Source: an optimization exercise on an open RTL-to-GDS flow (aim: small area). Production flows keep margins and buffers that such runs may drop.
Where RTL was checked, it was by simulation tests only, not by an equivalence proof against the original.
The series may have gaps, and a smaller design here may also do less where the tests do not look.
No functional check of the RTL was part of runs 2 and 3.
No activity file was given, so power comes from the tool's default toggle rates.

===== config.mk =====
export PLATFORM = sky130hd
export DESIGN_NAME = ETH_TOP
export DESIGN_NICKNAME = ETH_TOP
export VERILOG_FILES = /design/flow/design.v
export SDC_FILE = /design/flow/constraint.sdc
export NUM_CORES = 4
export LEC_CHECK = 0
export CAP_MARGIN = 20
export CORE_MARGIN = 2
export CORE_UTILIZATION = 40
export PLACE_DENSITY = 0.6
export SLEW_MARGIN = 20

===== constraint.sdc =====
create_clock -name core_clock -period 8.0 [get_ports {sys_clk}]
set_input_delay 1.6000 -clock core_clock [delete_from_list [all_inputs] [get_ports {sys_clk}]]
set_output_delay 1.6000 -clock core_clock [all_outputs]
set_load 0.01 [all_outputs]

===== design.v =====
`timescale 1ns / 1ps
module RX_UDP#(
	parameter FPGA_MAC         = 48'h00D0_0800_0002,
	parameter FPGA_IP          = 32'hC0A8_006E,
    parameter FPGA_DP          = 16'd8080,
    parameter FPGA_SP          = 16'd8080,
    parameter C_AXI_ID_WIDTH       = 4,         
    parameter C_AXI_ADDR_WIDTH     = 32,        
    parameter C_AXI_DATA_WIDTH     = 64,        
    parameter C_AXI_NBURST_SUPPORT = 1'b0,      
    parameter C_AXI_BURST_TYPE     = 2'b00,     
    parameter WATCH_DOG_WIDTH      = 12,   		 
    parameter FLAG_MOTOR           =   32'hE1EC_0C0D,
    parameter FLAG_AD              =   32'hAD86_86DA,
    parameter FLAG_ETHLOOP         =   32'hEEBA_EEBA,
    parameter C_ADDR_SUMOFFSET     =   32'h0000_1000,
    parameter C_ADDR_MOTOR2ETH     =   32'h0000_0000,
    parameter C_ADDR_AD2ETH        =   32'h1000_0000,
    parameter C_ADDR_ETH2MOTOR     =   32'hE000_0000,
    parameter C_ADDR_ETH2AD        =   32'hF000_0000,
    parameter C_ADDR_ETHLOOP       =   32'h2000_0000          
    )
(
    input   sys_clk,
    input   sys_rst,   
   	input                               maxi_wready,  
   	output [C_AXI_ID_WIDTH-1:0]         maxi_wid,     
   	output [C_AXI_ADDR_WIDTH-1:0]       maxi_waddr,   
   	output [7:0]                        maxi_wlen,    
   	output [2:0]                        maxi_wsize,   
   	output [1:0]                        maxi_wburst,  
   	output [1:0]                        maxi_wlock,   
   	output [3:0]                        maxi_wcache,  
   	output [2:0]                        maxi_wprot,   
   	output                              maxi_wvalid,  
   	input                               maxi_wd_wready,   
   	output [C_AXI_DATA_WIDTH-1:0]       maxi_wd_wdata,     
   	output [C_AXI_DATA_WIDTH/8-1:0]     maxi_wd_wstrb,     
   	output                              maxi_wd_wlast,     
   	output                              maxi_wd_wvalid,    
   	input  [C_AXI_ID_WIDTH-1:0]         maxi_wb_bid,      
   	input  [1:0]                        maxi_wb_bresp,    
   	input                               maxi_wb_bvalid,   
   	output                              maxi_wb_bready,   
   	input                               maxi_rready,      
   	output [C_AXI_ID_WIDTH-1:0]         maxi_rid,         
   	output [C_AXI_ADDR_WIDTH-1:0]       maxi_raddr,       
   	output [7:0]                        maxi_rlen,        
   	output [2:0]                        maxi_rsize,       
   	output [1:0]                        maxi_rburst,      
   	output [1:0]                        maxi_rlock,       
   	output [3:0]                        maxi_rcache,      
   	output [2:0]                        maxi_rprot,       
   	output                              maxi_rvalid,      
   	input  [C_AXI_ID_WIDTH-1:0]         maxi_rd_bid,      
   	input  [1:0]                        maxi_rd_rresp,    
   	input                               maxi_rd_rvalid,   
   	input  [C_AXI_DATA_WIDTH-1:0]       maxi_rd_rdata,    
   	input                               maxi_rd_rlast,    
   	output                              maxi_rd_rready,    
    input   [7:0]   					rgmii_rx_data,
    input   							rgmii_rx_valid,
    input   							rgmii_rx_last,
	input								rgmii_rx_user,
	output								rgmii_rx_ready,
	output	[47:0]						pc_mac,
	output	[31:0]						pc_ip,
	output								trig_package_rst,
	output								trig_arp	
);
	reg							local_reset;
	always @(posedge sys_clk) begin
		local_reset	<=	sys_rst;
	end
	reg [C_AXI_ID_WIDTH-1:0]         wr_wid;
	reg [C_AXI_ADDR_WIDTH-1:0]       wr_waddr;
	reg [7:0]                        wr_wlen;
	reg [1:0]                        wr_wburst;
	reg                              wr_wvalid;
	reg [C_AXI_DATA_WIDTH-1:0]       wd_wdata;
	reg [C_AXI_DATA_WIDTH/8-1:0]     wd_wstrb;
	reg                              wd_wlast;
	reg                              wd_wvalid;
	reg								wb_bready;
	reg [C_AXI_ID_WIDTH-1:0]         rr_rid;
	reg [C_AXI_ADDR_WIDTH-1:0]       rr_raddr;
	reg [7:0]                        rr_rlen;
	reg [2:0]                        rr_rsize;
	reg [1:0]                        rr_rburst;
	reg                              rr_rvalid;
	reg								rd_rready;	
	function integer clogb2 (input integer bit_depth);              
	begin                                                           
	for(clogb2=0; bit_depth>0; clogb2=clogb2+1)                   
	  bit_depth = bit_depth >> 1;                                 
	end                                                           
	endfunction 
	localparam	[2:0]	AXI_SIZE	=	clogb2(C_AXI_DATA_WIDTH/8-1);
	localparam 	[7:0]	AXI_ADDR_INC	=	C_AXI_DATA_WIDTH/8;
	localparam  [3:0]               WRITE_IDLE     = 4'd0, 
									RX_ETH_HEADER  = 4'd1,
									RX_IP_HEADER   = 4'd2,
									RX_UDP_HEADER  = 4'd3,
									RX_ARP         = 4'd4,
									WRITE_ADDR     = 4'd5,
									WRITE_DATA     = 4'd6,
									WRITE_RESPONSE = 4'd7,
									WRITE_TIME_OUT = 4'd8;
    reg [8:0]                       m_write_state,
									m_write_next;
	reg [WATCH_DOG_WIDTH : 0]       wt_watch_dog_cnt;          
	reg                             trig_write_start;
   	reg [7:0]                       write_data_cnt;
   reg 	[C_AXI_DATA_WIDTH-1:0]      rx_wd_wdata;  
    wire	[AXI_SIZE : 0]				rx_wd_cnt;
	localparam
	            IP_TYPE     = 16'h0800,
	            ARP_TYPE    = 16'h0806,
	            ETH_WORD    = 8'd14,
	            IP_VISION   = 8'h45,
	            UDP_PROTO   = 8'h11,
	            ICMP_PROTO  = 8'h01,
	            IP_WORD     = 8'd20,
	            UDP_WORD    = 8'd8, 
	            FLAG_WORD   = 8'd4,	                       
	            ARP_WORD    = 8'd28,
	            ARP_REQUEST = 16'h0001,
	            PING_REQ    = 8'h08,
	            ICMP_WORD   = 8'd40;
	reg	flag_eth_header_over,
		flag_ip_header_over,
		flag_udp_header_over,
		flag_arp,
		flag_arp_over,
		flag_frame_err;
	reg trig_package_reset;
	reg	[15:0]	rx_eth_type;
	reg	[47:0]	rx_eth_da_mac,
				rx_eth_sa_mac;
	reg	[15:0]	rx_ip_idf;
	reg	[7:0]	rx_ip_vision,
	            rx_ip_ttl,
	            rx_ip_proto;          
	reg	[31:0]	rx_da_ip,
				rx_sa_ip;
	reg	[15:0]	rx_udp_dp,  
	            rx_udp_sp,  
	            rx_udp_len;
	reg	[31:0]	udp_data_flag;
	reg [47:0]  arp_sa_mac;     	
	reg [31:0]  arp_sa_ip,
				arp_da_ip;     	  
	reg [15:0]  arp_opcode;
	reg	[7:0]	rgmii_rx_data_d;
	reg	[7:0]	udp_word_cnt;
	reg 		o_rgmii_rx_ready;	
	reg [47:0]	o_pc_mac;
	reg	[31:0]	o_pc_ip;
	wire[7:0]	rx_cmd_len;	
	assign	rgmii_rx_ready 		= 	o_rgmii_rx_ready;	
	assign	trig_package_rst	=	trig_package_reset;
	assign	trig_arp			=	flag_arp_over;
	always @(posedge sys_clk) begin
		if (local_reset)
			trig_write_start	<=	0;
		else
			trig_write_start <= rgmii_rx_valid && !rgmii_rx_last &&  m_write_state[WRITE_IDLE];
	end
	always @(posedge sys_clk) begin
		if(local_reset) begin
			m_write_state <= 1;
		end else begin
			m_write_state	<= m_write_next;
		end
	end
	always @(*) begin
		m_write_next	=	0;		 
		case (1)
			m_write_state[WRITE_IDLE]	:	begin 
				if (trig_write_start)
					m_write_next[RX_ETH_HEADER]	=	1;
				else
					m_write_next[WRITE_IDLE]		=	1;
			end
			m_write_state[RX_ETH_HEADER]	:	begin 
				if (flag_frame_err)
					m_write_next[WRITE_IDLE]		=	1;
				else if (flag_arp)
					m_write_next[RX_ARP]			=	1;					
				else if (flag_eth_header_over)
					m_write_next[RX_IP_HEADER]	=	1;			
				else
					m_write_next[RX_ETH_HEADER]	=	1;
			end
			m_write_state[RX_IP_HEADER]	:	begin 
				if (flag_frame_err)
					m_write_next[WRITE_IDLE]	=	1;
				else if (flag_ip_header_over)
					m_write_next[RX_UDP_HEADER]	=	1;
				else
					m_write_next[RX_IP_HEADER]	=	1;				
			end	
			m_write_state[RX_UDP_HEADER]	:	begin 
				if (flag_frame_err)
					m_write_next[WRITE_IDLE]		=	1;
				else if (flag_udp_header_over)
					m_write_next[WRITE_ADDR]		=	1;
				else
					m_write_next[RX_UDP_HEADER]	=	1;					
			end			
			m_write_state[RX_ARP]	:	begin 
				if (flag_frame_err)
					m_write_next[WRITE_IDLE]		=	1;
				else if (flag_arp_over)
					m_write_next[WRITE_IDLE]		=	1;
				else
					m_write_next[RX_ARP]			=	1;	
			end
			m_write_state[WRITE_ADDR]	:	begin 
				if (maxi_wvalid && maxi_wready)
					m_write_next[WRITE_DATA]		=	1;
				else
					m_write_next[WRITE_ADDR]		=	1;
			end
			m_write_state[WRITE_DATA] :	begin 
				if (maxi_wd_wvalid && maxi_wd_wready && maxi_wd_wlast)
					m_write_next[WRITE_RESPONSE]	=	1;
				else
					m_write_next[WRITE_DATA]		=	1;
			end
			m_write_state[WRITE_RESPONSE]	:	begin 
				if (maxi_wb_bvalid && maxi_wb_bready)
					m_write_next[WRITE_IDLE]		=	1;
				else
					m_write_next[WRITE_RESPONSE]	=	1;			
			end
			m_write_state[WRITE_TIME_OUT] :	begin 
					m_write_next[WRITE_IDLE]		=	1;
			end
			default : m_write_next[WRITE_IDLE]		=	1;
		endcase
	end
	always @(posedge sys_clk) begin
		if (local_reset) begin
			rgmii_rx_data_d      <= 0;
			rx_eth_type          <= 0;
			rx_eth_da_mac        <= 0;
			rx_eth_sa_mac        <= 0;
			rx_ip_vision         <= 0;
			rx_sa_ip             <= 0;
			rx_da_ip             <= 0;
			rx_ip_idf            <= 0;
			rx_ip_proto          <= 0;
			rx_ip_ttl            <= 0;
			rx_udp_dp            <= 0;
			rx_udp_sp            <= 0;
			rx_udp_len           <= 0;
			udp_data_flag        <= 0;
			arp_sa_mac           <= 0;
			arp_sa_ip            <= 0;
			arp_da_ip            <= 0;
			arp_opcode           <= 0;
			flag_frame_err       <= 0;
			flag_eth_header_over <= 0;
			flag_udp_header_over <= 0;
			flag_ip_header_over  <= 0;
			flag_arp             <= 0;
			flag_arp_over        <= 0;
			trig_package_reset   <= 0;
			udp_word_cnt         <= 0;
			o_rgmii_rx_ready     <= 0;
			rx_wd_wdata          <= 0;
			o_pc_mac             <= 0;
			o_pc_ip              <= 0;
		end else begin
		rgmii_rx_data_d	<=	rgmii_rx_data;
		case (1)
			m_write_next[WRITE_IDLE] : begin 
				rx_eth_type          <= 0;
				rx_eth_da_mac        <= 0;
				rx_eth_sa_mac        <= 0;
				rx_ip_vision         <= 0;
				rx_sa_ip             <= 0;
				rx_da_ip             <= 0;
				rx_ip_idf            <= 0;
				rx_ip_proto          <= 0;
				rx_ip_ttl            <= 0;
				rx_udp_dp            <= 0;
				rx_udp_sp            <= 0;
				rx_udp_len           <= 0;
				flag_frame_err       <= 0;
				flag_eth_header_over <= 0;
				flag_udp_header_over <= 0;
				flag_ip_header_over  <= 0;
				flag_arp             <= 0;
				flag_arp_over        <= 0;
				trig_package_reset   <= 0;
				udp_word_cnt         <= 0;
				o_rgmii_rx_ready     <= rgmii_rx_valid && rgmii_rx_last;
				rx_wd_wdata          <= 0;					
			end
			m_write_next[RX_ETH_HEADER]	:	begin 
	            if (udp_word_cnt == ETH_WORD) begin		            	              	
					if ((rx_eth_type ==  IP_TYPE) && {rx_eth_da_mac,rx_eth_sa_mac} == {FPGA_MAC,pc_mac}) begin	 
						flag_eth_header_over <=  1;
						flag_frame_err       <=  0;
					end
					else if (rx_eth_type ==  ARP_TYPE) begin 
						flag_eth_header_over <=  1;
						flag_arp             <=  1;
						flag_frame_err       <=  0;							
					end
                    else begin
						flag_eth_header_over <=  0;
						flag_frame_err       <=  1;                      
					end						 
					udp_word_cnt     <= 0;
	            end
				else begin
 					o_rgmii_rx_ready	<=	rgmii_rx_valid;
					if (rgmii_rx_valid && rgmii_rx_ready)		
						udp_word_cnt    <=  udp_word_cnt + 1;
					else
						udp_word_cnt    <=  udp_word_cnt;
					flag_frame_err		<=	rgmii_rx_last;
					case (udp_word_cnt) 
						 8'd00: begin rx_eth_da_mac[47:40] <= rgmii_rx_data; end
						 8'd01: begin rx_eth_da_mac[39:32] <= rgmii_rx_data; end
						 8'd02: begin rx_eth_da_mac[31:24] <= rgmii_rx_data; end
						 8'd03: begin rx_eth_da_mac[23:16] <= rgmii_rx_data; end
						 8'd04: begin rx_eth_da_mac[15:08] <= rgmii_rx_data; end
						 8'd05: begin rx_eth_da_mac[07:00] <= rgmii_rx_data; end
						 8'd06: begin rx_eth_sa_mac[47:40] <= rgmii_rx_data; end
						 8'd07: begin rx_eth_sa_mac[39:32] <= rgmii_rx_data; end
						 8'd08: begin rx_eth_sa_mac[31:24] <= rgmii_rx_data; end
						 8'd09: begin rx_eth_sa_mac[23:16] <= rgmii_rx_data; end
						 8'd10: begin rx_eth_sa_mac[15:08] <= rgmii_rx_data; end
						 8'd11: begin rx_eth_sa_mac[07:00] <= rgmii_rx_data; end
						 8'd12: begin rx_eth_type[15:08] <= rgmii_rx_data; end
						 8'd13: begin rx_eth_type[07:00] <= rgmii_rx_data; o_rgmii_rx_ready <= 0;end
						 ETH_WORD: begin end
						 default : begin  end
					endcase
				end												
			end
			m_write_next[RX_IP_HEADER]	:	begin 
		        if (udp_word_cnt == IP_WORD) begin			        	
					if (rx_ip_vision == IP_VISION && rx_ip_proto == UDP_PROTO && {rx_sa_ip,rx_da_ip} ==  {pc_ip,FPGA_IP}) begin
							flag_frame_err      <=  0;      
							flag_ip_header_over <=  1;
					end
	                else begin
	                    flag_frame_err          <=  1;
						flag_ip_header_over     <=  0;
	                end
	                o_rgmii_rx_ready	<=	0;
	                udp_word_cnt <= 0;
	            end
				else begin 
 					o_rgmii_rx_ready	<=	rgmii_rx_valid;
					if (rgmii_rx_valid && rgmii_rx_ready)		
						udp_word_cnt    <=  udp_word_cnt + 1;
					else
						udp_word_cnt    <=  udp_word_cnt;
					case (udp_word_cnt)
						 8'd00: begin rx_ip_vision	<=	rgmii_rx_data; end
						 8'd01: begin end
						 8'd02: begin end	
						 8'd03: begin end
						 8'd04: begin rx_ip_idf[15:08] <= rgmii_rx_data; end
						 8'd05: begin rx_ip_idf[07:00] <= rgmii_rx_data; end
						 8'd06: begin end
						 8'd07: begin end
						 8'd08: begin rx_ip_ttl[07:00]   <= rgmii_rx_data; end
						 8'd09: begin rx_ip_proto[07:00] <= rgmii_rx_data; end
						 8'd10: begin end
						 8'd11: begin end
						 8'd12: begin rx_sa_ip[31:24] <= rgmii_rx_data; end
						 8'd13: begin rx_sa_ip[23:16] <= rgmii_rx_data; end
						 8'd14: begin rx_sa_ip[15:08] <= rgmii_rx_data; end
						 8'd15: begin rx_sa_ip[07:00] <= rgmii_rx_data; end
						 8'd16: begin rx_da_ip[31:24] <= rgmii_rx_data; end
						 8'd17: begin rx_da_ip[23:16] <= rgmii_rx_data; end
						 8'd18: begin rx_da_ip[15:08] <= rgmii_rx_data; end
						 8'd19: begin rx_da_ip[07:00] <= rgmii_rx_data; o_rgmii_rx_ready <= 0;end				 
						 IP_WORD: begin  end
						 default : begin end					
					endcase					
				end						
			end
			m_write_next[RX_UDP_HEADER]	:	begin 
	            if (udp_word_cnt == UDP_WORD + FLAG_WORD) begin
            		if (rx_udp_dp == FPGA_DP && (udp_data_flag == FLAG_AD || udp_data_flag == FLAG_MOTOR || udp_data_flag == FLAG_ETHLOOP)) begin
                        flag_frame_err        <=  0;
                        flag_udp_header_over  <=  1; 
            		end
            		else begin 
                        flag_frame_err        <=  1;
                        flag_udp_header_over  <=  0;                    
            		end    	            		        				                
	                udp_word_cnt <= 0;
	            end
				else begin 
 					o_rgmii_rx_ready	<=	rgmii_rx_valid;
					if (rgmii_rx_valid && rgmii_rx_ready)		
						udp_word_cnt    <=  udp_word_cnt + 1;
					else
						udp_word_cnt    <=  udp_word_cnt;	
					case (udp_word_cnt) 
						 8'd00: begin rx_udp_sp[15:08] <= rgmii_rx_data; end
						 8'd01: begin rx_udp_sp[07:00] <= rgmii_rx_data; end
						 8'd02: begin rx_udp_dp[15:08] <= rgmii_rx_data; end
						 8'd03: begin rx_udp_dp[07:00] <= rgmii_rx_data; end
						 8'd04: begin rx_udp_len[15:08] <= rgmii_rx_data; end
						 8'd05: begin rx_udp_len[07:00] <= rgmii_rx_data; end
						 8'd06: begin end
						 8'd07: begin end
						 8'd08: begin udp_data_flag[31:24] <= rgmii_rx_data; end
						 8'd09: begin udp_data_flag[23:16] <= rgmii_rx_data; end
						 8'd10: begin udp_data_flag[15:08] <= rgmii_rx_data; end
						 8'd11: begin udp_data_flag[07:00] <= rgmii_rx_data; o_rgmii_rx_ready	<=	0;end						 						 
						 UDP_WORD + FLAG_WORD: begin end
						 default : begin  end
					endcase	
				end											
			end	
			m_write_next[RX_ARP]	: begin 
				if (udp_word_cnt == ARP_WORD) begin
					if (arp_opcode == ARP_REQUEST && arp_da_ip == FPGA_IP) begin
						o_pc_mac       <= arp_sa_mac;
						o_pc_ip        <= arp_sa_ip;
						flag_frame_err <= 0;
						flag_arp_over  <= 1;
					end
					else begin					
						o_pc_mac       <= o_pc_mac;
						o_pc_ip        <= o_pc_ip;
						flag_frame_err <= 1;
						flag_arp_over  <= 0;
					end
					udp_word_cnt <= 0;
				end
				else begin
 					o_rgmii_rx_ready	<=	rgmii_rx_valid;
					if (rgmii_rx_valid && rgmii_rx_ready)		
						udp_word_cnt    <=  udp_word_cnt + 1;
					else
						udp_word_cnt    <=  udp_word_cnt;
					case (udp_word_cnt) 
						 8'd06: begin arp_opcode[15:08] <= rgmii_rx_data; end
						 8'd07: begin arp_opcode[07:00] <= rgmii_rx_data; end				 
						 8'd08: begin arp_sa_mac[47:40] <= rgmii_rx_data; end
						 8'd09: begin arp_sa_mac[39:32] <= rgmii_rx_data; end
						 8'd10: begin arp_sa_mac[31:24] <= rgmii_rx_data; end
						 8'd11: begin arp_sa_mac[23:16] <= rgmii_rx_data; end
						 8'd12: begin arp_sa_mac[15:08] <= rgmii_rx_data; end
						 8'd13: begin arp_sa_mac[07:00] <= rgmii_rx_data; end				 
						 8'd14: begin arp_sa_ip[31:24] <= rgmii_rx_data; end
						 8'd15: begin arp_sa_ip[23:16] <= rgmii_rx_data; end
						 8'd16: begin arp_sa_ip[15:08] <= rgmii_rx_data; end
						 8'd17: begin arp_sa_ip[07:00] <= rgmii_rx_data; end
						 8'd24: begin arp_da_ip[31:24] <= rgmii_rx_data; end
						 8'd25: begin arp_da_ip[23:16] <= rgmii_rx_data; end
						 8'd26: begin arp_da_ip[15:08] <= rgmii_rx_data; end
						 8'd27: begin arp_da_ip[07:00] <= rgmii_rx_data; o_rgmii_rx_ready	<=	0;end				 
						 ARP_WORD: begin  end
						 default : begin  end
					endcase									
				end								
			end
			m_write_next[WRITE_DATA]	: begin 
					o_rgmii_rx_ready	<=	rgmii_rx_valid;
					if (udp_word_cnt <= rx_cmd_len) begin 
						if (rgmii_rx_valid && rgmii_rx_ready) begin 
							rx_wd_wdata[((C_AXI_DATA_WIDTH/8 - rx_wd_cnt)*8 - 1) -: 8]	<=	rgmii_rx_data;
							udp_word_cnt    <=  udp_word_cnt + 1;
						end									
						else
							udp_word_cnt    <=  udp_word_cnt;						
						end
					else begin 
						udp_word_cnt    <=  udp_word_cnt;
					end	
					trig_package_reset	 <=	 ({rgmii_rx_data_d,rgmii_rx_data} == 16'hEDED || {rgmii_rx_data_d,rgmii_rx_data} == 16'hEAEA);
			end
			default :  ;
		endcase
		end
	end
	assign	rx_wd_cnt 	= (AXI_SIZE > 0) ? udp_word_cnt[AXI_SIZE-1:0] : 0;
	assign	rx_cmd_len	= (rx_udp_len > 0) ? (rx_udp_len - UDP_WORD - FLAG_WORD) : 0;
	assign	pc_mac    	= o_pc_mac;
	assign	pc_ip     	= o_pc_ip;
	always @(posedge sys_clk) begin
		 if (local_reset)
		 	wt_watch_dog_cnt	<=	0;
		 else if (m_write_state != m_write_next)
		 	wt_watch_dog_cnt	<=	0;
		 else
		 	wt_watch_dog_cnt	<=	wt_watch_dog_cnt + 1; 
	end
	always @(posedge sys_clk) begin
		if (local_reset) begin
			wr_waddr	<=	0;
			wr_wvalid	<=	0;
		end
		else if (m_write_state[WRITE_ADDR] && m_write_next[WRITE_ADDR]) begin
			case (udp_data_flag)
			 	FLAG_AD		:	wr_waddr	<=	C_ADDR_ETH2AD;
			 	FLAG_MOTOR	:	wr_waddr	<=	C_ADDR_ETH2MOTOR;
			 	FLAG_ETHLOOP:	wr_waddr	<=	C_ADDR_ETHLOOP;
			 	default : wr_waddr	<=	0;
			 endcase 			 	
			wr_wvalid	<=	1;
		end
		else begin 
			wr_waddr	<=	wr_waddr;
			wr_wvalid	<=	0;			 	
		end
	end
	always @(posedge sys_clk) begin
		 if (local_reset)
		 	wr_wid	<=	0;
		 else if (m_write_state[RX_UDP_HEADER] && m_write_next[WRITE_ADDR])
		 	case (udp_data_flag)
		 	 	FLAG_AD		:	wr_wid	<=	1;
		 	 	FLAG_MOTOR	:	wr_wid	<=	2;
		 	 	FLAG_ETHLOOP:	wr_wid	<=	3;
		 	 	default : wr_wid	<=	0;
		 	 endcase 
		 else
		 	wr_wid	<=	wr_wid;
	end
	always @(posedge sys_clk) begin
		if(local_reset) begin
			 wr_wlen	<=	1;
		end else begin
			 if (m_write_state[RX_UDP_HEADER] && m_write_next[WRITE_ADDR])
			 		wr_wlen	<=	rx_cmd_len/AXI_ADDR_INC - 1;
			 else
			 	wr_wlen	<=	wr_wlen;
		end
	end	
	assign	maxi_wid	=	wr_wid;
	assign	maxi_waddr	=	wr_waddr;
	assign	maxi_wlen	=	wr_wlen;
	assign	maxi_wsize	=	AXI_SIZE;
	assign	maxi_wburst	=	C_AXI_BURST_TYPE;
	assign	maxi_wvalid	=	wr_wvalid;
	assign	maxi_wlock	=	2'b0;
	assign	maxi_wcache	=	4'b0;
	assign	maxi_wprot	=	3'b0;
	always @(posedge sys_clk) begin
		if (local_reset || m_write_state[WRITE_IDLE])
			write_data_cnt	<=	0;
		else if (m_write_state[WRITE_ADDR] && m_write_next[WRITE_DATA])
			write_data_cnt	<=	maxi_wlen;
		else if (maxi_wd_wvalid && maxi_wd_wready)
			write_data_cnt	<=	write_data_cnt - 1;
		else
			write_data_cnt	<=	write_data_cnt;
	end
	always @(posedge sys_clk) begin
		if (local_reset)
			wd_wdata	<=	0;
		else if (m_write_state[WRITE_ADDR] && m_write_next[WRITE_DATA]) begin 
			wd_wdata	<=	rx_wd_wdata;
		end
		else if (m_write_state[WRITE_DATA] && m_write_next[WRITE_DATA]) begin 	 
			if ((rx_wd_cnt == 0) && udp_word_cnt >= AXI_ADDR_INC)
				wd_wdata	<=	rx_wd_wdata;		 	
			else 
				wd_wdata	<=	wd_wdata;				 	
		end
		else
			wd_wdata	<=	0;
	end
	always @(posedge sys_clk) begin
		if (local_reset)
			wd_wvalid	<=	0;
		else if (m_write_state[WRITE_DATA] && m_write_next[WRITE_DATA]) begin 
		 	if ((rx_wd_cnt == 0) && udp_word_cnt >= AXI_ADDR_INC)
		 		wd_wvalid	<=	1;			
		 	else if (maxi_wd_wready)
		 		wd_wvalid	<=	0;	
		 	else
		 		wd_wvalid	<=	wd_wvalid;	
		 end 	
		 else begin 
		 	wd_wvalid	<=	0;				 	
		 end
	end
	always @(posedge sys_clk) begin		 
		 if (local_reset)
		 	wd_wlast	<=	0;
		 else if (m_write_state[WRITE_DATA] && m_write_next[WRITE_DATA]) begin 
		 	if ((rx_wd_cnt == 0) && udp_word_cnt >= AXI_ADDR_INC)
		 		wd_wlast	<=	(AXI_ADDR_INC == 1) ? (write_data_cnt == 1) : (write_data_cnt == 0);	 				 
		 	else
		 		wd_wlast	<=	wd_wlast;
		 end 
		 else begin 
		 	wd_wlast	<=	0;				 	
		 end		
	end
	always @(posedge sys_clk) begin
		if (local_reset)
			wd_wstrb	<=	0;
		else if (m_write_state[WRITE_DATA] && m_write_next[WRITE_DATA])
			wd_wstrb	<=	{(C_AXI_DATA_WIDTH/8){1'b1}};
		else
			wd_wstrb	<=	0;
	end
	assign	maxi_wd_wdata	=	wd_wdata;
	assign	maxi_wd_wstrb	=	wd_wstrb;
	assign	maxi_wd_wlast	=	wd_wlast;
	assign	maxi_wd_wvalid	=	wd_wvalid;
	always @(posedge sys_clk) begin
		if (local_reset)
			wb_bready <= 0;
		else if (m_write_state[WRITE_RESPONSE] && m_write_next[WRITE_RESPONSE])
			wb_bready <= 1;
		else
			wb_bready <= 0;
	end
	assign	maxi_wb_bready	=	wb_bready;
	assign	maxi_rid	=	0;
	assign	maxi_raddr	=	0;
	assign	maxi_rlen	=	0;
	assign	maxi_rsize	=	0;
	assign	maxi_rburst	=	0;
	assign	maxi_rlock	=	0;
	assign	maxi_rcache	=	0;
	assign	maxi_rprot	=	0;
	assign	maxi_rvalid	=	0;
	assign	maxi_rd_rready	=	0;
endmodule : RX_UDP
`timescale 1ns / 1ps
module TX_UDP#(
		parameter FPGA_MAC         = 48'h00D0_0800_0002,
		parameter FPGA_IP          = 32'hC0A8_006E,
	    parameter FPGA_DP          = 16'd8080,
	    parameter FPGA_SP          = 16'd8080,
	    parameter C_AXI_ID_WIDTH       = 4,         
	    parameter C_AXI_ADDR_WIDTH     = 32,        
	    parameter C_AXI_DATA_WIDTH     = 64,        
	    parameter C_AXI_NBURST_SUPPORT = 1'b0,      
	    parameter C_AXI_BURST_TYPE     = 2'b00,     
	    parameter WATCH_DOG_WIDTH      = 12,         
	    parameter FLAG_MOTOR           =   32'hE1EC_0C0D,
	    parameter FLAG_AD              =   32'hAD86_86DA,
	    parameter FLAG_ETHLOOP         =   32'hEEBA_EEBA,
	    parameter C_ADDR_SUMOFFSET     =   32'h0000_1000,
	    parameter C_ADDR_MOTOR2ETH     =   32'h0000_0000,
	    parameter C_ADDR_AD2ETH        =   32'h1000_0000,
	    parameter C_ADDR_ETHLOOP       =   32'h2000_0000,
	    parameter C_ADDR_ETH2MOTOR     =   32'hE000_0000,
	    parameter C_ADDR_ETH2AD        =   32'hF000_0000   
    )
	(
    input   sys_clk,
    input   sys_rst,   
   	output                            	saxi_wready,  
   	input [C_AXI_ID_WIDTH-1:0]        	saxi_wid,     
   	input [C_AXI_ADDR_WIDTH-1:0]      	saxi_waddr,   
   	input [7:0]                       	saxi_wlen,    
   	input [2:0]                       	saxi_wsize,   
   	input [1:0]                       	saxi_wburst,  
   	input [1:0]                       	saxi_wlock,   
   	input [3:0]                       	saxi_wcache,  
   	input [2:0]                       	saxi_wprot,   
   	input                             	saxi_wvalid,  
   	output                            	saxi_wd_wready,   
   	input [C_AXI_DATA_WIDTH-1:0]      	saxi_wd_wdata,     
   	input [C_AXI_DATA_WIDTH/8-1:0]    	saxi_wd_wstrb,     
   	input                             	saxi_wd_wlast,     
   	input                             	saxi_wd_wvalid,    
   	output  [C_AXI_ID_WIDTH-1:0]      	saxi_wb_bid,      
   	output  [1:0]                     	saxi_wb_bresp,    
   	output                            	saxi_wb_bvalid,   
   	input                             	saxi_wb_bready,   
   	output                            	saxi_rready,      
   	input [C_AXI_ID_WIDTH-1:0]        	saxi_rid,         
   	input [C_AXI_ADDR_WIDTH-1:0]      	saxi_raddr,       
   	input [7:0]                       	saxi_rlen,        
   	input [2:0]                       	saxi_rsize,       
   	input [1:0]                       	saxi_rburst,      
   	input [1:0]                       	saxi_rlock,       
   	input [3:0]                       	saxi_rcache,      
   	input [2:0]                       	saxi_rprot,       
   	input                             	saxi_rvalid,      
   	output  [C_AXI_ID_WIDTH-1:0]       	saxi_rd_bid,      
   	output  [1:0]                      	saxi_rd_rresp,    
   	output                             	saxi_rd_rvalid,   
   	output  [C_AXI_DATA_WIDTH-1:0]     	saxi_rd_rdata,    
   	output                             	saxi_rd_rlast,    
   	input                              	saxi_rd_rready,    
    output   [7:0]   					rgmii_tx_data,
    output   							rgmii_tx_valid,
    output   							rgmii_tx_last,
	output								rgmii_tx_user,
	input								rgmii_tx_ready, 
	input	[47:0]						pc_mac,
	input	[31:0]						pc_ip,
	input								trig_package_rst,
	input								trig_arp	
    );
	reg							local_reset;
	always @(posedge sys_clk) begin
		local_reset	<=	sys_rst;
	end
	reg [C_AXI_ID_WIDTH-1:0]        wr_wid;
	reg [C_AXI_ADDR_WIDTH-1:0]      wr_waddr;
	reg [7:0]                       wr_wlen;
	reg [1:0]                       wr_wburst;
	reg                             wr_wready;
	reg [C_AXI_DATA_WIDTH-1:0]      wd_wdata;
	reg [C_AXI_DATA_WIDTH/8-1:0]    wd_wstrb;
	reg                             wd_wready;
	reg								wb_bvalid;
	reg	[C_AXI_ID_WIDTH-1:0]      	wb_bid;
	reg [1:0]                     	wb_bresp;
	reg [C_AXI_ID_WIDTH-1:0]        rr_rid;
	reg [C_AXI_ADDR_WIDTH-1:0]      rr_raddr;
	reg [7:0]                       rr_rlen;
	reg [2:0]                       rr_rsize;
	reg [1:0]                       rr_rburst;
	reg                             rr_rready;
	reg [C_AXI_ID_WIDTH-1:0]        rd_rid;
	reg [1:0]                       rd_rresp;
	reg								rd_rvalid;
	reg [C_AXI_DATA_WIDTH-1:0]     	rd_rdata;  
	reg 							rd_rlast;
	function integer clogb2 (input integer bit_depth);              
	begin                                                           
	for(clogb2=0; bit_depth>0; clogb2=clogb2+1)                   
	  bit_depth = bit_depth >> 1;                                 
	end                                                           
	endfunction 
	localparam	[2:0]	AXI_SIZE	=	clogb2(C_AXI_DATA_WIDTH/8-1);
	localparam 	[7:0]	AXI_ADDR_INC	=	C_AXI_DATA_WIDTH/8;
	localparam	[2:0]	SUM_SIZE	=	clogb2(32/C_AXI_DATA_WIDTH-1);
	localparam  [3:0]               WRITE_IDLE     = 4'd0, 
									WRITE_ADDR     = 4'd1,
									TX_WAIT		   = 4'd2,		 
									TX_ETH_HEADER  = 4'd3,
									TX_IP_HEADER   = 4'd4,								
									TX_UDP_HEADER  = 4'd5,
									WRITE_DATA     = 4'd6,										
									WRITE_RESPONSE = 4'd7,
									WRITE_TIME_OUT = 4'd8,
									TX_ARP         = 4'd9;									
   	reg [9:0]                       write_state,
									write_next;
	reg [WATCH_DOG_WIDTH : 0]       wt_watch_dog_cnt;          
	reg                             trig_udp_start,
									trig_arp_start;
 	reg [3:0]						flag_data_sum;
   	reg [7:0]                       write_data_cnt;
  	reg	[AXI_SIZE-1 : 0]				tx_wd_cnt;
	localparam
	            IP_TYPE     	= 16'h0800,
	            ARP_TYPE    	= 16'h0806,
	            ETH_WORD    	= 8'd14,
	            IP_VISION   	= 8'h45,
	            IP_FLAG_OFFSET	= 16'h4000,
	            UDP_PROTO   	= 8'h11,
	            ICMP_PROTO  	= 8'h01,
	            IP_TTL          = 8'h80,
	            IP_WORD     	= 8'd20,
	            UDP_WORD    	= 8'd8, 
	            FLAG_WORD   	= 8'd4,	                      
	            ARP_HEAD       	= 64'h0001_0800_0604_0002,
	            ARP_WORD    	= 8'd28,
	            ARP_REQUEST 	= 16'h0001,
	            PING_REQ    	= 8'h08,
	            ICMP_WORD   	= 8'd40;
	reg			flag_eth_header_over,
				flag_ip_header_over,
				flag_udp_header_over,
				flag_arp_over,
				flag_addr_over,
				flag_wait_over,
				flag_arp_wait_over,
				flag_data_over;
	reg 		trig_udp_cks;
	reg			trig_udp_cks_d;
	reg [111:0] eth_temp;
	reg [159:0] ip_temp; 
	reg [15:0]  ip_identif; 
	reg [63:0]  udp_temp;
	reg [31:0]  udp_sum;
	reg [15:0]  udp_len;
	reg [31:0]  udp_flag;
	reg [31:0]  data_sum;
	reg [223:0] arp_temp;   
	reg [15:0]  tx_word_cnt;
	reg [7:0]   o_rgmii_data;  
	reg         o_rgmii_valid;
	reg         o_rgmii_last;
	reg [31:0]  package_cnt;
	reg [31:0]  ipcks_sum;
	reg [31:0]  udpcks_sum;  
	reg         ipcks_over;
	reg         udpcks_over;
	reg [127:0] eth_loop_data;
	assign	rgmii_tx_data	=	o_rgmii_data;
	assign	rgmii_tx_valid	=	o_rgmii_valid;
	assign	rgmii_tx_last	=	o_rgmii_last;
	always @(posedge sys_clk) begin
		if (local_reset  || rgmii_tx_last) begin
			ipcks_sum  <= 0;
			ipcks_over <= 0;
		end
		else begin 
			if (!trig_udp_cks_d && trig_udp_cks) begin
				ipcks_sum	<=	{IP_VISION,8'h0} + (IP_WORD + UDP_WORD + udp_len) + ip_identif + IP_FLAG_OFFSET + {IP_TTL,UDP_PROTO}
								+ FPGA_IP[31:16] + FPGA_IP[15:0] + pc_ip[31:16] + pc_ip[15:0];
			end
			else if (trig_udp_cks && !ipcks_over) begin
				if (ipcks_sum > 32'h0000_FFFF) begin
					ipcks_sum	<=	ipcks_sum[31:16] + ipcks_sum[15:0];
					ipcks_over	<=	0;						
				end
				else begin 
					ipcks_sum[15:0]	<=	~ipcks_sum[15:0];
					ipcks_over	<=	1;
				end
			end
			else begin 
				ipcks_sum  <= ipcks_sum;
				ipcks_over <= ipcks_over;				
			end			
		end		
	end	
	always @(posedge sys_clk) begin
		if (local_reset  || rgmii_tx_last) begin
			udpcks_sum	<=	0;
			udpcks_over	<=	0;
		end
		else begin 
			if (!trig_udp_cks_d && trig_udp_cks) begin
				udpcks_sum	<=	FPGA_IP[31:16] + FPGA_IP[15:0] + pc_ip[31:16] + pc_ip[15:0]	+ {8'h00,8'h11} + (UDP_WORD + udp_len)
								+ FPGA_SP + FPGA_DP + (UDP_WORD + udp_len) + udp_sum[31:16] + udp_sum[15:0];
			end
			else if (trig_udp_cks && !udpcks_over) begin					
				if (udpcks_sum > 32'h0000_ffff) begin
					udpcks_sum	<=	udpcks_sum[31:16] + udpcks_sum[15:0];
					udpcks_over	<=	0;						
				end
				else begin 
					udpcks_sum[15:0]	<=	~udpcks_sum[15:0];
					udpcks_over	<=	1;
				end			
			end
			else begin 
				udpcks_sum	<=	udpcks_sum;
				udpcks_over	<=	udpcks_over;				
			end			
		end		
	end		
	always @(posedge sys_clk) begin
		if (local_reset)
			trig_udp_start	<=	0;
		else
			trig_udp_start  <= saxi_wvalid && write_state[WRITE_IDLE];
	end
	always @(posedge sys_clk) begin
		if (local_reset || flag_arp_over)
			trig_arp_start	<=	0;
		else if (trig_arp)
			trig_arp_start	<=	1;
		else
			trig_arp_start	<=	trig_arp_start;
	end	
	always @(posedge sys_clk) begin
		if(local_reset) begin
			write_state <= 1;
		end else begin
			write_state	<= write_next;
		end
	end
	always @(*) begin
		write_next	=	0;		 
		case (1)
			write_state[WRITE_IDLE]	:	begin 
				if (trig_udp_start)
					write_next[WRITE_ADDR]		=	1;
				else if (trig_arp_start)
					write_next[TX_WAIT]			=	1;
				else if (flag_data_sum[2])							 
					write_next[TX_WAIT]			=	1;
				else
					write_next[WRITE_IDLE]		=	1;
			end
			write_state[WRITE_ADDR]	:	begin 
				if (flag_data_sum[3] && flag_addr_over)
					write_next[TX_WAIT]			=	1;
				else if ((|flag_data_sum[2:0]) && flag_addr_over)	 
					write_next[WRITE_DATA]		=	1;				
				else
					write_next[WRITE_ADDR]		=	1;
			end
			write_state[TX_WAIT]	:	begin 				
				if (flag_wait_over || flag_arp_wait_over)
					write_next[TX_ETH_HEADER]	=	1;			
				else
					write_next[TX_WAIT]			=	1;
			end
			write_state[TX_ETH_HEADER]	:	begin 
				if (flag_eth_header_over && flag_arp_wait_over)
					write_next[TX_ARP]			=	1;							
				else if (flag_eth_header_over)
					write_next[TX_IP_HEADER]	=	1;			
				else
					write_next[TX_ETH_HEADER]	=	1;
			end
			write_state[TX_IP_HEADER]	:	begin 
				if (flag_ip_header_over)
					write_next[TX_UDP_HEADER]	=	1;
				else
					write_next[TX_IP_HEADER]	=	1;				
			end				
			write_state[TX_UDP_HEADER]	:	begin 
				if (flag_udp_header_over)
					write_next[WRITE_DATA]		=	1;
				else
					write_next[TX_UDP_HEADER]	=	1;					
			end
			write_state[WRITE_DATA] :	begin 
				if (flag_data_over && flag_data_sum[2] && flag_wait_over)	 
					write_next[WRITE_IDLE]		=	1;
				else if (flag_data_over)
					write_next[WRITE_RESPONSE]	=	1;
				else
					write_next[WRITE_DATA]		=	1;
			end
			write_state[WRITE_RESPONSE]	:	begin 
				if (saxi_wb_bvalid && saxi_wb_bready)
					write_next[WRITE_IDLE]		=	1;
				else
					write_next[WRITE_RESPONSE]	=	1;			
			end
			write_state[WRITE_TIME_OUT] :	begin 
					write_next[WRITE_IDLE]		=	1;
			end
			write_state[TX_ARP]	:	begin 
				if (flag_arp_over)
					write_next[WRITE_IDLE]		=	1;
				else
					write_next[TX_ARP]			=	1;	
			end											
			default : write_next[WRITE_IDLE]		=	1;
		endcase
	end	
	always @(posedge sys_clk) begin
		if(local_reset || trig_package_rst) begin
			package_cnt <= 0;
		end else begin
			if (write_state[WRITE_RESPONSE] && write_next[WRITE_IDLE] && (flag_data_sum == 1))
				package_cnt <= package_cnt + 1;
			else
				package_cnt <= package_cnt;
		end
	end
	always @(posedge sys_clk) begin
		if(local_reset) begin
			ip_identif <= 0;
		end else begin
			if (rgmii_tx_last)
				ip_identif <= ip_identif + 1;
			else
				ip_identif <= ip_identif;
		end
	end	
	always @(posedge sys_clk) begin
		if(local_reset) begin
			flag_data_sum  <= 0;
			data_sum       <= 0;
			udp_temp[63:48]<= FPGA_SP;
			udp_temp[47:32]<= FPGA_DP;
			udp_temp[31:00]<= 0;
			trig_udp_cks_d       <= 0;
			flag_eth_header_over <= 0;
			flag_ip_header_over  <= 0;
			flag_udp_header_over <= 0;
			flag_arp_over        <= 0;
			flag_addr_over       <= 0;
			flag_wait_over       <= 0;
			flag_data_over       <= 0;
			flag_arp_wait_over   <= 0;
			trig_udp_cks         <= 0;
			eth_temp             <= 0;
			ip_temp              <= 0;
			arp_temp             <= 0;
			udp_sum              <= 0;
			udp_len              <= 0;
			udp_flag             <= 0;
			tx_word_cnt          <= 0;
			eth_loop_data        <= 0;
			o_rgmii_data         <= 0;
			o_rgmii_valid        <= 1'b0;
			o_rgmii_last         <= 1'b0;
		end else begin
			trig_udp_cks_d	<=	trig_udp_cks;
			case (1)
				write_next[WRITE_IDLE]	:	begin 
					flag_data_sum        <= flag_wait_over ? 0 : flag_data_sum;
					flag_eth_header_over <= 0;
					flag_ip_header_over  <= 0;
					flag_udp_header_over <= 0;
					flag_arp_over        <= 0;
					flag_addr_over       <= 0;
					flag_wait_over       <= 0;
					flag_data_over       <= 0;
					flag_arp_wait_over	 <=	0;
					trig_udp_cks		 <=	0;
					eth_temp             <= 0;
					ip_temp              <= 0;										
					udp_temp[31:00]		 <= 0;
					data_sum			 <=	data_sum;
					udp_sum              <= 0;
					udp_len              <= 0;
					udp_flag             <= 0;
					tx_word_cnt          <= 0;					
					o_rgmii_data         <= 0;	
					o_rgmii_valid        <= 1'b0;
					o_rgmii_last         <= 1'b0;
				end
				write_next[WRITE_ADDR]	:	begin 
					if (saxi_wvalid && saxi_wready) begin
						flag_addr_over       <= 1;
					 	case (saxi_waddr)
					 	 	C_ADDR_AD2ETH		+ C_ADDR_SUMOFFSET:	flag_data_sum[0]	<=	1;
					 	 	C_ADDR_MOTOR2ETH	+ C_ADDR_SUMOFFSET:	flag_data_sum[1]	<=	1;
					 	 	C_ADDR_ETHLOOP		:	flag_data_sum[2]	<=	1;
					 	 	C_ADDR_AD2ETH,C_ADDR_MOTOR2ETH
					 	 						:	flag_data_sum[3]	<=	1;	 
					 	 	default : flag_data_sum	<=	0;	
					 	 endcase 			 	
					 end
					 else begin 
				 		flag_data_sum <= flag_data_sum;
				 		flag_addr_over<= 0;
					 end								
				end
				write_next[TX_WAIT]	:	begin 
					case (1)
						flag_data_sum[0] : begin
										 		udp_sum	<=	data_sum + FLAG_AD[31:16] + FLAG_AD[15:00] + package_cnt[31:16] + (package_cnt[15:00]);
										 		udp_len	<=	wr_wlen*AXI_ADDR_INC + FLAG_WORD + 4;
										 		udp_flag<=	FLAG_AD;		trig_udp_cks	<=	1;
										 	end
						flag_data_sum[1] : begin	
										 		udp_sum	<=	data_sum + FLAG_MOTOR[31:16] + FLAG_MOTOR[15:00];
										 		udp_len	<=	wr_wlen*AXI_ADDR_INC + FLAG_WORD; 
										 		udp_flag<=	FLAG_MOTOR;		trig_udp_cks	<=	1;
										 	end	
						flag_data_sum[2] : begin 
										 		udp_sum	<=	data_sum + FLAG_ETHLOOP[31:16] + FLAG_ETHLOOP[15:00];
										 		udp_len	<=	16 + FLAG_WORD; 
										 		udp_flag<=	FLAG_ETHLOOP;	trig_udp_cks	<=	1;
											end											 
						default : begin 
									udp_sum	<=	udp_sum;
									udp_len	<=	udp_len;
									udp_flag<=	udp_flag;
						end
					endcase
					if (ipcks_over && udpcks_over) begin 
						eth_temp           <=  {pc_mac,FPGA_MAC,IP_TYPE};
						ip_temp            <=  {{IP_VISION,8'h00},(IP_WORD + UDP_WORD + udp_len),ip_identif,IP_FLAG_OFFSET,{IP_TTL,UDP_PROTO},ipcks_sum[15:0],FPGA_IP,pc_ip};
						udp_temp[31:0]     <=  {(UDP_WORD + udp_len),udpcks_sum[15:0]};
						flag_wait_over     <=  1;
					end
					else if (trig_arp_start && !flag_addr_over) begin 
						eth_temp           <=  {pc_mac,FPGA_MAC,ARP_TYPE};
						arp_temp           <=  {ARP_HEAD,FPGA_MAC,FPGA_IP,pc_mac,pc_ip};
						flag_arp_wait_over <=  1;
					end
					else begin 
						eth_temp	<=	eth_temp;
						udp_temp	<=	udp_temp;
						ip_temp		<=	ip_temp	;
						arp_temp	<=	arp_temp;	
					end
				end
				write_next[TX_ETH_HEADER]	:	begin
					trig_udp_cks             <=  0;
					if (tx_word_cnt == ETH_WORD) begin
						o_rgmii_valid        <= 1;
						if (trig_arp_start)
							o_rgmii_data     <= arp_temp[223:216];
						else
							o_rgmii_data     <= ip_temp[159:152];
						flag_eth_header_over <= 1;
						tx_word_cnt          <= 1;
					end
					else begin
						if (!rgmii_tx_valid) begin 
							o_rgmii_valid <=  1;
							o_rgmii_data  <=  eth_temp[((ETH_WORD - 1)-tx_word_cnt)*8 +: 8];
							tx_word_cnt   <=  1;
						end
						else if (rgmii_tx_valid && rgmii_tx_ready) begin
						    o_rgmii_valid <=  1;                          
							o_rgmii_data  <=  eth_temp[((ETH_WORD - 1)-tx_word_cnt)*8 +: 8];
							tx_word_cnt   <=  tx_word_cnt + 1;                            
						end
						else begin
							o_rgmii_valid <=  1;
							o_rgmii_data  <=  o_rgmii_data; 
							tx_word_cnt   <=  tx_word_cnt;
						end							
					end
				end
				write_next[TX_IP_HEADER]	:	begin
					if (tx_word_cnt == IP_WORD) begin
						o_rgmii_valid       <= 1;
						o_rgmii_data        <= udp_temp[63:56];
						flag_ip_header_over <= 1;
						tx_word_cnt         <= 1;
					end
					else begin
						if (rgmii_tx_valid && rgmii_tx_ready) begin
						    o_rgmii_valid   <=  1;                          
							o_rgmii_data    <=  ip_temp[((IP_WORD - 1)-tx_word_cnt)*8 +: 8];
							tx_word_cnt     <=  tx_word_cnt + 1;                            
						end
						else begin
							o_rgmii_valid   <=  1;
							o_rgmii_data    <=  o_rgmii_data; 
							tx_word_cnt     <=  tx_word_cnt;
						end							
					end
				end				
				write_next[TX_UDP_HEADER]	:	begin
					if (tx_word_cnt == UDP_WORD) begin
						o_rgmii_valid        <= 1;
						o_rgmii_data         <= udp_flag[31:24];
						flag_udp_header_over <= 1;
						tx_word_cnt          <= 1;
					end
					else begin
						if (rgmii_tx_valid && rgmii_tx_ready) begin
						    o_rgmii_valid    <=  1;                          
							o_rgmii_data     <=  udp_temp[((UDP_WORD - 1)-tx_word_cnt)*8 +: 8];
							tx_word_cnt      <=  tx_word_cnt + 1;                            
						end
						else begin
							o_rgmii_valid    <=  1;
							o_rgmii_data     <=  o_rgmii_data; 
							tx_word_cnt      <=  tx_word_cnt;
						end							
					end
				end	
				write_next[WRITE_DATA]	:	begin
					if (|flag_data_sum[1:0] && !flag_wait_over) begin 		
						if (AXI_ADDR_INC >= 4 ) begin				 
							if (saxi_wd_wvalid && saxi_wd_wready) begin 
								data_sum		<=	saxi_wd_wdata[31:0];
								flag_data_over	<=	1;								
							end
							else begin 
								data_sum		<=	data_sum;
								flag_data_over	<=	0;									
							end
						end
						else begin 
							if (saxi_wd_wvalid && saxi_wd_wready)
								tx_word_cnt	<=	tx_word_cnt + 1;
							else
								tx_word_cnt	<=	tx_word_cnt;
							if (tx_word_cnt <= ((1 << SUM_SIZE) - 1))  
								data_sum[31-tx_word_cnt*C_AXI_DATA_WIDTH -: C_AXI_DATA_WIDTH]		<=	saxi_wd_wdata;																
							else  								
								data_sum	<=	data_sum;
							flag_data_over	<=	(tx_word_cnt == ((1 << SUM_SIZE) - 1));					
						end
					end
					else if (flag_data_sum[2] && !flag_wait_over) begin 
						if (saxi_wd_wvalid && saxi_wd_wready) begin 
							tx_word_cnt	<=	tx_word_cnt + 1;
							data_sum	<=	data_sum + saxi_wd_wdata[15:0] + saxi_wd_wdata[31:16] + saxi_wd_wdata[47:32] + saxi_wd_wdata[63:48];
							if (tx_word_cnt < 2)
								eth_loop_data[127-tx_word_cnt*64 -: 64]		<=	saxi_wd_wdata;
						end							
						else begin 
							tx_word_cnt   <=  tx_word_cnt;
							data_sum      <=  data_sum;
							eth_loop_data <=  eth_loop_data;
						end													
						flag_data_over	<=	(tx_word_cnt == 2);	
					end
					else begin
						if (tx_word_cnt == udp_len) begin
							flag_data_over	<=	1;
							o_rgmii_valid	<=	0;
							o_rgmii_last	<=	0;
							o_rgmii_data	<=	0; 
							tx_word_cnt		<=	0;	
							data_sum		<=	0;	
							eth_loop_data	<=	0;					
						end
						else begin 
							if (rgmii_tx_valid && rgmii_tx_ready) begin
							 	o_rgmii_valid   <=	1;
							 	if (flag_data_sum[0]) begin 	
									if (tx_word_cnt < 4)
										o_rgmii_data	<=	udp_flag[((4-tx_word_cnt)*8 - 1) -: 8];
									else if (tx_word_cnt < 8)
										o_rgmii_data	<=	package_cnt[((8-tx_word_cnt)*8 - 1)-: 8];
									else begin 
										o_rgmii_data	<=	wd_wdata[((C_AXI_DATA_WIDTH/8 - tx_wd_cnt)*8 - 1) -: 8];	
									end										
							 	end
							 	else if (flag_data_sum[2]) begin 
									if (tx_word_cnt < 4)
										o_rgmii_data	<=	udp_flag[((4-tx_word_cnt)*8 - 1) -: 8];
									else 
										o_rgmii_data	<=	eth_loop_data[((udp_len-tx_word_cnt)*8 - 1) -: 8];							 		
							 	end
							 	else begin 
									if (tx_word_cnt < 4)
										o_rgmii_data	<=	udp_flag[((4-tx_word_cnt)*8 - 1) -: 8];
									else 
										o_rgmii_data	<=	wd_wdata[((C_AXI_DATA_WIDTH/8 - tx_wd_cnt)*8 - 1) -: 8];							 		
							 	end							
								tx_word_cnt		<=	tx_word_cnt + 1;	
								o_rgmii_last	<=	(tx_word_cnt == udp_len - 1);	
							end
							else begin
								o_rgmii_valid	<=	1;
								o_rgmii_last	<=	0;
								o_rgmii_data	<=	o_rgmii_data; 
								tx_word_cnt		<=	tx_word_cnt;
							end
						end
					end
				end
				write_next[TX_ARP]	:	begin 
					if (tx_word_cnt == ARP_WORD) begin
						o_rgmii_valid       <= 0;
						o_rgmii_data        <= o_rgmii_data;
						flag_arp_over 		<= 1;
						tx_word_cnt         <= 0;
					end
					else begin
						if (rgmii_tx_valid && rgmii_tx_ready) begin
						 	o_rgmii_valid   <=	1;							
							o_rgmii_data	<=	arp_temp[((ARP_WORD - 1)-tx_word_cnt)*8 +: 8];
							tx_word_cnt		<=	tx_word_cnt + 1;	
							o_rgmii_last	<=	(tx_word_cnt == ARP_WORD - 1);						
						end
						else begin
							o_rgmii_valid	<=	1;
							o_rgmii_last	<=	0;
							o_rgmii_data	<=	o_rgmii_data; 
							tx_word_cnt		<=	tx_word_cnt;
						end							
					end
				end
				write_next[WRITE_TIME_OUT]	:	begin 
					o_rgmii_last	<= 1;
				end
				default :  ;
			endcase
		end
	end	
	always @(*) begin 
		if (write_state[WRITE_DATA] && AXI_SIZE > 0) 
			if (flag_data_sum[0])							 
				tx_wd_cnt = tx_word_cnt[AXI_SIZE-1:0];
			else if (flag_data_sum[1])						 
				tx_wd_cnt = tx_word_cnt[AXI_SIZE-1:0] - 4;
			else
				tx_wd_cnt = 0;
		else
			tx_wd_cnt = 0;	
	end
	always @(posedge sys_clk) begin
		 if (local_reset)
		 	wt_watch_dog_cnt	<=	0;
		 else if (write_state != write_next)
		 	wt_watch_dog_cnt	<=	0;
		 else
		 	wt_watch_dog_cnt	<=	wt_watch_dog_cnt + 1; 
	end
	always @(posedge sys_clk) begin
		if (local_reset)
			wr_wready	<=	0;
		else if (write_state[WRITE_IDLE] && write_next[WRITE_ADDR])
			wr_wready	<=	1;
		else
			wr_wready	<=	0;
	end
	always @(posedge sys_clk) begin
		 if (local_reset)
		 	wr_wid	<=	0;
		 else if (saxi_wvalid && saxi_wready)
		 	wr_wid	<=	saxi_wid;
		 else
		 	wr_wid	<=	wr_wid;
	end
	always @(posedge sys_clk) begin
		 if (local_reset)
		 	wr_wlen	<=	0;
		 else if (saxi_wvalid && saxi_wready)
		 	wr_wlen	<=	saxi_wlen + 1;
		 else
		 	wr_wlen	<=	wr_wlen;
	end	
	always @(posedge sys_clk) begin
		if (local_reset)
			wr_wburst	<=	0;
		else
			wr_wburst	<=	saxi_wburst;	
	end	
	assign	saxi_wready	=	wr_wready;
	always @(posedge sys_clk) begin
		if (local_reset || write_next[WRITE_IDLE])
			write_data_cnt	<=	0;
		else if (write_state[WRITE_ADDR] && (write_next[WRITE_DATA] || write_next[TX_WAIT]))
			write_data_cnt	<=	saxi_wlen;
		else if (saxi_wd_wvalid && saxi_wd_wready)
			write_data_cnt	<=	write_data_cnt - 1;
		else
			write_data_cnt	<=	write_data_cnt;
	end
	always @(posedge sys_clk) begin
		if (local_reset)
			wd_wready	<=	0;
		else if (write_state[WRITE_DATA] && write_next[WRITE_DATA] && (tx_wd_cnt == ({AXI_SIZE{1'b1}}-1)))
			wd_wready	<=	saxi_wd_wvalid;		
		else if (write_state[WRITE_DATA] && write_next[WRITE_DATA] && !flag_data_sum[3] && (tx_word_cnt == 0))
			wd_wready	<=	saxi_wd_wvalid;
		else if (write_state[WRITE_DATA] && write_next[WRITE_DATA] && flag_data_sum[2])	 
			wd_wready	<=	saxi_wd_wvalid;
		else
			wd_wready	<=	0;
	end	
	always @(posedge sys_clk) begin
		if (local_reset)
			wd_wdata	<=	0;
		else if (write_state[WRITE_DATA] && write_next[WRITE_DATA])
			if (saxi_wd_wready && saxi_wd_wvalid)
				wd_wdata	<=	saxi_wd_wdata;
			else
				wd_wdata	<=	wd_wdata;
		else
			wd_wdata	<=	0;
	end
	assign	saxi_wd_wready	=	wd_wready;
	always @(posedge sys_clk) begin
		if (local_reset)
			wb_bvalid <= 0;
		else if (write_next[WRITE_RESPONSE] && write_state[WRITE_RESPONSE])
			wb_bvalid <= 1;
		else
			wb_bvalid <= 0;
	end
	assign	saxi_wb_bvalid	=	wb_bvalid;
	assign	saxi_wb_bid		=	0;
	assign	saxi_wb_bresp	=	0;
	assign	saxi_rready		=	0;
	assign	saxi_rd_bid		=	0;
	assign	saxi_rd_rresp	=	0;
	assign	saxi_rd_rvalid	=	0;
	assign	saxi_rd_rdata	=	0;
	assign	saxi_rd_rlast	=	0;
	assign	rgmii_tx_user	=	0;
endmodule
`timescale 1ns / 1ps
module ETH_TOP#(
		parameter FPGA_MAC         = 48'h00D0_0800_0002,
		parameter FPGA_IP          = 32'hC0A8_006E,
	    parameter FPGA_DP          = 16'd8080,
	    parameter FPGA_SP          = 16'd8080,
	    parameter C_AXI_ID_WIDTH       = 4,         
	    parameter C_AXI_ADDR_WIDTH     = 32,        
	    parameter C_AXI_DATA_WIDTH     = 64,        
	    parameter C_AXI_NBURST_SUPPORT = 1'b0,      
	    parameter C_AXI_BURST_TYPE     = 2'b00,     
	    parameter WATCH_DOG_WIDTH      = 12,   		 
	    parameter FLAG_MOTOR           =   32'hE1EC_0C0D,
	    parameter FLAG_AD              =   32'hAD86_86DA,
	    parameter FLAG_ETHLOOP         =   32'hEEBA_EEBA,
	    parameter C_ADDR_SUMOFFSET     =   32'h0000_1000,
	    parameter C_ADDR_MOTOR2ETH     =   32'h0000_0000,
	    parameter C_ADDR_AD2ETH        =   32'h1000_0000,
	    parameter C_ADDR_ETHLOOP       =   32'h2000_0000,
	    parameter C_ADDR_ETH2MOTOR     =   32'hE000_0000,
	    parameter C_ADDR_ETH2AD        =   32'hF000_0000           
    )
	(
	    input   sys_clk,
	    input   sys_rst,   
	   	input                               maxi_wready,  
	   	output [C_AXI_ID_WIDTH-1:0]         maxi_wid,     
	   	output [C_AXI_ADDR_WIDTH-1:0]       maxi_waddr,   
	   	output [7:0]                        maxi_wlen,    
	   	output [2:0]                        maxi_wsize,   
	   	output [1:0]                        maxi_wburst,  
	   	output [1:0]                        maxi_wlock,   
	   	output [3:0]                        maxi_wcache,  
	   	output [2:0]                        maxi_wprot,   
	   	output                              maxi_wvalid,  
	   	output [3:0]						maxi_wqos,
	   	input                               maxi_wd_wready,   
	   	output [C_AXI_DATA_WIDTH-1:0]       maxi_wd_wdata,     
	   	output [C_AXI_DATA_WIDTH/8-1:0]     maxi_wd_wstrb,     
	   	output                              maxi_wd_wlast,     
	   	output                              maxi_wd_wvalid,    
	   	input  [C_AXI_ID_WIDTH-1:0]         maxi_wb_bid,      
	   	input  [1:0]                        maxi_wb_bresp,    
	   	input                               maxi_wb_bvalid,   
	   	output                              maxi_wb_bready,   
	   	input                               maxi_rready,      
	   	output [C_AXI_ID_WIDTH-1:0]         maxi_rid,         
	   	output [C_AXI_ADDR_WIDTH-1:0]       maxi_raddr,       
	   	output [7:0]                        maxi_rlen,        
	   	output [2:0]                        maxi_rsize,       
	   	output [1:0]                        maxi_rburst,      
	   	output [1:0]                        maxi_rlock,       
	   	output [3:0]                        maxi_rcache,      
	   	output [2:0]                        maxi_rprot,       
	   	output                              maxi_rvalid,      
	    output [3:0]						maxi_rqos,
	   	input  [C_AXI_ID_WIDTH-1:0]         maxi_rd_bid,      
	   	input  [1:0]                        maxi_rd_rresp,    
	   	input                               maxi_rd_rvalid,   
	   	input  [C_AXI_DATA_WIDTH-1:0]       maxi_rd_rdata,    
	   	input                               maxi_rd_rlast,    
	   	output                              maxi_rd_rready,   
	   	output                            	saxi_wready,  
	   	input [C_AXI_ID_WIDTH-1:0]        	saxi_wid,     
	   	input [C_AXI_ADDR_WIDTH-1:0]      	saxi_waddr,   
	   	input [7:0]                       	saxi_wlen,    
	   	input [2:0]                       	saxi_wsize,   
	   	input [1:0]                       	saxi_wburst,  
	   	input [1:0]                       	saxi_wlock,   
	   	input [3:0]                       	saxi_wcache,  
	   	input [2:0]                       	saxi_wprot,   
	   	input                             	saxi_wvalid,  
	  	input [3:0]							saxi_wqos,
	   	output                            	saxi_wd_wready,   
	   	input [C_AXI_DATA_WIDTH-1:0]      	saxi_wd_wdata,     
	   	input [C_AXI_DATA_WIDTH/8-1:0]    	saxi_wd_wstrb,     
	   	input                             	saxi_wd_wlast,     
	   	input                             	saxi_wd_wvalid,    
	   	output  [C_AXI_ID_WIDTH-1:0]      	saxi_wb_bid,      
	   	output  [1:0]                     	saxi_wb_bresp,    
	   	output                            	saxi_wb_bvalid,   
	   	input                             	saxi_wb_bready,   
	   	output                            	saxi_rready,      
	   	input [C_AXI_ID_WIDTH-1:0]        	saxi_rid,         
	   	input [C_AXI_ADDR_WIDTH-1:0]      	saxi_raddr,       
	   	input [7:0]                       	saxi_rlen,        
	   	input [2:0]                       	saxi_rsize,       
	   	input [1:0]                       	saxi_rburst,      
	   	input [1:0]                       	saxi_rlock,       
	   	input [3:0]                       	saxi_rcache,      
	   	input [2:0]                       	saxi_rprot,       
	   	input                             	saxi_rvalid,      
	  	input [3:0]							saxi_rqos,
	   	output  [C_AXI_ID_WIDTH-1:0]       	saxi_rd_bid,      
	   	output  [1:0]                      	saxi_rd_rresp,    
	   	output                             	saxi_rd_rvalid,   
	   	output  [C_AXI_DATA_WIDTH-1:0]     	saxi_rd_rdata,    
	   	output                             	saxi_rd_rlast,    
	   	input                              	saxi_rd_rready,    
	    input   [7:0]   					rgmii_rx_data,
	    input   							rgmii_rx_valid,
	    input   							rgmii_rx_last,
		input								rgmii_rx_user,
		output								rgmii_rx_ready,
	    output   [7:0]   					rgmii_tx_data,
	    output   							rgmii_tx_valid,
	    output   							rgmii_tx_last,
		output								rgmii_tx_user,
		input								rgmii_tx_ready	
    );
	wire [47:0]	pc_mac;
	wire [31:0] pc_ip;
	wire		trig_package_rst;
	wire		trig_arp;
	   	wire                              taxi_wready;  
	   	wire [C_AXI_ID_WIDTH-1:0]         taxi_wid;     
	   	wire [C_AXI_ADDR_WIDTH-1:0]       taxi_waddr;   
	   	wire [7:0]                        taxi_wlen;    
	   	wire [2:0]                        taxi_wsize;   
	   	wire [1:0]                        taxi_wburst;  
	   	wire [1:0]                        taxi_wlock;   
	   	wire [3:0]                        taxi_wcache;  
	   	wire [2:0]                        taxi_wprot;   
	   	wire                              taxi_wvalid;  
	   	wire [3:0]						  taxi_wqos;
	   	wire                              taxi_wd_wready;   
	   	wire [C_AXI_DATA_WIDTH-1:0]       taxi_wd_wdata;     
	   	wire [C_AXI_DATA_WIDTH/8-1:0]     taxi_wd_wstrb;     
	   	wire                              taxi_wd_wlast;     
	   	wire                              taxi_wd_wvalid;    
	   	wire  [C_AXI_ID_WIDTH-1:0]         taxi_wb_bid;      
	   	wire  [1:0]                        taxi_wb_bresp;    
	   	wire                               taxi_wb_bvalid;   
	   	wire                               taxi_wb_bready;   
	   	wire                               taxi_rready;      
	   	wire [C_AXI_ID_WIDTH-1:0]          taxi_rid;         
	   	wire [C_AXI_ADDR_WIDTH-1:0]        taxi_raddr;       
	   	wire [7:0]                         taxi_rlen;        
	   	wire [2:0]                         taxi_rsize;       
	   	wire [1:0]                         taxi_rburst;      
	   	wire [1:0]                         taxi_rlock;       
	   	wire [3:0]                         taxi_rcache;      
	   	wire [2:0]                         taxi_rprot;       
	   	wire                               taxi_rvalid;      
	    wire [3:0]						   taxi_rqos;
	   	wire  [C_AXI_ID_WIDTH-1:0]         taxi_rd_bid;      
	   	wire  [1:0]                        taxi_rd_rresp;    
	   	wire                               taxi_rd_rvalid;   
	   	wire  [C_AXI_DATA_WIDTH-1:0]       taxi_rd_rdata;    
	   	wire                               taxi_rd_rlast;    
	   	wire                               taxi_rd_rready;   
	assign	maxi_wqos	=	0;
	assign	maxi_rqos	=	0;
	RX_UDP #(
			.FPGA_MAC(FPGA_MAC),
			.FPGA_IP(FPGA_IP),
			.FPGA_DP(FPGA_DP),
			.FPGA_SP(FPGA_SP),
			.C_AXI_ID_WIDTH(C_AXI_ID_WIDTH),
			.C_AXI_ADDR_WIDTH(C_AXI_ADDR_WIDTH),
			.C_AXI_DATA_WIDTH(C_AXI_DATA_WIDTH),
			.C_AXI_NBURST_SUPPORT(C_AXI_NBURST_SUPPORT),
			.C_AXI_BURST_TYPE(C_AXI_BURST_TYPE),
			.WATCH_DOG_WIDTH(WATCH_DOG_WIDTH),
			.FLAG_MOTOR(FLAG_MOTOR),
			.FLAG_AD(FLAG_AD),
			.FLAG_ETHLOOP(FLAG_ETHLOOP),
			.C_ADDR_SUMOFFSET(C_ADDR_SUMOFFSET),
			.C_ADDR_MOTOR2ETH(C_ADDR_MOTOR2ETH),
			.C_ADDR_AD2ETH(C_ADDR_AD2ETH),
			.C_ADDR_ETH2MOTOR(C_ADDR_ETH2MOTOR),
			.C_ADDR_ETH2AD(C_ADDR_ETH2AD),
			.C_ADDR_ETHLOOP(C_ADDR_ETHLOOP)
		) inst_RX_UDP (
			.sys_clk          (sys_clk),
			.sys_rst          (sys_rst),
			.maxi_wready      (maxi_wready),
			.maxi_wid         (maxi_wid),
			.maxi_waddr       (maxi_waddr),
			.maxi_wlen        (maxi_wlen),
			.maxi_wsize       (maxi_wsize),
			.maxi_wburst      (maxi_wburst),
			.maxi_wlock       (maxi_wlock),
			.maxi_wcache      (maxi_wcache),
			.maxi_wprot       (maxi_wprot),
			.maxi_wvalid      (maxi_wvalid),
			.maxi_wd_wready   (maxi_wd_wready),
			.maxi_wd_wdata    (maxi_wd_wdata),
			.maxi_wd_wstrb    (maxi_wd_wstrb),
			.maxi_wd_wlast    (maxi_wd_wlast),
			.maxi_wd_wvalid   (maxi_wd_wvalid),
			.maxi_wb_bid      (maxi_wb_bid),
			.maxi_wb_bresp    (maxi_wb_bresp),
			.maxi_wb_bvalid   (maxi_wb_bvalid),
			.maxi_wb_bready   (maxi_wb_bready),
			.maxi_rready      (maxi_rready),
			.maxi_rid         (maxi_rid),
			.maxi_raddr       (maxi_raddr),
			.maxi_rlen        (maxi_rlen),
			.maxi_rsize       (maxi_rsize),
			.maxi_rburst      (maxi_rburst),
			.maxi_rlock       (maxi_rlock),
			.maxi_rcache      (maxi_rcache),
			.maxi_rprot       (maxi_rprot),
			.maxi_rvalid      (maxi_rvalid),
			.maxi_rd_bid      (maxi_rd_bid),
			.maxi_rd_rresp    (maxi_rd_rresp),
			.maxi_rd_rvalid   (maxi_rd_rvalid),
			.maxi_rd_rdata    (maxi_rd_rdata),
			.maxi_rd_rlast    (maxi_rd_rlast),
			.maxi_rd_rready   (maxi_rd_rready),
			.rgmii_rx_data    (rgmii_rx_data),
			.rgmii_rx_valid   (rgmii_rx_valid),
			.rgmii_rx_last    (rgmii_rx_last),
			.rgmii_rx_user    (rgmii_rx_user),
			.rgmii_rx_ready   (rgmii_rx_ready),
			.pc_mac           (pc_mac),
			.pc_ip            (pc_ip),
			.trig_package_rst (trig_package_rst),
			.trig_arp         (trig_arp)
		);
	TX_UDP #(
			.FPGA_MAC(FPGA_MAC),
			.FPGA_IP(FPGA_IP),
			.FPGA_DP(FPGA_DP),
			.FPGA_SP(FPGA_SP),
			.C_AXI_ID_WIDTH(C_AXI_ID_WIDTH),
			.C_AXI_ADDR_WIDTH(C_AXI_ADDR_WIDTH),
			.C_AXI_DATA_WIDTH(C_AXI_DATA_WIDTH),
			.C_AXI_NBURST_SUPPORT(C_AXI_NBURST_SUPPORT),
			.C_AXI_BURST_TYPE(C_AXI_BURST_TYPE),
			.WATCH_DOG_WIDTH(WATCH_DOG_WIDTH),
			.FLAG_MOTOR(FLAG_MOTOR),
			.FLAG_AD(FLAG_AD),
			.FLAG_ETHLOOP(FLAG_ETHLOOP),
			.C_ADDR_SUMOFFSET(C_ADDR_SUMOFFSET),
			.C_ADDR_MOTOR2ETH(C_ADDR_MOTOR2ETH),
			.C_ADDR_AD2ETH(C_ADDR_AD2ETH),
			.C_ADDR_ETHLOOP(C_ADDR_ETHLOOP),
			.C_ADDR_ETH2MOTOR(C_ADDR_ETH2MOTOR),
			.C_ADDR_ETH2AD(C_ADDR_ETH2AD)
		) inst_TX_UDP (
			.sys_clk          (sys_clk),
			.sys_rst          (sys_rst),
			.saxi_wready      (saxi_wready),
			.saxi_wid         (saxi_wid),
			.saxi_waddr       (saxi_waddr),
			.saxi_wlen        (saxi_wlen),
			.saxi_wsize       (saxi_wsize),
			.saxi_wburst      (saxi_wburst),
			.saxi_wlock       (saxi_wlock),
			.saxi_wcache      (saxi_wcache),
			.saxi_wprot       (saxi_wprot),
			.saxi_wvalid      (saxi_wvalid),
			.saxi_wd_wready   (saxi_wd_wready),
			.saxi_wd_wdata    (saxi_wd_wdata),
			.saxi_wd_wstrb    (saxi_wd_wstrb),
			.saxi_wd_wlast    (saxi_wd_wlast),
			.saxi_wd_wvalid   (saxi_wd_wvalid),
			.saxi_wb_bid      (saxi_wb_bid),
			.saxi_wb_bresp    (saxi_wb_bresp),
			.saxi_wb_bvalid   (saxi_wb_bvalid),
			.saxi_wb_bready   (saxi_wb_bready),
			.saxi_rready      (saxi_rready),
			.saxi_rid         (saxi_rid),
			.saxi_raddr       (saxi_raddr),
			.saxi_rlen        (saxi_rlen),
			.saxi_rsize       (saxi_rsize),
			.saxi_rburst      (saxi_rburst),
			.saxi_rlock       (saxi_rlock),
			.saxi_rcache      (saxi_rcache),
			.saxi_rprot       (saxi_rprot),
			.saxi_rvalid      (saxi_rvalid),
			.saxi_rd_bid      (saxi_rd_bid),
			.saxi_rd_rresp    (saxi_rd_rresp),
			.saxi_rd_rvalid   (saxi_rd_rvalid),
			.saxi_rd_rdata    (saxi_rd_rdata),
			.saxi_rd_rlast    (saxi_rd_rlast),
			.saxi_rd_rready   (saxi_rd_rready),
			.rgmii_tx_data    (rgmii_tx_data),
			.rgmii_tx_valid   (rgmii_tx_valid),
			.rgmii_tx_last    (rgmii_tx_last),
			.rgmii_tx_user    (rgmii_tx_user),
			.rgmii_tx_ready   (rgmii_tx_ready),
			.pc_mac           (pc_mac),
			.pc_ip            (pc_ip),
			.trig_package_rst (trig_package_rst),
			.trig_arp         (trig_arp)
		);
endmodule

===== run.sh =====
#!/bin/bash
# synth_recipe.tcl (not shown) runs the flow's synth.tcl, then flattens the netlist and writes it again
# the make line also repeats each setting of config.mk as NAME=value (left out here)
make -C /OpenROAD-flow-scripts/flow DESIGN_CONFIG=/design/flow/config.mk WORK_HOME=/design/flow/orfs CLKGATE_MAP_FILE= SYNTH_SCRIPT=/design/flow/synth_recipe.tcl finish

Fig. 1: run 1, floorplan with the power grid
Bar = 100 um. Pins as bars on the die edge. Tap cells in gray.
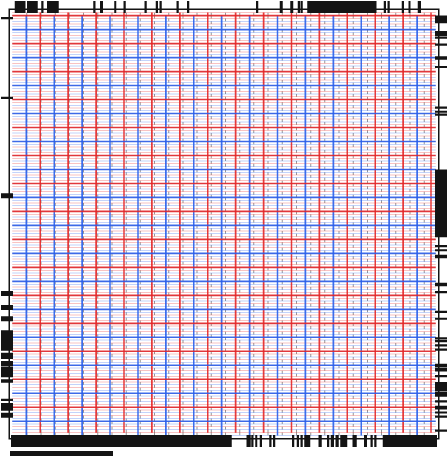
VSS -> blue
VDD -> red
met5 straps = 30
signal pins = 594
rows = 151
met4 straps = 30
tap cells = 2,218
die outline width: 416.2 um
die extent in y: 416.2 um
core region area: 169,100 sq um
largest vdd supply drop: 0.2266 mV

Fig. 2: run 1, cells colored by class
Bar = 100 um. Fill, decap, tap and diode cells in gray.
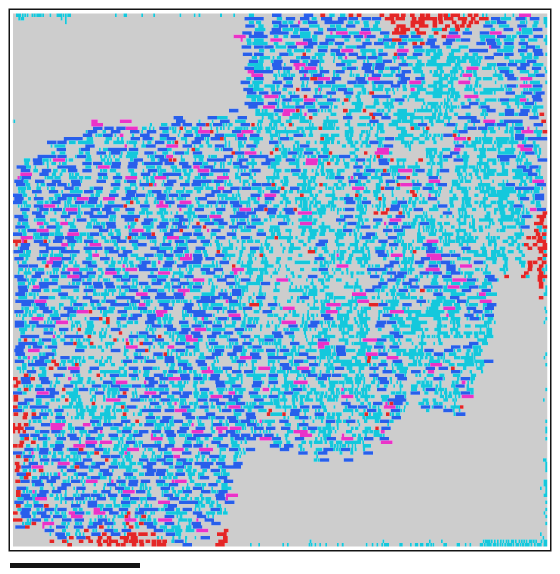
clock drivers and dummy loads -> magenta  # cells 262, share of their area 6.8%
registers -> blue  # cells 1,306, share of their area 36%
remaining logic cells -> cyan  # cells 5,959, share of their area 53%
remaining buffers and delay cells -> red  # cells 342, share of their area 4.3%

==> reports/results.ini, run 1 <==
[outcome]
run_status=finished clean

[logic_synthesis]
synthesis.area_per_instance_sq_um=8.712
dominant_combinational_cell_family_by_area_after_synthesis=simple AND/OR/NAND/NOR gates
synth_fa_ha_area_share_pct=7.722
synth_edf_count=0
synth_compound_area_share_pct=15.19
synth.mux.area_fraction_pct=9.767
yosys_warnings=2
netlist_top_cells_area=sky130_fd_sc_hd__dfxtp_1 (38%), sky130_fd_sc_hd__mux2i_1 (6.4%), sky130_fd_sc_hd__nand2_1 (5.9%)
post_synth_instance_area_sq_um=67960
synth.ff_latch_count=1306
synth_cells=7801
post_synth_xor_area_fraction_pct=3.772
synth_most_common_cell=sky130_fd_sc_hd__dfxtp_1
fraction_of_the_mapped_netlist_area_in_simple_logic_gates_pct=18.26
synthFlopType=sky130_fd_sc_hd__dfxtp_1
seq_area_frac_synth_pct=38.47
synthArstFlopShare_pct=0
synth_largest_area_cell=sky130_fd_sc_hd__dfxtp_1
ys_top_cells_by_count=sky130_fd_sc_hd__dfxtp_1 (1,306), sky130_fd_sc_hd__nand2_1 (1,071), sky130_fd_sc_hd__nor2_1 (817)
area_share_of_the_leading_cell_type_in_the_synthesized_netlist_pct=38.47
post_synth_num_cell_types=114

[routing]
top_layer_used=met5
ant_nets=0
drt_iter0_markers=4526
drt_pass1_iterations=6
met2_wirelength_um=102800
detail_route.vias_per_cell=5.639
dr_wl_met3_um=13810
met1_layer_wirelength_in_the_final_routing_um=92650
drc=0

[pwr]
share_comb_of_total_power_pct=5.6
p_per_area_nw_per_um2=187.8
power_report.internal_total_mw=10.81
cellLeakagePower_nw=27.94
pwr.group.sequential_mw=6.52
pwr.group.combinational_mw=0.793
sw_frac_of_total_pct=24.13
largestPowerGroup=clock
power.net_switching_mw=3.438
fin_total_pwr_mw=14.25
sequentialPowerShare_pct=45.8

[sta]
period_utilisation_layout_pct=86.36
worst_slew_pin_tran_ns=1.144
final_worst_path_period_need_ns=6.909
worst_slew_margin_rel_pct=23.46
final.setup.tns_ns=0
slew_viol_final=0
setup_ws_post_layout_ns=1.091
holdWs_ns=0.4475
report.final.setup_viol=0
max_clock_freq_mhz=144.7
final_hold_vio_count=0
rsz0062_at_grt=false

[global_route]
grt_pass1_vias=54750
top_usage_layer=met2
use_met1_pct=31.50
global_route_wire_length_before_repair_um=332800
gr-usage-met3_pct=4.321
grt.overflow.total=0
initial_antenna_violation_count=5
maximum_number_of_pins_on_one_net_before_global_route_repair=212
gr_met2_demand_resource_pct=40.32

[critical_path]
worst_path_max_delay_cell=sky130_fd_sc_hd__o41ai_1
crit_path_buffers_inverters=3
ff2ff_setup_slack_ns=1.09
cp_max_fo=5
timing.critical_path.depth=25
start_kind=flop
timing.setup.critical_path_class=flop to flop
cpLargestDelayFamily=compound AO/OA/AOI/OAI gates
crit_start=inst_RX_UDP.o_pc_ip[17]
critPathRequiredTime_ns=8.66
r2r_cells=25
critical_path_max_stage_delay_ns=0.65
reg2reg_from=inst_RX_UDP.o_pc_ip[17]
critical_path.endpoint_type=flop
timing.critical_path.mode_cell=sky130_fd_sc_hd__ha_1
worst_r2r_endpoint=inst_TX_UDP.udpcks_sum[18]
critPathCapture=inst_TX_UDP.udpcks_sum[18]
worst_ep_arrival_time_ns=7.57

[min_path]
min_from=inst_RX_UDP.wd_wdata[44]
min_path_cells=2
min_path_type=flop to flop
whs_endpoint=inst_RX_UDP.wd_wdata[44]

[clocking]
maximum_level_of_the_cts_h_tree=4
clock-sinks=1306
cts_root_buf=sky130_fd_sc_hd__clkbuf_16
cts_made_buffers=144
post_cts_resized=0
cts-hold-fix-buffers=0
tritoncts=done
ctsLongestPathBuffers=3
cts.repair_timing.setup_buffer_count=0
path_clk_slew_ns=0.06

[finish]
regMostFlops=inst_TX_UDP.eth_loop_data
count_of_clock_net_buffers_in_the_final_layout=204
final_cell_area_sq_um=75870
final_common_cell=sky130_fd_sc_hd__dfxtp_1
ff_latch_area_sq_um=26160
nonClockInverterCount=220
buf_share_pct=4.110
multi_input_area_share_pct=50.13
comb.multi_input.count=5739
multi_input_logic_area_sq_um=38040
largest_registers_in_the_final_layout=inst_TX_UDP.eth_loop_data x128, inst_TX_UDP.arp_temp x81, inst_TX_UDP.ip_temp x76
layout-drive-gt1-share_pct=7.968
n_all_buffers=342
flops_and_latches=1306
cell_type_taking_the_most_area=multi-input combinational cells
filler_cell_count=16430
layout_common_cells=sky130_fd_sc_hd__dfxtp_1 (1,301), sky130_fd_sc_hd__nand2_1 (1,068), sky130_fd_sc_hd__nor2_1 (810), sky130_fd_sc_hd__a21oi_1 (734), sky130_fd_sc_hd__mux2i_1 (437)
final-instance-count-excl-fill=10090
layout.core_utilization_pct=44.87
final_nets=8397
post_synthesis_to_final_layout_area_growth_pct=11.64
antenna_cells=3
largest_register_ffs=128
seq_share_pct=34.48
clockNetworkAreaShare_pct=6.509

[placement]
io_buffers=226
numPlacedInstances=9824
detailed_place.area_sq_um=70900
pre_cts_ws_ns=0.7727
dp_hpwl_um=153000
place.gp.congestion=0.9498

[die]
floorplan.io_pins=594
starting_density_pct=40.19
tapCellCount=2218
num_rows=151
design.die.area_sq_um=173200

[run]
drv_cap=0

Fig. 3: run 1, clock network drawn from the DEF
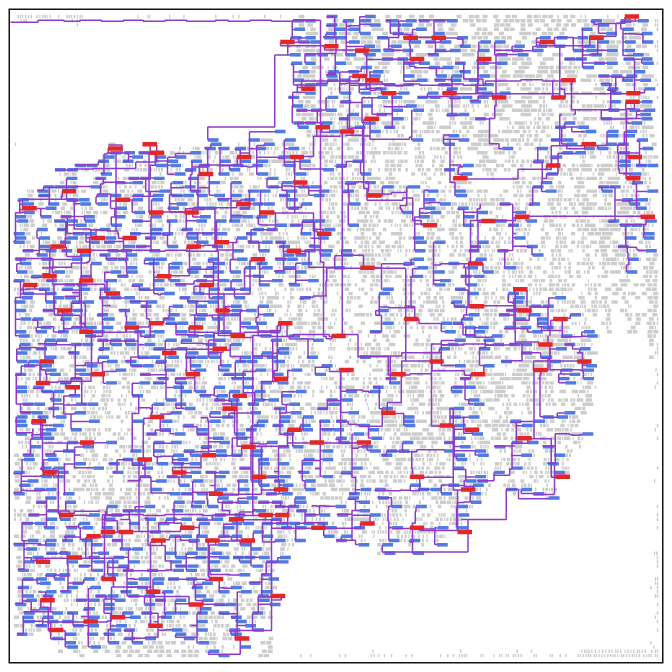
clock wires -> purple  # length 17,500 um
flip-flops -> blue  # count 1,306
clock-net drivers -> red  # count 144
routed clock nets = 145
clock network power: 6.93 mW
clk latency of the worst-skew pair: 0.81 ns
Fin Clk Skew: 0.03713 ns
share of power burned in the clock network: 48.7%

Fig. 4: run 1, metal layers overlaid
Bar = 100 um. Only two layers are drawn.
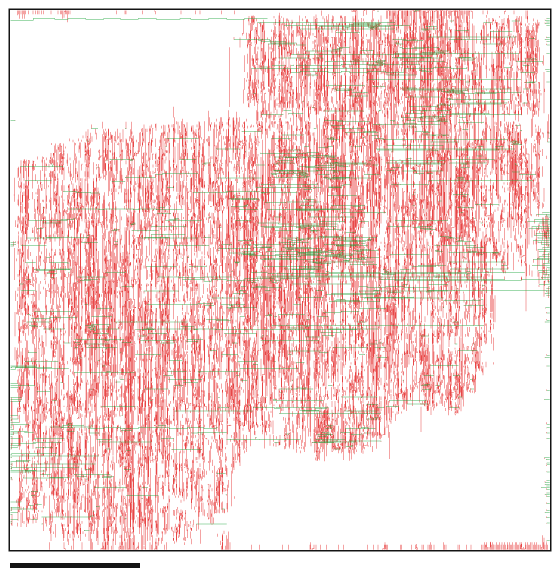
M3 -> green  # wire length 13,800 um
M2 -> red  # wire length 103 mm
post-detailed-route wirelength per cell: 21.67 um
Overall Global Routing Usage: 24.50%
Final Routed Wirelength: 218,700 um
routed via count: 56,900

## Run 2: files that changed since run 1, shown whole
==> design.v <==
`timescale 1ns / 1ps
module RX_UDP#(
	parameter FPGA_MAC         = 48'h00D0_0800_0002,
	parameter FPGA_IP          = 32'hC0A8_006E,
    parameter FPGA_DP          = 16'd8080,
    parameter FPGA_SP          = 16'd8080,
    parameter C_AXI_ID_WIDTH       = 4,         
    parameter C_AXI_ADDR_WIDTH     = 32,        
    parameter C_AXI_DATA_WIDTH     = 64,        
    parameter C_AXI_NBURST_SUPPORT = 1'b0,      
    parameter C_AXI_BURST_TYPE     = 2'b00,     
    parameter WATCH_DOG_WIDTH      = 12,   		 
    parameter FLAG_MOTOR           =   32'hE1EC_0C0D,
    parameter FLAG_AD              =   32'hAD86_86DA,
    parameter FLAG_ETHLOOP         =   32'hEEBA_EEBA,
    parameter C_ADDR_SUMOFFSET     =   32'h0000_1000,
    parameter C_ADDR_MOTOR2ETH     =   32'h0000_0000,
    parameter C_ADDR_AD2ETH        =   32'h1000_0000,
    parameter C_ADDR_ETH2MOTOR     =   32'hE000_0000,
    parameter C_ADDR_ETH2AD        =   32'hF000_0000,
    parameter C_ADDR_ETHLOOP       =   32'h2000_0000          
    )
(
    input   sys_clk,
    input   sys_rst,   
   	input                               maxi_wready,  
   	output [C_AXI_ID_WIDTH-1:0]         maxi_wid,     
   	output [C_AXI_ADDR_WIDTH-1:0]       maxi_waddr,   
   	output [7:0]                        maxi_wlen,    
   	output [2:0]                        maxi_wsize,   
   	output [1:0]                        maxi_wburst,  
   	output [1:0]                        maxi_wlock,   
   	output [3:0]                        maxi_wcache,  
   	output [2:0]                        maxi_wprot,   
   	output                              maxi_wvalid,  
   	input                               maxi_wd_wready,   
   	output [C_AXI_DATA_WIDTH-1:0]       maxi_wd_wdata,     
   	output [C_AXI_DATA_WIDTH/8-1:0]     maxi_wd_wstrb,     
   	output                              maxi_wd_wlast,     
   	output                              maxi_wd_wvalid,    
   	input  [C_AXI_ID_WIDTH-1:0]         maxi_wb_bid,      
   	input  [1:0]                        maxi_wb_bresp,    
   	input                               maxi_wb_bvalid,   
   	output                              maxi_wb_bready,   
   	input                               maxi_rready,      
   	output [C_AXI_ID_WIDTH-1:0]         maxi_rid,         
   	output [C_AXI_ADDR_WIDTH-1:0]       maxi_raddr,       
   	output [7:0]                        maxi_rlen,        
   	output [2:0]                        maxi_rsize,       
   	output [1:0]                        maxi_rburst,      
   	output [1:0]                        maxi_rlock,       
   	output [3:0]                        maxi_rcache,      
   	output [2:0]                        maxi_rprot,       
   	output                              maxi_rvalid,      
   	input  [C_AXI_ID_WIDTH-1:0]         maxi_rd_bid,      
   	input  [1:0]                        maxi_rd_rresp,    
   	input                               maxi_rd_rvalid,   
   	input  [C_AXI_DATA_WIDTH-1:0]       maxi_rd_rdata,    
   	input                               maxi_rd_rlast,    
   	output                              maxi_rd_rready,    
    input   [7:0]   					rgmii_rx_data,
    input   							rgmii_rx_valid,
    input   							rgmii_rx_last,
	input								rgmii_rx_user,
	output								rgmii_rx_ready,
	output	[47:0]						pc_mac,
	output	[31:0]						pc_ip,
	output								trig_package_rst,
	output								trig_arp	
);
	reg							local_reset;
	always @(posedge sys_clk) begin
		local_reset	<=	sys_rst;
	end
	localparam	WRITE_IDLE     = 0,
				RX_ETH_HEADER  = 1,
				RX_IP_HEADER   = 2,
				RX_UDP_HEADER  = 3,
				RX_ARP         = 4,
				WRITE_ADDR     = 5,
				WRITE_DATA     = 6,
				WRITE_RESPONSE = 7;
	localparam [7:0] UDP_WORD_C = 8'd12;
	reg [7:0]	st, nx;
	reg			trig_write_start;
	reg [7:0]	udp_word_cnt;
	reg 		o_rgmii_rx_ready;
	reg [63:0]	rx_wd_wdata;
	reg			flag_eth_header_over,
				flag_ip_header_over,
				flag_udp_header_over,
				flag_arp,
				flag_arp_over,
				flag_frame_err,
				trig_package_reset;
	reg			acc_a;			 
	reg			acc_b;			 
	reg			f_ad, f_mo, f_lp;	 
	reg			len_hi_nz;
	reg [7:0]	rx_cmd_len;
	reg			d_ed, d_ea;		 
	reg [47:0]	arp_sa_mac;
	reg [31:0]	arp_sa_ip;
	reg [47:0]	o_pc_mac;
	reg [31:0]	o_pc_ip;
	reg [3:0]	wr_wid;
	reg [31:0]	wr_waddr;
	reg [7:0]	wr_wlen;
	reg			wr_wvalid;
	reg [7:0]	write_data_cnt;
	reg [63:0]	wd_wdata;
	reg			wd_wstrb1;
	reg			wd_wlast;
	reg			wd_wvalid;
	reg			wb_bready;
	wire		rx_hs = rgmii_rx_valid && o_rgmii_rx_ready;
	wire [2:0]	rx_wd_cnt = udp_word_cnt[2:0];
	assign	rgmii_rx_ready 		= 	o_rgmii_rx_ready;
	assign	trig_package_rst	=	trig_package_reset;
	assign	trig_arp			=	flag_arp_over;
	assign	pc_mac    			= 	o_pc_mac;
	assign	pc_ip     			= 	o_pc_ip;
	always @(posedge sys_clk) begin
		if (local_reset)
			trig_write_start	<=	0;
		else
			trig_write_start <= rgmii_rx_valid && !rgmii_rx_last && st[WRITE_IDLE];
	end
	always @(posedge sys_clk) begin
		if (local_reset)
			st <= 8'd1;
		else
			st <= nx;
	end
	always @(*) begin
		nx = 8'd0;
		case (1'b1)
			st[WRITE_IDLE]: begin
				if (trig_write_start)				nx[RX_ETH_HEADER] = 1'b1;
				else								nx[WRITE_IDLE] = 1'b1;
			end
			st[RX_ETH_HEADER]: begin
				if (flag_frame_err)					nx[WRITE_IDLE] = 1'b1;
				else if (flag_arp)					nx[RX_ARP] = 1'b1;
				else if (flag_eth_header_over)		nx[RX_IP_HEADER] = 1'b1;
				else								nx[RX_ETH_HEADER] = 1'b1;
			end
			st[RX_IP_HEADER]: begin
				if (flag_frame_err)					nx[WRITE_IDLE] = 1'b1;
				else if (flag_ip_header_over)		nx[RX_UDP_HEADER] = 1'b1;
				else								nx[RX_IP_HEADER] = 1'b1;
			end
			st[RX_UDP_HEADER]: begin
				if (flag_frame_err)					nx[WRITE_IDLE] = 1'b1;
				else if (flag_udp_header_over)		nx[WRITE_ADDR] = 1'b1;
				else								nx[RX_UDP_HEADER] = 1'b1;
			end
			st[RX_ARP]: begin
				if (flag_frame_err || flag_arp_over) nx[WRITE_IDLE] = 1'b1;
				else								nx[RX_ARP] = 1'b1;
			end
			st[WRITE_ADDR]: begin
				if (wr_wvalid && maxi_wready)		nx[WRITE_DATA] = 1'b1;
				else								nx[WRITE_ADDR] = 1'b1;
			end
			st[WRITE_DATA]: begin
				if (wd_wvalid && maxi_wd_wready && wd_wlast) nx[WRITE_RESPONSE] = 1'b1;
				else								nx[WRITE_DATA] = 1'b1;
			end
			st[WRITE_RESPONSE]: begin
				if (maxi_wb_bvalid && wb_bready)	nx[WRITE_IDLE] = 1'b1;
				else								nx[WRITE_RESPONSE] = 1'b1;
			end
			default:								nx[WRITE_IDLE] = 1'b1;
		endcase
	end
	reg [7:0]	eth_exp;
	always @(*) begin
		case (udp_word_cnt[3:0])
			4'd0:  eth_exp = FPGA_MAC[47:40];
			4'd1:  eth_exp = FPGA_MAC[39:32];
			4'd2:  eth_exp = FPGA_MAC[31:24];
			4'd3:  eth_exp = FPGA_MAC[23:16];
			4'd4:  eth_exp = FPGA_MAC[15:8];
			4'd5:  eth_exp = FPGA_MAC[7:0];
			4'd6:  eth_exp = o_pc_mac[47:40];
			4'd7:  eth_exp = o_pc_mac[39:32];
			4'd8:  eth_exp = o_pc_mac[31:24];
			4'd9:  eth_exp = o_pc_mac[23:16];
			4'd10: eth_exp = o_pc_mac[15:8];
			4'd11: eth_exp = o_pc_mac[7:0];
			4'd12: eth_exp = 8'h08;
			default: eth_exp = 8'h00;
		endcase
	end
	wire	eth_ok   = (rgmii_rx_data == eth_exp);
	wire	arp_t_ok = (udp_word_cnt[3:0] < 4'd12) ||
					   (rgmii_rx_data == ((udp_word_cnt[3:0] == 4'd12) ? 8'h08 : 8'h06));
	reg		ip_ok;
	always @(*) begin
		case (udp_word_cnt[4:0])
			5'd0:  ip_ok = (rgmii_rx_data == 8'h45);
			5'd9:  ip_ok = (rgmii_rx_data == 8'h11);
			5'd12: ip_ok = (rgmii_rx_data == o_pc_ip[31:24]);
			5'd13: ip_ok = (rgmii_rx_data == o_pc_ip[23:16]);
			5'd14: ip_ok = (rgmii_rx_data == o_pc_ip[15:8]);
			5'd15: ip_ok = (rgmii_rx_data == o_pc_ip[7:0]);
			5'd16: ip_ok = (rgmii_rx_data == FPGA_IP[31:24]);
			5'd17: ip_ok = (rgmii_rx_data == FPGA_IP[23:16]);
			5'd18: ip_ok = (rgmii_rx_data == FPGA_IP[15:8]);
			5'd19: ip_ok = (rgmii_rx_data == FPGA_IP[7:0]);
			default: ip_ok = 1'b1;
		endcase
	end
	reg		dp_ok;
	always @(*) begin
		case (udp_word_cnt[3:0])
			4'd2:  dp_ok = (rgmii_rx_data == FPGA_DP[15:8]);
			4'd3:  dp_ok = (rgmii_rx_data == FPGA_DP[7:0]);
			default: dp_ok = 1'b1;
		endcase
	end
	reg [7:0]	fad_e, fmo_e, flp_e;
	always @(*) begin
		case (udp_word_cnt[1:0])
			2'd0: begin fad_e = FLAG_AD[31:24]; fmo_e = FLAG_MOTOR[31:24]; flp_e = FLAG_ETHLOOP[31:24]; end
			2'd1: begin fad_e = FLAG_AD[23:16]; fmo_e = FLAG_MOTOR[23:16]; flp_e = FLAG_ETHLOOP[23:16]; end
			2'd2: begin fad_e = FLAG_AD[15:8];  fmo_e = FLAG_MOTOR[15:8];  flp_e = FLAG_ETHLOOP[15:8];  end
			default: begin fad_e = FLAG_AD[7:0]; fmo_e = FLAG_MOTOR[7:0]; flp_e = FLAG_ETHLOOP[7:0]; end
		endcase
	end
	reg		arp_ok;
	always @(*) begin
		case (udp_word_cnt[4:0])
			5'd6:  arp_ok = (rgmii_rx_data == 8'h00);
			5'd7:  arp_ok = (rgmii_rx_data == 8'h01);
			5'd24: arp_ok = (rgmii_rx_data == FPGA_IP[31:24]);
			5'd25: arp_ok = (rgmii_rx_data == FPGA_IP[23:16]);
			5'd26: arp_ok = (rgmii_rx_data == FPGA_IP[15:8]);
			5'd27: arp_ok = (rgmii_rx_data == FPGA_IP[7:0]);
			default: arp_ok = 1'b1;
		endcase
	end
	always @(posedge sys_clk) begin
		if (nx[RX_ARP] && udp_word_cnt != 8'd28) begin
			case (udp_word_cnt)
				8'd08: arp_sa_mac[47:40] <= rgmii_rx_data;
				8'd09: arp_sa_mac[39:32] <= rgmii_rx_data;
				8'd10: arp_sa_mac[31:24] <= rgmii_rx_data;
				8'd11: arp_sa_mac[23:16] <= rgmii_rx_data;
				8'd12: arp_sa_mac[15:08] <= rgmii_rx_data;
				8'd13: arp_sa_mac[07:00] <= rgmii_rx_data;
				8'd14: arp_sa_ip[31:24] <= rgmii_rx_data;
				8'd15: arp_sa_ip[23:16] <= rgmii_rx_data;
				8'd16: arp_sa_ip[15:08] <= rgmii_rx_data;
				8'd17: arp_sa_ip[07:00] <= rgmii_rx_data;
				default: ;
			endcase
		end
	end
	always @(posedge sys_clk) begin
		if (nx[WRITE_DATA] && (udp_word_cnt <= rx_cmd_len) && rx_hs)
			case (rx_wd_cnt)
				3'd0: rx_wd_wdata[63:56] <= rgmii_rx_data;
				3'd1: rx_wd_wdata[55:48] <= rgmii_rx_data;
				3'd2: rx_wd_wdata[47:40] <= rgmii_rx_data;
				3'd3: rx_wd_wdata[39:32] <= rgmii_rx_data;
				3'd4: rx_wd_wdata[31:24] <= rgmii_rx_data;
				3'd5: rx_wd_wdata[23:16] <= rgmii_rx_data;
				3'd6: rx_wd_wdata[15:8]  <= rgmii_rx_data;
				default: rx_wd_wdata[7:0] <= rgmii_rx_data;
			endcase
	end
	always @(posedge sys_clk) begin
		if (local_reset) begin
			d_ed                 <= 0;
			d_ea                 <= 0;
			flag_frame_err       <= 0;
			flag_eth_header_over <= 0;
			flag_udp_header_over <= 0;
			flag_ip_header_over  <= 0;
			flag_arp             <= 0;
			flag_arp_over        <= 0;
			trig_package_reset   <= 0;
			udp_word_cnt         <= 0;
			o_rgmii_rx_ready     <= 0;
			o_pc_mac             <= 0;
			o_pc_ip              <= 0;
			acc_a                <= 1;
			acc_b                <= 1;
			f_ad                 <= 0;
			f_mo                 <= 0;
			f_lp                 <= 0;
			len_hi_nz            <= 0;
			rx_cmd_len           <= 0;
		end else begin
		d_ed <= (rgmii_rx_data == 8'hED);
		d_ea <= (rgmii_rx_data == 8'hEA);
		case (1'b1)
			nx[WRITE_IDLE] : begin
				flag_frame_err       <= 0;
				flag_eth_header_over <= 0;
				flag_udp_header_over <= 0;
				flag_ip_header_over  <= 0;
				flag_arp             <= 0;
				flag_arp_over        <= 0;
				trig_package_reset   <= 0;
				udp_word_cnt         <= 0;
				o_rgmii_rx_ready     <= rgmii_rx_valid && rgmii_rx_last;
				acc_a                <= 1;
				acc_b                <= 1;
				len_hi_nz            <= 0;
				rx_cmd_len           <= 0;
			end
			nx[RX_ETH_HEADER] : begin
				if (udp_word_cnt == 8'd14) begin
					if (acc_a) begin
						flag_eth_header_over <= 1;
						flag_frame_err       <= 0;
					end else if (acc_b) begin
						flag_eth_header_over <= 1;
						flag_arp             <= 1;
						flag_frame_err       <= 0;
					end else begin
						flag_eth_header_over <= 0;
						flag_frame_err       <= 1;
					end
					udp_word_cnt <= 0;
					acc_a        <= 1;
				end else begin
					o_rgmii_rx_ready <= rgmii_rx_valid;
					if (rx_hs) begin
						udp_word_cnt <= udp_word_cnt + 1;
						acc_a        <= acc_a & eth_ok;
						acc_b        <= acc_b & arp_t_ok;
					end
					flag_frame_err <= rgmii_rx_last;
					if (udp_word_cnt == 8'd13)
						o_rgmii_rx_ready <= 0;
				end
			end
			nx[RX_IP_HEADER] : begin
				if (udp_word_cnt == 8'd20) begin
					if (acc_a) begin
						flag_frame_err      <= 0;
						flag_ip_header_over <= 1;
					end else begin
						flag_frame_err      <= 1;
						flag_ip_header_over <= 0;
					end
					o_rgmii_rx_ready <= 0;
					udp_word_cnt     <= 0;
					acc_a            <= 1;
				end else begin
					o_rgmii_rx_ready <= rgmii_rx_valid;
					if (rx_hs) begin
						udp_word_cnt <= udp_word_cnt + 1;
						acc_a        <= acc_a & ip_ok;
					end
					if (udp_word_cnt == 8'd19)
						o_rgmii_rx_ready <= 0;
				end
			end
			nx[RX_UDP_HEADER] : begin
				if (udp_word_cnt == 8'd12) begin
					if (acc_a && (f_ad || f_mo || f_lp)) begin
						flag_frame_err       <= 0;
						flag_udp_header_over <= 1;
					end else begin
						flag_frame_err       <= 1;
						flag_udp_header_over <= 0;
					end
					udp_word_cnt <= 0;
				end else begin
					o_rgmii_rx_ready <= rgmii_rx_valid;
					if (rx_hs) begin
						udp_word_cnt <= udp_word_cnt + 1;
						acc_a        <= acc_a & dp_ok;
						if (udp_word_cnt[3:2] == 2'd2) begin
							f_ad <= (udp_word_cnt[1:0] == 2'd0 || f_ad) && (rgmii_rx_data == fad_e);
							f_mo <= (udp_word_cnt[1:0] == 2'd0 || f_mo) && (rgmii_rx_data == fmo_e);
							f_lp <= (udp_word_cnt[1:0] == 2'd0 || f_lp) && (rgmii_rx_data == flp_e);
						end
					end
					if (udp_word_cnt == 8'd4)
						len_hi_nz <= (rgmii_rx_data != 8'd0);
					if (udp_word_cnt == 8'd5)
						rx_cmd_len <= (len_hi_nz || rgmii_rx_data != 8'd0) ? (rgmii_rx_data - UDP_WORD_C) : 8'd0;
					if (udp_word_cnt == 8'd11)
						o_rgmii_rx_ready <= 0;
				end
			end
			nx[RX_ARP] : begin
				if (udp_word_cnt == 8'd28) begin
					if (acc_a) begin
						o_pc_mac       <= arp_sa_mac;
						o_pc_ip        <= arp_sa_ip;
						flag_frame_err <= 0;
						flag_arp_over  <= 1;
					end else begin
						flag_frame_err <= 1;
						flag_arp_over  <= 0;
					end
					udp_word_cnt <= 0;
				end else begin
					o_rgmii_rx_ready <= rgmii_rx_valid;
					if (rx_hs) begin
						udp_word_cnt <= udp_word_cnt + 1;
						acc_a        <= acc_a & arp_ok;
					end
					if (udp_word_cnt == 8'd27)
						o_rgmii_rx_ready <= 0;
				end
			end
			nx[WRITE_DATA] : begin
				o_rgmii_rx_ready <= rgmii_rx_valid;
				if ((udp_word_cnt <= rx_cmd_len) && rx_hs)
					udp_word_cnt <= udp_word_cnt + 1;
				trig_package_reset <= (d_ed && rgmii_rx_data == 8'hED) || (d_ea && rgmii_rx_data == 8'hEA);
			end
			default : ;
		endcase
		end
	end
	always @(posedge sys_clk) begin
		if (local_reset) begin
			wr_waddr	<=	0;
			wr_wvalid	<=	0;
		end else if (st[WRITE_ADDR] && nx[WRITE_ADDR]) begin
			wr_waddr	<=	f_ad ? C_ADDR_ETH2AD : f_mo ? C_ADDR_ETH2MOTOR : f_lp ? C_ADDR_ETHLOOP : 32'd0;
			wr_wvalid	<=	1;
		end else begin
			wr_wvalid	<=	0;
		end
	end
	always @(posedge sys_clk) begin
		if (local_reset) begin
			wr_wid	<=	0;
			wr_wlen	<=	1;
		end else if (st[RX_UDP_HEADER] && nx[WRITE_ADDR]) begin
			wr_wid	<=	f_ad ? 4'd1 : f_mo ? 4'd2 : f_lp ? 4'd3 : 4'd0;
			wr_wlen	<=	{3'b000, rx_cmd_len[7:3]} - 8'd1;
		end
	end
	assign	maxi_wid	=	wr_wid;
	assign	maxi_waddr	=	wr_waddr;
	assign	maxi_wlen	=	wr_wlen;
	assign	maxi_wsize	=	3'd3;
	assign	maxi_wburst	=	C_AXI_BURST_TYPE;
	assign	maxi_wvalid	=	wr_wvalid;
	assign	maxi_wlock	=	2'b0;
	assign	maxi_wcache	=	4'b0;
	assign	maxi_wprot	=	3'b0;
	wire	dd	=	st[WRITE_DATA] && nx[WRITE_DATA];
	wire	word_rdy = (rx_wd_cnt == 3'd0) && (udp_word_cnt >= 8'd8);
	always @(posedge sys_clk) begin
		if (local_reset || st[WRITE_IDLE])
			write_data_cnt	<=	0;
		else if (st[WRITE_ADDR] && nx[WRITE_DATA])
			write_data_cnt	<=	wr_wlen;
		else if (wd_wvalid && maxi_wd_wready)
			write_data_cnt	<=	write_data_cnt - 1;
	end
	always @(posedge sys_clk) begin
		if (local_reset || !dd)
			wd_wdata	<=	0;
		else if (word_rdy)
			wd_wdata	<=	rx_wd_wdata;
	end
	always @(posedge sys_clk) begin
		if (local_reset || !dd) begin
			wd_wvalid	<=	0;
			wd_wlast	<=	0;
		end else if (word_rdy) begin
			wd_wvalid	<=	1;
			wd_wlast	<=	(write_data_cnt == 8'd0);
		end else if (maxi_wd_wready) begin
			wd_wvalid	<=	0;
		end
	end
	always @(posedge sys_clk) begin
		if (local_reset)
			wd_wstrb1	<=	0;
		else
			wd_wstrb1	<=	dd;
	end
	always @(posedge sys_clk) begin
		if (local_reset)
			wb_bready <= 0;
		else
			wb_bready <= st[WRITE_RESPONSE] && nx[WRITE_RESPONSE];
	end
	assign	maxi_wd_wdata	=	wd_wdata;
	assign	maxi_wd_wstrb	=	{8{wd_wstrb1}};
	assign	maxi_wd_wlast	=	wd_wlast;
	assign	maxi_wd_wvalid	=	wd_wvalid;
	assign	maxi_wb_bready	=	wb_bready;
	assign	maxi_rid	=	0;
	assign	maxi_raddr	=	0;
	assign	maxi_rlen	=	0;
	assign	maxi_rsize	=	0;
	assign	maxi_rburst	=	0;
	assign	maxi_rlock	=	0;
	assign	maxi_rcache	=	0;
	assign	maxi_rprot	=	0;
	assign	maxi_rvalid	=	0;
	assign	maxi_rd_rready	=	0;
endmodule
`timescale 1ns / 1ps
module TX_UDP#(
		parameter FPGA_MAC         = 48'h00D0_0800_0002,
		parameter FPGA_IP          = 32'hC0A8_006E,
	    parameter FPGA_DP          = 16'd8080,
	    parameter FPGA_SP          = 16'd8080,
	    parameter C_AXI_ID_WIDTH       = 4,         
	    parameter C_AXI_ADDR_WIDTH     = 32,        
	    parameter C_AXI_DATA_WIDTH     = 64,        
	    parameter C_AXI_NBURST_SUPPORT = 1'b0,      
	    parameter C_AXI_BURST_TYPE     = 2'b00,     
	    parameter WATCH_DOG_WIDTH      = 12,         
	    parameter FLAG_MOTOR           =   32'hE1EC_0C0D,
	    parameter FLAG_AD              =   32'hAD86_86DA,
	    parameter FLAG_ETHLOOP         =   32'hEEBA_EEBA,
	    parameter C_ADDR_SUMOFFSET     =   32'h0000_1000,
	    parameter C_ADDR_MOTOR2ETH     =   32'h0000_0000,
	    parameter C_ADDR_AD2ETH        =   32'h1000_0000,
	    parameter C_ADDR_ETHLOOP       =   32'h2000_0000,
	    parameter C_ADDR_ETH2MOTOR     =   32'hE000_0000,
	    parameter C_ADDR_ETH2AD        =   32'hF000_0000   
    )
	(
    input   sys_clk,
    input   sys_rst,   
   	output                            	saxi_wready,  
   	input [C_AXI_ID_WIDTH-1:0]        	saxi_wid,     
   	input [C_AXI_ADDR_WIDTH-1:0]      	saxi_waddr,   
   	input [7:0]                       	saxi_wlen,    
   	input [2:0]                       	saxi_wsize,   
   	input [1:0]                       	saxi_wburst,  
   	input [1:0]                       	saxi_wlock,   
   	input [3:0]                       	saxi_wcache,  
   	input [2:0]                       	saxi_wprot,   
   	input                             	saxi_wvalid,  
   	output                            	saxi_wd_wready,   
   	input [C_AXI_DATA_WIDTH-1:0]      	saxi_wd_wdata,     
   	input [C_AXI_DATA_WIDTH/8-1:0]    	saxi_wd_wstrb,     
   	input                             	saxi_wd_wlast,     
   	input                             	saxi_wd_wvalid,    
   	output  [C_AXI_ID_WIDTH-1:0]      	saxi_wb_bid,      
   	output  [1:0]                     	saxi_wb_bresp,    
   	output                            	saxi_wb_bvalid,   
   	input                             	saxi_wb_bready,   
   	output                            	saxi_rready,      
   	input [C_AXI_ID_WIDTH-1:0]        	saxi_rid,         
   	input [C_AXI_ADDR_WIDTH-1:0]      	saxi_raddr,       
   	input [7:0]                       	saxi_rlen,        
   	input [2:0]                       	saxi_rsize,       
   	input [1:0]                       	saxi_rburst,      
   	input [1:0]                       	saxi_rlock,       
   	input [3:0]                       	saxi_rcache,      
   	input [2:0]                       	saxi_rprot,       
   	input                             	saxi_rvalid,      
   	output  [C_AXI_ID_WIDTH-1:0]       	saxi_rd_bid,      
   	output  [1:0]                      	saxi_rd_rresp,    
   	output                             	saxi_rd_rvalid,   
   	output  [C_AXI_DATA_WIDTH-1:0]     	saxi_rd_rdata,    
   	output                             	saxi_rd_rlast,    
   	input                              	saxi_rd_rready,    
    output   [7:0]   					rgmii_tx_data,
    output   							rgmii_tx_valid,
    output   							rgmii_tx_last,
	output								rgmii_tx_user,
	input								rgmii_tx_ready, 
	input	[47:0]						pc_mac,
	input	[31:0]						pc_ip,
	input								trig_package_rst,
	input								trig_arp	
    );
	reg							local_reset;
	always @(posedge sys_clk) begin
		local_reset	<=	sys_rst;
	end
	localparam	WRITE_IDLE     = 0,
				WRITE_ADDR     = 1,
				TX_WAIT        = 2,
				TX_ETH_HEADER  = 3,
				TX_IP_HEADER   = 4,
				TX_UDP_HEADER  = 5,
				WRITE_DATA     = 6,
				WRITE_RESPONSE = 7,
				TX_ARP         = 8;
	localparam	[15:0]	IP_TYPE        = 16'h0800,
						ARP_TYPE       = 16'h0806,
						IP_FLAG_OFFSET = 16'h4000;
	localparam	[7:0]	IP_VISION      = 8'h45,
						UDP_PROTO      = 8'h11,
						IP_TTL         = 8'h80,
						IP_WORD        = 8'd20,
						UDP_WORD       = 8'd8;
	localparam	[63:0]	ARP_HEAD       = 64'h0001_0800_0604_0002;
	reg [8:0]	st, nx;
	reg			trig_udp_start,
				trig_arp_start;
	reg [3:0]	flag_data_sum;
	reg			flag_eth_header_over,
				flag_ip_header_over,
				flag_udp_header_over,
				flag_arp_over,
				flag_addr_over,
				flag_wait_over,
				flag_arp_wait_over,
				flag_data_over;
	reg			trig_udp_cks,
				trig_udp_cks_d;
	reg [47:0]	snap_mac;		 
	reg [31:0]	snap_ip;		 
	reg [17:0]	usum_p;			 
	reg [31:0]	data_sum;
	reg [11:0]	tx_word_cnt;
	reg [7:0]	o_rgmii_data;
	reg			o_rgmii_valid;
	reg			o_rgmii_last;
	reg [31:0]	package_cnt;
	reg [15:0]	ip_identif;
	reg [31:0]	ipcks_sum;
	reg [31:0]	udpcks_sum;
	reg			ipcks_over;
	reg			udpcks_over;
	reg [127:0]	eth_loop_data;	 
	reg [7:0]	wr_wlen;
	reg			wr_wready;
	reg			wd_wready;
	reg			wb_bvalid;
	reg [2:0]	tx_wd_cnt;
	assign	rgmii_tx_data	=	o_rgmii_data;
	assign	rgmii_tx_valid	=	o_rgmii_valid;
	assign	rgmii_tx_last	=	o_rgmii_last;
	wire		wd_hs	=	saxi_wd_wvalid && wd_wready;
	wire [17:0]	half_sum	=	(saxi_wd_wdata[15:0] + saxi_wd_wdata[31:16]) + (saxi_wd_wdata[47:32] + saxi_wd_wdata[63:48]);
	wire [12:0]	cnt_p1	=	tx_word_cnt + 1'b1;
	wire [15:0]	udp_len	=	flag_data_sum[0] ? ({5'd0, wr_wlen, 3'b000} + 16'd8) :
							flag_data_sum[1] ? ({5'd0, wr_wlen, 3'b000} + 16'd4) :
							flag_data_sum[2] ? 16'd20 : 16'd0;
	wire [31:0]	udp_flag =	flag_data_sum[0] ? FLAG_AD :
							flag_data_sum[1] ? FLAG_MOTOR :
							flag_data_sum[2] ? FLAG_ETHLOOP : 32'd0;
	wire [15:0]	ip_len	=	IP_WORD + UDP_WORD + udp_len;
	wire [15:0]	ul_len	=	UDP_WORD + udp_len;
	localparam [16:0] K_AD	=	32'd0 + FLAG_AD[31:16] + FLAG_AD[15:00];
	localparam [16:0] K_MO	=	32'd0 + FLAG_MOTOR[31:16] + FLAG_MOTOR[15:00];
	localparam [16:0] K_LP	=	32'd0 + FLAG_ETHLOOP[31:16] + FLAG_ETHLOOP[15:00];
	wire [16:0]	pk_sum		=	package_cnt[31:16] + package_cnt[15:00];
	wire [17:0]	flag_k		=	flag_data_sum[0] ? (K_AD + pk_sum) : flag_data_sum[1] ? {1'b0, K_MO} : {1'b0, K_LP};
	wire [31:0]	udp_sum_n	=	data_sum + flag_k;
	wire [16:0]	pc_sum		=	pc_ip[31:16] + pc_ip[15:0];
	localparam [17:0] IPCKS_K	=	32'd0 + {IP_VISION,8'h0} + IP_WORD + UDP_WORD + IP_FLAG_OFFSET + {IP_TTL,UDP_PROTO} + FPGA_IP[31:16] + FPGA_IP[15:0];
	localparam [17:0] USUM_K	=	FPGA_IP[31:16] + FPGA_IP[15:0] + 16'h0011 + 2*UDP_WORD + FPGA_SP + FPGA_DP;
	always @(posedge sys_clk) begin
		if (nx[TX_WAIT] && (|flag_data_sum[2:0]))
			usum_p	<=	udp_sum_n[31:16] + udp_sum_n[15:0] + {udp_len, 1'b0} + USUM_K;
	end
	always @(posedge sys_clk) begin
		if (local_reset  || o_rgmii_last) begin
			ipcks_sum  <= 0;
			ipcks_over <= 0;
		end
		else begin
			if (!trig_udp_cks_d && trig_udp_cks) begin
				ipcks_sum	<=	IPCKS_K + udp_len + ip_identif + pc_sum;
			end
			else if (trig_udp_cks && !ipcks_over) begin
				if (ipcks_sum > 32'h0000_FFFF) begin
					ipcks_sum	<=	ipcks_sum[31:16] + ipcks_sum[15:0];
				end
				else begin
					ipcks_sum[15:0]	<=	~ipcks_sum[15:0];
					ipcks_over	<=	1;
				end
			end
		end
	end
	always @(posedge sys_clk) begin
		if (local_reset  || o_rgmii_last) begin
			udpcks_sum	<=	0;
			udpcks_over	<=	0;
		end
		else begin
			if (!trig_udp_cks_d && trig_udp_cks) begin
				udpcks_sum	<=	usum_p + pc_sum;
			end
			else if (trig_udp_cks && !udpcks_over) begin
				if (udpcks_sum > 32'h0000_ffff) begin
					udpcks_sum	<=	udpcks_sum[31:16] + udpcks_sum[15:0];
				end
				else begin
					udpcks_sum[15:0]	<=	~udpcks_sum[15:0];
					udpcks_over	<=	1;
				end
			end
		end
	end
	always @(posedge sys_clk) begin
		if (local_reset)
			trig_udp_start	<=	0;
		else
			trig_udp_start  <= saxi_wvalid && st[WRITE_IDLE];
	end
	always @(posedge sys_clk) begin
		if (local_reset || flag_arp_over)
			trig_arp_start	<=	0;
		else if (trig_arp)
			trig_arp_start	<=	1;
	end
	always @(posedge sys_clk) begin
		if (local_reset)
			st <= 9'd1;
		else
			st <= nx;
	end
	always @(*) begin
		nx = 9'd0;
		case (1'b1)
			st[WRITE_IDLE]: begin
				if (trig_udp_start)					nx[WRITE_ADDR] = 1'b1;
				else if (trig_arp_start)			nx[TX_WAIT] = 1'b1;
				else if (flag_data_sum[2])			nx[TX_WAIT] = 1'b1;
				else								nx[WRITE_IDLE] = 1'b1;
			end
			st[WRITE_ADDR]: begin
				if (flag_data_sum[3] && flag_addr_over)				nx[TX_WAIT] = 1'b1;
				else if ((|flag_data_sum[2:0]) && flag_addr_over)	nx[WRITE_DATA] = 1'b1;
				else												nx[WRITE_ADDR] = 1'b1;
			end
			st[TX_WAIT]: begin
				if (flag_wait_over || flag_arp_wait_over)	nx[TX_ETH_HEADER] = 1'b1;
				else										nx[TX_WAIT] = 1'b1;
			end
			st[TX_ETH_HEADER]: begin
				if (flag_eth_header_over && flag_arp_wait_over)	nx[TX_ARP] = 1'b1;
				else if (flag_eth_header_over)					nx[TX_IP_HEADER] = 1'b1;
				else											nx[TX_ETH_HEADER] = 1'b1;
			end
			st[TX_IP_HEADER]: begin
				if (flag_ip_header_over)	nx[TX_UDP_HEADER] = 1'b1;
				else						nx[TX_IP_HEADER] = 1'b1;
			end
			st[TX_UDP_HEADER]: begin
				if (flag_udp_header_over)	nx[WRITE_DATA] = 1'b1;
				else						nx[TX_UDP_HEADER] = 1'b1;
			end
			st[WRITE_DATA]: begin
				if (flag_data_over && flag_data_sum[2] && flag_wait_over)	nx[WRITE_IDLE] = 1'b1;
				else if (flag_data_over)									nx[WRITE_RESPONSE] = 1'b1;
				else														nx[WRITE_DATA] = 1'b1;
			end
			st[WRITE_RESPONSE]: begin
				if (wb_bvalid && saxi_wb_bready)	nx[WRITE_IDLE] = 1'b1;
				else								nx[WRITE_RESPONSE] = 1'b1;
			end
			st[TX_ARP]: begin
				if (flag_arp_over)	nx[WRITE_IDLE] = 1'b1;
				else				nx[TX_ARP] = 1'b1;
			end
			default:				nx[WRITE_IDLE] = 1'b1;
		endcase
	end
	always @(posedge sys_clk) begin
		if (local_reset || trig_package_rst)
			package_cnt <= 0;
		else if (st[WRITE_RESPONSE] && nx[WRITE_IDLE] && (flag_data_sum == 4'd1))
			package_cnt <= package_cnt + 1;
	end
	always @(posedge sys_clk) begin
		if (local_reset)
			ip_identif <= 0;
		else if (o_rgmii_last)
			ip_identif <= ip_identif + 1;
	end
	reg [7:0]	eth_byte;
	always @(*) begin
		case (tx_word_cnt[3:0])
			4'd0:  eth_byte = snap_mac[47:40];
			4'd1:  eth_byte = snap_mac[39:32];
			4'd2:  eth_byte = snap_mac[31:24];
			4'd3:  eth_byte = snap_mac[23:16];
			4'd4:  eth_byte = snap_mac[15:8];
			4'd5:  eth_byte = snap_mac[7:0];
			4'd6:  eth_byte = FPGA_MAC[47:40];
			4'd7:  eth_byte = FPGA_MAC[39:32];
			4'd8:  eth_byte = FPGA_MAC[31:24];
			4'd9:  eth_byte = FPGA_MAC[23:16];
			4'd10: eth_byte = FPGA_MAC[15:8];
			4'd11: eth_byte = FPGA_MAC[7:0];
			4'd12: eth_byte = IP_TYPE[15:8];
			default: eth_byte = flag_arp_wait_over ? ARP_TYPE[7:0] : IP_TYPE[7:0];
		endcase
	end
	reg [7:0]	ip_byte;
	always @(*) begin
		case (tx_word_cnt[4:0])
			5'd0:  ip_byte = IP_VISION;
			5'd1:  ip_byte = 8'h00;
			5'd2:  ip_byte = ip_len[15:8];
			5'd3:  ip_byte = ip_len[7:0];
			5'd4:  ip_byte = ip_identif[15:8];
			5'd5:  ip_byte = ip_identif[7:0];
			5'd6:  ip_byte = IP_FLAG_OFFSET[15:8];
			5'd7:  ip_byte = IP_FLAG_OFFSET[7:0];
			5'd8:  ip_byte = IP_TTL;
			5'd9:  ip_byte = UDP_PROTO;
			5'd10: ip_byte = ipcks_sum[15:8];
			5'd11: ip_byte = ipcks_sum[7:0];
			5'd12: ip_byte = FPGA_IP[31:24];
			5'd13: ip_byte = FPGA_IP[23:16];
			5'd14: ip_byte = FPGA_IP[15:8];
			5'd15: ip_byte = FPGA_IP[7:0];
			5'd16: ip_byte = snap_ip[31:24];
			5'd17: ip_byte = snap_ip[23:16];
			5'd18: ip_byte = snap_ip[15:8];
			default: ip_byte = snap_ip[7:0];
		endcase
	end
	reg [7:0]	udp_byte;
	always @(*) begin
		case (tx_word_cnt[2:0])
			3'd0:  udp_byte = FPGA_SP[15:8];
			3'd1:  udp_byte = FPGA_SP[7:0];
			3'd2:  udp_byte = FPGA_DP[15:8];
			3'd3:  udp_byte = FPGA_DP[7:0];
			3'd4:  udp_byte = ul_len[15:8];
			3'd5:  udp_byte = ul_len[7:0];
			3'd6:  udp_byte = udpcks_sum[15:8];
			default: udp_byte = udpcks_sum[7:0];
		endcase
	end
	reg [7:0]	arp_byte;
	always @(*) begin
		case (tx_word_cnt[4:0])
			5'd0:  arp_byte = ARP_HEAD[63:56];
			5'd1:  arp_byte = ARP_HEAD[55:48];
			5'd2:  arp_byte = ARP_HEAD[47:40];
			5'd3:  arp_byte = ARP_HEAD[39:32];
			5'd4:  arp_byte = ARP_HEAD[31:24];
			5'd5:  arp_byte = ARP_HEAD[23:16];
			5'd6:  arp_byte = ARP_HEAD[15:8];
			5'd7:  arp_byte = ARP_HEAD[7:0];
			5'd8:  arp_byte = FPGA_MAC[47:40];
			5'd9:  arp_byte = FPGA_MAC[39:32];
			5'd10: arp_byte = FPGA_MAC[31:24];
			5'd11: arp_byte = FPGA_MAC[23:16];
			5'd12: arp_byte = FPGA_MAC[15:8];
			5'd13: arp_byte = FPGA_MAC[7:0];
			5'd14: arp_byte = FPGA_IP[31:24];
			5'd15: arp_byte = FPGA_IP[23:16];
			5'd16: arp_byte = FPGA_IP[15:8];
			5'd17: arp_byte = FPGA_IP[7:0];
			5'd18: arp_byte = snap_mac[47:40];
			5'd19: arp_byte = snap_mac[39:32];
			5'd20: arp_byte = snap_mac[31:24];
			5'd21: arp_byte = snap_mac[23:16];
			5'd22: arp_byte = snap_mac[15:8];
			5'd23: arp_byte = snap_mac[7:0];
			5'd24: arp_byte = snap_ip[31:24];
			5'd25: arp_byte = snap_ip[23:16];
			5'd26: arp_byte = snap_ip[15:8];
			default: arp_byte = snap_ip[7:0];
		endcase
	end
	reg [7:0]	flag_byte;
	always @(*) begin
		case (tx_word_cnt[1:0])
			2'd0:  flag_byte = udp_flag[31:24];
			2'd1:  flag_byte = udp_flag[23:16];
			2'd2:  flag_byte = udp_flag[15:8];
			default: flag_byte = udp_flag[7:0];
		endcase
	end
	reg [7:0]	pkt_byte;
	always @(*) begin
		case (tx_word_cnt[1:0])
			2'd0:  pkt_byte = package_cnt[31:24];
			2'd1:  pkt_byte = package_cnt[23:16];
			2'd2:  pkt_byte = package_cnt[15:8];
			default: pkt_byte = package_cnt[7:0];
		endcase
	end
	reg [7:0]	wd_byte;
	always @(*) begin
		case (tx_wd_cnt)
			3'd0: wd_byte = eth_loop_data[63:56];
			3'd1: wd_byte = eth_loop_data[55:48];
			3'd2: wd_byte = eth_loop_data[47:40];
			3'd3: wd_byte = eth_loop_data[39:32];
			3'd4: wd_byte = eth_loop_data[31:24];
			3'd5: wd_byte = eth_loop_data[23:16];
			3'd6: wd_byte = eth_loop_data[15:8];
			default: wd_byte = eth_loop_data[7:0];
		endcase
	end
	wire [3:0]	loop_idx	=	udp_len[3:0] + ~tx_word_cnt[3:0];
	wire [7:0]	loop_byte	=	eth_loop_data[{loop_idx, 3'b000} +: 8];
	reg [7:0]	data_byte;
	always @(*) begin
		if (tx_word_cnt < 4)
			data_byte = flag_byte;
		else if (flag_data_sum[0])
			data_byte = (tx_word_cnt < 8) ? pkt_byte : wd_byte;
		else if (flag_data_sum[2])
			data_byte = loop_byte;
		else
			data_byte = wd_byte;
	end
	wire	sum_br	=	(|flag_data_sum[1:0]) && !flag_wait_over;
	wire	loop_br	=	!sum_br && flag_data_sum[2] && !flag_wait_over;
	wire	tx_br	=	!sum_br && !loop_br;
	wire	admo	=	flag_data_sum[0] || !flag_data_sum[2];
	always @(posedge sys_clk) begin
		if (nx[TX_WAIT] && ((ipcks_over && udpcks_over) || (trig_arp_start && !flag_addr_over))) begin
			snap_mac	<=	pc_mac;
			snap_ip		<=	pc_ip;
		end
	end
	always @(posedge sys_clk) begin
		if (local_reset)
			eth_loop_data	<=	0;
		else if (nx[WRITE_DATA]) begin
			if (loop_br) begin
				if (wd_hs && tx_word_cnt < 2)
					if (tx_word_cnt[0])
						eth_loop_data[63:0]		<=	saxi_wd_wdata;
					else
						eth_loop_data[127:64]	<=	saxi_wd_wdata;
			end
			else if (tx_br) begin
				if (tx_word_cnt == udp_len)
					eth_loop_data	<=	0;
				else if (st[WRITE_DATA] && admo && wd_hs)
					eth_loop_data[63:0]	<=	saxi_wd_wdata;
			end
		end
		else if (st[TX_UDP_HEADER] && admo)
			eth_loop_data[63:0]	<=	0;
	end
	always @(posedge sys_clk) begin
		if(local_reset) begin
			flag_data_sum        <= 0;
			data_sum             <= 0;
			trig_udp_cks_d       <= 0;
			flag_eth_header_over <= 0;
			flag_ip_header_over  <= 0;
			flag_udp_header_over <= 0;
			flag_arp_over        <= 0;
			flag_addr_over       <= 0;
			flag_wait_over       <= 0;
			flag_data_over       <= 0;
			flag_arp_wait_over   <= 0;
			trig_udp_cks         <= 0;
			tx_word_cnt          <= 0;
			o_rgmii_data         <= 0;
			o_rgmii_valid        <= 1'b0;
			o_rgmii_last         <= 1'b0;
		end else begin
			trig_udp_cks_d	<=	trig_udp_cks;
			case (1'b1)
				nx[WRITE_IDLE]	:	begin
					flag_data_sum        <= flag_wait_over ? 4'd0 : flag_data_sum;
					flag_eth_header_over <= 0;
					flag_ip_header_over  <= 0;
					flag_udp_header_over <= 0;
					flag_arp_over        <= 0;
					flag_addr_over       <= 0;
					flag_wait_over       <= 0;
					flag_data_over       <= 0;
					flag_arp_wait_over	 <=	0;
					trig_udp_cks		 <=	0;
					tx_word_cnt          <= 0;
					o_rgmii_data         <= 0;
					o_rgmii_valid        <= 1'b0;
					o_rgmii_last         <= 1'b0;
				end
				nx[WRITE_ADDR]	:	begin
					if (saxi_wvalid && wr_wready) begin
						flag_addr_over       <= 1;
					 	case (saxi_waddr)
					 	 	C_ADDR_AD2ETH		+ C_ADDR_SUMOFFSET:	flag_data_sum[0]	<=	1;
					 	 	C_ADDR_MOTOR2ETH	+ C_ADDR_SUMOFFSET:	flag_data_sum[1]	<=	1;
					 	 	C_ADDR_ETHLOOP		:	flag_data_sum[2]	<=	1;
					 	 	C_ADDR_AD2ETH,C_ADDR_MOTOR2ETH
					 	 						:	flag_data_sum[3]	<=	1;
					 	 	default : flag_data_sum	<=	0;
					 	endcase
					end
					else begin
						flag_addr_over <= 0;
					end
				end
				nx[TX_WAIT]	:	begin
					if (|flag_data_sum[2:0])
						trig_udp_cks	<=	1;
					if (ipcks_over && udpcks_over)
						flag_wait_over     <=  1;
					else if (trig_arp_start && !flag_addr_over)
						flag_arp_wait_over <=  1;
				end
				nx[TX_ETH_HEADER]	:	begin
					trig_udp_cks             <=  0;
					o_rgmii_valid            <=  1;
					if (tx_word_cnt == 12'd14) begin
						o_rgmii_data         <= trig_arp_start ? ARP_HEAD[63:56] : IP_VISION;
						flag_eth_header_over <= 1;
						tx_word_cnt          <= 1;
					end
					else if (!o_rgmii_valid) begin
						o_rgmii_data  <=  eth_byte;
						tx_word_cnt   <=  1;
					end
					else if (rgmii_tx_ready) begin
						o_rgmii_data  <=  eth_byte;
						tx_word_cnt   <=  cnt_p1[11:0];
					end
				end
				nx[TX_IP_HEADER]	:	begin
					o_rgmii_valid            <=  1;
					if (tx_word_cnt == 12'd20) begin
						o_rgmii_data        <= FPGA_SP[15:8];
						flag_ip_header_over <= 1;
						tx_word_cnt         <= 1;
					end
					else if (o_rgmii_valid && rgmii_tx_ready) begin
						o_rgmii_data    <=  ip_byte;
						tx_word_cnt     <=  cnt_p1[11:0];
					end
				end
				nx[TX_UDP_HEADER]	:	begin
					o_rgmii_valid            <=  1;
					if (tx_word_cnt == 12'd8) begin
						o_rgmii_data         <= udp_flag[31:24];
						flag_udp_header_over <= 1;
						tx_word_cnt          <= 1;
					end
					else if (o_rgmii_valid && rgmii_tx_ready) begin
						o_rgmii_data     <=  udp_byte;
						tx_word_cnt      <=  cnt_p1[11:0];
					end
				end
				nx[WRITE_DATA]	:	begin
					if (sum_br) begin
						if (wd_hs) begin
							data_sum		<=	saxi_wd_wdata[31:0];
							flag_data_over	<=	1;
						end
						else
							flag_data_over	<=	0;
					end
					else if (loop_br) begin
						if (wd_hs) begin
							tx_word_cnt	<=	cnt_p1[11:0];
							data_sum	<=	data_sum + half_sum;
						end
						flag_data_over	<=	(tx_word_cnt == 12'd2);
					end
					else begin
						if (tx_word_cnt == udp_len) begin
							flag_data_over	<=	1;
							o_rgmii_valid	<=	0;
							o_rgmii_last	<=	0;
							o_rgmii_data	<=	0;
							tx_word_cnt		<=	0;
							data_sum		<=	0;
						end
						else if (o_rgmii_valid && rgmii_tx_ready) begin
							o_rgmii_valid   <=	1;
							o_rgmii_data	<=	data_byte;
							tx_word_cnt		<=	cnt_p1[11:0];
							o_rgmii_last	<=	({3'b000, cnt_p1} == udp_len);
						end
						else begin
							o_rgmii_valid	<=	1;
							o_rgmii_last	<=	0;
						end
					end
				end
				nx[TX_ARP]	:	begin
					if (tx_word_cnt == 12'd28) begin
						o_rgmii_valid       <= 0;
						flag_arp_over 		<= 1;
						tx_word_cnt         <= 0;
					end
					else if (o_rgmii_valid && rgmii_tx_ready) begin
						o_rgmii_valid   <=	1;
						o_rgmii_data	<=	arp_byte;
						tx_word_cnt		<=	cnt_p1[11:0];
						o_rgmii_last	<=	(tx_word_cnt == 12'd27);
					end
					else begin
						o_rgmii_valid	<=	1;
						o_rgmii_last	<=	0;
					end
				end
				default : ;
			endcase
		end
	end
	always @(*) begin
		if (st[WRITE_DATA])
			if (flag_data_sum[0])
				tx_wd_cnt = tx_word_cnt[2:0];
			else if (flag_data_sum[1])
				tx_wd_cnt = tx_word_cnt[2:0] - 3'd4;
			else
				tx_wd_cnt = 3'd0;
		else
			tx_wd_cnt = 3'd0;
	end
	always @(posedge sys_clk) begin
		if (local_reset)
			wr_wready	<=	0;
		else
			wr_wready	<=	st[WRITE_IDLE] && nx[WRITE_ADDR];
	end
	always @(posedge sys_clk) begin
		 if (local_reset)
		 	wr_wlen	<=	0;
		 else if (saxi_wvalid && wr_wready)
		 	wr_wlen	<=	saxi_wlen + 1;
	end
	assign	saxi_wready	=	wr_wready;
	wire	dd	=	st[WRITE_DATA] && nx[WRITE_DATA];
	always @(posedge sys_clk) begin
		if (local_reset)
			wd_wready	<=	0;
		else if (dd && ((tx_wd_cnt == 3'd6) || (!flag_data_sum[3] && tx_word_cnt == 12'd0) || flag_data_sum[2]))
			wd_wready	<=	saxi_wd_wvalid;
		else
			wd_wready	<=	0;
	end
	assign	saxi_wd_wready	=	wd_wready;
	always @(posedge sys_clk) begin
		if (local_reset)
			wb_bvalid <= 0;
		else
			wb_bvalid <= st[WRITE_RESPONSE] && nx[WRITE_RESPONSE];
	end
	assign	saxi_wb_bvalid	=	wb_bvalid;
	assign	saxi_wb_bid		=	0;
	assign	saxi_wb_bresp	=	0;
	assign	saxi_rready		=	0;
	assign	saxi_rd_bid		=	0;
	assign	saxi_rd_rresp	=	0;
	assign	saxi_rd_rvalid	=	0;
	assign	saxi_rd_rdata	=	0;
	assign	saxi_rd_rlast	=	0;
	assign	rgmii_tx_user	=	0;
endmodule
`timescale 1ns / 1ps
module ETH_TOP#(
		parameter FPGA_MAC         = 48'h00D0_0800_0002,
		parameter FPGA_IP          = 32'hC0A8_006E,
	    parameter FPGA_DP          = 16'd8080,
	    parameter FPGA_SP          = 16'd8080,
	    parameter C_AXI_ID_WIDTH       = 4,         
	    parameter C_AXI_ADDR_WIDTH     = 32,        
	    parameter C_AXI_DATA_WIDTH     = 64,        
	    parameter C_AXI_NBURST_SUPPORT = 1'b0,      
	    parameter C_AXI_BURST_TYPE     = 2'b00,     
	    parameter WATCH_DOG_WIDTH      = 12,   		 
	    parameter FLAG_MOTOR           =   32'hE1EC_0C0D,
	    parameter FLAG_AD              =   32'hAD86_86DA,
	    parameter FLAG_ETHLOOP         =   32'hEEBA_EEBA,
	    parameter C_ADDR_SUMOFFSET     =   32'h0000_1000,
	    parameter C_ADDR_MOTOR2ETH     =   32'h0000_0000,
	    parameter C_ADDR_AD2ETH        =   32'h1000_0000,
	    parameter C_ADDR_ETHLOOP       =   32'h2000_0000,
	    parameter C_ADDR_ETH2MOTOR     =   32'hE000_0000,
	    parameter C_ADDR_ETH2AD        =   32'hF000_0000           
    )
	(
	    input   sys_clk,
	    input   sys_rst,   
	   	input                               maxi_wready,  
	   	output [C_AXI_ID_WIDTH-1:0]         maxi_wid,     
	   	output [C_AXI_ADDR_WIDTH-1:0]       maxi_waddr,   
	   	output [7:0]                        maxi_wlen,    
	   	output [2:0]                        maxi_wsize,   
	   	output [1:0]                        maxi_wburst,  
	   	output [1:0]                        maxi_wlock,   
	   	output [3:0]                        maxi_wcache,  
	   	output [2:0]                        maxi_wprot,   
	   	output                              maxi_wvalid,  
	   	output [3:0]						maxi_wqos,
	   	input                               maxi_wd_wready,   
	   	output [C_AXI_DATA_WIDTH-1:0]       maxi_wd_wdata,     
	   	output [C_AXI_DATA_WIDTH/8-1:0]     maxi_wd_wstrb,     
	   	output                              maxi_wd_wlast,     
	   	output                              maxi_wd_wvalid,    
	   	input  [C_AXI_ID_WIDTH-1:0]         maxi_wb_bid,      
	   	input  [1:0]                        maxi_wb_bresp,    
	   	input                               maxi_wb_bvalid,   
	   	output                              maxi_wb_bready,   
	   	input                               maxi_rready,      
	   	output [C_AXI_ID_WIDTH-1:0]         maxi_rid,         
	   	output [C_AXI_ADDR_WIDTH-1:0]       maxi_raddr,       
	   	output [7:0]                        maxi_rlen,        
	   	output [2:0]                        maxi_rsize,       
	   	output [1:0]                        maxi_rburst,      
	   	output [1:0]                        maxi_rlock,       
	   	output [3:0]                        maxi_rcache,      
	   	output [2:0]                        maxi_rprot,       
	   	output                              maxi_rvalid,      
	    output [3:0]						maxi_rqos,
	   	input  [C_AXI_ID_WIDTH-1:0]         maxi_rd_bid,      
	   	input  [1:0]                        maxi_rd_rresp,    
	   	input                               maxi_rd_rvalid,   
	   	input  [C_AXI_DATA_WIDTH-1:0]       maxi_rd_rdata,    
	   	input                               maxi_rd_rlast,    
	   	output                              maxi_rd_rready,   
	   	output                            	saxi_wready,  
	   	input [C_AXI_ID_WIDTH-1:0]        	saxi_wid,     
	   	input [C_AXI_ADDR_WIDTH-1:0]      	saxi_waddr,   
	   	input [7:0]                       	saxi_wlen,    
	   	input [2:0]                       	saxi_wsize,   
	   	input [1:0]                       	saxi_wburst,  
	   	input [1:0]                       	saxi_wlock,   
	   	input [3:0]                       	saxi_wcache,  
	   	input [2:0]                       	saxi_wprot,   
	   	input                             	saxi_wvalid,  
	  	input [3:0]							saxi_wqos,
	   	output                            	saxi_wd_wready,   
	   	input [C_AXI_DATA_WIDTH-1:0]      	saxi_wd_wdata,     
	   	input [C_AXI_DATA_WIDTH/8-1:0]    	saxi_wd_wstrb,     
	   	input                             	saxi_wd_wlast,     
	   	input                             	saxi_wd_wvalid,    
	   	output  [C_AXI_ID_WIDTH-1:0]      	saxi_wb_bid,      
	   	output  [1:0]                     	saxi_wb_bresp,    
	   	output                            	saxi_wb_bvalid,   
	   	input                             	saxi_wb_bready,   
	   	output                            	saxi_rready,      
	   	input [C_AXI_ID_WIDTH-1:0]        	saxi_rid,         
	   	input [C_AXI_ADDR_WIDTH-1:0]      	saxi_raddr,       
	   	input [7:0]                       	saxi_rlen,        
	   	input [2:0]                       	saxi_rsize,       
	   	input [1:0]                       	saxi_rburst,      
	   	input [1:0]                       	saxi_rlock,       
	   	input [3:0]                       	saxi_rcache,      
	   	input [2:0]                       	saxi_rprot,       
	   	input                             	saxi_rvalid,      
	  	input [3:0]							saxi_rqos,
	   	output  [C_AXI_ID_WIDTH-1:0]       	saxi_rd_bid,      
	   	output  [1:0]                      	saxi_rd_rresp,    
	   	output                             	saxi_rd_rvalid,   
	   	output  [C_AXI_DATA_WIDTH-1:0]     	saxi_rd_rdata,    
	   	output                             	saxi_rd_rlast,    
	   	input                              	saxi_rd_rready,    
	    input   [7:0]   					rgmii_rx_data,
	    input   							rgmii_rx_valid,
	    input   							rgmii_rx_last,
		input								rgmii_rx_user,
		output								rgmii_rx_ready,
	    output   [7:0]   					rgmii_tx_data,
	    output   							rgmii_tx_valid,
	    output   							rgmii_tx_last,
		output								rgmii_tx_user,
		input								rgmii_tx_ready	
    );
	wire [47:0]	pc_mac;
	wire [31:0] pc_ip;
	wire		trig_package_rst;
	wire		trig_arp;
	   	wire                              taxi_wready;  
	   	wire [C_AXI_ID_WIDTH-1:0]         taxi_wid;     
	   	wire [C_AXI_ADDR_WIDTH-1:0]       taxi_waddr;   
	   	wire [7:0]                        taxi_wlen;    
	   	wire [2:0]                        taxi_wsize;   
	   	wire [1:0]                        taxi_wburst;  
	   	wire [1:0]                        taxi_wlock;   
	   	wire [3:0]                        taxi_wcache;  
	   	wire [2:0]                        taxi_wprot;   
	   	wire                              taxi_wvalid;  
	   	wire [3:0]						  taxi_wqos;
	   	wire                              taxi_wd_wready;   
	   	wire [C_AXI_DATA_WIDTH-1:0]       taxi_wd_wdata;     
	   	wire [C_AXI_DATA_WIDTH/8-1:0]     taxi_wd_wstrb;     
	   	wire                              taxi_wd_wlast;     
	   	wire                              taxi_wd_wvalid;    
	   	wire  [C_AXI_ID_WIDTH-1:0]         taxi_wb_bid;      
	   	wire  [1:0]                        taxi_wb_bresp;    
	   	wire                               taxi_wb_bvalid;   
	   	wire                               taxi_wb_bready;   
	   	wire                               taxi_rready;      
	   	wire [C_AXI_ID_WIDTH-1:0]          taxi_rid;         
	   	wire [C_AXI_ADDR_WIDTH-1:0]        taxi_raddr;       
	   	wire [7:0]                         taxi_rlen;        
	   	wire [2:0]                         taxi_rsize;       
	   	wire [1:0]                         taxi_rburst;      
	   	wire [1:0]                         taxi_rlock;       
	   	wire [3:0]                         taxi_rcache;      
	   	wire [2:0]                         taxi_rprot;       
	   	wire                               taxi_rvalid;      
	    wire [3:0]						   taxi_rqos;
	   	wire  [C_AXI_ID_WIDTH-1:0]         taxi_rd_bid;      
	   	wire  [1:0]                        taxi_rd_rresp;    
	   	wire                               taxi_rd_rvalid;   
	   	wire  [C_AXI_DATA_WIDTH-1:0]       taxi_rd_rdata;    
	   	wire                               taxi_rd_rlast;    
	   	wire                               taxi_rd_rready;   
	assign	maxi_wqos	=	0;
	assign	maxi_rqos	=	0;
	RX_UDP #(
			.FPGA_MAC(FPGA_MAC),
			.FPGA_IP(FPGA_IP),
			.FPGA_DP(FPGA_DP),
			.FPGA_SP(FPGA_SP),
			.C_AXI_ID_WIDTH(C_AXI_ID_WIDTH),
			.C_AXI_ADDR_WIDTH(C_AXI_ADDR_WIDTH),
			.C_AXI_DATA_WIDTH(C_AXI_DATA_WIDTH),
			.C_AXI_NBURST_SUPPORT(C_AXI_NBURST_SUPPORT),
			.C_AXI_BURST_TYPE(C_AXI_BURST_TYPE),
			.WATCH_DOG_WIDTH(WATCH_DOG_WIDTH),
			.FLAG_MOTOR(FLAG_MOTOR),
			.FLAG_AD(FLAG_AD),
			.FLAG_ETHLOOP(FLAG_ETHLOOP),
			.C_ADDR_SUMOFFSET(C_ADDR_SUMOFFSET),
			.C_ADDR_MOTOR2ETH(C_ADDR_MOTOR2ETH),
			.C_ADDR_AD2ETH(C_ADDR_AD2ETH),
			.C_ADDR_ETH2MOTOR(C_ADDR_ETH2MOTOR),
			.C_ADDR_ETH2AD(C_ADDR_ETH2AD),
			.C_ADDR_ETHLOOP(C_ADDR_ETHLOOP)
		) inst_RX_UDP (
			.sys_clk          (sys_clk),
			.sys_rst          (sys_rst),
			.maxi_wready      (maxi_wready),
			.maxi_wid         (maxi_wid),
			.maxi_waddr       (maxi_waddr),
			.maxi_wlen        (maxi_wlen),
			.maxi_wsize       (maxi_wsize),
			.maxi_wburst      (maxi_wburst),
			.maxi_wlock       (maxi_wlock),
			.maxi_wcache      (maxi_wcache),
			.maxi_wprot       (maxi_wprot),
			.maxi_wvalid      (maxi_wvalid),
			.maxi_wd_wready   (maxi_wd_wready),
			.maxi_wd_wdata    (maxi_wd_wdata),
			.maxi_wd_wstrb    (maxi_wd_wstrb),
			.maxi_wd_wlast    (maxi_wd_wlast),
			.maxi_wd_wvalid   (maxi_wd_wvalid),
			.maxi_wb_bid      (maxi_wb_bid),
			.maxi_wb_bresp    (maxi_wb_bresp),
			.maxi_wb_bvalid   (maxi_wb_bvalid),
			.maxi_wb_bready   (maxi_wb_bready),
			.maxi_rready      (maxi_rready),
			.maxi_rid         (maxi_rid),
			.maxi_raddr       (maxi_raddr),
			.maxi_rlen        (maxi_rlen),
			.maxi_rsize       (maxi_rsize),
			.maxi_rburst      (maxi_rburst),
			.maxi_rlock       (maxi_rlock),
			.maxi_rcache      (maxi_rcache),
			.maxi_rprot       (maxi_rprot),
			.maxi_rvalid      (maxi_rvalid),
			.maxi_rd_bid      (maxi_rd_bid),
			.maxi_rd_rresp    (maxi_rd_rresp),
			.maxi_rd_rvalid   (maxi_rd_rvalid),
			.maxi_rd_rdata    (maxi_rd_rdata),
			.maxi_rd_rlast    (maxi_rd_rlast),
			.maxi_rd_rready   (maxi_rd_rready),
			.rgmii_rx_data    (rgmii_rx_data),
			.rgmii_rx_valid   (rgmii_rx_valid),
			.rgmii_rx_last    (rgmii_rx_last),
			.rgmii_rx_user    (rgmii_rx_user),
			.rgmii_rx_ready   (rgmii_rx_ready),
			.pc_mac           (pc_mac),
			.pc_ip            (pc_ip),
			.trig_package_rst (trig_package_rst),
			.trig_arp         (trig_arp)
		);
	TX_UDP #(
			.FPGA_MAC(FPGA_MAC),
			.FPGA_IP(FPGA_IP),
			.FPGA_DP(FPGA_DP),
			.FPGA_SP(FPGA_SP),
			.C_AXI_ID_WIDTH(C_AXI_ID_WIDTH),
			.C_AXI_ADDR_WIDTH(C_AXI_ADDR_WIDTH),
			.C_AXI_DATA_WIDTH(C_AXI_DATA_WIDTH),
			.C_AXI_NBURST_SUPPORT(C_AXI_NBURST_SUPPORT),
			.C_AXI_BURST_TYPE(C_AXI_BURST_TYPE),
			.WATCH_DOG_WIDTH(WATCH_DOG_WIDTH),
			.FLAG_MOTOR(FLAG_MOTOR),
			.FLAG_AD(FLAG_AD),
			.FLAG_ETHLOOP(FLAG_ETHLOOP),
			.C_ADDR_SUMOFFSET(C_ADDR_SUMOFFSET),
			.C_ADDR_MOTOR2ETH(C_ADDR_MOTOR2ETH),
			.C_ADDR_AD2ETH(C_ADDR_AD2ETH),
			.C_ADDR_ETHLOOP(C_ADDR_ETHLOOP),
			.C_ADDR_ETH2MOTOR(C_ADDR_ETH2MOTOR),
			.C_ADDR_ETH2AD(C_ADDR_ETH2AD)
		) inst_TX_UDP (
			.sys_clk          (sys_clk),
			.sys_rst          (sys_rst),
			.saxi_wready      (saxi_wready),
			.saxi_wid         (saxi_wid),
			.saxi_waddr       (saxi_waddr),
			.saxi_wlen        (saxi_wlen),
			.saxi_wsize       (saxi_wsize),
			.saxi_wburst      (saxi_wburst),
			.saxi_wlock       (saxi_wlock),
			.saxi_wcache      (saxi_wcache),
			.saxi_wprot       (saxi_wprot),
			.saxi_wvalid      (saxi_wvalid),
			.saxi_wd_wready   (saxi_wd_wready),
			.saxi_wd_wdata    (saxi_wd_wdata),
			.saxi_wd_wstrb    (saxi_wd_wstrb),
			.saxi_wd_wlast    (saxi_wd_wlast),
			.saxi_wd_wvalid   (saxi_wd_wvalid),
			.saxi_wb_bid      (saxi_wb_bid),
			.saxi_wb_bresp    (saxi_wb_bresp),
			.saxi_wb_bvalid   (saxi_wb_bvalid),
			.saxi_wb_bready   (saxi_wb_bready),
			.saxi_rready      (saxi_rready),
			.saxi_rid         (saxi_rid),
			.saxi_raddr       (saxi_raddr),
			.saxi_rlen        (saxi_rlen),
			.saxi_rsize       (saxi_rsize),
			.saxi_rburst      (saxi_rburst),
			.saxi_rlock       (saxi_rlock),
			.saxi_rcache      (saxi_rcache),
			.saxi_rprot       (saxi_rprot),
			.saxi_rvalid      (saxi_rvalid),
			.saxi_rd_bid      (saxi_rd_bid),
			.saxi_rd_rresp    (saxi_rd_rresp),
			.saxi_rd_rvalid   (saxi_rd_rvalid),
			.saxi_rd_rdata    (saxi_rd_rdata),
			.saxi_rd_rlast    (saxi_rd_rlast),
			.saxi_rd_rready   (saxi_rd_rready),
			.rgmii_tx_data    (rgmii_tx_data),
			.rgmii_tx_valid   (rgmii_tx_valid),
			.rgmii_tx_last    (rgmii_tx_last),
			.rgmii_tx_user    (rgmii_tx_user),
			.rgmii_tx_ready   (rgmii_tx_ready),
			.pc_mac           (pc_mac),
			.pc_ip            (pc_ip),
			.trig_package_rst (trig_package_rst),
			.trig_arp         (trig_arp)
		);
endmodule
==> config.mk <==
export PLATFORM = sky130hd
export DESIGN_NAME = ETH_TOP
export DESIGN_NICKNAME = ETH_TOP
export VERILOG_FILES = /design/flow/design.v
export SDC_FILE = /design/flow/constraint.sdc
export NUM_CORES = 4
export LEC_CHECK = 0
export ABC_AREA = 1
export CAP_MARGIN = 20
export CORE_MARGIN = 2
export CORE_UTILIZATION = 65
export CTS_BUF_LIST = sky130_fd_sc_hd__clkbuf_8
export CTS_CLUSTER_SIZE = 30
export PLACE_DENSITY = 0.75
export SLEW_MARGIN = 20
==> run 2 against run 1 <==
  * First-iteration DRC count up 49%
  * Sequential cell count down 548
  * Still clean on timing, DRC and antenna
  * Maximum frequency down 8.3%
  * Critical endpoint is now inst_TX_UDP.usum_p[16]
  * Non-clock buffer count down 44
  * Clock-buffer cell count down 54
  * Cell count down 19%
  * Worst hold slack worse by 0.0089 ns
  * Worst setup slack worse by 0.63 ns
  * Critical path type unchanged
  * Highest routed layer unchanged
  * Critical path depth up 17
  * Wire length down 24%
  * Synthesized cell count down 12%
==> reports/results.ini, run 2 <==
[global_route]
initial_antenna_violation_count=3  ; was 5
gr-usage-met3_pct=9.972  ; was 4.321%
gr_met2_demand_resource_pct=63.37  ; was 40.32%
grt_pass1_vias=45190  ; was 54,750
global_route_wire_length_before_repair_um=252800  ; was 332,800 um
top_usage_layer=met2  ; unchanged
use_met1_pct=56.43  ; was 31.50%
grt.overflow.total=0  ; unchanged
maximum_number_of_pins_on_one_net_before_global_route_repair=118  ; was 212

[logic_synthesis]
synth_compound_area_share_pct=17.41  ; was 15.19%
synthFlopType=sky130_fd_sc_hd__dfxtp_1  ; unchanged
synth_cells=6865  ; was 7,801
synth.mux.area_fraction_pct=0  ; was 9.767%
ys_top_cells_by_count=sky130_fd_sc_hd__nand2_1 (1,634), sky130_fd_sc_hd__inv_1 (744), sky130_fd_sc_hd__a21oi_1 (717)  ; was sky130_fd_sc_hd__dfxtp_1 (1,306), sky130_fd_sc_hd__nand2_1 (1,071), sky130_fd_sc_hd__nor2_1 (817)
synthesis.area_per_instance_sq_um=7.078  ; was 8.712 sq um
dominant_combinational_cell_family_by_area_after_synthesis=simple AND/OR/NAND/NOR gates  ; unchanged
seq_area_frac_synth_pct=36.21  ; was 38.47%
post_synth_instance_area_sq_um=48590  ; was 67,960 sq um
post_synth_xor_area_fraction_pct=3.280  ; was 3.772%
synth_fa_ha_area_share_pct=7.544  ; was 7.722%
synth_largest_area_cell=sky130_fd_sc_hd__dfxtp_1  ; unchanged
post_synth_num_cell_types=59  ; was 114
fraction_of_the_mapped_netlist_area_in_simple_logic_gates_pct=24.53  ; was 18.26%
synth_most_common_cell=sky130_fd_sc_hd__nand2_1  ; was sky130_fd_sc_hd__dfxtp_1
synth_edf_count=242  ; was 0
area_share_of_the_leading_cell_type_in_the_synthesized_netlist_pct=21.26  ; was 38.47%

[finish]
buf_share_pct=5.215  ; was 4.110%
filler_cell_count=6182  ; was 16,430
final_nets=7638  ; was 8,397
largest_registers_in_the_final_layout=inst_TX_UDP.eth_loop_data x128, inst_RX_UDP.rx_wd_wdata x64, inst_RX_UDP.wd_wdata x64  ; was inst_TX_UDP.eth_loop_data x128, inst_TX_UDP.arp_temp x81, inst_TX_UDP.ip_temp x76
comb.multi_input.count=5105  ; was 5,739
multi_input_logic_area_sq_um=26440  ; was 38,040 sq um
cell_type_taking_the_most_area=multi-input combinational cells  ; unchanged
final-instance-count-excl-fill=8139  ; was 10,090
flops_and_latches=758  ; was 1,306
final_cell_area_sq_um=53650  ; was 75,870 sq um
largest_register_ffs=128  ; unchanged
nonClockInverterCount=769  ; was 220
regMostFlops=inst_TX_UDP.eth_loop_data  ; unchanged
layout_common_cells=sky130_fd_sc_hd__nand2_1 (1,632), sky130_fd_sc_hd__inv_1 (797), sky130_fd_sc_hd__a21oi_1 (716), sky130_fd_sc_hd__nor2_1 (708), sky130_fd_sc_hd__dfxtp_1 (513)  ; was sky130_fd_sc_hd__dfxtp_1 (1,301), sky130_fd_sc_hd__nand2_1 (1,068), sky130_fd_sc_hd__nor2_1 (810), sky130_fd_sc_hd__a21oi_1 (734), sky130_fd_sc_hd__mux2i_1 (437)
ff_latch_area_sq_um=17600  ; was 26,160 sq um
final_common_cell=sky130_fd_sc_hd__nand2_1  ; was sky130_fd_sc_hd__dfxtp_1

[pwr]
sequentialPowerShare_pct=45.6  ; was 45.8%
pwr.group.combinational_mw=1.08  ; was 0.793 mW
sw_frac_of_total_pct=28.92  ; was 24.13%
power_report.internal_total_mw=6.194  ; was 10.81 mW
share_comb_of_total_power_pct=12.4  ; was 5.6%
largestPowerGroup=registers  ; was clock
cellLeakagePower_nw=23.26  ; was 27.94 nW
p_per_area_nw_per_um2=162.4  ; was 187.8 nW/um^2

[routing]
met1_layer_wirelength_in_the_final_routing_um=65220  ; was 92,650 um
drc=0  ; unchanged
drt_pass1_iterations=8  ; was 6
detail_route.vias_per_cell=6.048  ; was 5.639
met2_wirelength_um=71480  ; was 102,800 um
ant_nets=0  ; unchanged
drt_iter0_markers=6734  ; was 4,526
dr_wl_met3_um=21830  ; was 13,810 um
drt-wirelength-per-cell_um=20.43  ; was 21.67 um
top_layer_used=met5  ; unchanged

[clocking]
tritoncts=done  ; unchanged
ctsLongestPathBuffers=3  ; unchanged
cts_made_buffers=130  ; was 144
path_clk_slew_ns=0.06  ; about the same
worstSkewPairLatency_ns=0.84  ; was 0.81 ns
maximum_level_of_the_cts_h_tree=4  ; unchanged
post_cts_resized=0  ; unchanged
cts.repair_timing.setup_buffer_count=0  ; unchanged

[die]
design.die.area_sq_um=76960  ; was 173,200 sq um
floorplan.io_pins=594  ; unchanged
tapCellCount=969  ; was 2,218

[critical_path]
worst_path_max_delay_cell=sky130_fd_sc_hd__dfxtp_1  ; was sky130_fd_sc_hd__o41ai_1
reg2reg_from=inst_TX_UDP.package_cnt[0]  ; was inst_RX_UDP.o_pc_ip[17]
crit_path_buffers_inverters=6  ; was 3
worst_ep_arrival_time_ns=8.07  ; was 7.57 ns
critical_path_max_stage_delay_ns=0.45  ; was 0.65 ns
ff2ff_setup_slack_ns=0.47  ; was 1.09 ns
timing.setup.critical_path_class=flop to flop  ; unchanged
critPathCapture=inst_TX_UDP.usum_p[16]  ; was inst_TX_UDP.udpcks_sum[18]
crit_start=inst_TX_UDP.package_cnt[0]  ; was inst_RX_UDP.o_pc_ip[17]
worst_r2r_endpoint=inst_TX_UDP.usum_p[16]  ; was inst_TX_UDP.udpcks_sum[18]
timing.critical_path.depth=42  ; was 25
cpLargestDelayFamily=adder cells  ; was compound AO/OA/AOI/OAI gates

[min_path]
min_from=inst_RX_UDP.o_pc_mac[3]  ; was inst_RX_UDP.wd_wdata[44]
min_path_cells=0  ; was 2

[outcome]
run_status=finished clean  ; unchanged

[sta]
worst_slew_pin_tran_ns=1.134  ; was 1.144 ns
final_hold_vio_count=0  ; unchanged
period_utilisation_layout_pct=94.18  ; was 86.36%
max_clock_freq_mhz=132.7  ; was 144.7 MHz
fin_skew_ns=0.06658  ; was 0.03713 ns
report.final.setup_viol=0  ; unchanged
worst_slew_margin_rel_pct=24.41  ; was 23.46%
final_worst_path_period_need_ns=7.534  ; was 6.909 ns

[placement]
place.gp.congestion=1.060  ; was 0.9498
numPlacedInstances=7897  ; was 9,824
io_buffers=226  ; unchanged
dp_hpwl_um=122400  ; was 153,000 um
detailed_place.area_sq_um=50900  ; was 70,900 sq um

Fig. 5: run 2, cells colored by class
Bar = 100 um. Fill, decap, tap and diode cells in gray.
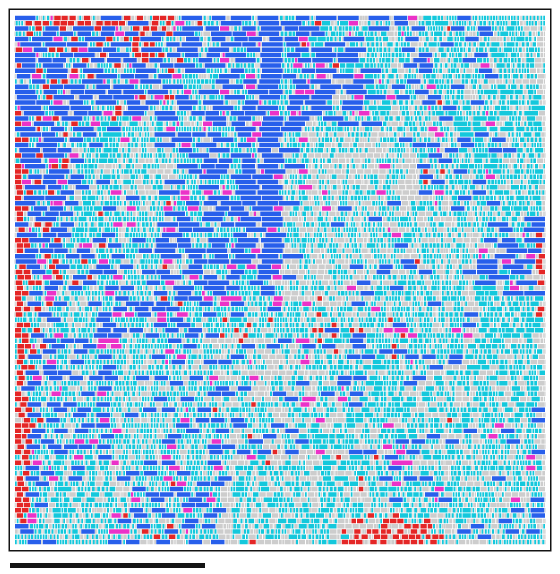
registers -> blue  # cells 758, share of their area 34%
clock drivers and dummy loads -> magenta  # cells 239, share of their area 5.2%
remaining logic cells -> cyan  # cells 5,874, share of their area 56%
remaining buffers and delay cells -> red  # cells 298, share of their area 5.3%

Fig. 6: run 2, floorplan with the power grid
Bar = 100 um. Pins as bars on the die edge. Tap cells in gray.
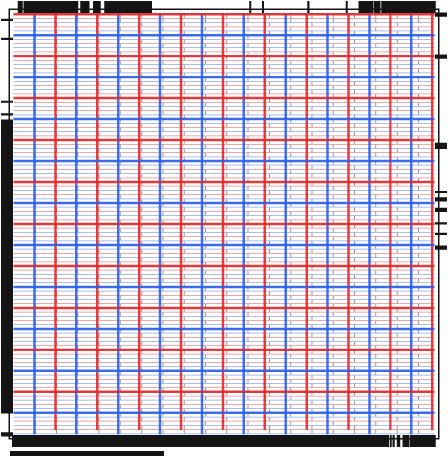
VDD -> red
VSS -> blue
met1 rails = 101
tap cells = 969
met5 straps = 20
core region area: 74,200 sq um
die outline width: 277.4 um
largest vdd supply drop: 0.1556 mV

Fig. 7: run 2, finished layout with every layer on
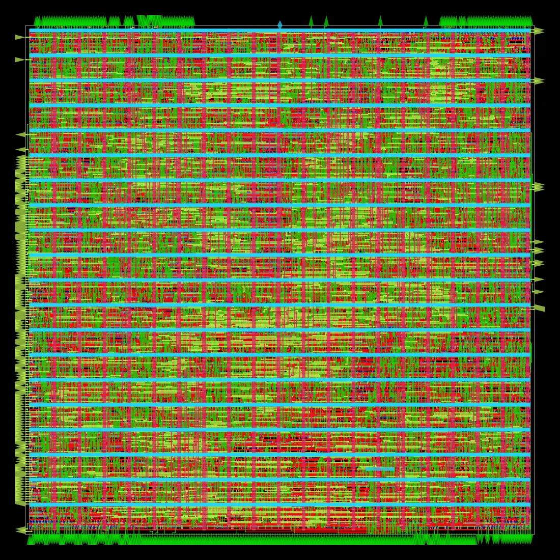
placement row count: 100
die extent in y: 277.4 um
final core occ: 72.31%
Final Routed Wirelength: 166,300 um

Fig. 8: run 2, metal layers overlaid
Bar = 100 um. Only two layers are drawn.
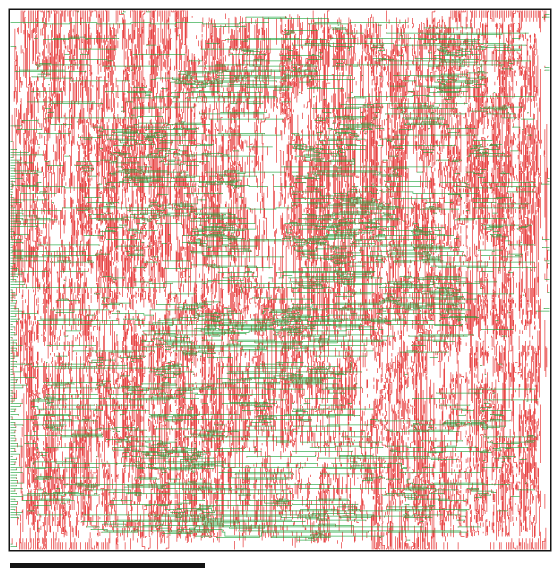
M3 -> green  # wire length 21.8 mm
M2 -> red  # wire length 71.5 mm
routed via count: 49,230
Overall Global Routing Usage: 41.71%

## Run 3: what changed since run 2
--- a/config.mk
+++ b/config.mk
@@ -8,8 +8,6 @@
 export ABC_AREA = 1
 export CAP_MARGIN = 20
 export CORE_MARGIN = 2
-export CORE_UTILIZATION = 65
-export CTS_BUF_LIST = sky130_fd_sc_hd__clkbuf_8
-export CTS_CLUSTER_SIZE = 30
-export PLACE_DENSITY = 0.75
+export CORE_UTILIZATION = 40
+export PLACE_DENSITY = 0.6
 export SLEW_MARGIN = 20
==> run 3 against run 2 <==
  * Still clean on timing, DRC and antenna
  * Via count down 4.8%
  * Clock-buffer cell count down 35
  * Critical path depth down 4
  * Cell count up 6.9%
  * Utilization down 27 points
  * Worst hold slack worse by 0.010 ns
  * Combinational power about the same
  * Largest cell class unchanged
  * Largest power group is now clock
==> reports/results.ini, run 3 <==
[pwr]
pwr.group.combinational_mw=1.05  ; was 1.08 mW
share_comb_of_total_power_pct=11.4  ; was 12.4%
power_report.internal_total_mw=6.722  ; was 6.194 mW
largestPowerGroup=clock  ; was registers
sequentialPowerShare_pct=43.0  ; was 45.6%
fin_total_pwr_mw=9.225  ; was 8.714 mW
clock_net_power_mw=4.20  ; was 3.67 mW
vdd.ir_drop.worst_mv=0.1644  ; was 0.1556 mV
power.net_switching_mw=2.502  ; was 2.520 mW
share_of_power_burned_in_the_clock_network_pct=45.6  ; was 42.1%
pwr.group.sequential_mw=3.97  ; about the same
cellLeakagePower_nw=23.09  ; was 23.26 nW

[outcome]
run_status=finished clean  ; unchanged

[finish]
nonClockInverterCount=769  ; unchanged
multi_input_logic_area_sq_um=26440  ; about the same
count_of_clock_net_buffers_in_the_final_layout=115  ; was 150
final-instance-count-excl-fill=8697  ; was 8,139
regMostFlops=inst_TX_UDP.eth_loop_data  ; unchanged
antenna_cells=1  ; unchanged
cell_type_taking_the_most_area=multi-input combinational cells  ; unchanged
largest_register_ffs=128  ; unchanged
layout.core_utilization_pct=45.51  ; was 72.31%
final_nets=7592  ; was 7,638
n_all_buffers=296  ; was 298
final_common_cell=sky130_fd_sc_hd__nand2_1  ; unchanged
layout_common_cells=sky130_fd_sc_hd__nand2_1 (1,632), sky130_fd_sc_hd__inv_1 (741), sky130_fd_sc_hd__a21oi_1 (716), sky130_fd_sc_hd__nor2_1 (708), sky130_fd_sc_hd__dfxtp_1 (512)  ; was sky130_fd_sc_hd__nand2_1 (1,632), sky130_fd_sc_hd__inv_1 (797), sky130_fd_sc_hd__a21oi_1 (716), sky130_fd_sc_hd__nor2_1 (708), sky130_fd_sc_hd__dfxtp_1 (513)
largest_registers_in_the_final_layout=inst_TX_UDP.eth_loop_data x128, inst_RX_UDP.rx_wd_wdata x64, inst_RX_UDP.wd_wdata x64  ; unchanged
ff_latch_area_sq_um=17600  ; about the same
buf_share_pct=5.106  ; was 5.215%
layout-drive-gt1-share_pct=3.727  ; was 4.408%
multi_input_area_share_pct=48.29  ; was 49.28%
filler_cell_count=12350  ; was 6,182
flops_and_latches=758  ; unchanged
comb.multi_input.count=5105  ; unchanged
post_synthesis_to_final_layout_area_growth_pct=12.67  ; was 10.41%

[placement]
place.gp.congestion=0.9569  ; was 1.060
numPlacedInstances=8539  ; was 7,897
detailed_place.area_sq_um=51710  ; was 50,900 sq um
io_buffers=226  ; unchanged
dp_hpwl_um=130400  ; was 122,400 um
pre_cts_ws_ns=0.3499  ; was 0.2034 ns

[logic_synthesis]
synth_cells=6865  ; unchanged
synthFlopType=sky130_fd_sc_hd__dfxtp_1  ; unchanged
ys_top_cells_by_count=sky130_fd_sc_hd__nand2_1 (1,634), sky130_fd_sc_hd__inv_1 (744), sky130_fd_sc_hd__a21oi_1 (717)  ; unchanged
synth_most_common_cell=sky130_fd_sc_hd__nand2_1  ; unchanged
synthArstFlopShare_pct=0  ; unchanged
dominant_combinational_cell_family_by_area_after_synthesis=simple AND/OR/NAND/NOR gates  ; unchanged
post_synth_instance_area_sq_um=48590  ; unchanged
synth_edf_count=242  ; unchanged
synth.ff_latch_count=758  ; unchanged
synth.mux.area_fraction_pct=0  ; unchanged
synth_fa_ha_area_share_pct=7.544  ; unchanged
synth_largest_area_cell=sky130_fd_sc_hd__dfxtp_1  ; unchanged
fraction_of_the_mapped_netlist_area_in_simple_logic_gates_pct=24.53  ; unchanged
synthesis.area_per_instance_sq_um=7.078  ; unchanged
seq_area_frac_synth_pct=36.21  ; unchanged
synth_compound_area_share_pct=17.41  ; unchanged
post_synth_xor_area_fraction_pct=3.280  ; unchanged
area_share_of_the_leading_cell_type_in_the_synthesized_netlist_pct=21.26  ; unchanged
yosys_warnings=2  ; unchanged
post_synth_num_cell_types=59  ; unchanged

[global_route]
gr-usage-met3_pct=4.223  ; was 9.972%
top_usage_layer=met2  ; unchanged
grt_pass1_vias=43030  ; was 45,190
use_met1_pct=39.37  ; was 56.43%
gr_met2_demand_resource_pct=40.99  ; was 63.37%
grt.overflow.total=0  ; unchanged
global_route_wire_length_before_repair_um=262900  ; was 252,800 um

[sta]
rsz0062_at_grt=false  ; unchanged
slew_viol_final=0  ; unchanged
worst_slew_margin_rel_pct=27.29  ; was 24.41%
final.setup.tns_ns=0  ; unchanged
report.final.setup_viol=0  ; unchanged
setup_ws_post_layout_ns=0.6397  ; was 0.4660 ns
worst_slew_pin_tran_ns=1.091  ; was 1.134 ns
final_worst_path_period_need_ns=7.360  ; was 7.534 ns
period_utilisation_layout_pct=92.00  ; was 94.18%
max_clock_freq_mhz=135.9  ; was 132.7 MHz
fin_skew_ns=0.06622  ; was 0.06658 ns

[critical_path]
timing.critical_path.depth=38  ; was 42
reg2reg_from=inst_TX_UDP.package_cnt[2]  ; was inst_TX_UDP.package_cnt[0]
critPathCapture=inst_TX_UDP.usum_p[15]  ; was inst_TX_UDP.usum_p[16]
critical_path.endpoint_type=flop  ; unchanged
r2r_cells=38  ; was 42
crit_path_buffers_inverters=3  ; was 6
worst_r2r_endpoint=inst_TX_UDP.usum_p[15]  ; was inst_TX_UDP.usum_p[16]
cp_max_fo=5  ; unchanged
crit_start=inst_TX_UDP.package_cnt[2]  ; was inst_TX_UDP.package_cnt[0]
timing.setup.critical_path_class=flop to flop  ; unchanged
critPathRequiredTime_ns=8.42  ; was 8.54 ns
start_kind=flop  ; unchanged
ff2ff_setup_slack_ns=0.64  ; was 0.47 ns
worst_path_max_delay_cell=sky130_fd_sc_hd__fa_1  ; was sky130_fd_sc_hd__dfxtp_1
critical_path_max_stage_delay_ns=0.46  ; was 0.45 ns
worst_ep_arrival_time_ns=7.78  ; was 8.07 ns

[clocking]
worstSkewPairLatency_ns=0.73  ; was 0.84 ns
post_cts_resized=0  ; unchanged
clock-sinks=758  ; unchanged
path_clk_slew_ns=0.06  ; about the same
cts_root_buf=sky130_fd_sc_hd__clkbuf_16  ; was sky130_fd_sc_hd__clkbuf_8
maximum_level_of_the_cts_h_tree=3  ; was 4
ctsLongestPathBuffers=3  ; unchanged
cts.repair_timing.setup_buffer_count=0  ; unchanged
cts_made_buffers=86  ; was 130
cts-hold-fix-buffers=0  ; unchanged

[die]
design.die.area_sq_um=124300  ; was 76,960 sq um
floorplan.io_pins=594  ; unchanged
tapCellCount=1612  ; was 969

[routing]
ant_nets=0  ; unchanged
met1_layer_wirelength_in_the_final_routing_um=80500  ; was 65,220 um
drt_iter0_markers=5041  ; was 6,734
drt_pass1_iterations=7  ; was 8
drc=0  ; unchanged

[min_path]
min_from=inst_RX_UDP.o_pc_mac[41]  ; was inst_RX_UDP.o_pc_mac[3]
min_path_type=flop to flop  ; unchanged
whs_endpoint=inst_TX_UDP.snap_mac[41]  ; was inst_TX_UDP.snap_mac[3]
min_path_cells=0  ; unchanged

[run]
drv_cap=0  ; unchanged

Fig. 9: run 3, floorplan with the power grid
Bar = 100 um. Pins as bars on the die edge. Tap cells in gray.
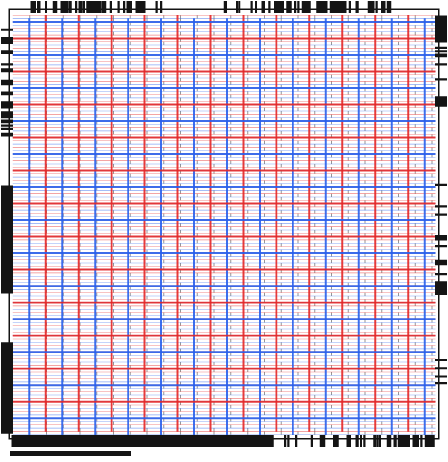
VDD -> red
VSS -> blue
met5 straps = 25
signal pins = 594
die extent in y: 352.5 um
die outline width: 352.5 um

Fig. 10: run 3, cells colored by class
Bar = 100 um. Fill, decap, tap and diode cells in gray.
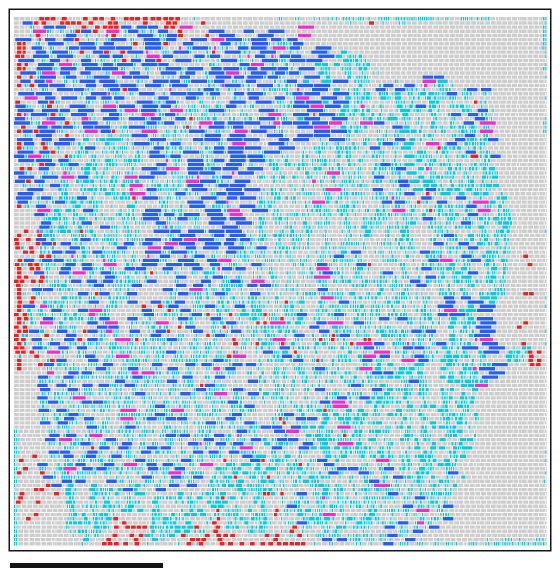
remaining logic cells -> cyan  # cells 5,874, share of their area 56%
clock drivers and dummy loads -> magenta  # cells 156, share of their area 5.7%
registers -> blue  # cells 758, share of their area 33%
remaining buffers and delay cells -> red  # cells 296, share of their area 5.3%
placement row count: 127
Finished Cell Area: 54,750 sq um
fraction of area in registers: 32.16%

Fig. 11: run 3, the routed nets
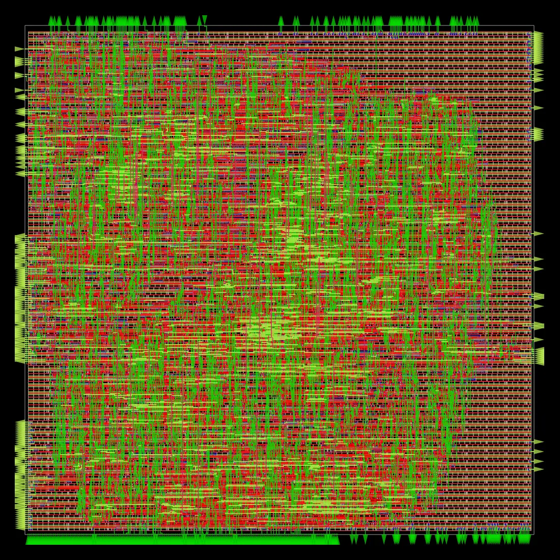
total met2 wirelength after detailed routing: 74,990 um
Overall Global Routing Usage: 26.94%
Final Routed Wirelength: 173,700 um
total length of routed met3 wires: 14,050 um

Fig. 12: run 3, metal layers overlaid
Bar = 100 um. Only two layers are drawn.
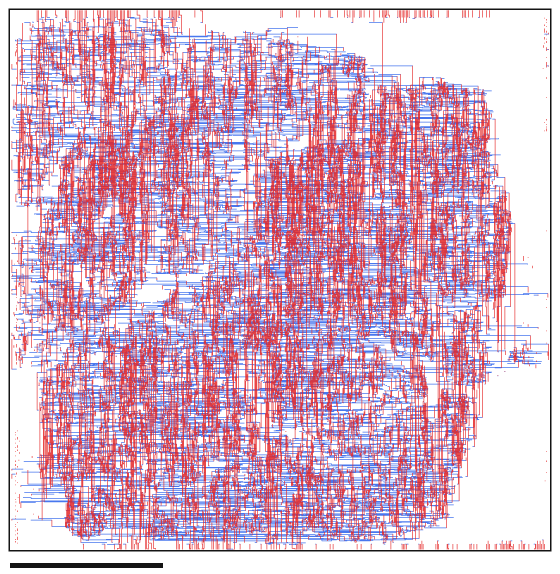
M1 -> blue  # wire length 80.5 mm
M2 -> red  # wire length 75.0 mm
routed via count: 46,890
post-detailed-route wirelength per cell: 19.97 um

## Run 4: what changed since run 3
--- a/design.v
+++ b/design.v
@@ -260,16 +260,7 @@
 	end
 	always @(posedge sys_clk) begin
 		if (nx[WRITE_DATA] && (udp_word_cnt <= rx_cmd_len) && rx_hs)
-			case (rx_wd_cnt)
-				3'd0: rx_wd_wdata[63:56] <= rgmii_rx_data;
-				3'd1: rx_wd_wdata[55:48] <= rgmii_rx_data;
-				3'd2: rx_wd_wdata[47:40] <= rgmii_rx_data;
-				3'd3: rx_wd_wdata[39:32] <= rgmii_rx_data;
-				3'd4: rx_wd_wdata[31:24] <= rgmii_rx_data;
-				3'd5: rx_wd_wdata[23:16] <= rgmii_rx_data;
-				3'd6: rx_wd_wdata[15:8]  <= rgmii_rx_data;
-				default: rx_wd_wdata[7:0] <= rgmii_rx_data;
-			endcase
+			rx_wd_wdata[((8 - rx_wd_cnt)*8 - 1) -: 8] <= rgmii_rx_data;
 	end
 	always @(posedge sys_clk) begin
 		if (local_reset) begin
@@ -636,8 +627,6 @@
 	assign	rgmii_tx_valid	=	o_rgmii_valid;
 	assign	rgmii_tx_last	=	o_rgmii_last;
 	wire		wd_hs	=	saxi_wd_wvalid && wd_wready;
-	wire [17:0]	half_sum	=	(saxi_wd_wdata[15:0] + saxi_wd_wdata[31:16]) + (saxi_wd_wdata[47:32] + saxi_wd_wdata[63:48]);
-	wire [12:0]	cnt_p1	=	tx_word_cnt + 1'b1;
 	wire [15:0]	udp_len	=	flag_data_sum[0] ? ({5'd0, wr_wlen, 3'b000} + 16'd8) :
 							flag_data_sum[1] ? ({5'd0, wr_wlen, 3'b000} + 16'd4) :
 							flag_data_sum[2] ? 16'd20 : 16'd0;
@@ -646,14 +635,9 @@
 							flag_data_sum[2] ? FLAG_ETHLOOP : 32'd0;
 	wire [15:0]	ip_len	=	IP_WORD + UDP_WORD + udp_len;
 	wire [15:0]	ul_len	=	UDP_WORD + udp_len;
-	localparam [16:0] K_AD	=	32'd0 + FLAG_AD[31:16] + FLAG_AD[15:00];
-	localparam [16:0] K_MO	=	32'd0 + FLAG_MOTOR[31:16] + FLAG_MOTOR[15:00];
-	localparam [16:0] K_LP	=	32'd0 + FLAG_ETHLOOP[31:16] + FLAG_ETHLOOP[15:00];
-	wire [16:0]	pk_sum		=	package_cnt[31:16] + package_cnt[15:00];
-	wire [17:0]	flag_k		=	flag_data_sum[0] ? (K_AD + pk_sum) : flag_data_sum[1] ? {1'b0, K_MO} : {1'b0, K_LP};
-	wire [31:0]	udp_sum_n	=	data_sum + flag_k;
-	wire [16:0]	pc_sum		=	pc_ip[31:16] + pc_ip[15:0];
-	localparam [17:0] IPCKS_K	=	32'd0 + {IP_VISION,8'h0} + IP_WORD + UDP_WORD + IP_FLAG_OFFSET + {IP_TTL,UDP_PROTO} + FPGA_IP[31:16] + FPGA_IP[15:0];
+	wire [31:0]	udp_sum_n	=	flag_data_sum[0] ? (data_sum + FLAG_AD[31:16] + FLAG_AD[15:00] + package_cnt[31:16] + package_cnt[15:00]) :
+								flag_data_sum[1] ? (data_sum + FLAG_MOTOR[31:16] + FLAG_MOTOR[15:00]) :
+												   (data_sum + FLAG_ETHLOOP[31:16] + FLAG_ETHLOOP[15:00]);
 	localparam [17:0] USUM_K	=	FPGA_IP[31:16] + FPGA_IP[15:0] + 16'h0011 + 2*UDP_WORD + FPGA_SP + FPGA_DP;
 	always @(posedge sys_clk) begin
 		if (nx[TX_WAIT] && (|flag_data_sum[2:0]))
@@ -666,7 +650,8 @@
 		end
 		else begin
 			if (!trig_udp_cks_d && trig_udp_cks) begin
-				ipcks_sum	<=	IPCKS_K + udp_len + ip_identif + pc_sum;
+				ipcks_sum	<=	{IP_VISION,8'h0} + (IP_WORD + UDP_WORD + udp_len) + ip_identif + IP_FLAG_OFFSET + {IP_TTL,UDP_PROTO}
+								+ FPGA_IP[31:16] + FPGA_IP[15:0] + pc_ip[31:16] + pc_ip[15:0];
 			end
 			else if (trig_udp_cks && !ipcks_over) begin
 				if (ipcks_sum > 32'h0000_FFFF) begin
@@ -686,7 +671,7 @@
 		end
 		else begin
 			if (!trig_udp_cks_d && trig_udp_cks) begin
-				udpcks_sum	<=	usum_p + pc_sum;
+				udpcks_sum	<=	usum_p + pc_ip[31:16] + pc_ip[15:0];
 			end
 			else if (trig_udp_cks && !udpcks_over) begin
 				if (udpcks_sum > 32'h0000_ffff) begin
@@ -884,21 +869,8 @@
 			default: pkt_byte = package_cnt[7:0];
 		endcase
 	end
-	reg [7:0]	wd_byte;
-	always @(*) begin
-		case (tx_wd_cnt)
-			3'd0: wd_byte = eth_loop_data[63:56];
-			3'd1: wd_byte = eth_loop_data[55:48];
-			3'd2: wd_byte = eth_loop_data[47:40];
-			3'd3: wd_byte = eth_loop_data[39:32];
-			3'd4: wd_byte = eth_loop_data[31:24];
-			3'd5: wd_byte = eth_loop_data[23:16];
-			3'd6: wd_byte = eth_loop_data[15:8];
-			default: wd_byte = eth_loop_data[7:0];
-		endcase
-	end
-	wire [3:0]	loop_idx	=	udp_len[3:0] + ~tx_word_cnt[3:0];
-	wire [7:0]	loop_byte	=	eth_loop_data[{loop_idx, 3'b000} +: 8];
+	wire [7:0]	wd_byte		=	eth_loop_data[((C_AXI_DATA_WIDTH/8 - tx_wd_cnt)*8 - 1) -: 8];
+	wire [7:0]	loop_byte	=	eth_loop_data[((udp_len-tx_word_cnt)*8 - 1) -: 8];
 	reg [7:0]	data_byte;
 	always @(*) begin
 		if (tx_word_cnt < 4)
@@ -926,10 +898,7 @@
 		else if (nx[WRITE_DATA]) begin
 			if (loop_br) begin
 				if (wd_hs && tx_word_cnt < 2)
-					if (tx_word_cnt[0])
-						eth_loop_data[63:0]		<=	saxi_wd_wdata;
-					else
-						eth_loop_data[127:64]	<=	saxi_wd_wdata;
+					eth_loop_data[127-tx_word_cnt*64 -: 64]	<=	saxi_wd_wdata;
 			end
 			else if (tx_br) begin
 				if (tx_word_cnt == udp_len)
@@ -1016,7 +985,7 @@
 					end
 					else if (rgmii_tx_ready) begin
 						o_rgmii_data  <=  eth_byte;
-						tx_word_cnt   <=  cnt_p1[11:0];
+						tx_word_cnt   <=  tx_word_cnt + 1;
 					end
 				end
 				nx[TX_IP_HEADER]	:	begin
@@ -1028,7 +997,7 @@
 					end
 					else if (o_rgmii_valid && rgmii_tx_ready) begin
 						o_rgmii_data    <=  ip_byte;
-						tx_word_cnt     <=  cnt_p1[11:0];
+						tx_word_cnt     <=  tx_word_cnt + 1;
 					end
 				end
 				nx[TX_UDP_HEADER]	:	begin
@@ -1040,7 +1009,7 @@
 					end
 					else if (o_rgmii_valid && rgmii_tx_ready) begin
 						o_rgmii_data     <=  udp_byte;
-						tx_word_cnt      <=  cnt_p1[11:0];
+						tx_word_cnt      <=  tx_word_cnt + 1;
 					end
 				end
 				nx[WRITE_DATA]	:	begin
@@ -1054,8 +1023,8 @@
 					end
 					else if (loop_br) begin
 						if (wd_hs) begin
-							tx_word_cnt	<=	cnt_p1[11:0];
-							data_sum	<=	data_sum + half_sum;
+							tx_word_cnt	<=	tx_word_cnt + 1;
+							data_sum	<=	data_sum + saxi_wd_wdata[15:0] + saxi_wd_wdata[31:16] + saxi_wd_wdata[47:32] + saxi_wd_wdata[63:48];
 						end
 						flag_data_over	<=	(tx_word_cnt == 12'd2);
 					end
@@ -1071,8 +1040,8 @@
 						else if (o_rgmii_valid && rgmii_tx_ready) begin
 							o_rgmii_valid   <=	1;
 							o_rgmii_data	<=	data_byte;
-							tx_word_cnt		<=	cnt_p1[11:0];
-							o_rgmii_last	<=	({3'b000, cnt_p1} == udp_len);
+							tx_word_cnt		<=	tx_word_cnt + 1;
+							o_rgmii_last	<=	(tx_word_cnt == udp_len - 1);
 						end
 						else begin
 							o_rgmii_valid	<=	1;
@@ -1089,7 +1058,7 @@
 					else if (o_rgmii_valid && rgmii_tx_ready) begin
 						o_rgmii_valid   <=	1;
 						o_rgmii_data	<=	arp_byte;
-						tx_word_cnt		<=	cnt_p1[11:0];
+						tx_word_cnt		<=	tx_word_cnt + 1;
 						o_rgmii_last	<=	(tx_word_cnt == 12'd27);
 					end
 					else begin
--- a/config.mk
+++ b/config.mk
@@ -5,7 +5,6 @@
 export SDC_FILE = /design/flow/constraint.sdc
 export NUM_CORES = 4
 export LEC_CHECK = 0
-export ABC_AREA = 1
 export CAP_MARGIN = 20
 export CORE_MARGIN = 2
 export CORE_UTILIZATION = 40
==> run 4 against run 3 <==
  * Still clean
  * Clock power hardly changed
  * Worst setup slack got worse by 0.058 ns
  * Design area down 1.6%
  * Power fell by 3.8%
  * Wire length down 6.4%
  * Register-to-register slack worse by 0.06 ns
  * Utilization about the same
  * Combinational power fell by 31%
  * Non-clock buffer count increased by 14
  * Via count decreased by 13%
  * Global-route usage decreased by 1.1 points
  * Largest cell class unchanged
  * Highest routed layer is now met5
==> reports/results.ini, run 4 <==
[logic_synthesis]
netlist_top_cells_area=sky130_fd_sc_hd__dfxtp_1 (22%), sky130_fd_sc_hd__edfxtp_1 (15%), sky130_fd_sc_hd__ha_1 (5.8%)  ; was sky130_fd_sc_hd__dfxtp_1 (21%), sky130_fd_sc_hd__edfxtp_1 (15%), sky130_fd_sc_hd__nand2_1 (13%)
synth_cells=5228  ; was 6,865
synthFlopType=sky130_fd_sc_hd__dfxtp_1  ; unchanged
post_synth_instance_area_sq_um=47890  ; was 48,590 sq um
synth_edf_count=242  ; unchanged
synthesis.area_per_instance_sq_um=9.160  ; was 7.078 sq um
post_synth_xor_area_fraction_pct=4.747  ; was 3.280%
synth_largest_area_cell=sky130_fd_sc_hd__dfxtp_1  ; unchanged
yosys_warnings=2  ; unchanged
post_synth_num_cell_types=116  ; was 59
seq_area_frac_synth_pct=36.79  ; was 36.21%

[global_route]
gr-usage-met3_pct=4.353  ; was 4.223%
global_route_wire_length_before_repair_um=243500  ; was 262,900 um
grt_pass1_vias=38410  ; was 43,030
use_met1_pct=35.49  ; was 39.37%

[clocking]
cts_made_buffers=87  ; was 86
cts.repair_timing.setup_buffer_count=0  ; unchanged
maximum_level_of_the_cts_h_tree=3  ; unchanged
clock-sinks=759  ; was 758
tritoncts=done  ; unchanged

[pwr]
largestPowerGroup=clock  ; unchanged
pwr.group.sequential_mw=3.97  ; about the same
vdd.ir_drop.worst_mv=0.1641  ; was 0.1644 mV
share_comb_of_total_power_pct=8.1  ; was 11.4%
clock_net_power_mw=4.18  ; was 4.20 mW
share_of_power_burned_in_the_clock_network_pct=47.1  ; was 45.6%
sw_frac_of_total_pct=25.15  ; was 27.13%

[critical_path]
timing.setup.critical_path_class=flop to flop  ; unchanged
start_kind=flop  ; unchanged
worst_ep_arrival_time_ns=7.84  ; was 7.78 ns
crit_start=inst_TX_UDP.package_cnt[18]  ; was inst_TX_UDP.package_cnt[2]
critPathCapture=inst_TX_UDP.usum_p[16]  ; was inst_TX_UDP.usum_p[15]
critPathRequiredTime_ns=8.42  ; about the same
timing.critical_path.mode_cell=sky130_fd_sc_hd__ha_1
cp_max_fo=5  ; unchanged
critical_path.endpoint_type=flop  ; unchanged
crit_path_buffers_inverters=1  ; was 3
cpLargestDelayFamily=compound AO/OA/AOI/OAI gates  ; unchanged

[sta]
fin_skew_ns=0.09485  ; was 0.06622 ns
worst_slew_pin_tran_ns=1.057  ; was 1.091 ns
holdWs_ns=0.4544  ; was 0.4285 ns
final_worst_path_period_need_ns=7.419  ; was 7.360 ns
worst_slew_margin_rel_pct=29.01  ; was 27.29%
final_hold_vio_count=0  ; unchanged
report.final.setup_viol=0  ; unchanged
period_utilisation_layout_pct=92.73  ; was 92.00%

[routing]
routed_wirelength_um=162500  ; was 173,700 um
met1_layer_wirelength_in_the_final_routing_um=70500  ; was 80,500 um
drt_iter0_markers=4318  ; was 5,041
ant_nets=0  ; unchanged
met2_wirelength_um=73270  ; was 74,990 um
drt_pass1_iterations=10  ; was 7
drc=0  ; unchanged
detail_route.vias_per_cell=5.850  ; was 5.391

[finish]
final_cell_area_sq_um=53860  ; was 54,750 sq um
ff_latch_area_sq_um=17620  ; was 17,600 sq um
comb.multi_input.count=3959  ; was 5,105
final_nets=5924  ; was 7,592
antenna_cells=0  ; was 1
filler_cell_count=11360  ; was 12,350
count_of_clock_net_buffers_in_the_final_layout=117  ; was 115
nonClockInverterCount=189  ; was 769
multi_input_area_share_pct=51.29  ; was 48.29%
regMostFlops=inst_TX_UDP.eth_loop_data  ; unchanged

[die]
tapCellCount=1600  ; was 1,612

[outcome]
run_status=finished clean  ; unchanged

[placement]
detailed_place.area_sq_um=50810  ; was 51,710 sq um
pre_cts_ws_ns=0.5180  ; was 0.3499 ns

[min_path]
min_from=inst_RX_UDP.rx_cmd_len[1]  ; was inst_RX_UDP.o_pc_mac[41]

[run]
drv_cap=0  ; unchanged

Fig. 13: run 4, floorplan with the power grid
Bar = 100 um. Pins as bars on the die edge. Tap cells in gray.
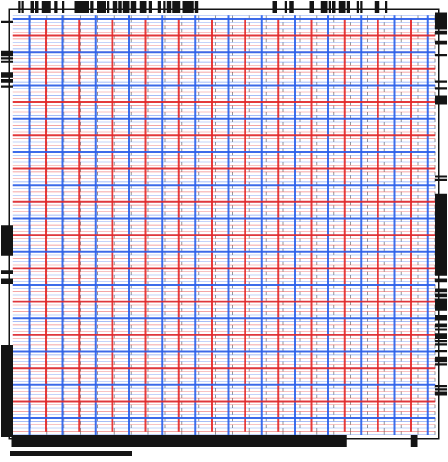
VSS -> blue
VDD -> red
tap cells = 1,600
met4 straps = 25
met5 straps = 25
rows = 126

Fig. 14: run 4, cells colored by class
Bar = 100 um. Fill, decap, tap and diode cells in gray.
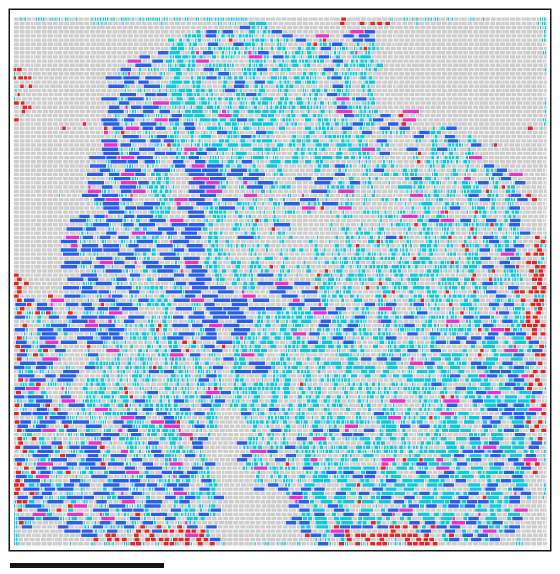
remaining buffers and delay cells -> red  # cells 310, share of their area 5.5%
clock drivers and dummy loads -> magenta  # cells 163, share of their area 5.8%
registers -> blue  # cells 759, share of their area 34%
remaining logic cells -> cyan  # cells 4,148, share of their area 55%
placement row count: 126
final core occ: 45.49%
core region area: 118,400 sq um
fraction of area in registers: 32.73%

Fig. 15: run 4, clock network drawn from the DEF
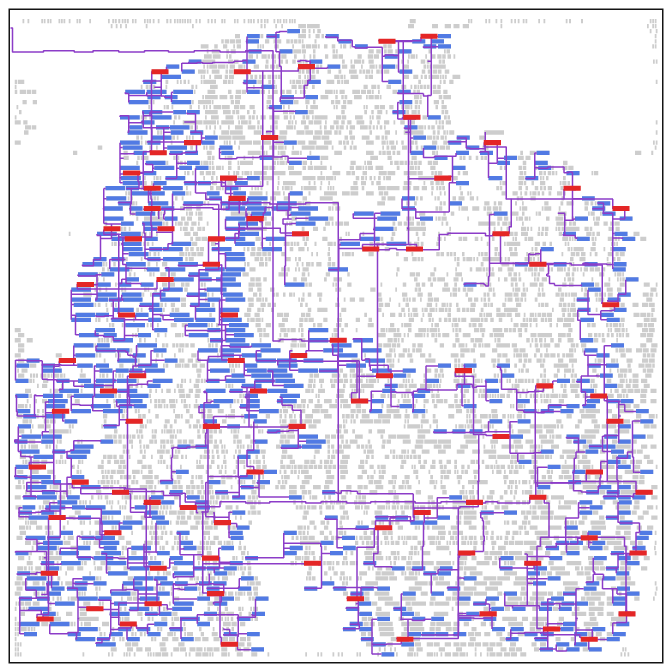
clock wires -> purple  # length 10,700 um
clock-net drivers -> red  # count 87
flip-flops -> blue  # count 759
flops lie = all over the die
routed clock nets = 88

Fig. 16: run 4, finished layout with every layer on
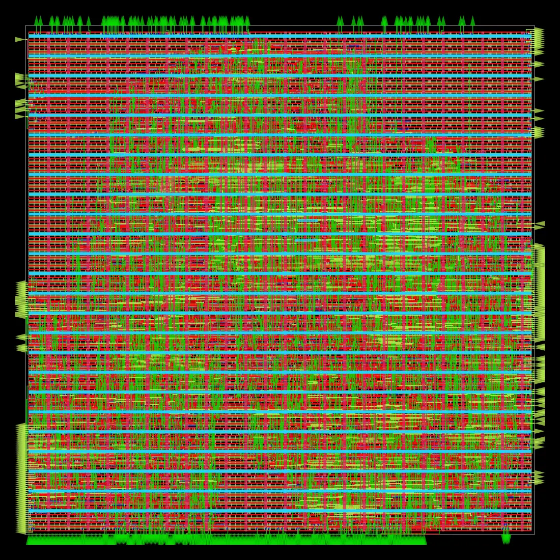
number of top-level pins: 594
die area: 122,500 sq um

## Run 5: what changed since run 4
--- a/design.v
+++ b/design.v
@@ -260,7 +260,16 @@
 	end
 	always @(posedge sys_clk) begin
 		if (nx[WRITE_DATA] && (udp_word_cnt <= rx_cmd_len) && rx_hs)
-			rx_wd_wdata[((8 - rx_wd_cnt)*8 - 1) -: 8] <= rgmii_rx_data;
+			case (rx_wd_cnt)
+				3'd0: rx_wd_wdata[63:56] <= rgmii_rx_data;
+				3'd1: rx_wd_wdata[55:48] <= rgmii_rx_data;
+				3'd2: rx_wd_wdata[47:40] <= rgmii_rx_data;
+				3'd3: rx_wd_wdata[39:32] <= rgmii_rx_data;
+				3'd4: rx_wd_wdata[31:24] <= rgmii_rx_data;
+				3'd5: rx_wd_wdata[23:16] <= rgmii_rx_data;
+				3'd6: rx_wd_wdata[15:8]  <= rgmii_rx_data;
+				default: rx_wd_wdata[7:0] <= rgmii_rx_data;
+			endcase
 	end
 	always @(posedge sys_clk) begin
 		if (local_reset) begin
@@ -605,7 +614,6 @@
 				trig_udp_cks_d;
 	reg [47:0]	snap_mac;		 
 	reg [31:0]	snap_ip;		 
-	reg [17:0]	usum_p;			 
 	reg [31:0]	data_sum;
 	reg [11:0]	tx_word_cnt;
 	reg [7:0]	o_rgmii_data;
@@ -613,8 +621,9 @@
 	reg			o_rgmii_last;
 	reg [31:0]	package_cnt;
 	reg [15:0]	ip_identif;
-	reg [31:0]	ipcks_sum;
-	reg [31:0]	udpcks_sum;
+	reg [19:0]	ipcks_sum;
+	reg [19:0]	udpcks_sum;
+	reg			wd_loaded;		 
 	reg			ipcks_over;
 	reg			udpcks_over;
 	reg [127:0]	eth_loop_data;	 
@@ -627,6 +636,13 @@
 	assign	rgmii_tx_valid	=	o_rgmii_valid;
 	assign	rgmii_tx_last	=	o_rgmii_last;
 	wire		wd_hs	=	saxi_wd_wvalid && wd_wready;
+	wire		dd		=	st[WRITE_DATA] && nx[WRITE_DATA];
+	wire	sum_br	=	(|flag_data_sum[1:0]) && !flag_wait_over;
+	wire	loop_br	=	!sum_br && flag_data_sum[2] && !flag_wait_over;
+	wire	tx_br	=	!sum_br && !loop_br;
+	wire	admo	=	flag_data_sum[0] || !flag_data_sum[2];
+	wire [17:0]	half_sum	=	(saxi_wd_wdata[15:0] + saxi_wd_wdata[31:16]) + (saxi_wd_wdata[47:32] + saxi_wd_wdata[63:48]);
+	wire [12:0]	cnt_p1	=	tx_word_cnt + 1'b1;
 	wire [15:0]	udp_len	=	flag_data_sum[0] ? ({5'd0, wr_wlen, 3'b000} + 16'd8) :
 							flag_data_sum[1] ? ({5'd0, wr_wlen, 3'b000} + 16'd4) :
 							flag_data_sum[2] ? 16'd20 : 16'd0;
@@ -635,27 +651,40 @@
 							flag_data_sum[2] ? FLAG_ETHLOOP : 32'd0;
 	wire [15:0]	ip_len	=	IP_WORD + UDP_WORD + udp_len;
 	wire [15:0]	ul_len	=	UDP_WORD + udp_len;
-	wire [31:0]	udp_sum_n	=	flag_data_sum[0] ? (data_sum + FLAG_AD[31:16] + FLAG_AD[15:00] + package_cnt[31:16] + package_cnt[15:00]) :
-								flag_data_sum[1] ? (data_sum + FLAG_MOTOR[31:16] + FLAG_MOTOR[15:00]) :
-												   (data_sum + FLAG_ETHLOOP[31:16] + FLAG_ETHLOOP[15:00]);
+	localparam [16:0] K_AD	=	32'd0 + FLAG_AD[31:16] + FLAG_AD[15:00];
+	localparam [16:0] K_MO	=	32'd0 + FLAG_MOTOR[31:16] + FLAG_MOTOR[15:00];
+	localparam [16:0] K_LP	=	32'd0 + FLAG_ETHLOOP[31:16] + FLAG_ETHLOOP[15:00];
+	reg [17:0]	pk_k;
+	wire [17:0]	flag_k		=	flag_data_sum[0] ? pk_k : flag_data_sum[1] ? {1'b0, K_MO} : {1'b0, K_LP};
+	wire		loop_acc	=	nx[WRITE_DATA] && loop_br;
+	wire [31:0]	add32		=	data_sum + flag_k;
+	reg [17:0]	hsum_r;
+	reg			hsum_v;
+	wire [31:0]	loop_sum	=	data_sum + hsum_r;
+	always @(posedge sys_clk) begin
+		hsum_r	<=	half_sum;
+		hsum_v	<=	!local_reset && loop_acc && wd_hs;
+	end
+	wire [16:0]	usum		=	add32[31:16] + add32[15:0];
+	wire [17:0]	ucks_k		=	{udp_len, 1'b0} + USUM_K;
+	wire [16:0]	pc_sum		=	pc_ip[31:16] + pc_ip[15:0];
+	localparam [17:0] IPCKS_K	=	32'd0 + {IP_VISION,8'h0} + IP_WORD + UDP_WORD + IP_FLAG_OFFSET + {IP_TTL,UDP_PROTO} + FPGA_IP[31:16] + FPGA_IP[15:0];
 	localparam [17:0] USUM_K	=	FPGA_IP[31:16] + FPGA_IP[15:0] + 16'h0011 + 2*UDP_WORD + FPGA_SP + FPGA_DP;
 	always @(posedge sys_clk) begin
-		if (nx[TX_WAIT] && (|flag_data_sum[2:0]))
-			usum_p	<=	udp_sum_n[31:16] + udp_sum_n[15:0] + {udp_len, 1'b0} + USUM_K;
-	end
-	always @(posedge sys_clk) begin
 		if (local_reset  || o_rgmii_last) begin
 			ipcks_sum  <= 0;
 			ipcks_over <= 0;
 		end
 		else begin
 			if (!trig_udp_cks_d && trig_udp_cks) begin
-				ipcks_sum	<=	{IP_VISION,8'h0} + (IP_WORD + UDP_WORD + udp_len) + ip_identif + IP_FLAG_OFFSET + {IP_TTL,UDP_PROTO}
-								+ FPGA_IP[31:16] + FPGA_IP[15:0] + pc_ip[31:16] + pc_ip[15:0];
+				ipcks_sum	<=	ipcks_sum + pc_sum;
+			end
+			else if (nx[TX_WAIT] && (|flag_data_sum[2:0]) && !trig_udp_cks) begin
+				ipcks_sum	<=	IPCKS_K + udp_len + ip_identif;
 			end
 			else if (trig_udp_cks && !ipcks_over) begin
-				if (ipcks_sum > 32'h0000_FFFF) begin
-					ipcks_sum	<=	ipcks_sum[31:16] + ipcks_sum[15:0];
+				if (ipcks_sum > 20'h0_FFFF) begin
+					ipcks_sum	<=	ipcks_sum[19:16] + ipcks_sum[15:0];
 				end
 				else begin
 					ipcks_sum[15:0]	<=	~ipcks_sum[15:0];
@@ -671,11 +700,14 @@
 		end
 		else begin
 			if (!trig_udp_cks_d && trig_udp_cks) begin
-				udpcks_sum	<=	usum_p + pc_ip[31:16] + pc_ip[15:0];
+				udpcks_sum	<=	udpcks_sum + (pc_sum + ucks_k);
+			end
+			else if (nx[TX_WAIT] && (|flag_data_sum[2:0]) && !trig_udp_cks) begin
+				udpcks_sum	<=	{3'd0, usum};
 			end
 			else if (trig_udp_cks && !udpcks_over) begin
-				if (udpcks_sum > 32'h0000_ffff) begin
-					udpcks_sum	<=	udpcks_sum[31:16] + udpcks_sum[15:0];
+				if (udpcks_sum > 20'h0_ffff) begin
+					udpcks_sum	<=	udpcks_sum[19:16] + udpcks_sum[15:0];
 				end
 				else begin
 					udpcks_sum[15:0]	<=	~udpcks_sum[15:0];
@@ -749,11 +781,11 @@
 			default:				nx[WRITE_IDLE] = 1'b1;
 		endcase
 	end
+	wire [31:0]	package_cnt_n	=	(local_reset || trig_package_rst) ? 32'd0 :
+									(st[WRITE_RESPONSE] && nx[WRITE_IDLE] && (flag_data_sum == 4'd1)) ? package_cnt + 1 : package_cnt;
 	always @(posedge sys_clk) begin
-		if (local_reset || trig_package_rst)
-			package_cnt <= 0;
-		else if (st[WRITE_RESPONSE] && nx[WRITE_IDLE] && (flag_data_sum == 4'd1))
-			package_cnt <= package_cnt + 1;
+		package_cnt	<=	package_cnt_n;
+		pk_k		<=	(local_reset || trig_package_rst) ? {1'b0, K_AD} : K_AD + (package_cnt[31:16] + package_cnt[15:0]);
 	end
 	always @(posedge sys_clk) begin
 		if (local_reset)
@@ -761,15 +793,32 @@
 		else if (o_rgmii_last)
 			ip_identif <= ip_identif + 1;
 	end
+	wire [4:0]	snap_idx	=	nx[TX_ETH_HEADER] ? tx_word_cnt[4:0] :
+							nx[TX_IP_HEADER]  ? tx_word_cnt[4:0] - 5'd10 : tx_word_cnt[4:0] - 5'd18;
+	reg [7:0]	snap_byte;
+	always @(*) begin
+		case (snap_idx[3:0])
+			4'd0:  snap_byte = snap_mac[47:40];
+			4'd1:  snap_byte = snap_mac[39:32];
+			4'd2:  snap_byte = snap_mac[31:24];
+			4'd3:  snap_byte = snap_mac[23:16];
+			4'd4:  snap_byte = snap_mac[15:8];
+			4'd5:  snap_byte = snap_mac[7:0];
+			4'd6:  snap_byte = snap_ip[31:24];
+			4'd7:  snap_byte = snap_ip[23:16];
+			4'd8:  snap_byte = snap_ip[15:8];
+			default: snap_byte = snap_ip[7:0];
+		endcase
+	end
 	reg [7:0]	eth_byte;
 	always @(*) begin
 		case (tx_word_cnt[3:0])
-			4'd0:  eth_byte = snap_mac[47:40];
-			4'd1:  eth_byte = snap_mac[39:32];
-			4'd2:  eth_byte = snap_mac[31:24];
-			4'd3:  eth_byte = snap_mac[23:16];
-			4'd4:  eth_byte = snap_mac[15:8];
-			4'd5:  eth_byte = snap_mac[7:0];
+			4'd0:  eth_byte = snap_byte;
+			4'd1:  eth_byte = snap_byte;
+			4'd2:  eth_byte = snap_byte;
+			4'd3:  eth_byte = snap_byte;
+			4'd4:  eth_byte = snap_byte;
+			4'd5:  eth_byte = snap_byte;
 			4'd6:  eth_byte = FPGA_MAC[47:40];
 			4'd7:  eth_byte = FPGA_MAC[39:32];
 			4'd8:  eth_byte = FPGA_MAC[31:24];
@@ -799,10 +848,10 @@
 			5'd13: ip_byte = FPGA_IP[23:16];
 			5'd14: ip_byte = FPGA_IP[15:8];
 			5'd15: ip_byte = FPGA_IP[7:0];
-			5'd16: ip_byte = snap_ip[31:24];
-			5'd17: ip_byte = snap_ip[23:16];
-			5'd18: ip_byte = snap_ip[15:8];
-			default: ip_byte = snap_ip[7:0];
+			5'd16: ip_byte = snap_byte;
+			5'd17: ip_byte = snap_byte;
+			5'd18: ip_byte = snap_byte;
+			default: ip_byte = snap_byte;
 		endcase
 	end
 	reg [7:0]	udp_byte;
@@ -839,16 +888,16 @@
 			5'd15: arp_byte = FPGA_IP[23:16];
 			5'd16: arp_byte = FPGA_IP[15:8];
 			5'd17: arp_byte = FPGA_IP[7:0];
-			5'd18: arp_byte = snap_mac[47:40];
-			5'd19: arp_byte = snap_mac[39:32];
-			5'd20: arp_byte = snap_mac[31:24];
-			5'd21: arp_byte = snap_mac[23:16];
-			5'd22: arp_byte = snap_mac[15:8];
-			5'd23: arp_byte = snap_mac[7:0];
-			5'd24: arp_byte = snap_ip[31:24];
-			5'd25: arp_byte = snap_ip[23:16];
-			5'd26: arp_byte = snap_ip[15:8];
-			default: arp_byte = snap_ip[7:0];
+			5'd18: arp_byte = snap_byte;
+			5'd19: arp_byte = snap_byte;
+			5'd20: arp_byte = snap_byte;
+			5'd21: arp_byte = snap_byte;
+			5'd22: arp_byte = snap_byte;
+			5'd23: arp_byte = snap_byte;
+			5'd24: arp_byte = snap_byte;
+			5'd25: arp_byte = snap_byte;
+			5'd26: arp_byte = snap_byte;
+			default: arp_byte = snap_byte;
 		endcase
 	end
 	reg [7:0]	flag_byte;
@@ -869,23 +918,19 @@
 			default: pkt_byte = package_cnt[7:0];
 		endcase
 	end
-	wire [7:0]	wd_byte		=	eth_loop_data[((C_AXI_DATA_WIDTH/8 - tx_wd_cnt)*8 - 1) -: 8];
-	wire [7:0]	loop_byte	=	eth_loop_data[((udp_len-tx_word_cnt)*8 - 1) -: 8];
+	wire [3:0]	loop_idx	=	4'd3 - tx_word_cnt[3:0];
+	wire [3:0]	buf_idx		=	admo ? {1'b0, ~tx_wd_cnt} : loop_idx;
+	wire		buf_zero	=	admo ? !wd_loaded : flag_data_sum[1];
+	wire [7:0]	buf_byte	=	buf_zero ? 8'h00 : eth_loop_data[{buf_idx, 3'b000} +: 8];
 	reg [7:0]	data_byte;
 	always @(*) begin
 		if (tx_word_cnt < 4)
 			data_byte = flag_byte;
 		else if (flag_data_sum[0])
-			data_byte = (tx_word_cnt < 8) ? pkt_byte : wd_byte;
-		else if (flag_data_sum[2])
-			data_byte = loop_byte;
+			data_byte = (tx_word_cnt < 8) ? pkt_byte : buf_byte;
 		else
-			data_byte = wd_byte;
+			data_byte = buf_byte;
 	end
-	wire	sum_br	=	(|flag_data_sum[1:0]) && !flag_wait_over;
-	wire	loop_br	=	!sum_br && flag_data_sum[2] && !flag_wait_over;
-	wire	tx_br	=	!sum_br && !loop_br;
-	wire	admo	=	flag_data_sum[0] || !flag_data_sum[2];
 	always @(posedge sys_clk) begin
 		if (nx[TX_WAIT] && ((ipcks_over && udpcks_over) || (trig_arp_start && !flag_addr_over))) begin
 			snap_mac	<=	pc_mac;
@@ -893,22 +938,22 @@
 		end
 	end
 	always @(posedge sys_clk) begin
-		if (local_reset)
-			eth_loop_data	<=	0;
-		else if (nx[WRITE_DATA]) begin
+		if (nx[WRITE_DATA] && wd_hs) begin
 			if (loop_br) begin
-				if (wd_hs && tx_word_cnt < 2)
-					eth_loop_data[127-tx_word_cnt*64 -: 64]	<=	saxi_wd_wdata;
-			end
-			else if (tx_br) begin
-				if (tx_word_cnt == udp_len)
-					eth_loop_data	<=	0;
-				else if (st[WRITE_DATA] && admo && wd_hs)
-					eth_loop_data[63:0]	<=	saxi_wd_wdata;
+				if (tx_word_cnt == 12'd0)
+					eth_loop_data[127:64]	<=	saxi_wd_wdata;
+				if (tx_word_cnt == 12'd1)
+					eth_loop_data[63:0]		<=	saxi_wd_wdata;
 			end
+			else if (tx_br && admo && st[WRITE_DATA])
+				eth_loop_data[63:0]	<=	saxi_wd_wdata;
 		end
-		else if (st[TX_UDP_HEADER] && admo)
-			eth_loop_data[63:0]	<=	0;
+	end
+	always @(posedge sys_clk) begin
+		if (local_reset || !dd)
+			wd_loaded	<=	0;
+		else if (wd_hs)
+			wd_loaded	<=	1;
 	end
 	always @(posedge sys_clk) begin
 		if(local_reset) begin
@@ -930,6 +975,8 @@
 			o_rgmii_last         <= 1'b0;
 		end else begin
 			trig_udp_cks_d	<=	trig_udp_cks;
+			if (hsum_v)
+				data_sum	<=	loop_sum;
 			case (1'b1)
 				nx[WRITE_IDLE]	:	begin
 					flag_data_sum        <= flag_wait_over ? 4'd0 : flag_data_sum;
@@ -985,7 +1032,7 @@
 					end
 					else if (rgmii_tx_ready) begin
 						o_rgmii_data  <=  eth_byte;
-						tx_word_cnt   <=  tx_word_cnt + 1;
+						tx_word_cnt   <=  cnt_p1[11:0];
 					end
 				end
 				nx[TX_IP_HEADER]	:	begin
@@ -997,7 +1044,7 @@
 					end
 					else if (o_rgmii_valid && rgmii_tx_ready) begin
 						o_rgmii_data    <=  ip_byte;
-						tx_word_cnt     <=  tx_word_cnt + 1;
+						tx_word_cnt     <=  cnt_p1[11:0];
 					end
 				end
 				nx[TX_UDP_HEADER]	:	begin
@@ -1009,7 +1056,7 @@
 					end
 					else if (o_rgmii_valid && rgmii_tx_ready) begin
 						o_rgmii_data     <=  udp_byte;
-						tx_word_cnt      <=  tx_word_cnt + 1;
+						tx_word_cnt      <=  cnt_p1[11:0];
 					end
 				end
 				nx[WRITE_DATA]	:	begin
@@ -1022,10 +1069,8 @@
 							flag_data_over	<=	0;
 					end
 					else if (loop_br) begin
-						if (wd_hs) begin
-							tx_word_cnt	<=	tx_word_cnt + 1;
-							data_sum	<=	data_sum + saxi_wd_wdata[15:0] + saxi_wd_wdata[31:16] + saxi_wd_wdata[47:32] + saxi_wd_wdata[63:48];
-						end
+						if (wd_hs)
+							tx_word_cnt	<=	cnt_p1[11:0];
 						flag_data_over	<=	(tx_word_cnt == 12'd2);
 					end
 					else begin
@@ -1040,8 +1085,8 @@
 						else if (o_rgmii_valid && rgmii_tx_ready) begin
 							o_rgmii_valid   <=	1;
 							o_rgmii_data	<=	data_byte;
-							tx_word_cnt		<=	tx_word_cnt + 1;
-							o_rgmii_last	<=	(tx_word_cnt == udp_len - 1);
+							tx_word_cnt		<=	cnt_p1[11:0];
+							o_rgmii_last	<=	({3'b000, cnt_p1} == udp_len);
 						end
 						else begin
 							o_rgmii_valid	<=	1;
@@ -1058,7 +1103,7 @@
 					else if (o_rgmii_valid && rgmii_tx_ready) begin
 						o_rgmii_valid   <=	1;
 						o_rgmii_data	<=	arp_byte;
-						tx_word_cnt		<=	tx_word_cnt + 1;
+						tx_word_cnt		<=	cnt_p1[11:0];
 						o_rgmii_last	<=	(tx_word_cnt == 12'd27);
 					end
 					else begin
@@ -1094,7 +1139,6 @@
 		 	wr_wlen	<=	saxi_wlen + 1;
 	end
 	assign	saxi_wready	=	wr_wready;
-	wire	dd	=	st[WRITE_DATA] && nx[WRITE_DATA];
 	always @(posedge sys_clk) begin
 		if (local_reset)
 			wd_wready	<=	0;
==> run 5 against run 4 <==
  * Sequential cell count grew 21
  * Sequential share of layout area grew 3.9 points
  * Register-to-register slack gained 1.3 ns
  * Synthesized cell count shrank 1.5%
  * Worst hold slack lost 0.0056 ns
  * Synthesized area shrank 3.3%
  * Critical endpoint is now inst_TX_UDP.udpcks_sum[16]
  * Highest routed layer unchanged
==> reports/results.ini, run 5 <==
[finish]
nonClockInverterCount=138  ; was 189
n_all_buffers=302  ; was 310
flops_and_latches=780  ; was 759
antenna_cells=0  ; unchanged
regMostFlops=inst_TX_UDP.eth_loop_data  ; unchanged
final_common_cell=sky130_fd_sc_hd__nand2_1  ; unchanged
final-instance-count-excl-fill=6864  ; was 6,980
largest_registers_in_the_final_layout=inst_TX_UDP.eth_loop_data x128, inst_RX_UDP.rx_wd_wdata x64, inst_RX_UDP.wd_wdata x64  ; unchanged
comb.multi_input.count=3967  ; was 3,959
cell_type_taking_the_most_area=multi-input combinational cells  ; unchanged
clockNetworkAreaShare_pct=5.786  ; was 5.611%
layout.core_utilization_pct=45.66  ; was 45.49%
seq_share_pct=36.58  ; was 32.73%
largest_register_ffs=128  ; unchanged
post_synthesis_to_final_layout_area_growth_pct=13.05  ; was 12.46%
final_cell_area_sq_um=52350  ; was 53,860 sq um
multi_input_area_share_pct=47.60  ; was 51.29%
layout_common_cells=sky130_fd_sc_hd__nand2_1 (609), sky130_fd_sc_hd__a21oi_1 (462), sky130_fd_sc_hd__nor2_1 (435), sky130_fd_sc_hd__dfxtp_1 (424), sky130_fd_sc_hd__edfxtp_1 (352)  ; was sky130_fd_sc_hd__nand2_1 (585), sky130_fd_sc_hd__dfxtp_1 (513), sky130_fd_sc_hd__a21oi_1 (417), sky130_fd_sc_hd__nor2_1 (380), sky130_fd_sc_hd__edfxtp_1 (242)

[clocking]
clock-sinks=780  ; was 759
cts_root_buf=sky130_fd_sc_hd__clkbuf_16  ; unchanged
maximum_level_of_the_cts_h_tree=3  ; unchanged
cts-hold-fix-buffers=0  ; unchanged
tritoncts=done  ; unchanged
ctsLongestPathBuffers=3  ; unchanged
post_cts_resized=0  ; unchanged

[sta]
final_worst_path_period_need_ns=6.119  ; was 7.419 ns
holdWs_ns=0.4488  ; was 0.4544 ns
max_clock_freq_mhz=163.4  ; was 134.8 MHz
slew_viol_final=0  ; unchanged
setup_ws_post_layout_ns=1.881  ; was 0.5813 ns
final.setup.tns_ns=0  ; unchanged
worst_slew_margin_rel_pct=14.38  ; was 29.01%
report.final.setup_viol=0  ; unchanged

[pwr]
sw_frac_of_total_pct=24.77  ; was 25.15%
pwr.group.sequential_mw=4.24  ; was 3.97 mW
power.net_switching_mw=2.274  ; was 2.231 mW
vdd.ir_drop.worst_mv=0.1795  ; was 0.1641 mV
p_per_area_nw_per_um2=175.3  ; was 164.7 nW/um^2
power_report.internal_total_mw=6.906  ; was 6.640 mW
largestPowerGroup=registers  ; was clock
fin_total_pwr_mw=9.179  ; was 8.872 mW
sequentialPowerShare_pct=46.2  ; was 44.7%
share_comb_of_total_power_pct=8.2  ; was 8.1%

[die]
tapCellCount=1512  ; was 1,600
floorplan.die.height_um=344.3  ; was 350 um
num_rows=124  ; was 126
core_area_sq_um=114700  ; was 118,400 sq um
design.die.area_sq_um=118500  ; was 122,500 sq um

[logic_synthesis]
netlist_top_cells_area=sky130_fd_sc_hd__edfxtp_1 (23%), sky130_fd_sc_hd__dfxtp_1 (19%), sky130_fd_sc_hd__ha_1 (6.9%)  ; was sky130_fd_sc_hd__dfxtp_1 (22%), sky130_fd_sc_hd__edfxtp_1 (15%), sky130_fd_sc_hd__ha_1 (5.8%)
synth_most_common_cell=sky130_fd_sc_hd__nand2_1  ; unchanged
synth.mux.area_fraction_pct=1.667  ; was 4.972%
synthesis.area_per_instance_sq_um=8.992  ; was 9.160 sq um
dominant_combinational_cell_family_by_area_after_synthesis=compound AO/OA/AOI/OAI gates  ; unchanged
synth_cells=5150  ; was 5,228
post_synth_xor_area_fraction_pct=6.128  ; was 4.747%
post_synth_num_cell_types=106  ; was 116
synth_largest_area_cell=sky130_fd_sc_hd__edfxtp_1  ; was sky130_fd_sc_hd__dfxtp_1
synth.ff_latch_count=780  ; was 759
area_share_of_the_leading_cell_type_in_the_synthesized_netlist_pct=22.83  ; was 21.61%
post_synth_instance_area_sq_um=46310  ; was 47,890 sq um
ys_top_cells_by_count=sky130_fd_sc_hd__nand2_1 (610), sky130_fd_sc_hd__a21oi_1 (464), sky130_fd_sc_hd__nor2_1 (436)  ; was sky130_fd_sc_hd__nand2_1 (586), sky130_fd_sc_hd__dfxtp_1 (517), sky130_fd_sc_hd__a21oi_1 (419)
seq_area_frac_synth_pct=41.33  ; was 36.79%
fraction_of_the_mapped_netlist_area_in_simple_logic_gates_pct=17.71  ; was 16.24%
synthFlopType=sky130_fd_sc_hd__dfxtp_1  ; unchanged
synth_edf_count=352  ; was 242
synth_fa_ha_area_share_pct=7.506  ; was 9.882%

[placement]
io_buffers=226  ; unchanged
detailed_place.area_sq_um=49310  ; was 50,810 sq um
numPlacedInstances=6698  ; was 6,817
dp_hpwl_um=109600  ; was 119,200 um
pre_cts_ws_ns=1.635  ; was 0.5180 ns

[min_path]
min_path_cells=1  ; was 2
whs_endpoint=inst_RX_UDP.wb_bready  ; was inst_RX_UDP.rx_cmd_len[1]
min_from=inst_RX_UDP.st[7]  ; was inst_RX_UDP.rx_cmd_len[1]
min_path_type=flop to flop  ; unchanged

[outcome]
run_status=finished clean  ; unchanged

[critical_path]
ff2ff_setup_slack_ns=1.88  ; was 0.58 ns
reg2reg_from=inst_TX_UDP.flag_data_sum[1]  ; was inst_TX_UDP.package_cnt[18]
cpLargestDelayFamily=compound AO/OA/AOI/OAI gates  ; unchanged
timing.critical_path.mode_cell=sky130_fd_sc_hd__nand2_1  ; was sky130_fd_sc_hd__ha_1
cp_max_fo=15  ; was 5
crit_start=inst_TX_UDP.flag_data_sum[1]  ; was inst_TX_UDP.package_cnt[18]
critPathCapture=inst_TX_UDP.udpcks_sum[16]  ; was inst_TX_UDP.usum_p[16]
worst_r2r_endpoint=inst_TX_UDP.udpcks_sum[16]  ; was inst_TX_UDP.usum_p[16]
timing.setup.critical_path_class=flop to flop  ; unchanged
worst_ep_arrival_time_ns=6.67  ; was 7.84 ns
r2r_cells=23  ; was 31
critical_path.endpoint_type=flop  ; unchanged
critPathRequiredTime_ns=8.55  ; was 8.42 ns

[global_route]
grt_pass1_vias=36990  ; was 38,410
gr_met2_demand_resource_pct=38.42  ; was 40.74%
grt.overflow.total=0  ; unchanged
initial_antenna_violation_count=7  ; was 2
gr-usage-met3_pct=5.247  ; was 4.353%
use_met1_pct=34.55  ; was 35.49%

[run]
drv_cap=0  ; unchanged

[routing]
drc=0  ; unchanged
drt_iter0_markers=4116  ; was 4,318
ant_nets=0  ; unchanged
top_layer_used=met5  ; unchanged
routed_wirelength_um=151200  ; was 162,500 um
drt_pass1_iterations=8  ; was 10

Fig. 17: run 5, the routed nets
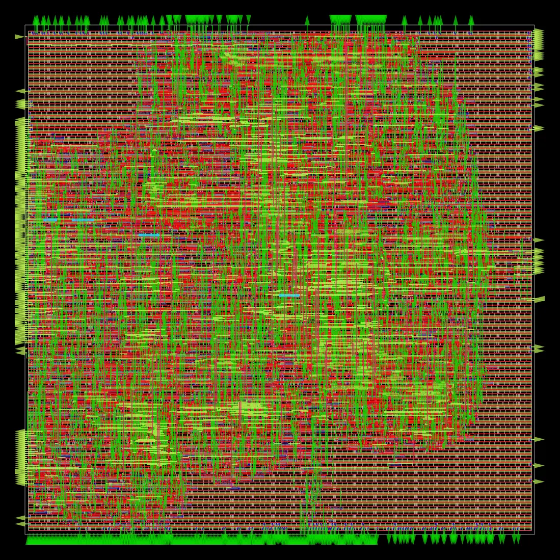
total length of routed met3 wires: 13,620 um
Overall Global Routing Usage: 24.84%
routed via count: 39,550
post-detailed-route wirelength per cell: 22.03 um
total met2 wirelength after detailed routing: 67,010 um

Fig. 18: run 5, clock network drawn from the DEF
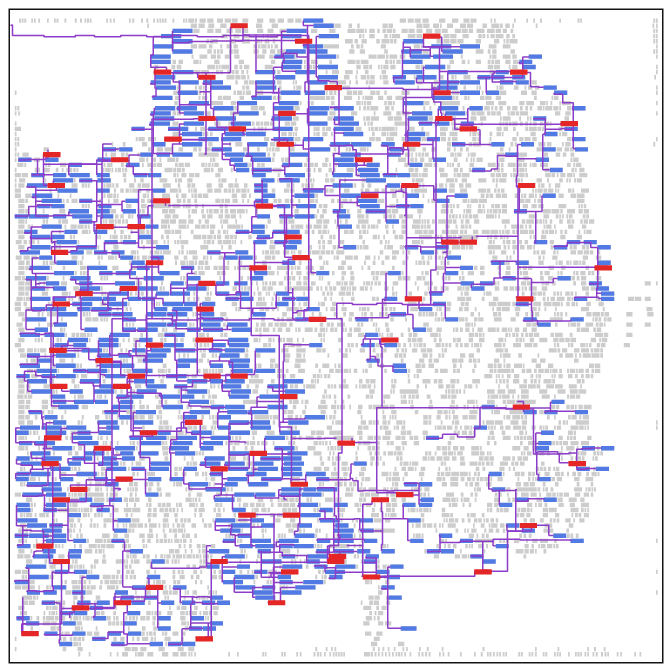
flip-flops -> blue  # count 780
clock-net drivers -> red  # count 88
clock wires -> purple  # length 10,700 um
routed clock nets = 89
clk latency of the worst-skew pair: 0.72 ns
clock network power: 4.18 mW
Fin Clk Skew: 0.06244 ns
share of power burned in the clock network: 45.6%

Fig. 19: run 5, floorplan with the power grid
Bar = 100 um. Pins as bars on the die edge. Tap cells in gray.
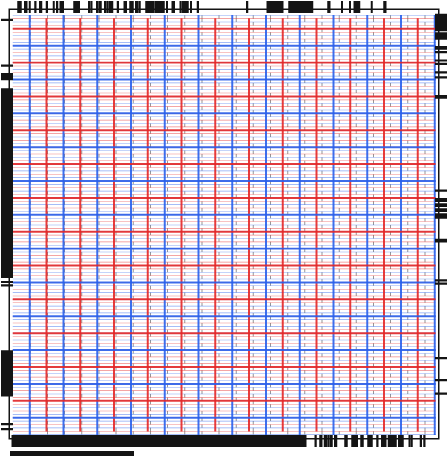
VSS -> blue
VDD -> red
met4 straps = 25
rows = 124

Fig. 20: run 5, metal layers overlaid
Bar = 100 um. Only two layers are drawn.
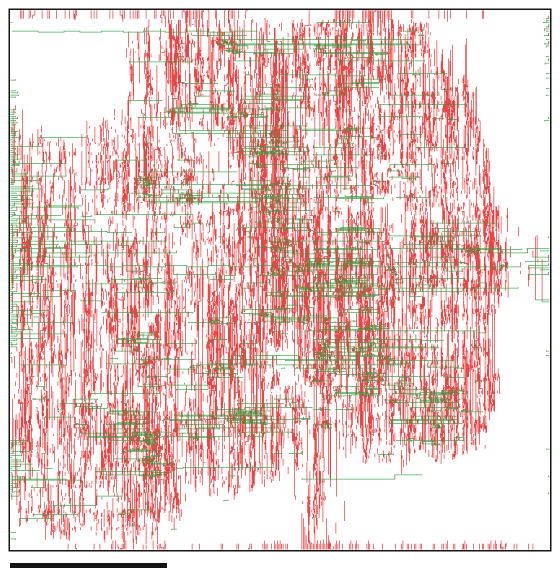
M2 -> red  # wire length 67.0 mm
M3 -> green  # wire length 13,600 um

## Run 6: what changed since run 5
--- a/design.v
+++ b/design.v
@@ -81,7 +81,9 @@
 				WRITE_DATA     = 6,
 				WRITE_RESPONSE = 7;
 	localparam [7:0] UDP_WORD_C = 8'd12;
-	reg [7:0]	st, nx;
+	reg [2:0]	st_b;
+	wire [7:0]	st = 8'd1 << st_b;
+	reg [7:0]	nx;
 	reg			trig_write_start;
 	reg [7:0]	udp_word_cnt;
 	reg 		o_rgmii_rx_ready;
@@ -128,9 +130,9 @@
 	end
 	always @(posedge sys_clk) begin
 		if (local_reset)
-			st <= 8'd1;
+			st_b <= 3'd0;
 		else
-			st <= nx;
+			st_b <= {nx[4] | nx[5] | nx[6] | nx[7], nx[2] | nx[3] | nx[6] | nx[7], nx[1] | nx[3] | nx[5] | nx[7]};
 	end
 	always @(*) begin
 		nx = 8'd0;
@@ -598,7 +600,9 @@
 						IP_WORD        = 8'd20,
 						UDP_WORD       = 8'd8;
 	localparam	[63:0]	ARP_HEAD       = 64'h0001_0800_0604_0002;
-	reg [8:0]	st, nx;
+	reg [3:0]	st_b;
+	wire [8:0]	st = 9'd1 << st_b;
+	reg [8:0]	nx;
 	reg			trig_udp_start,
 				trig_arp_start;
 	reg [3:0]	flag_data_sum;
@@ -730,9 +734,9 @@
 	end
 	always @(posedge sys_clk) begin
 		if (local_reset)
-			st <= 9'd1;
+			st_b <= 4'd0;
 		else
-			st <= nx;
+			st_b <= {nx[8], nx[4] | nx[5] | nx[6] | nx[7], nx[2] | nx[3] | nx[6] | nx[7], nx[1] | nx[3] | nx[5] | nx[7]};
 	end
 	always @(*) begin
 		nx = 9'd0;
--- a/config.mk
+++ b/config.mk
@@ -5,8 +5,9 @@
 export SDC_FILE = /design/flow/constraint.sdc
 export NUM_CORES = 4
 export LEC_CHECK = 0
+export ABC_CLOCK_PERIOD_IN_PS = 1000000
 export CAP_MARGIN = 20
 export CORE_MARGIN = 2
-export CORE_UTILIZATION = 40
-export PLACE_DENSITY = 0.6
+export CORE_UTILIZATION = 65
+export PLACE_DENSITY = 0.75
 export SLEW_MARGIN = 20
==> run 6 against run 5 <==
  * Critical endpoint unchanged
  * Highest routed layer unchanged
  * Synthesized cell count grew 0.21%
  * Maximum frequency down 6.6%
  * Die area down 38%
  * Sequential share of layout area is 0.17 points higher
  * Sequential cell count decreased by 10
  * Clock-buffer cell count down 15
  * Wire length decreased by 3.7%
  * Synthesized area shrank 0.17%
==> reports/results.ini, run 6 <==
[logic_synthesis]
synth_most_common_cell=sky130_fd_sc_hd__nand2_1  ; unchanged
synth_edf_count=352  ; unchanged
synthesis.area_per_instance_sq_um=8.958  ; was 8.992 sq um
netlist_top_cells_area=sky130_fd_sc_hd__edfxtp_1 (23%), sky130_fd_sc_hd__dfxtp_1 (18%), sky130_fd_sc_hd__ha_1 (7.0%)  ; was sky130_fd_sc_hd__edfxtp_1 (23%), sky130_fd_sc_hd__dfxtp_1 (19%), sky130_fd_sc_hd__ha_1 (6.9%)
area_share_of_the_leading_cell_type_in_the_synthesized_netlist_pct=22.86  ; was 22.83%
synthFlopType=sky130_fd_sc_hd__dfxtp_1  ; unchanged
synth_compound_area_share_pct=19.06  ; about the same
synth_largest_area_cell=sky130_fd_sc_hd__edfxtp_1  ; unchanged
ys_top_cells_by_count=sky130_fd_sc_hd__nand2_1 (660), sky130_fd_sc_hd__a21oi_1 (436), sky130_fd_sc_hd__nor2_1 (432)  ; was sky130_fd_sc_hd__nand2_1 (610), sky130_fd_sc_hd__a21oi_1 (464), sky130_fd_sc_hd__nor2_1 (436)
post_synth_num_cell_types=113  ; was 106
seq_area_frac_synth_pct=40.96  ; was 41.33%
fraction_of_the_mapped_netlist_area_in_simple_logic_gates_pct=18.02  ; was 17.71%
yosys_warnings=2  ; unchanged
synth_cells=5161  ; was 5,150
synth_fa_ha_area_share_pct=7.518  ; was 7.506%

[routing]
top_layer_used=met5  ; unchanged
detail_route.vias_per_cell=6.419  ; was 5.763
dr_wl_met3_um=15110  ; was 13,620 um
drt_pass1_iterations=7  ; was 8
routed_wirelength_um=145700  ; was 151,200 um
ant_nets=0  ; unchanged
drt_iter0_markers=4685  ; was 4,116
drc=0  ; unchanged

[pwr]
power.net_switching_mw=2.697  ; was 2.274 mW
power_report.internal_total_mw=7.120  ; was 6.906 mW
pwr.group.combinational_mw=1.37  ; was 0.757 mW
share_comb_of_total_power_pct=14.0  ; was 8.2%
sw_frac_of_total_pct=27.48  ; was 24.77%
p_per_area_nw_per_um2=190.4  ; was 175.3 nW/um^2
vdd.ir_drop.worst_mv=0.2074  ; was 0.1795 mV
clock_net_power_mw=4.17  ; was 4.18 mW
pwr.group.sequential_mw=4.27  ; was 4.24 mW
fin_total_pwr_mw=9.817  ; was 9.179 mW
sequentialPowerShare_pct=43.5  ; was 46.2%
cellLeakagePower_nw=19.29  ; was 19.39 nW
share_of_power_burned_in_the_clock_network_pct=42.5  ; was 45.6%
largestPowerGroup=registers  ; unchanged

[global_route]
gr_met2_demand_resource_pct=59.45  ; was 38.42%
top_usage_layer=met2  ; unchanged
maximum_number_of_pins_on_one_net_before_global_route_repair=81  ; was 103
global_route_wire_length_before_repair_um=220600  ; was 227,100 um
initial_antenna_violation_count=8  ; was 7
grt.overflow.total=0  ; unchanged
use_met1_pct=53.28  ; was 34.55%
gr-usage-met3_pct=7.216  ; was 5.247%
grt_pass1_vias=37400  ; was 36,990

[sta]
final.setup.tns_ns=0  ; unchanged
rsz0062_at_grt=false  ; unchanged
worst_slew_pin_tran_ns=1.132  ; was 1.252 ns
final_hold_vio_count=0  ; unchanged
report.final.setup_viol=0  ; unchanged
slew_viol_final=0  ; unchanged
setup_ws_post_layout_ns=1.452  ; was 1.881 ns
worst_slew_margin_rel_pct=24.35  ; was 14.38%
holdWs_ns=0.4533  ; was 0.4488 ns
period_utilisation_layout_pct=81.85  ; was 76.49%
final_worst_path_period_need_ns=6.548  ; was 6.119 ns
max_clock_freq_mhz=152.7  ; was 163.4 MHz

[finish]
clockNetworkAreaShare_pct=5.859  ; was 5.786%
filler_cell_count=5306  ; was 10,890
multi_input_area_share_pct=48.67  ; was 47.60%
antenna_cells=2  ; was 0
comb.multi_input.count=3998  ; was 3,967
final_nets=5857  ; was 5,845
final-instance-count-excl-fill=6300  ; was 6,864
nonClockInverterCount=139  ; was 138
final_common_cell=sky130_fd_sc_hd__nand2_1  ; unchanged
regMostFlops=inst_TX_UDP.eth_loop_data  ; unchanged
layout_common_cells=sky130_fd_sc_hd__nand2_1 (660), sky130_fd_sc_hd__a21oi_1 (435), sky130_fd_sc_hd__nor2_1 (429), sky130_fd_sc_hd__dfxtp_1 (415), sky130_fd_sc_hd__edfxtp_1 (352)  ; was sky130_fd_sc_hd__nand2_1 (609), sky130_fd_sc_hd__a21oi_1 (462), sky130_fd_sc_hd__nor2_1 (435), sky130_fd_sc_hd__dfxtp_1 (424), sky130_fd_sc_hd__edfxtp_1 (352)
seq_share_pct=36.75  ; was 36.58%
layout-drive-gt1-share_pct=5.879  ; was 5.755%
buf_share_pct=5.422  ; was 5.430%
largest_registers_in_the_final_layout=inst_TX_UDP.eth_loop_data x128, inst_RX_UDP.rx_wd_wdata x64, inst_RX_UDP.wd_wdata x64  ; unchanged
multi_input_logic_area_sq_um=25090  ; was 24,920 sq um
cell_type_taking_the_most_area=multi-input combinational cells  ; unchanged
ff_latch_area_sq_um=18940  ; was 19,150 sq um
largest_register_ffs=128  ; unchanged
post_synthesis_to_final_layout_area_growth_pct=11.52  ; was 13.05%
count_of_clock_net_buffers_in_the_final_layout=115  ; was 130
flops_and_latches=770  ; was 780

[clocking]
cts_root_buf=sky130_fd_sc_hd__clkbuf_16  ; unchanged
maximum_level_of_the_cts_h_tree=3  ; unchanged
ctsLongestPathBuffers=3  ; unchanged
post_cts_resized=0  ; unchanged
cts_made_buffers=83  ; was 88
worstSkewPairLatency_ns=0.69  ; was 0.72 ns
tritoncts=done  ; unchanged
clock-sinks=770  ; was 780
cts.repair_timing.setup_buffer_count=0  ; unchanged
path_clk_slew_ns=0.06  ; about the same

[placement]
detailed_place.area_sq_um=48510  ; was 49,310 sq um
pre_cts_ws_ns=1.589  ; was 1.635 ns
dp_hpwl_um=105800  ; was 109,600 um
place.gp.congestion=1.013  ; was 0.9832
numPlacedInstances=6144  ; was 6,698

[critical_path]
cp_max_fo=21  ; was 15
ff2ff_setup_slack_ns=1.45  ; was 1.88 ns
r2r_cells=26  ; was 23
critical_path_max_stage_delay_ns=0.72  ; was 0.75 ns
worst_path_max_delay_cell=sky130_fd_sc_hd__dfxtp_1  ; unchanged
worst_ep_arrival_time_ns=7.13  ; was 6.67 ns
crit_start=inst_TX_UDP.flag_data_sum[0]  ; was inst_TX_UDP.flag_data_sum[1]
timing.setup.critical_path_class=flop to flop  ; unchanged
start_kind=flop  ; unchanged
critPathRequiredTime_ns=8.58  ; was 8.55 ns
critPathCapture=inst_TX_UDP.udpcks_sum[16]  ; unchanged
crit_path_buffers_inverters=1  ; was 0
worst_r2r_endpoint=inst_TX_UDP.udpcks_sum[16]  ; unchanged
timing.critical_path.depth=26  ; was 23
timing.critical_path.mode_cell=sky130_fd_sc_hd__o21a_1  ; was sky130_fd_sc_hd__nand2_1

[die]
num_rows=97  ; was 124
floorplan.io_pins=594  ; unchanged
starting_density_pct=65.79  ; was 40.39%
fp.dieW_um=270.7  ; was 344.3 um
tapCellCount=940  ; was 1,512

[min_path]
whs_endpoint=inst_RX_UDP.wd_wdata[26]  ; was inst_RX_UDP.wb_bready
min_path_type=flop to flop  ; unchanged
min_path_cells=2  ; was 1
min_from=inst_RX_UDP.wd_wdata[26]  ; was inst_RX_UDP.st[7]

[outcome]
run_status=finished clean  ; unchanged

Fig. 21: run 6, cells colored by class
Bar = 100 um. Fill, decap, tap and diode cells in gray.
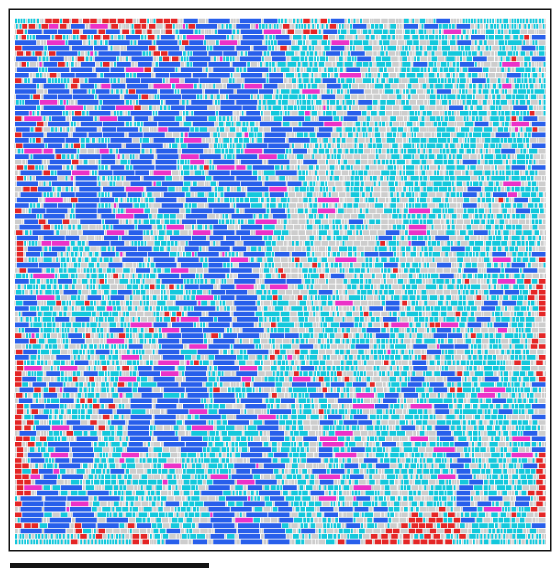
remaining logic cells -> cyan  # cells 4,137, share of their area 51%
registers -> blue  # cells 770, share of their area 38%
clock drivers and dummy loads -> magenta  # cells 154, share of their area 6.0%
remaining buffers and delay cells -> red  # cells 297, share of their area 5.5%
core region area: 70,270 sq um
Finished Cell Area: 51,550 sq um
final core occ: 73.37%

Fig. 22: run 6, metal layers overlaid
Bar = 100 um. Only two layers are drawn.
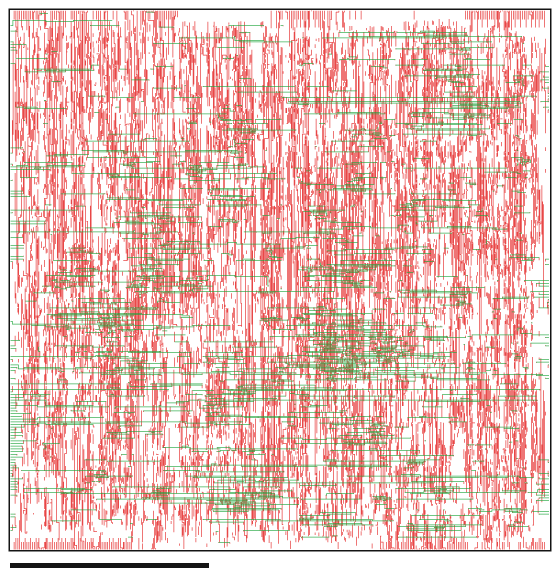
M2 -> red  # wire length 64.4 mm
M3 -> green  # wire length 15,100 um
post-detailed-route wirelength per cell: 23.13 um
routed via count: 40,440
Overall Global Routing Usage: 38.59%

Fig. 23: run 6, clock network drawn from the DEF
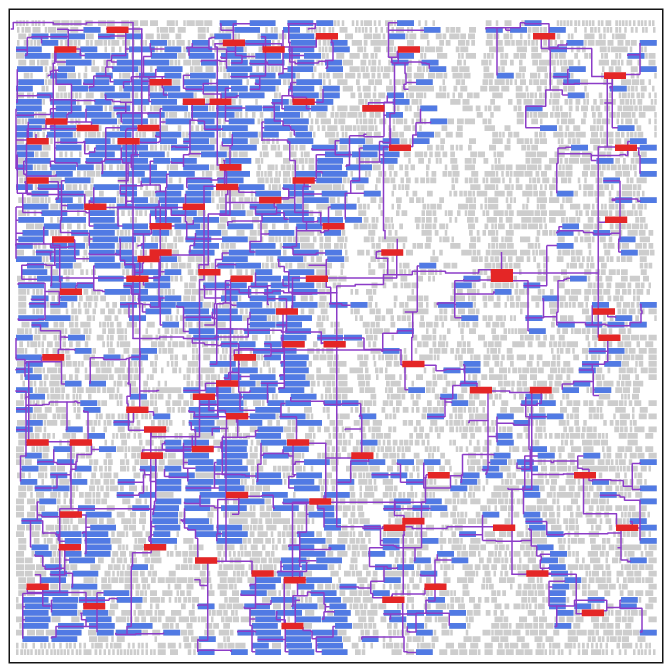
clock wires -> purple  # length 9,360 um
clock-net drivers -> red  # count 83
flip-flops -> blue  # count 770
routed clock nets = 84

Fig. 24: run 6, finished layout with every layer on
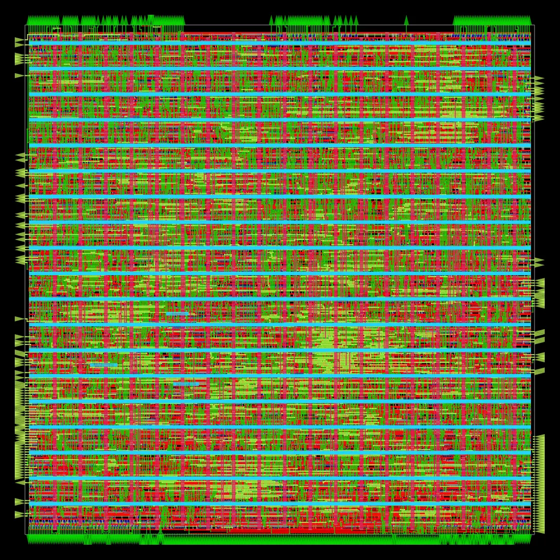
die extent in y: 270.7 um
die area: 73,270 sq um

## Run 7: what changed since run 6
==> flow/run.sh (new file) <==
#!/bin/bash
# Standard synthesis, then the combinational logic re-mapped for area (registers untouched),
# then the standard layout from floorplan to finish.
set -euo pipefail
W=$(pwd)
R=$W/orfs/results/sky130hd/ETH_TOP/base
YOSYS=$FLOW_HOME/../tools/install/yosys/bin/yosys
bash standard.sh synth > $W/standard_synth.log 2>&1
cp $R/1_2_yosys.v $W/std_1_2_yosys.v
RS_LIB=$FLOW_HOME/platforms/sky130hd/lib/sky130_fd_sc_hd__tt_025C_1v80.lib \
RS_DONTUSE=$W/flow/dontuse.txt RS_IN=$W/std_1_2_yosys.v RS_OUT=$W/rs_1_2_yosys.v \
RS_SCRIPT=$W/flow/rs.abc $YOSYS -c $W/flow/resynth.tcl > $W/resynth.log 2>&1
cp $W/rs_1_2_yosys.v $R/1_2_yosys.v
rm -f $R/1_synth.odb $R/1_synth.sdc
bash standard.sh > $W/standard_layout.log 2>&1
==> flow/dontuse.txt (new file) <==
-dont_use sky130_fd_sc_hd__lpflow_bleeder_1 -dont_use sky130_fd_sc_hd__lpflow_clkbufkapwr_1 -dont_use sky130_fd_sc_hd__lpflow_clkbufkapwr_16 -dont_use sky130_fd_sc_hd__lpflow_clkbufkapwr_2 -dont_use sky130_fd_sc_hd__lpflow_clkbufkapwr_4 -dont_use sky130_fd_sc_hd__lpflow_clkbufkapwr_8 -dont_use sky130_fd_sc_hd__lpflow_clkinvkapwr_1 -dont_use sky130_fd_sc_hd__lpflow_clkinvkapwr_16 -dont_use sky130_fd_sc_hd__lpflow_clkinvkapwr_2 -dont_use sky130_fd_sc_hd__lpflow_clkinvkapwr_4 -dont_use sky130_fd_sc_hd__lpflow_clkinvkapwr_8 -dont_use sky130_fd_sc_hd__lpflow_decapkapwr_12 -dont_use sky130_fd_sc_hd__lpflow_decapkapwr_3 -dont_use sky130_fd_sc_hd__lpflow_decapkapwr_4 -dont_use sky130_fd_sc_hd__lpflow_decapkapwr_6 -dont_use sky130_fd_sc_hd__lpflow_decapkapwr_8 -dont_use sky130_fd_sc_hd__lpflow_inputiso0n_1 -dont_use sky130_fd_sc_hd__lpflow_inputiso0p_1 -dont_use sky130_fd_sc_hd__lpflow_inputiso1n_1 -dont_use sky130_fd_sc_hd__lpflow_inputiso1p_1 -dont_use sky130_fd_sc_hd__lpflow_inputisolatch_1 -dont_use sky130_fd_sc_hd__lpflow_isobufsrc_1 -dont_use sky130_fd_sc_hd__lpflow_isobufsrc_16 -dont_use sky130_fd_sc_hd__lpflow_isobufsrc_2 -dont_use sky130_fd_sc_hd__lpflow_isobufsrc_4 -dont_use sky130_fd_sc_hd__lpflow_isobufsrc_8 -dont_use sky130_fd_sc_hd__lpflow_isobufsrckapwr_16 -dont_use sky130_fd_sc_hd__lpflow_lsbuf_lh_hl_isowell_tap_1 -dont_use sky130_fd_sc_hd__lpflow_lsbuf_lh_hl_isowell_tap_2 -dont_use sky130_fd_sc_hd__lpflow_lsbuf_lh_hl_isowell_tap_4 -dont_use sky130_fd_sc_hd__lpflow_lsbuf_lh_isowell_4 -dont_use sky130_fd_sc_hd__lpflow_lsbuf_lh_isowell_tap_1 -dont_use sky130_fd_sc_hd__lpflow_lsbuf_lh_isowell_tap_2 -dont_use sky130_fd_sc_hd__lpflow_lsbuf_lh_isowell_tap_4 -dont_use sky130_fd_sc_hd__probe_p_8 -dont_use sky130_fd_sc_hd__probec_p_8 
==> flow/resynth.tcl (new file) <==
# Re-map the combinational logic of the standard synthesis netlist with ABC.
# The flip-flops (and tie cells) are kept as they are: same instances, names and cell types.
yosys -import
set lib $::env(RS_LIB)
set dont [string trim [read [open $::env(RS_DONTUSE)]]]
read_liberty -ignore_miss_func $lib
read_verilog $::env(RS_IN)
hierarchy -top ETH_TOP
setattr -mod -set keep_hierarchy 1 sky130_fd_sc_hd__*df* sky130_fd_sc_hd__*dl* sky130_fd_sc_hd__conb_1
setattr -set keep 1 t:sky130_fd_sc_hd__*df* t:sky130_fd_sc_hd__*dl*
flatten
hierarchy -top ETH_TOP
blackbox sky130_fd_sc_hd__*df* sky130_fd_sc_hd__*dl* sky130_fd_sc_hd__conb_1
select -clear
tee -o $::env(RS_OUT).pre.stat stat -liberty $lib
eval abc -script $::env(RS_SCRIPT) -liberty $lib {*}$dont
opt_clean -purge
insbuf -buf sky130_fd_sc_hd__buf_4 A X
opt_clean -purge
tee -o $::env(RS_OUT).stat stat -liberty $lib
write_verilog -noattr -nohex -nodec $::env(RS_OUT)
==> flow/rs.abc (new file) <==
strash
dc2
&get -n
&dch -f
&nf -R 1000
&put
strash
dch -f
amap
==> standard.sh (new file) <==
#!/bin/bash
# synth_recipe.tcl (not shown) runs the flow's synth.tcl, then flattens the netlist and writes it again
# the make line also repeats each setting of config.mk as NAME=value (left out here)
make -C /OpenROAD-flow-scripts/flow DESIGN_CONFIG=/design/flow/config.mk WORK_HOME=/design/flow/orfs CLKGATE_MAP_FILE= SYNTH_SCRIPT=/design/flow/synth_recipe.tcl "${@:-finish}"
removed: run.sh
==> run 7 against run 6 <==
  * Clock power down 8.4%
  * Still clean on timing, DRC and antenna
  * Largest power group unchanged
  * Utilization up 1.1 points
  * Clock skew down 0.011 ns
==> reports/results.ini, run 7 <==
[outcome]
run_status=finished clean  ; unchanged

[pwr]
pwr.group.sequential_mw=4.25  ; was 4.27 mW
share_comb_of_total_power_pct=15.1  ; was 14.0%
power.net_switching_mw=2.837  ; was 2.697 mW
pwr.group.combinational_mw=1.44  ; was 1.37 mW
p_per_area_nw_per_um2=208.3  ; was 190.4 nW/um^2
largestPowerGroup=registers  ; unchanged
fin_total_pwr_mw=9.514  ; was 9.817 mW

[global_route]
grt.overflow.total=0  ; unchanged
global_route_wire_length_before_repair_um=207100  ; was 220,600 um
maximum_number_of_pins_on_one_net_before_global_route_repair=89  ; was 81
top_usage_layer=met2  ; unchanged
gr_met2_demand_resource_pct=66.84  ; was 59.45%

[clocking]
tritoncts=done  ; unchanged
path_clk_slew_ns=0.07  ; was 0.06 ns
cts_root_buf=sky130_fd_sc_hd__clkbuf_16  ; unchanged
ctsLongestPathBuffers=3  ; unchanged
worstSkewPairLatency_ns=0.68  ; was 0.69 ns
post_cts_resized=2  ; was 0
cts.repair_timing.setup_buffer_count=0  ; unchanged

[routing]
detail_route.vias_per_cell=6.586  ; was 6.419
drt_iter0_markers=5222  ; was 4,685
drc=0  ; unchanged
ant_nets=0  ; unchanged
met2_wirelength_um=62540  ; was 64,390 um

[sta]
setup_ws_post_layout_ns=0.6147  ; was 1.452 ns
holdWs_ns=0.4457  ; was 0.4533 ns
report.final.setup_viol=0  ; unchanged
worst_slew_pin_tran_ns=1.255  ; was 1.132 ns
final_worst_path_period_need_ns=7.385  ; was 6.548 ns
period_utilisation_layout_pct=92.32  ; was 81.85%
final.setup.tns_ns=0  ; unchanged
max_clock_freq_mhz=135.4  ; was 152.7 MHz

[logic_synthesis]
synthesis.area_per_instance_sq_um=8.512  ; was 8.958 sq um
synth_cells=4716  ; was 5,161

[placement]
dp_hpwl_um=101000  ; was 105,800 um
detailed_place.area_sq_um=42820  ; was 48,510 sq um
pre_cts_ws_ns=-0.07562  ; was 1.589 ns
numPlacedInstances=5742  ; was 6,144

[finish]
filler_cell_count=4384  ; was 5,306
largest_registers_in_the_final_layout=inst_TX_UDP.eth_loop_data x128, inst_RX_UDP.rx_wd_wdata x64, inst_RX_UDP.wd_wdata x64  ; unchanged
final-instance-count-excl-fill=5899  ; was 6,300
final_nets=5333  ; was 5,857
largest_register_ffs=128  ; unchanged
multi_input_area_share_pct=40.12  ; was 48.67%
antenna_cells=7  ; was 2
post_synthesis_to_final_layout_area_growth_pct=13.78  ; was 11.52%
clockNetworkAreaShare_pct=5.854  ; was 5.859%
ff_latch_area_sq_um=18940  ; about the same
final_common_cell=sky130_fd_sc_hd__nor2_1  ; was sky130_fd_sc_hd__nand2_1
nonClockInverterCount=445  ; was 139
regMostFlops=inst_TX_UDP.eth_loop_data  ; unchanged

[critical_path]
cp_max_fo=4  ; was 21
critical_path.endpoint_type=flop  ; unchanged
worst_path_max_delay_cell=sky130_fd_sc_hd__o21ai_1  ; was sky130_fd_sc_hd__dfxtp_1
start_kind=flop  ; unchanged
crit_path_buffers_inverters=5  ; was 1
reg2reg_from=inst_RX_UDP.o_pc_ip[17]  ; was inst_TX_UDP.flag_data_sum[0]

[die]
tapCellCount=790  ; was 940
core_area_sq_um=61370  ; was 70,270 sq um

[min_path]
min_path_cells=2  ; unchanged

Fig. 25: run 7, metal layers overlaid
Bar = 100 um. Only two layers are drawn.
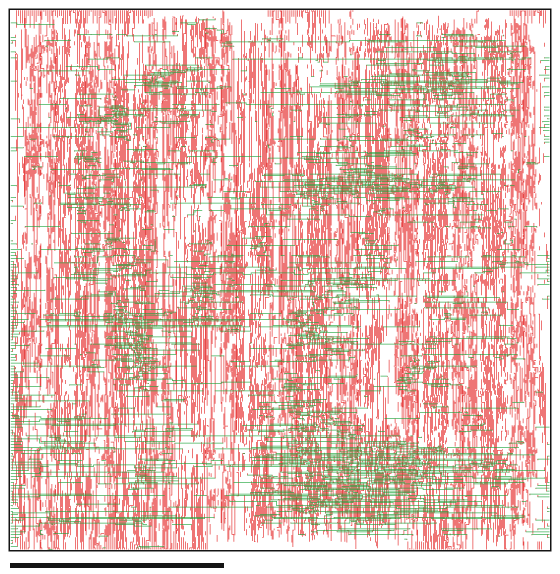
M2 -> red  # wire length 62.5 mm
M3 -> green  # wire length 17,400 um

Fig. 26: run 7, the routed nets
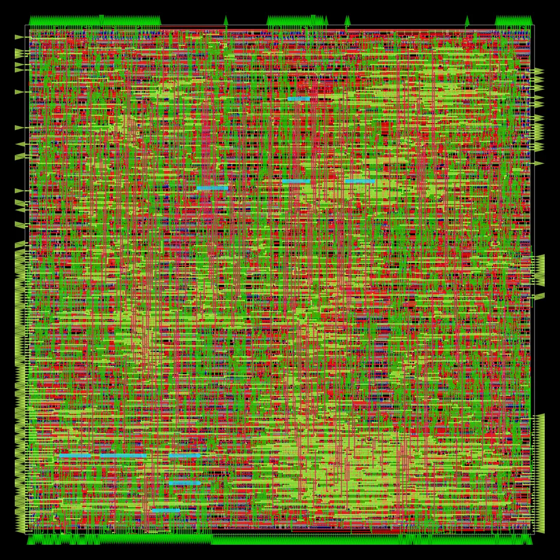
met1 layer wirelength in the final routing: 51,120 um
Final Routed Wirelength: 140,900 um
routed via count: 38,850
Overall Global Routing Usage: 42.79%

Fig. 27: run 7, floorplan with the power grid
Bar = 100 um. Pins as bars on the die edge. Tap cells in gray.
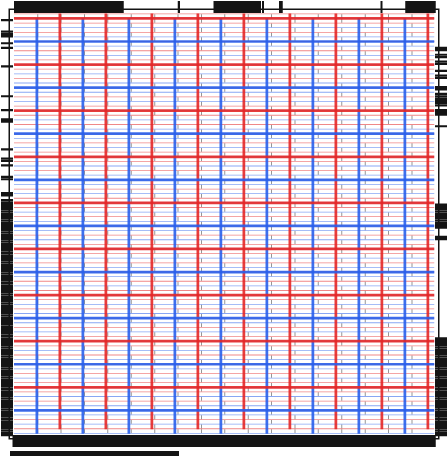
VSS -> blue
VDD -> red
met1 rails = 92
signal pins = 594
rows = 91
met4 straps = 18

Fig. 28: run 7, cells colored by class
Bar = 100 um. Fill, decap, tap and diode cells in gray.
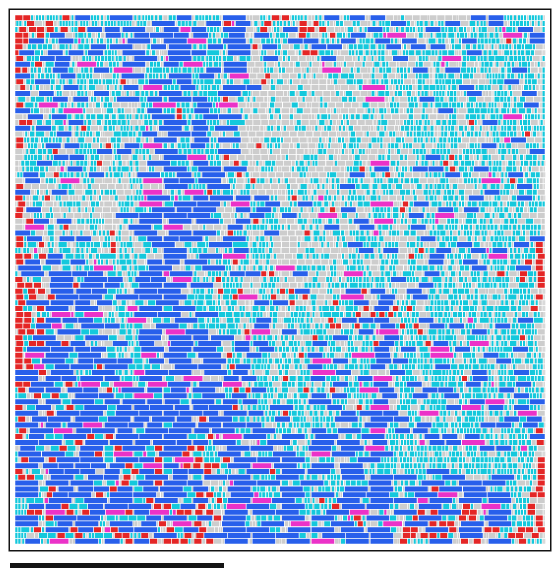
remaining buffers and delay cells -> red  # cells 333, share of their area 6.9%
clock drivers and dummy loads -> magenta  # cells 148, share of their area 6.0%
remaining logic cells -> cyan  # cells 3,851, share of their area 45%
registers -> blue  # cells 770, share of their area 42%
Finished Cell Area: 45,680 sq um
fraction of area in registers: 41.46%
final core occ: 74.43%

## Run 8: what changed since run 7
--- a/config.mk
+++ b/config.mk
@@ -9,5 +9,6 @@
 export CAP_MARGIN = 20
 export CORE_MARGIN = 2
 export CORE_UTILIZATION = 65
+export CTS_BUF_LIST = sky130_fd_sc_hd__clkbuf_4
 export PLACE_DENSITY = 0.75
 export SLEW_MARGIN = 20
==> run 8 against run 7 <==
  * Worst setup slack worse by 0.0023 ns
  * Cell count is 3.6% higher
  * Sequential share of layout area is 0.11 points higher
  * Sequential cell count stayed put
  * Critical path type unchanged
  * Critical endpoint unchanged
  * Largest cell class unchanged
  * Largest power group unchanged
==> reports/results.ini, run 8 <==
[min_path]
min_path_cells=2  ; unchanged
min_path_type=flop to flop  ; unchanged
min_from=inst_TX_UDP.o_rgmii_data[2]  ; unchanged

[critical_path]
crit_start=inst_RX_UDP.o_pc_ip[17]  ; unchanged
timing.critical_path.mode_cell=sky130_fd_sc_hd__nor2_1  ; unchanged
critical_path_max_stage_delay_ns=0.39  ; was 0.69 ns
critPathRequiredTime_ns=9.03  ; was 8.51 ns
start_kind=flop  ; unchanged
cp_max_fo=4  ; unchanged
ff2ff_setup_slack_ns=0.61  ; about the same
crit_path_buffers_inverters=8  ; was 5
cpLargestDelayFamily=compound AO/OA/AOI/OAI gates  ; unchanged
timing.setup.critical_path_class=flop to flop  ; unchanged
worst_path_max_delay_cell=sky130_fd_sc_hd__dfxtp_1  ; was sky130_fd_sc_hd__o21ai_1
worst_r2r_endpoint=inst_TX_UDP.udpcks_sum[19]  ; unchanged
r2r_cells=47  ; was 41
critPathCapture=inst_TX_UDP.udpcks_sum[19]  ; unchanged
timing.critical_path.depth=47  ; was 41
worst_ep_arrival_time_ns=8.42  ; was 7.90 ns

[global_route]
gr_met2_demand_resource_pct=65.38  ; was 66.84%
gr-usage-met3_pct=13.64  ; was 11.82%
top_usage_layer=met2  ; unchanged
groute.usage.overall_pct=42.57  ; was 42.79%
initial_antenna_violation_count=17  ; was 15
grt.overflow.total=0  ; unchanged
grt_pass1_vias=35950  ; was 35,370
global_route_wire_length_before_repair_um=205600  ; was 207,100 um
use_met1_pct=51.98  ; was 52.59%
maximum_number_of_pins_on_one_net_before_global_route_repair=89  ; unchanged

[finish]
buf_share_pct=6.717  ; was 6.700%
final_nets=5443  ; was 5,333
n_all_buffers=333  ; unchanged
flops_and_latches=770  ; unchanged
ff_latch_area_sq_um=18940  ; about the same
nonClockInverterCount=445  ; unchanged
comb.multi_input.count=3406  ; unchanged
largest_registers_in_the_final_layout=inst_TX_UDP.eth_loop_data x128, inst_RX_UDP.rx_wd_wdata x64, inst_RX_UDP.wd_wdata x64  ; unchanged
seq_share_pct=41.57  ; was 41.46%
filler_cell_count=4497  ; was 4,384
layout_common_cells=sky130_fd_sc_hd__nor2_1 (878), sky130_fd_sc_hd__clkinv_1 (488), sky130_fd_sc_hd__dfxtp_1 (416), sky130_fd_sc_hd__o21ai_0 (380), sky130_fd_sc_hd__a21oi_1 (370)  ; was sky130_fd_sc_hd__nor2_1 (872), sky130_fd_sc_hd__clkinv_1 (452), sky130_fd_sc_hd__dfxtp_1 (417), sky130_fd_sc_hd__o21ai_0 (379), sky130_fd_sc_hd__a21oi_1 (369)
final_common_cell=sky130_fd_sc_hd__nor2_1  ; unchanged
largest_register_ffs=128  ; unchanged
layout.core_utilization_pct=74.24  ; was 74.43%
final-instance-count-excl-fill=6110  ; was 5,899
clockNetworkAreaShare_pct=5.657  ; was 5.854%
layout-drive-gt1-share_pct=8.570  ; was 5.351%
antenna_cells=11  ; was 7
multi_input_area_share_pct=40.15  ; was 40.12%

[pwr]
pwr.group.combinational_mw=1.43  ; was 1.44 mW
fin_total_pwr_mw=9.153  ; was 9.514 mW
sw_frac_of_total_pct=31.39  ; was 29.82%
cellLeakagePower_nw=15.52  ; was 15.30 nW
vdd.ir_drop.worst_mv=0.2548  ; was 0.2138 mV
pwr.group.sequential_mw=4.25  ; about the same
largestPowerGroup=registers  ; unchanged
sequentialPowerShare_pct=46.4  ; was 44.7%
power_report.internal_total_mw=6.280  ; was 6.676 mW

[logic_synthesis]
synthesis.area_per_instance_sq_um=8.512  ; unchanged
synth_cells=4716  ; unchanged
post_synth_instance_area_sq_um=40140  ; unchanged

[routing]
ant_nets=0  ; unchanged
drt_iter0_markers=4997  ; was 5,222
met2_wirelength_um=61350  ; was 62,540 um
drt_pass1_iterations=9  ; was 6
detail_route.vias_per_cell=6.424  ; was 6.586
met1_layer_wirelength_in_the_final_routing_um=50280  ; was 51,120 um

[placement]
place.gp.congestion=1.051  ; unchanged
pre_cts_ws_ns=-0.07562  ; unchanged
detailed_place.area_sq_um=42820  ; unchanged
dp_hpwl_um=101000  ; unchanged

[clocking]
maximum_level_of_the_cts_h_tree=4  ; was 3
tritoncts=done  ; unchanged
path_clk_slew_ns=0.06  ; was 0.07 ns
post_cts_resized=1  ; was 2
clock-sinks=770  ; unchanged
cts-hold-fix-buffers=0  ; unchanged
ctsLongestPathBuffers=3  ; unchanged
cts_root_buf=sky130_fd_sc_hd__clkbuf_4  ; was sky130_fd_sc_hd__clkbuf_16
cts_made_buffers=189  ; was 79

[sta]
final_hold_vio_count=0  ; unchanged
holdWs_ns=0.4453  ; was 0.4457 ns
period_utilisation_layout_pct=92.34  ; was 92.32%
report.final.setup_viol=0  ; unchanged
max_clock_freq_mhz=135.4  ; about the same
worst_slew_pin_tran_ns=1.282  ; was 1.255 ns
worst_slew_margin_rel_pct=13.62  ; was 15.43%
final_worst_path_period_need_ns=7.388  ; was 7.385 ns
final.setup.tns_ns=0  ; unchanged
setup_ws_post_layout_ns=0.6125  ; was 0.6147 ns

[outcome]
run_status=finished clean  ; unchanged

[die]
floorplan.io_pins=594  ; unchanged
fp.dieW_um=252.5  ; unchanged
num_rows=91  ; unchanged
tapCellCount=790  ; unchanged
core_area_sq_um=61370  ; unchanged

[run]
drv_cap=0  ; unchanged

Fig. 29: run 8, cells colored by class
Bar = 100 um. Fill, decap, tap and diode cells in gray.
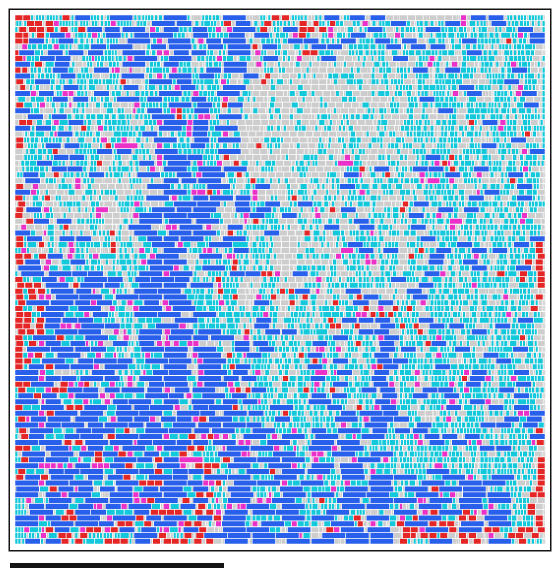
clock drivers and dummy loads -> magenta  # cells 355, share of their area 5.8%
remaining buffers and delay cells -> red  # cells 333, share of their area 6.9%
registers -> blue  # cells 770, share of their area 43%
remaining logic cells -> cyan  # cells 3,851, share of their area 45%

Fig. 30: run 8, clock network drawn from the DEF
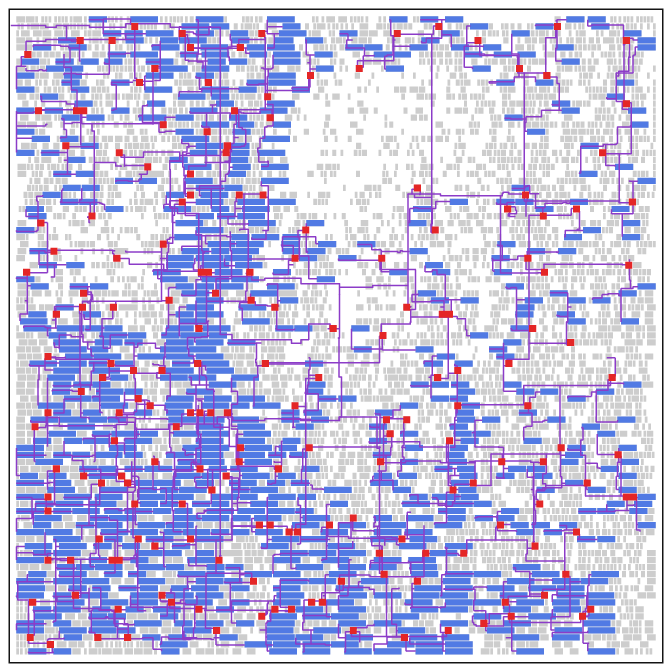
flip-flops -> blue  # count 770
clock wires -> purple  # length 10,500 um
clock-net drivers -> red  # count 189
routed clock nets = 190
flops lie = all over the die
Fin Clk Skew: 0.07944 ns
clk latency of the worst-skew pair: 1.13 ns
clock network power: 3.48 mW
share of power burned in the clock network: 38.0%

Fig. 31: run 8, metal layers overlaid
Bar = 100 um. Only two layers are drawn.
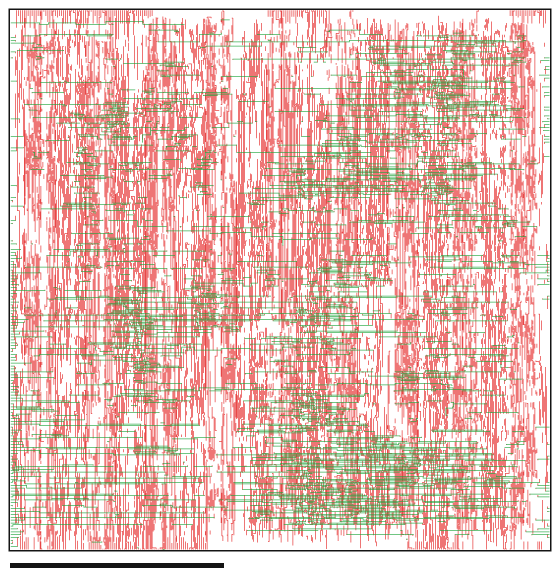
M2 -> red  # wire length 61.3 mm
M3 -> green  # wire length 17,700 um

Fig. 32: run 8, the routed nets
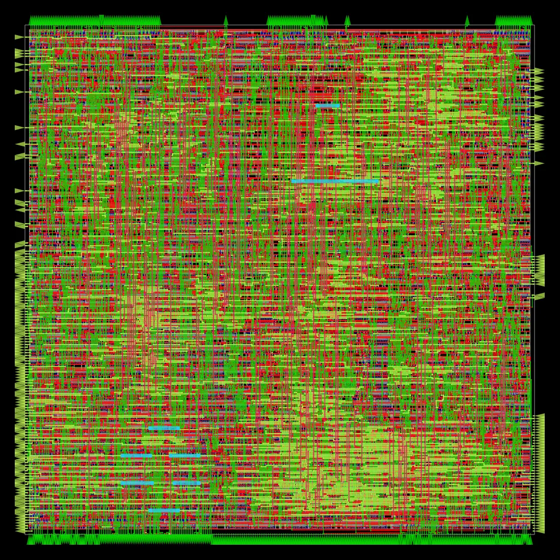
routed via count: 39,250
Final Routed Wirelength: 138,900 um
post-detailed-route wirelength per cell: 22.73 um
total length of routed met3 wires: 17,720 um
top routing layer in use: met5

## Run 9: what changed since run 8
--- a/flow/run.sh
+++ b/flow/run.sh
@@ -12,4 +12,5 @@
 RS_SCRIPT=$W/flow/rs.abc $YOSYS -c $W/flow/resynth.tcl > $W/resynth.log 2>&1
 cp $W/rs_1_2_yosys.v $R/1_2_yosys.v
 rm -f $R/1_synth.odb $R/1_synth.sdc
-bash standard.sh > $W/standard_layout.log 2>&1
+# ports get the smallest buffer cell
+bash standard.sh "BUFFER_PORTS_ARGS=-buffer_cell sky130_fd_sc_hd__buf_1" finish > $W/standard_layout.log 2>&1
==> flow/rs.abc (replaced) <==
strash
dc2
&get -n
&dch -f
&nf -R 1000
&put
strash
dch -f
amap
strash
dch -f
amap
==> run 9 against run 8 <==
  * Still clean
  * Sequential power about the same
  * Worst setup slack better by 0.19 ns
  * Clock power down 4%
  * Sequential cell count unchanged
  * Non-clock buffer count down 14
  * Cell count up 0.79%
  * Clock skew down 0.0043 ns
  * Clock-buffer cell count unchanged
  * Wire length down 2.2%
  * Utilization down 2.2 points
  * Critical path type unchanged
==> reports/results.ini, run 9 <==
[outcome]
run_status=finished clean  ; unchanged

[sta]
worst_slew_pin_tran_ns=1.030  ; was 1.282 ns
slew_viol_final=0  ; unchanged
holdWs_ns=0.4530  ; was 0.4453 ns
max_clock_freq_mhz=138.9  ; was 135.4 MHz
period_utilisation_layout_pct=90.01  ; was 92.34%
report.final.setup_viol=0  ; unchanged
final.setup.tns_ns=0  ; unchanged
setup_ws_post_layout_ns=0.7996  ; was 0.6125 ns
final_worst_path_period_need_ns=7.200  ; was 7.388 ns
final_hold_vio_count=0  ; unchanged
worst_slew_margin_rel_pct=29.58  ; was 13.62%

[placement]
detailed_place.area_sq_um=40910  ; was 42,820 sq um
dp_hpwl_um=98570  ; was 101,000 um
pre_cts_ws_ns=0.03545  ; was -0.07562 ns
place.gp.congestion=1.041  ; was 1.051
io_buffers=226  ; unchanged
numPlacedInstances=5795  ; was 5,742

[die]
floorplan.io_pins=594  ; unchanged
tapCellCount=782  ; was 790
num_rows=90  ; was 91
starting_density_pct=65.76  ; was 65.41%

[critical_path]
r2r_cells=53  ; was 47
cpLargestDelayFamily=compound AO/OA/AOI/OAI gates  ; unchanged
timing.critical_path.depth=53  ; was 47
crit_path_buffers_inverters=2  ; was 8
ff2ff_setup_slack_ns=0.80  ; was 0.61 ns
critPathCapture=inst_TX_UDP.udpcks_sum[14]  ; was inst_TX_UDP.udpcks_sum[19]
critPathRequiredTime_ns=9.04  ; was 9.03 ns
reg2reg_from=inst_TX_UDP.flag_data_sum[0]  ; was inst_RX_UDP.o_pc_ip[17]
crit_start=inst_TX_UDP.flag_data_sum[0]  ; was inst_RX_UDP.o_pc_ip[17]
worst_path_max_delay_cell=sky130_fd_sc_hd__a2111oi_2  ; was sky130_fd_sc_hd__dfxtp_1
worst_r2r_endpoint=inst_TX_UDP.udpcks_sum[14]  ; was inst_TX_UDP.udpcks_sum[19]
timing.critical_path.mode_cell=sky130_fd_sc_hd__nor2_1  ; unchanged
start_kind=flop  ; unchanged
worst_ep_arrival_time_ns=8.24  ; was 8.42 ns
cp_max_fo=4  ; unchanged
timing.setup.critical_path_class=flop to flop  ; unchanged
critical_path_max_stage_delay_ns=0.34  ; was 0.39 ns
critical_path.endpoint_type=flop  ; unchanged

[pwr]
share_comb_of_total_power_pct=16.3  ; was 15.6%
fin_total_pwr_mw=9.048  ; was 9.153 mW
largestPowerGroup=registers  ; unchanged
pwr.group.sequential_mw=4.23  ; was 4.25 mW
power.net_switching_mw=2.842  ; was 2.873 mW
sequentialPowerShare_pct=46.7  ; was 46.4%
cellLeakagePower_nw=14.90  ; was 15.52 nW
power_report.internal_total_mw=6.206  ; was 6.280 mW
p_per_area_nw_per_um2=207.7  ; was 200.9 nW/um^2
sw_frac_of_total_pct=31.41  ; was 31.39%
pwr.group.combinational_mw=1.47  ; was 1.43 mW

[finish]
nonClockInverterCount=399  ; was 445
filler_cell_count=4883  ; was 4,497
layout_common_cells=sky130_fd_sc_hd__nor2_1 (1,043), sky130_fd_sc_hd__clkinv_1 (434), sky130_fd_sc_hd__dfxtp_1 (416), sky130_fd_sc_hd__nand2_1 (366), sky130_fd_sc_hd__o21ai_0 (366)  ; was sky130_fd_sc_hd__nor2_1 (878), sky130_fd_sc_hd__clkinv_1 (488), sky130_fd_sc_hd__dfxtp_1 (416), sky130_fd_sc_hd__o21ai_0 (380), sky130_fd_sc_hd__a21oi_1 (370)
antenna_cells=20  ; was 11
final_nets=5504  ; was 5,443
layout-drive-gt1-share_pct=8.084  ; was 8.570%
cell_type_taking_the_most_area=registers  ; unchanged
count_of_clock_net_buffers_in_the_final_layout=281  ; unchanged
final_cell_area_sq_um=43570  ; was 45,560 sq um
n_all_buffers=319  ; was 333
final_common_cell=sky130_fd_sc_hd__nor2_1  ; unchanged
largest_registers_in_the_final_layout=inst_TX_UDP.eth_loop_data x128, inst_RX_UDP.rx_wd_wdata x64, inst_RX_UDP.wd_wdata x64  ; unchanged
multi_input_logic_area_sq_um=18080  ; was 18,300 sq um
comb.multi_input.count=3527  ; was 3,406
buf_share_pct=3.549  ; was 6.717%
flops_and_latches=770  ; unchanged
multi_input_area_share_pct=41.50  ; was 40.15%
largest_register_ffs=128  ; unchanged
ff_latch_area_sq_um=18940  ; about the same
layout.core_utilization_pct=72.05  ; was 74.24%
seq_share_pct=43.48  ; was 41.57%
post_synthesis_to_final_layout_area_growth_pct=9.568  ; was 13.49%
clockNetworkAreaShare_pct=5.671  ; was 5.657%
regMostFlops=inst_TX_UDP.eth_loop_data  ; unchanged

[min_path]
whs_endpoint=inst_TX_UDP.o_rgmii_data[1]  ; was inst_TX_UDP.o_rgmii_data[2]
min_path_cells=1  ; was 2
min_path_type=flop to flop  ; unchanged
min_from=inst_TX_UDP.o_rgmii_data[1]  ; was inst_TX_UDP.o_rgmii_data[2]

[logic_synthesis]
post_synth_instance_area_sq_um=39770  ; was 40,140 sq um
synth_cells=4791  ; was 4,716
synthesis.area_per_instance_sq_um=8.300  ; was 8.512 sq um
yosys_warnings=2  ; unchanged

[routing]
route.vias.total=38830  ; was 39,250
met2_wirelength_um=59020  ; was 61,350 um
drt-wirelength-per-cell_um=22.05  ; was 22.73 um
dr_wl_met3_um=18670  ; was 17,720 um
met1_layer_wirelength_in_the_final_routing_um=51250  ; was 50,280 um
routed_wirelength_um=135800  ; was 138,900 um
ant_nets=0  ; unchanged
drt_iter0_markers=5515  ; was 4,997
drc=0  ; unchanged
top_layer_used=met5  ; unchanged
detail_route.vias_per_cell=6.305  ; was 6.424
drt_pass1_iterations=7  ; was 9

[clocking]
path_clk_slew_ns=0.07  ; was 0.06 ns
cts.repair_timing.setup_buffer_count=0  ; unchanged
maximum_level_of_the_cts_h_tree=4  ; unchanged
post_cts_resized=0  ; was 1
tritoncts=done  ; unchanged
cts-hold-fix-buffers=0  ; unchanged
cts_made_buffers=189  ; unchanged
ctsLongestPathBuffers=3  ; unchanged
cts_root_buf=sky130_fd_sc_hd__clkbuf_4  ; unchanged
clock-sinks=770  ; unchanged

[global_route]
groute.usage.overall_pct=41.91  ; was 42.57%
grt.overflow.total=0  ; unchanged
initial_antenna_violation_count=24  ; was 17
grt_pass1_vias=34700  ; was 35,950
global_route_wire_length_before_repair_um=201400  ; was 205,600 um
use_met1_pct=54.33  ; was 51.98%
maximum_number_of_pins_on_one_net_before_global_route_repair=81  ; was 89
gr-usage-met3_pct=13.86  ; was 13.64%
top_usage_layer=met2  ; unchanged
gr_met2_demand_resource_pct=63.36  ; was 65.38%

[run]
drv_cap=0  ; unchanged

Fig. 33: run 9, finished layout with every layer on
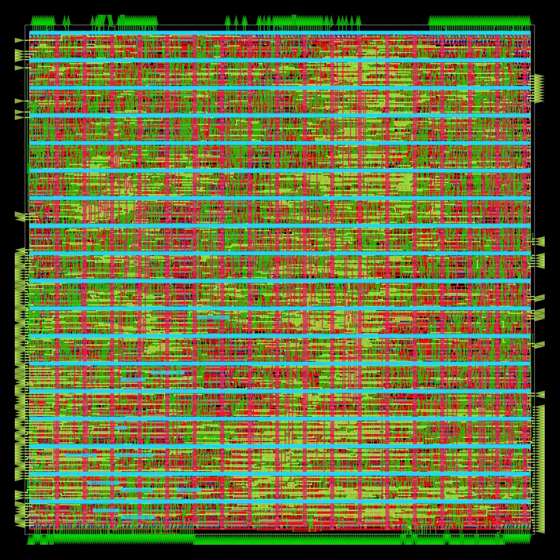
die area: 63,170 sq um
final std cells w/o fill: 6,158

Fig. 34: run 9, clock network drawn from the DEF
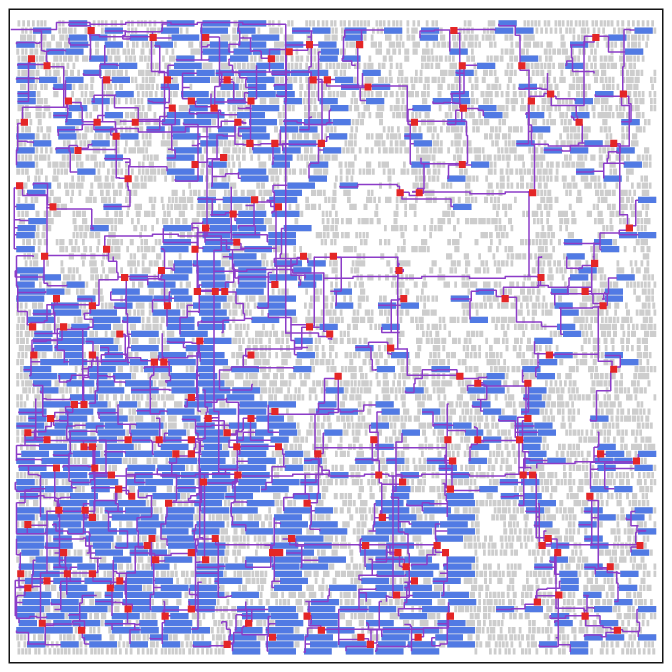
clock wires -> purple  # length 10,100 um
flip-flops -> blue  # count 770
clock-net drivers -> red  # count 189
flops lie = all over the die
routed clock nets = 190
share of power burned in the clock network: 37.0%
clock network power: 3.34 mW
clk latency of the worst-skew pair: 1.12 ns
Fin Clk Skew: 0.07514 ns

Fig. 35: run 9, floorplan with the power grid
Bar = 100 um. Pins as bars on the die edge. Tap cells in gray.
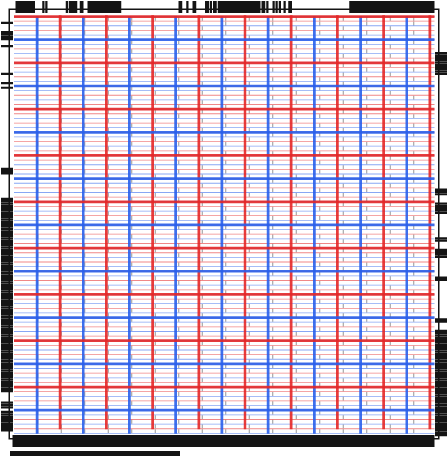
VDD -> red
VSS -> blue
met1 rails = 91
signal pins = 594
rows = 90
met5 straps = 18
met4 straps = 18
core region area: 60,470 sq um
die extent in y: 251.3 um
largest vdd supply drop: 0.2277 mV
die outline width: 251.3 um

Fig. 36: run 9, metal layers overlaid
Bar = 100 um. Only two layers are drawn.
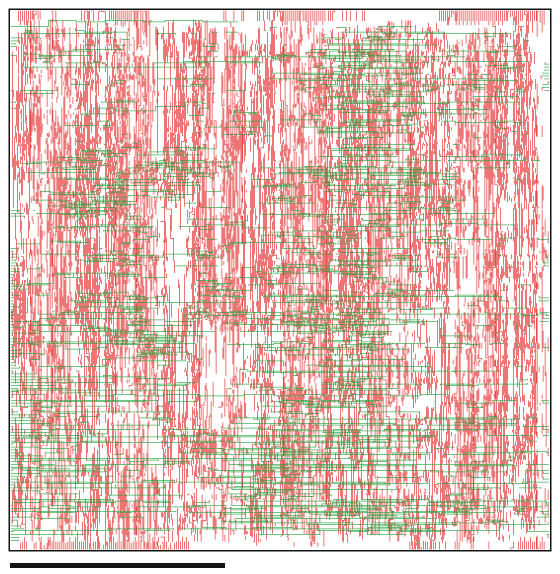
M3 -> green  # wire length 18,700 um
M2 -> red  # wire length 59.0 mm

## Run 10: what changed since run 9
--- a/design.v
+++ b/design.v
@@ -81,9 +81,7 @@
 				WRITE_DATA     = 6,
 				WRITE_RESPONSE = 7;
 	localparam [7:0] UDP_WORD_C = 8'd12;
-	reg [2:0]	st_b;
-	wire [7:0]	st = 8'd1 << st_b;
-	reg [7:0]	nx;
+	reg [7:0]	st, nx;
 	reg			trig_write_start;
 	reg [7:0]	udp_word_cnt;
 	reg 		o_rgmii_rx_ready;
@@ -130,9 +128,9 @@
 	end
 	always @(posedge sys_clk) begin
 		if (local_reset)
-			st_b <= 3'd0;
+			st <= 8'd1;
 		else
-			st_b <= {nx[4] | nx[5] | nx[6] | nx[7], nx[2] | nx[3] | nx[6] | nx[7], nx[1] | nx[3] | nx[5] | nx[7]};
+			st <= nx;
 	end
 	always @(*) begin
 		nx = 8'd0;
@@ -600,9 +598,7 @@
 						IP_WORD        = 8'd20,
 						UDP_WORD       = 8'd8;
 	localparam	[63:0]	ARP_HEAD       = 64'h0001_0800_0604_0002;
-	reg [3:0]	st_b;
-	wire [8:0]	st = 9'd1 << st_b;
-	reg [8:0]	nx;
+	reg [8:0]	st, nx;
 	reg			trig_udp_start,
 				trig_arp_start;
 	reg [3:0]	flag_data_sum;
@@ -734,9 +730,9 @@
 	end
 	always @(posedge sys_clk) begin
 		if (local_reset)
-			st_b <= 4'd0;
+			st <= 9'd1;
 		else
-			st_b <= {nx[8], nx[4] | nx[5] | nx[6] | nx[7], nx[2] | nx[3] | nx[6] | nx[7], nx[1] | nx[3] | nx[5] | nx[7]};
+			st <= nx;
 	end
 	always @(*) begin
 		nx = 9'd0;
--- a/flow/run.sh
+++ b/flow/run.sh
@@ -12,5 +12,4 @@
 RS_SCRIPT=$W/flow/rs.abc $YOSYS -c $W/flow/resynth.tcl > $W/resynth.log 2>&1
 cp $W/rs_1_2_yosys.v $R/1_2_yosys.v
 rm -f $R/1_synth.odb $R/1_synth.sdc
-# ports get the smallest buffer cell
-bash standard.sh "BUFFER_PORTS_ARGS=-buffer_cell sky130_fd_sc_hd__buf_1" finish > $W/standard_layout.log 2>&1
+bash standard.sh > $W/standard_layout.log 2>&1
==> flow/rs.abc (replaced) <==
strash
dc2
&get -n
&dch -f
&nf -R 1000
&put
strash
dch -f
amap
--- a/config.mk
+++ b/config.mk
@@ -8,7 +8,6 @@
 export ABC_CLOCK_PERIOD_IN_PS = 1000000
 export CAP_MARGIN = 20
 export CORE_MARGIN = 2
-export CORE_UTILIZATION = 65
-export CTS_BUF_LIST = sky130_fd_sc_hd__clkbuf_4
-export PLACE_DENSITY = 0.75
+export CORE_UTILIZATION = 40
+export PLACE_DENSITY = 0.6
 export SLEW_MARGIN = 20
==> run 10 against run 9 <==
  * Still clean
  * Clock power increased by about 20%
  * Worst setup slack got worse by 0.099 ns
  * Register-to-register slack worse by 0.099 ns
  * Clock skew is 0.022 ns lower
  * Non-clock buffer count up 30
  * Combinational power shrank 66%
  * Worst hold slack got worse by 0.031 ns
  * Clock-buffer cell count down 161
  * Cell count rose by 6.1%
  * Utilization decreased by 25 points
  * Critical path type unchanged
  * Critical endpoint is now inst_TX_UDP.udpcks_sum[18]
==> reports/results.ini, run 10 <==
[logic_synthesis]
yosys_warnings=2  ; unchanged

[routing]
ant_nets=0  ; unchanged

[global_route]
top_usage_layer=met2  ; unchanged

[finish]
filler_cell_count=9745  ; was 4,883
cell_type_taking_the_most_area=registers  ; unchanged

[pwr]
sw_frac_of_total_pct=23.89  ; was 31.41%

[outcome]
run_status=finished clean  ; unchanged

[clocking]
tritoncts=done  ; unchanged
ctsLongestPathBuffers=3  ; unchanged

[critical_path]
ff2ff_setup_slack_ns=0.70  ; was 0.80 ns

[sta]
setup_ws_post_layout_ns=0.7002  ; was 0.7996 ns

Fig. 37: run 10, metal layers overlaid
Bar = 100 um. Only two layers are drawn.
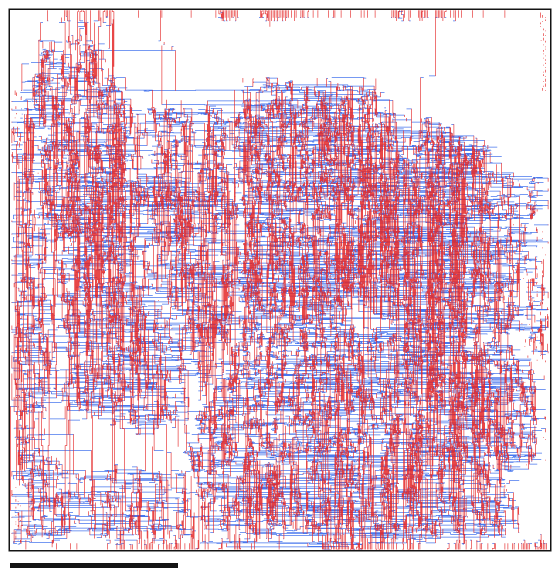
M2 -> red  # wire length 64.2 mm
M1 -> blue  # wire length 59.3 mm
Final Routed Wirelength: 138,800 um
routed via count: 37,070
post-detailed-route wirelength per cell: 21.25 um

Fig. 38: run 10, clock network drawn from the DEF
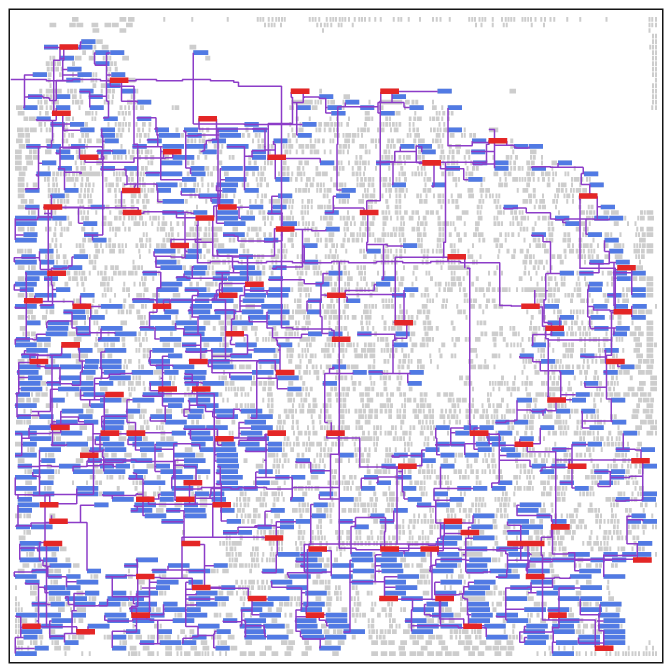
flip-flops -> blue  # count 780
clock wires -> purple  # length 10,600 um
clock-net drivers -> red  # count 87
flops lie = all over the die

Fig. 39: run 10, cells colored by class
Bar = 100 um. Fill, decap, tap and diode cells in gray.
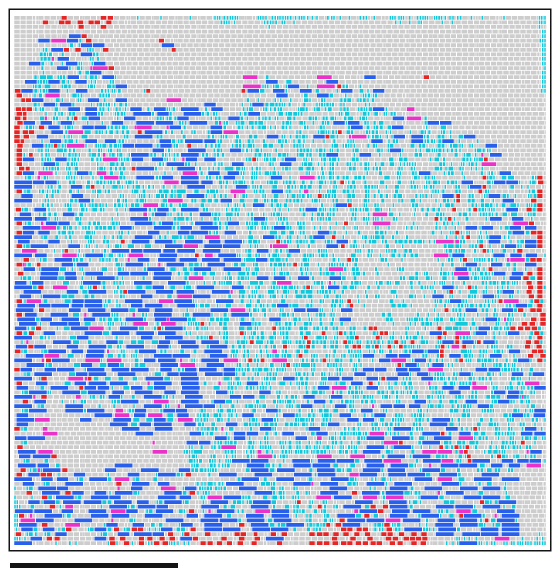
remaining logic cells -> cyan  # cells 3,940, share of their area 44%
remaining buffers and delay cells -> red  # cells 349, share of their area 7.0%
registers -> blue  # cells 780, share of their area 42%
clock drivers and dummy loads -> magenta  # cells 164, share of their area 6.3%
core region area: 100,000 sq um
final core occ: 46.85%
placement row count: 116
fraction of area in registers: 40.86%
Finished Cell Area: 46,850 sq um

Fig. 40: run 10, floorplan with the power grid
Bar = 100 um. Pins as bars on the die edge. Tap cells in gray.
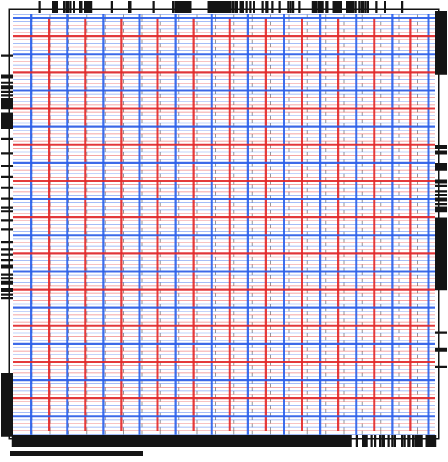
VDD -> red
VSS -> blue
met4 straps = 23
met1 rails = 117
rows = 116
met5 straps = 23
die outline width: 321.6 um
die extent in y: 321.6 um
largest vdd supply drop: 0.2037 mV

## port drivers added, routing unchanged
How much do the figures lean on ideal ports? The routed layouts below were timed once more, with nothing changed but the port constraints. Step 1 assumes that a clkbuf_16 drives the clock port and a buf_2 every other input. Step 2 also shifts input and output timing later by t, the mid clock arrival at the registers, as if the neighbouring blocks saw the same clock. Slacks: ideal ports / drivers / drivers and shift; pairs: ideal ports / drivers.
run	t (ns)	setup slack, ns
run 1	0.878	1.091 / 1.091 / 0.728
run 2	0.871	0.466 / 0.466 / 0.335
run 3	0.770	0.640 / 0.640 / 0.234
run 4	0.758	0.581 / 0.581 / 0.581
run 5	0.768	1.881 / 1.881 / 1.566
run 6	0.727	1.452 / 1.452 / 1.452
run 7	0.726	0.615 / 0.615 / -0.051
run 8	1.157	0.612 / 0.612 / -0.178
run 9	1.148	0.800 / 0.800 / -0.145
run 10	0.736	0.700 / 0.700 / 0.116
With both steps, setup timing fails in run 7, run 8 and run 9, where it was met with ideal ports.
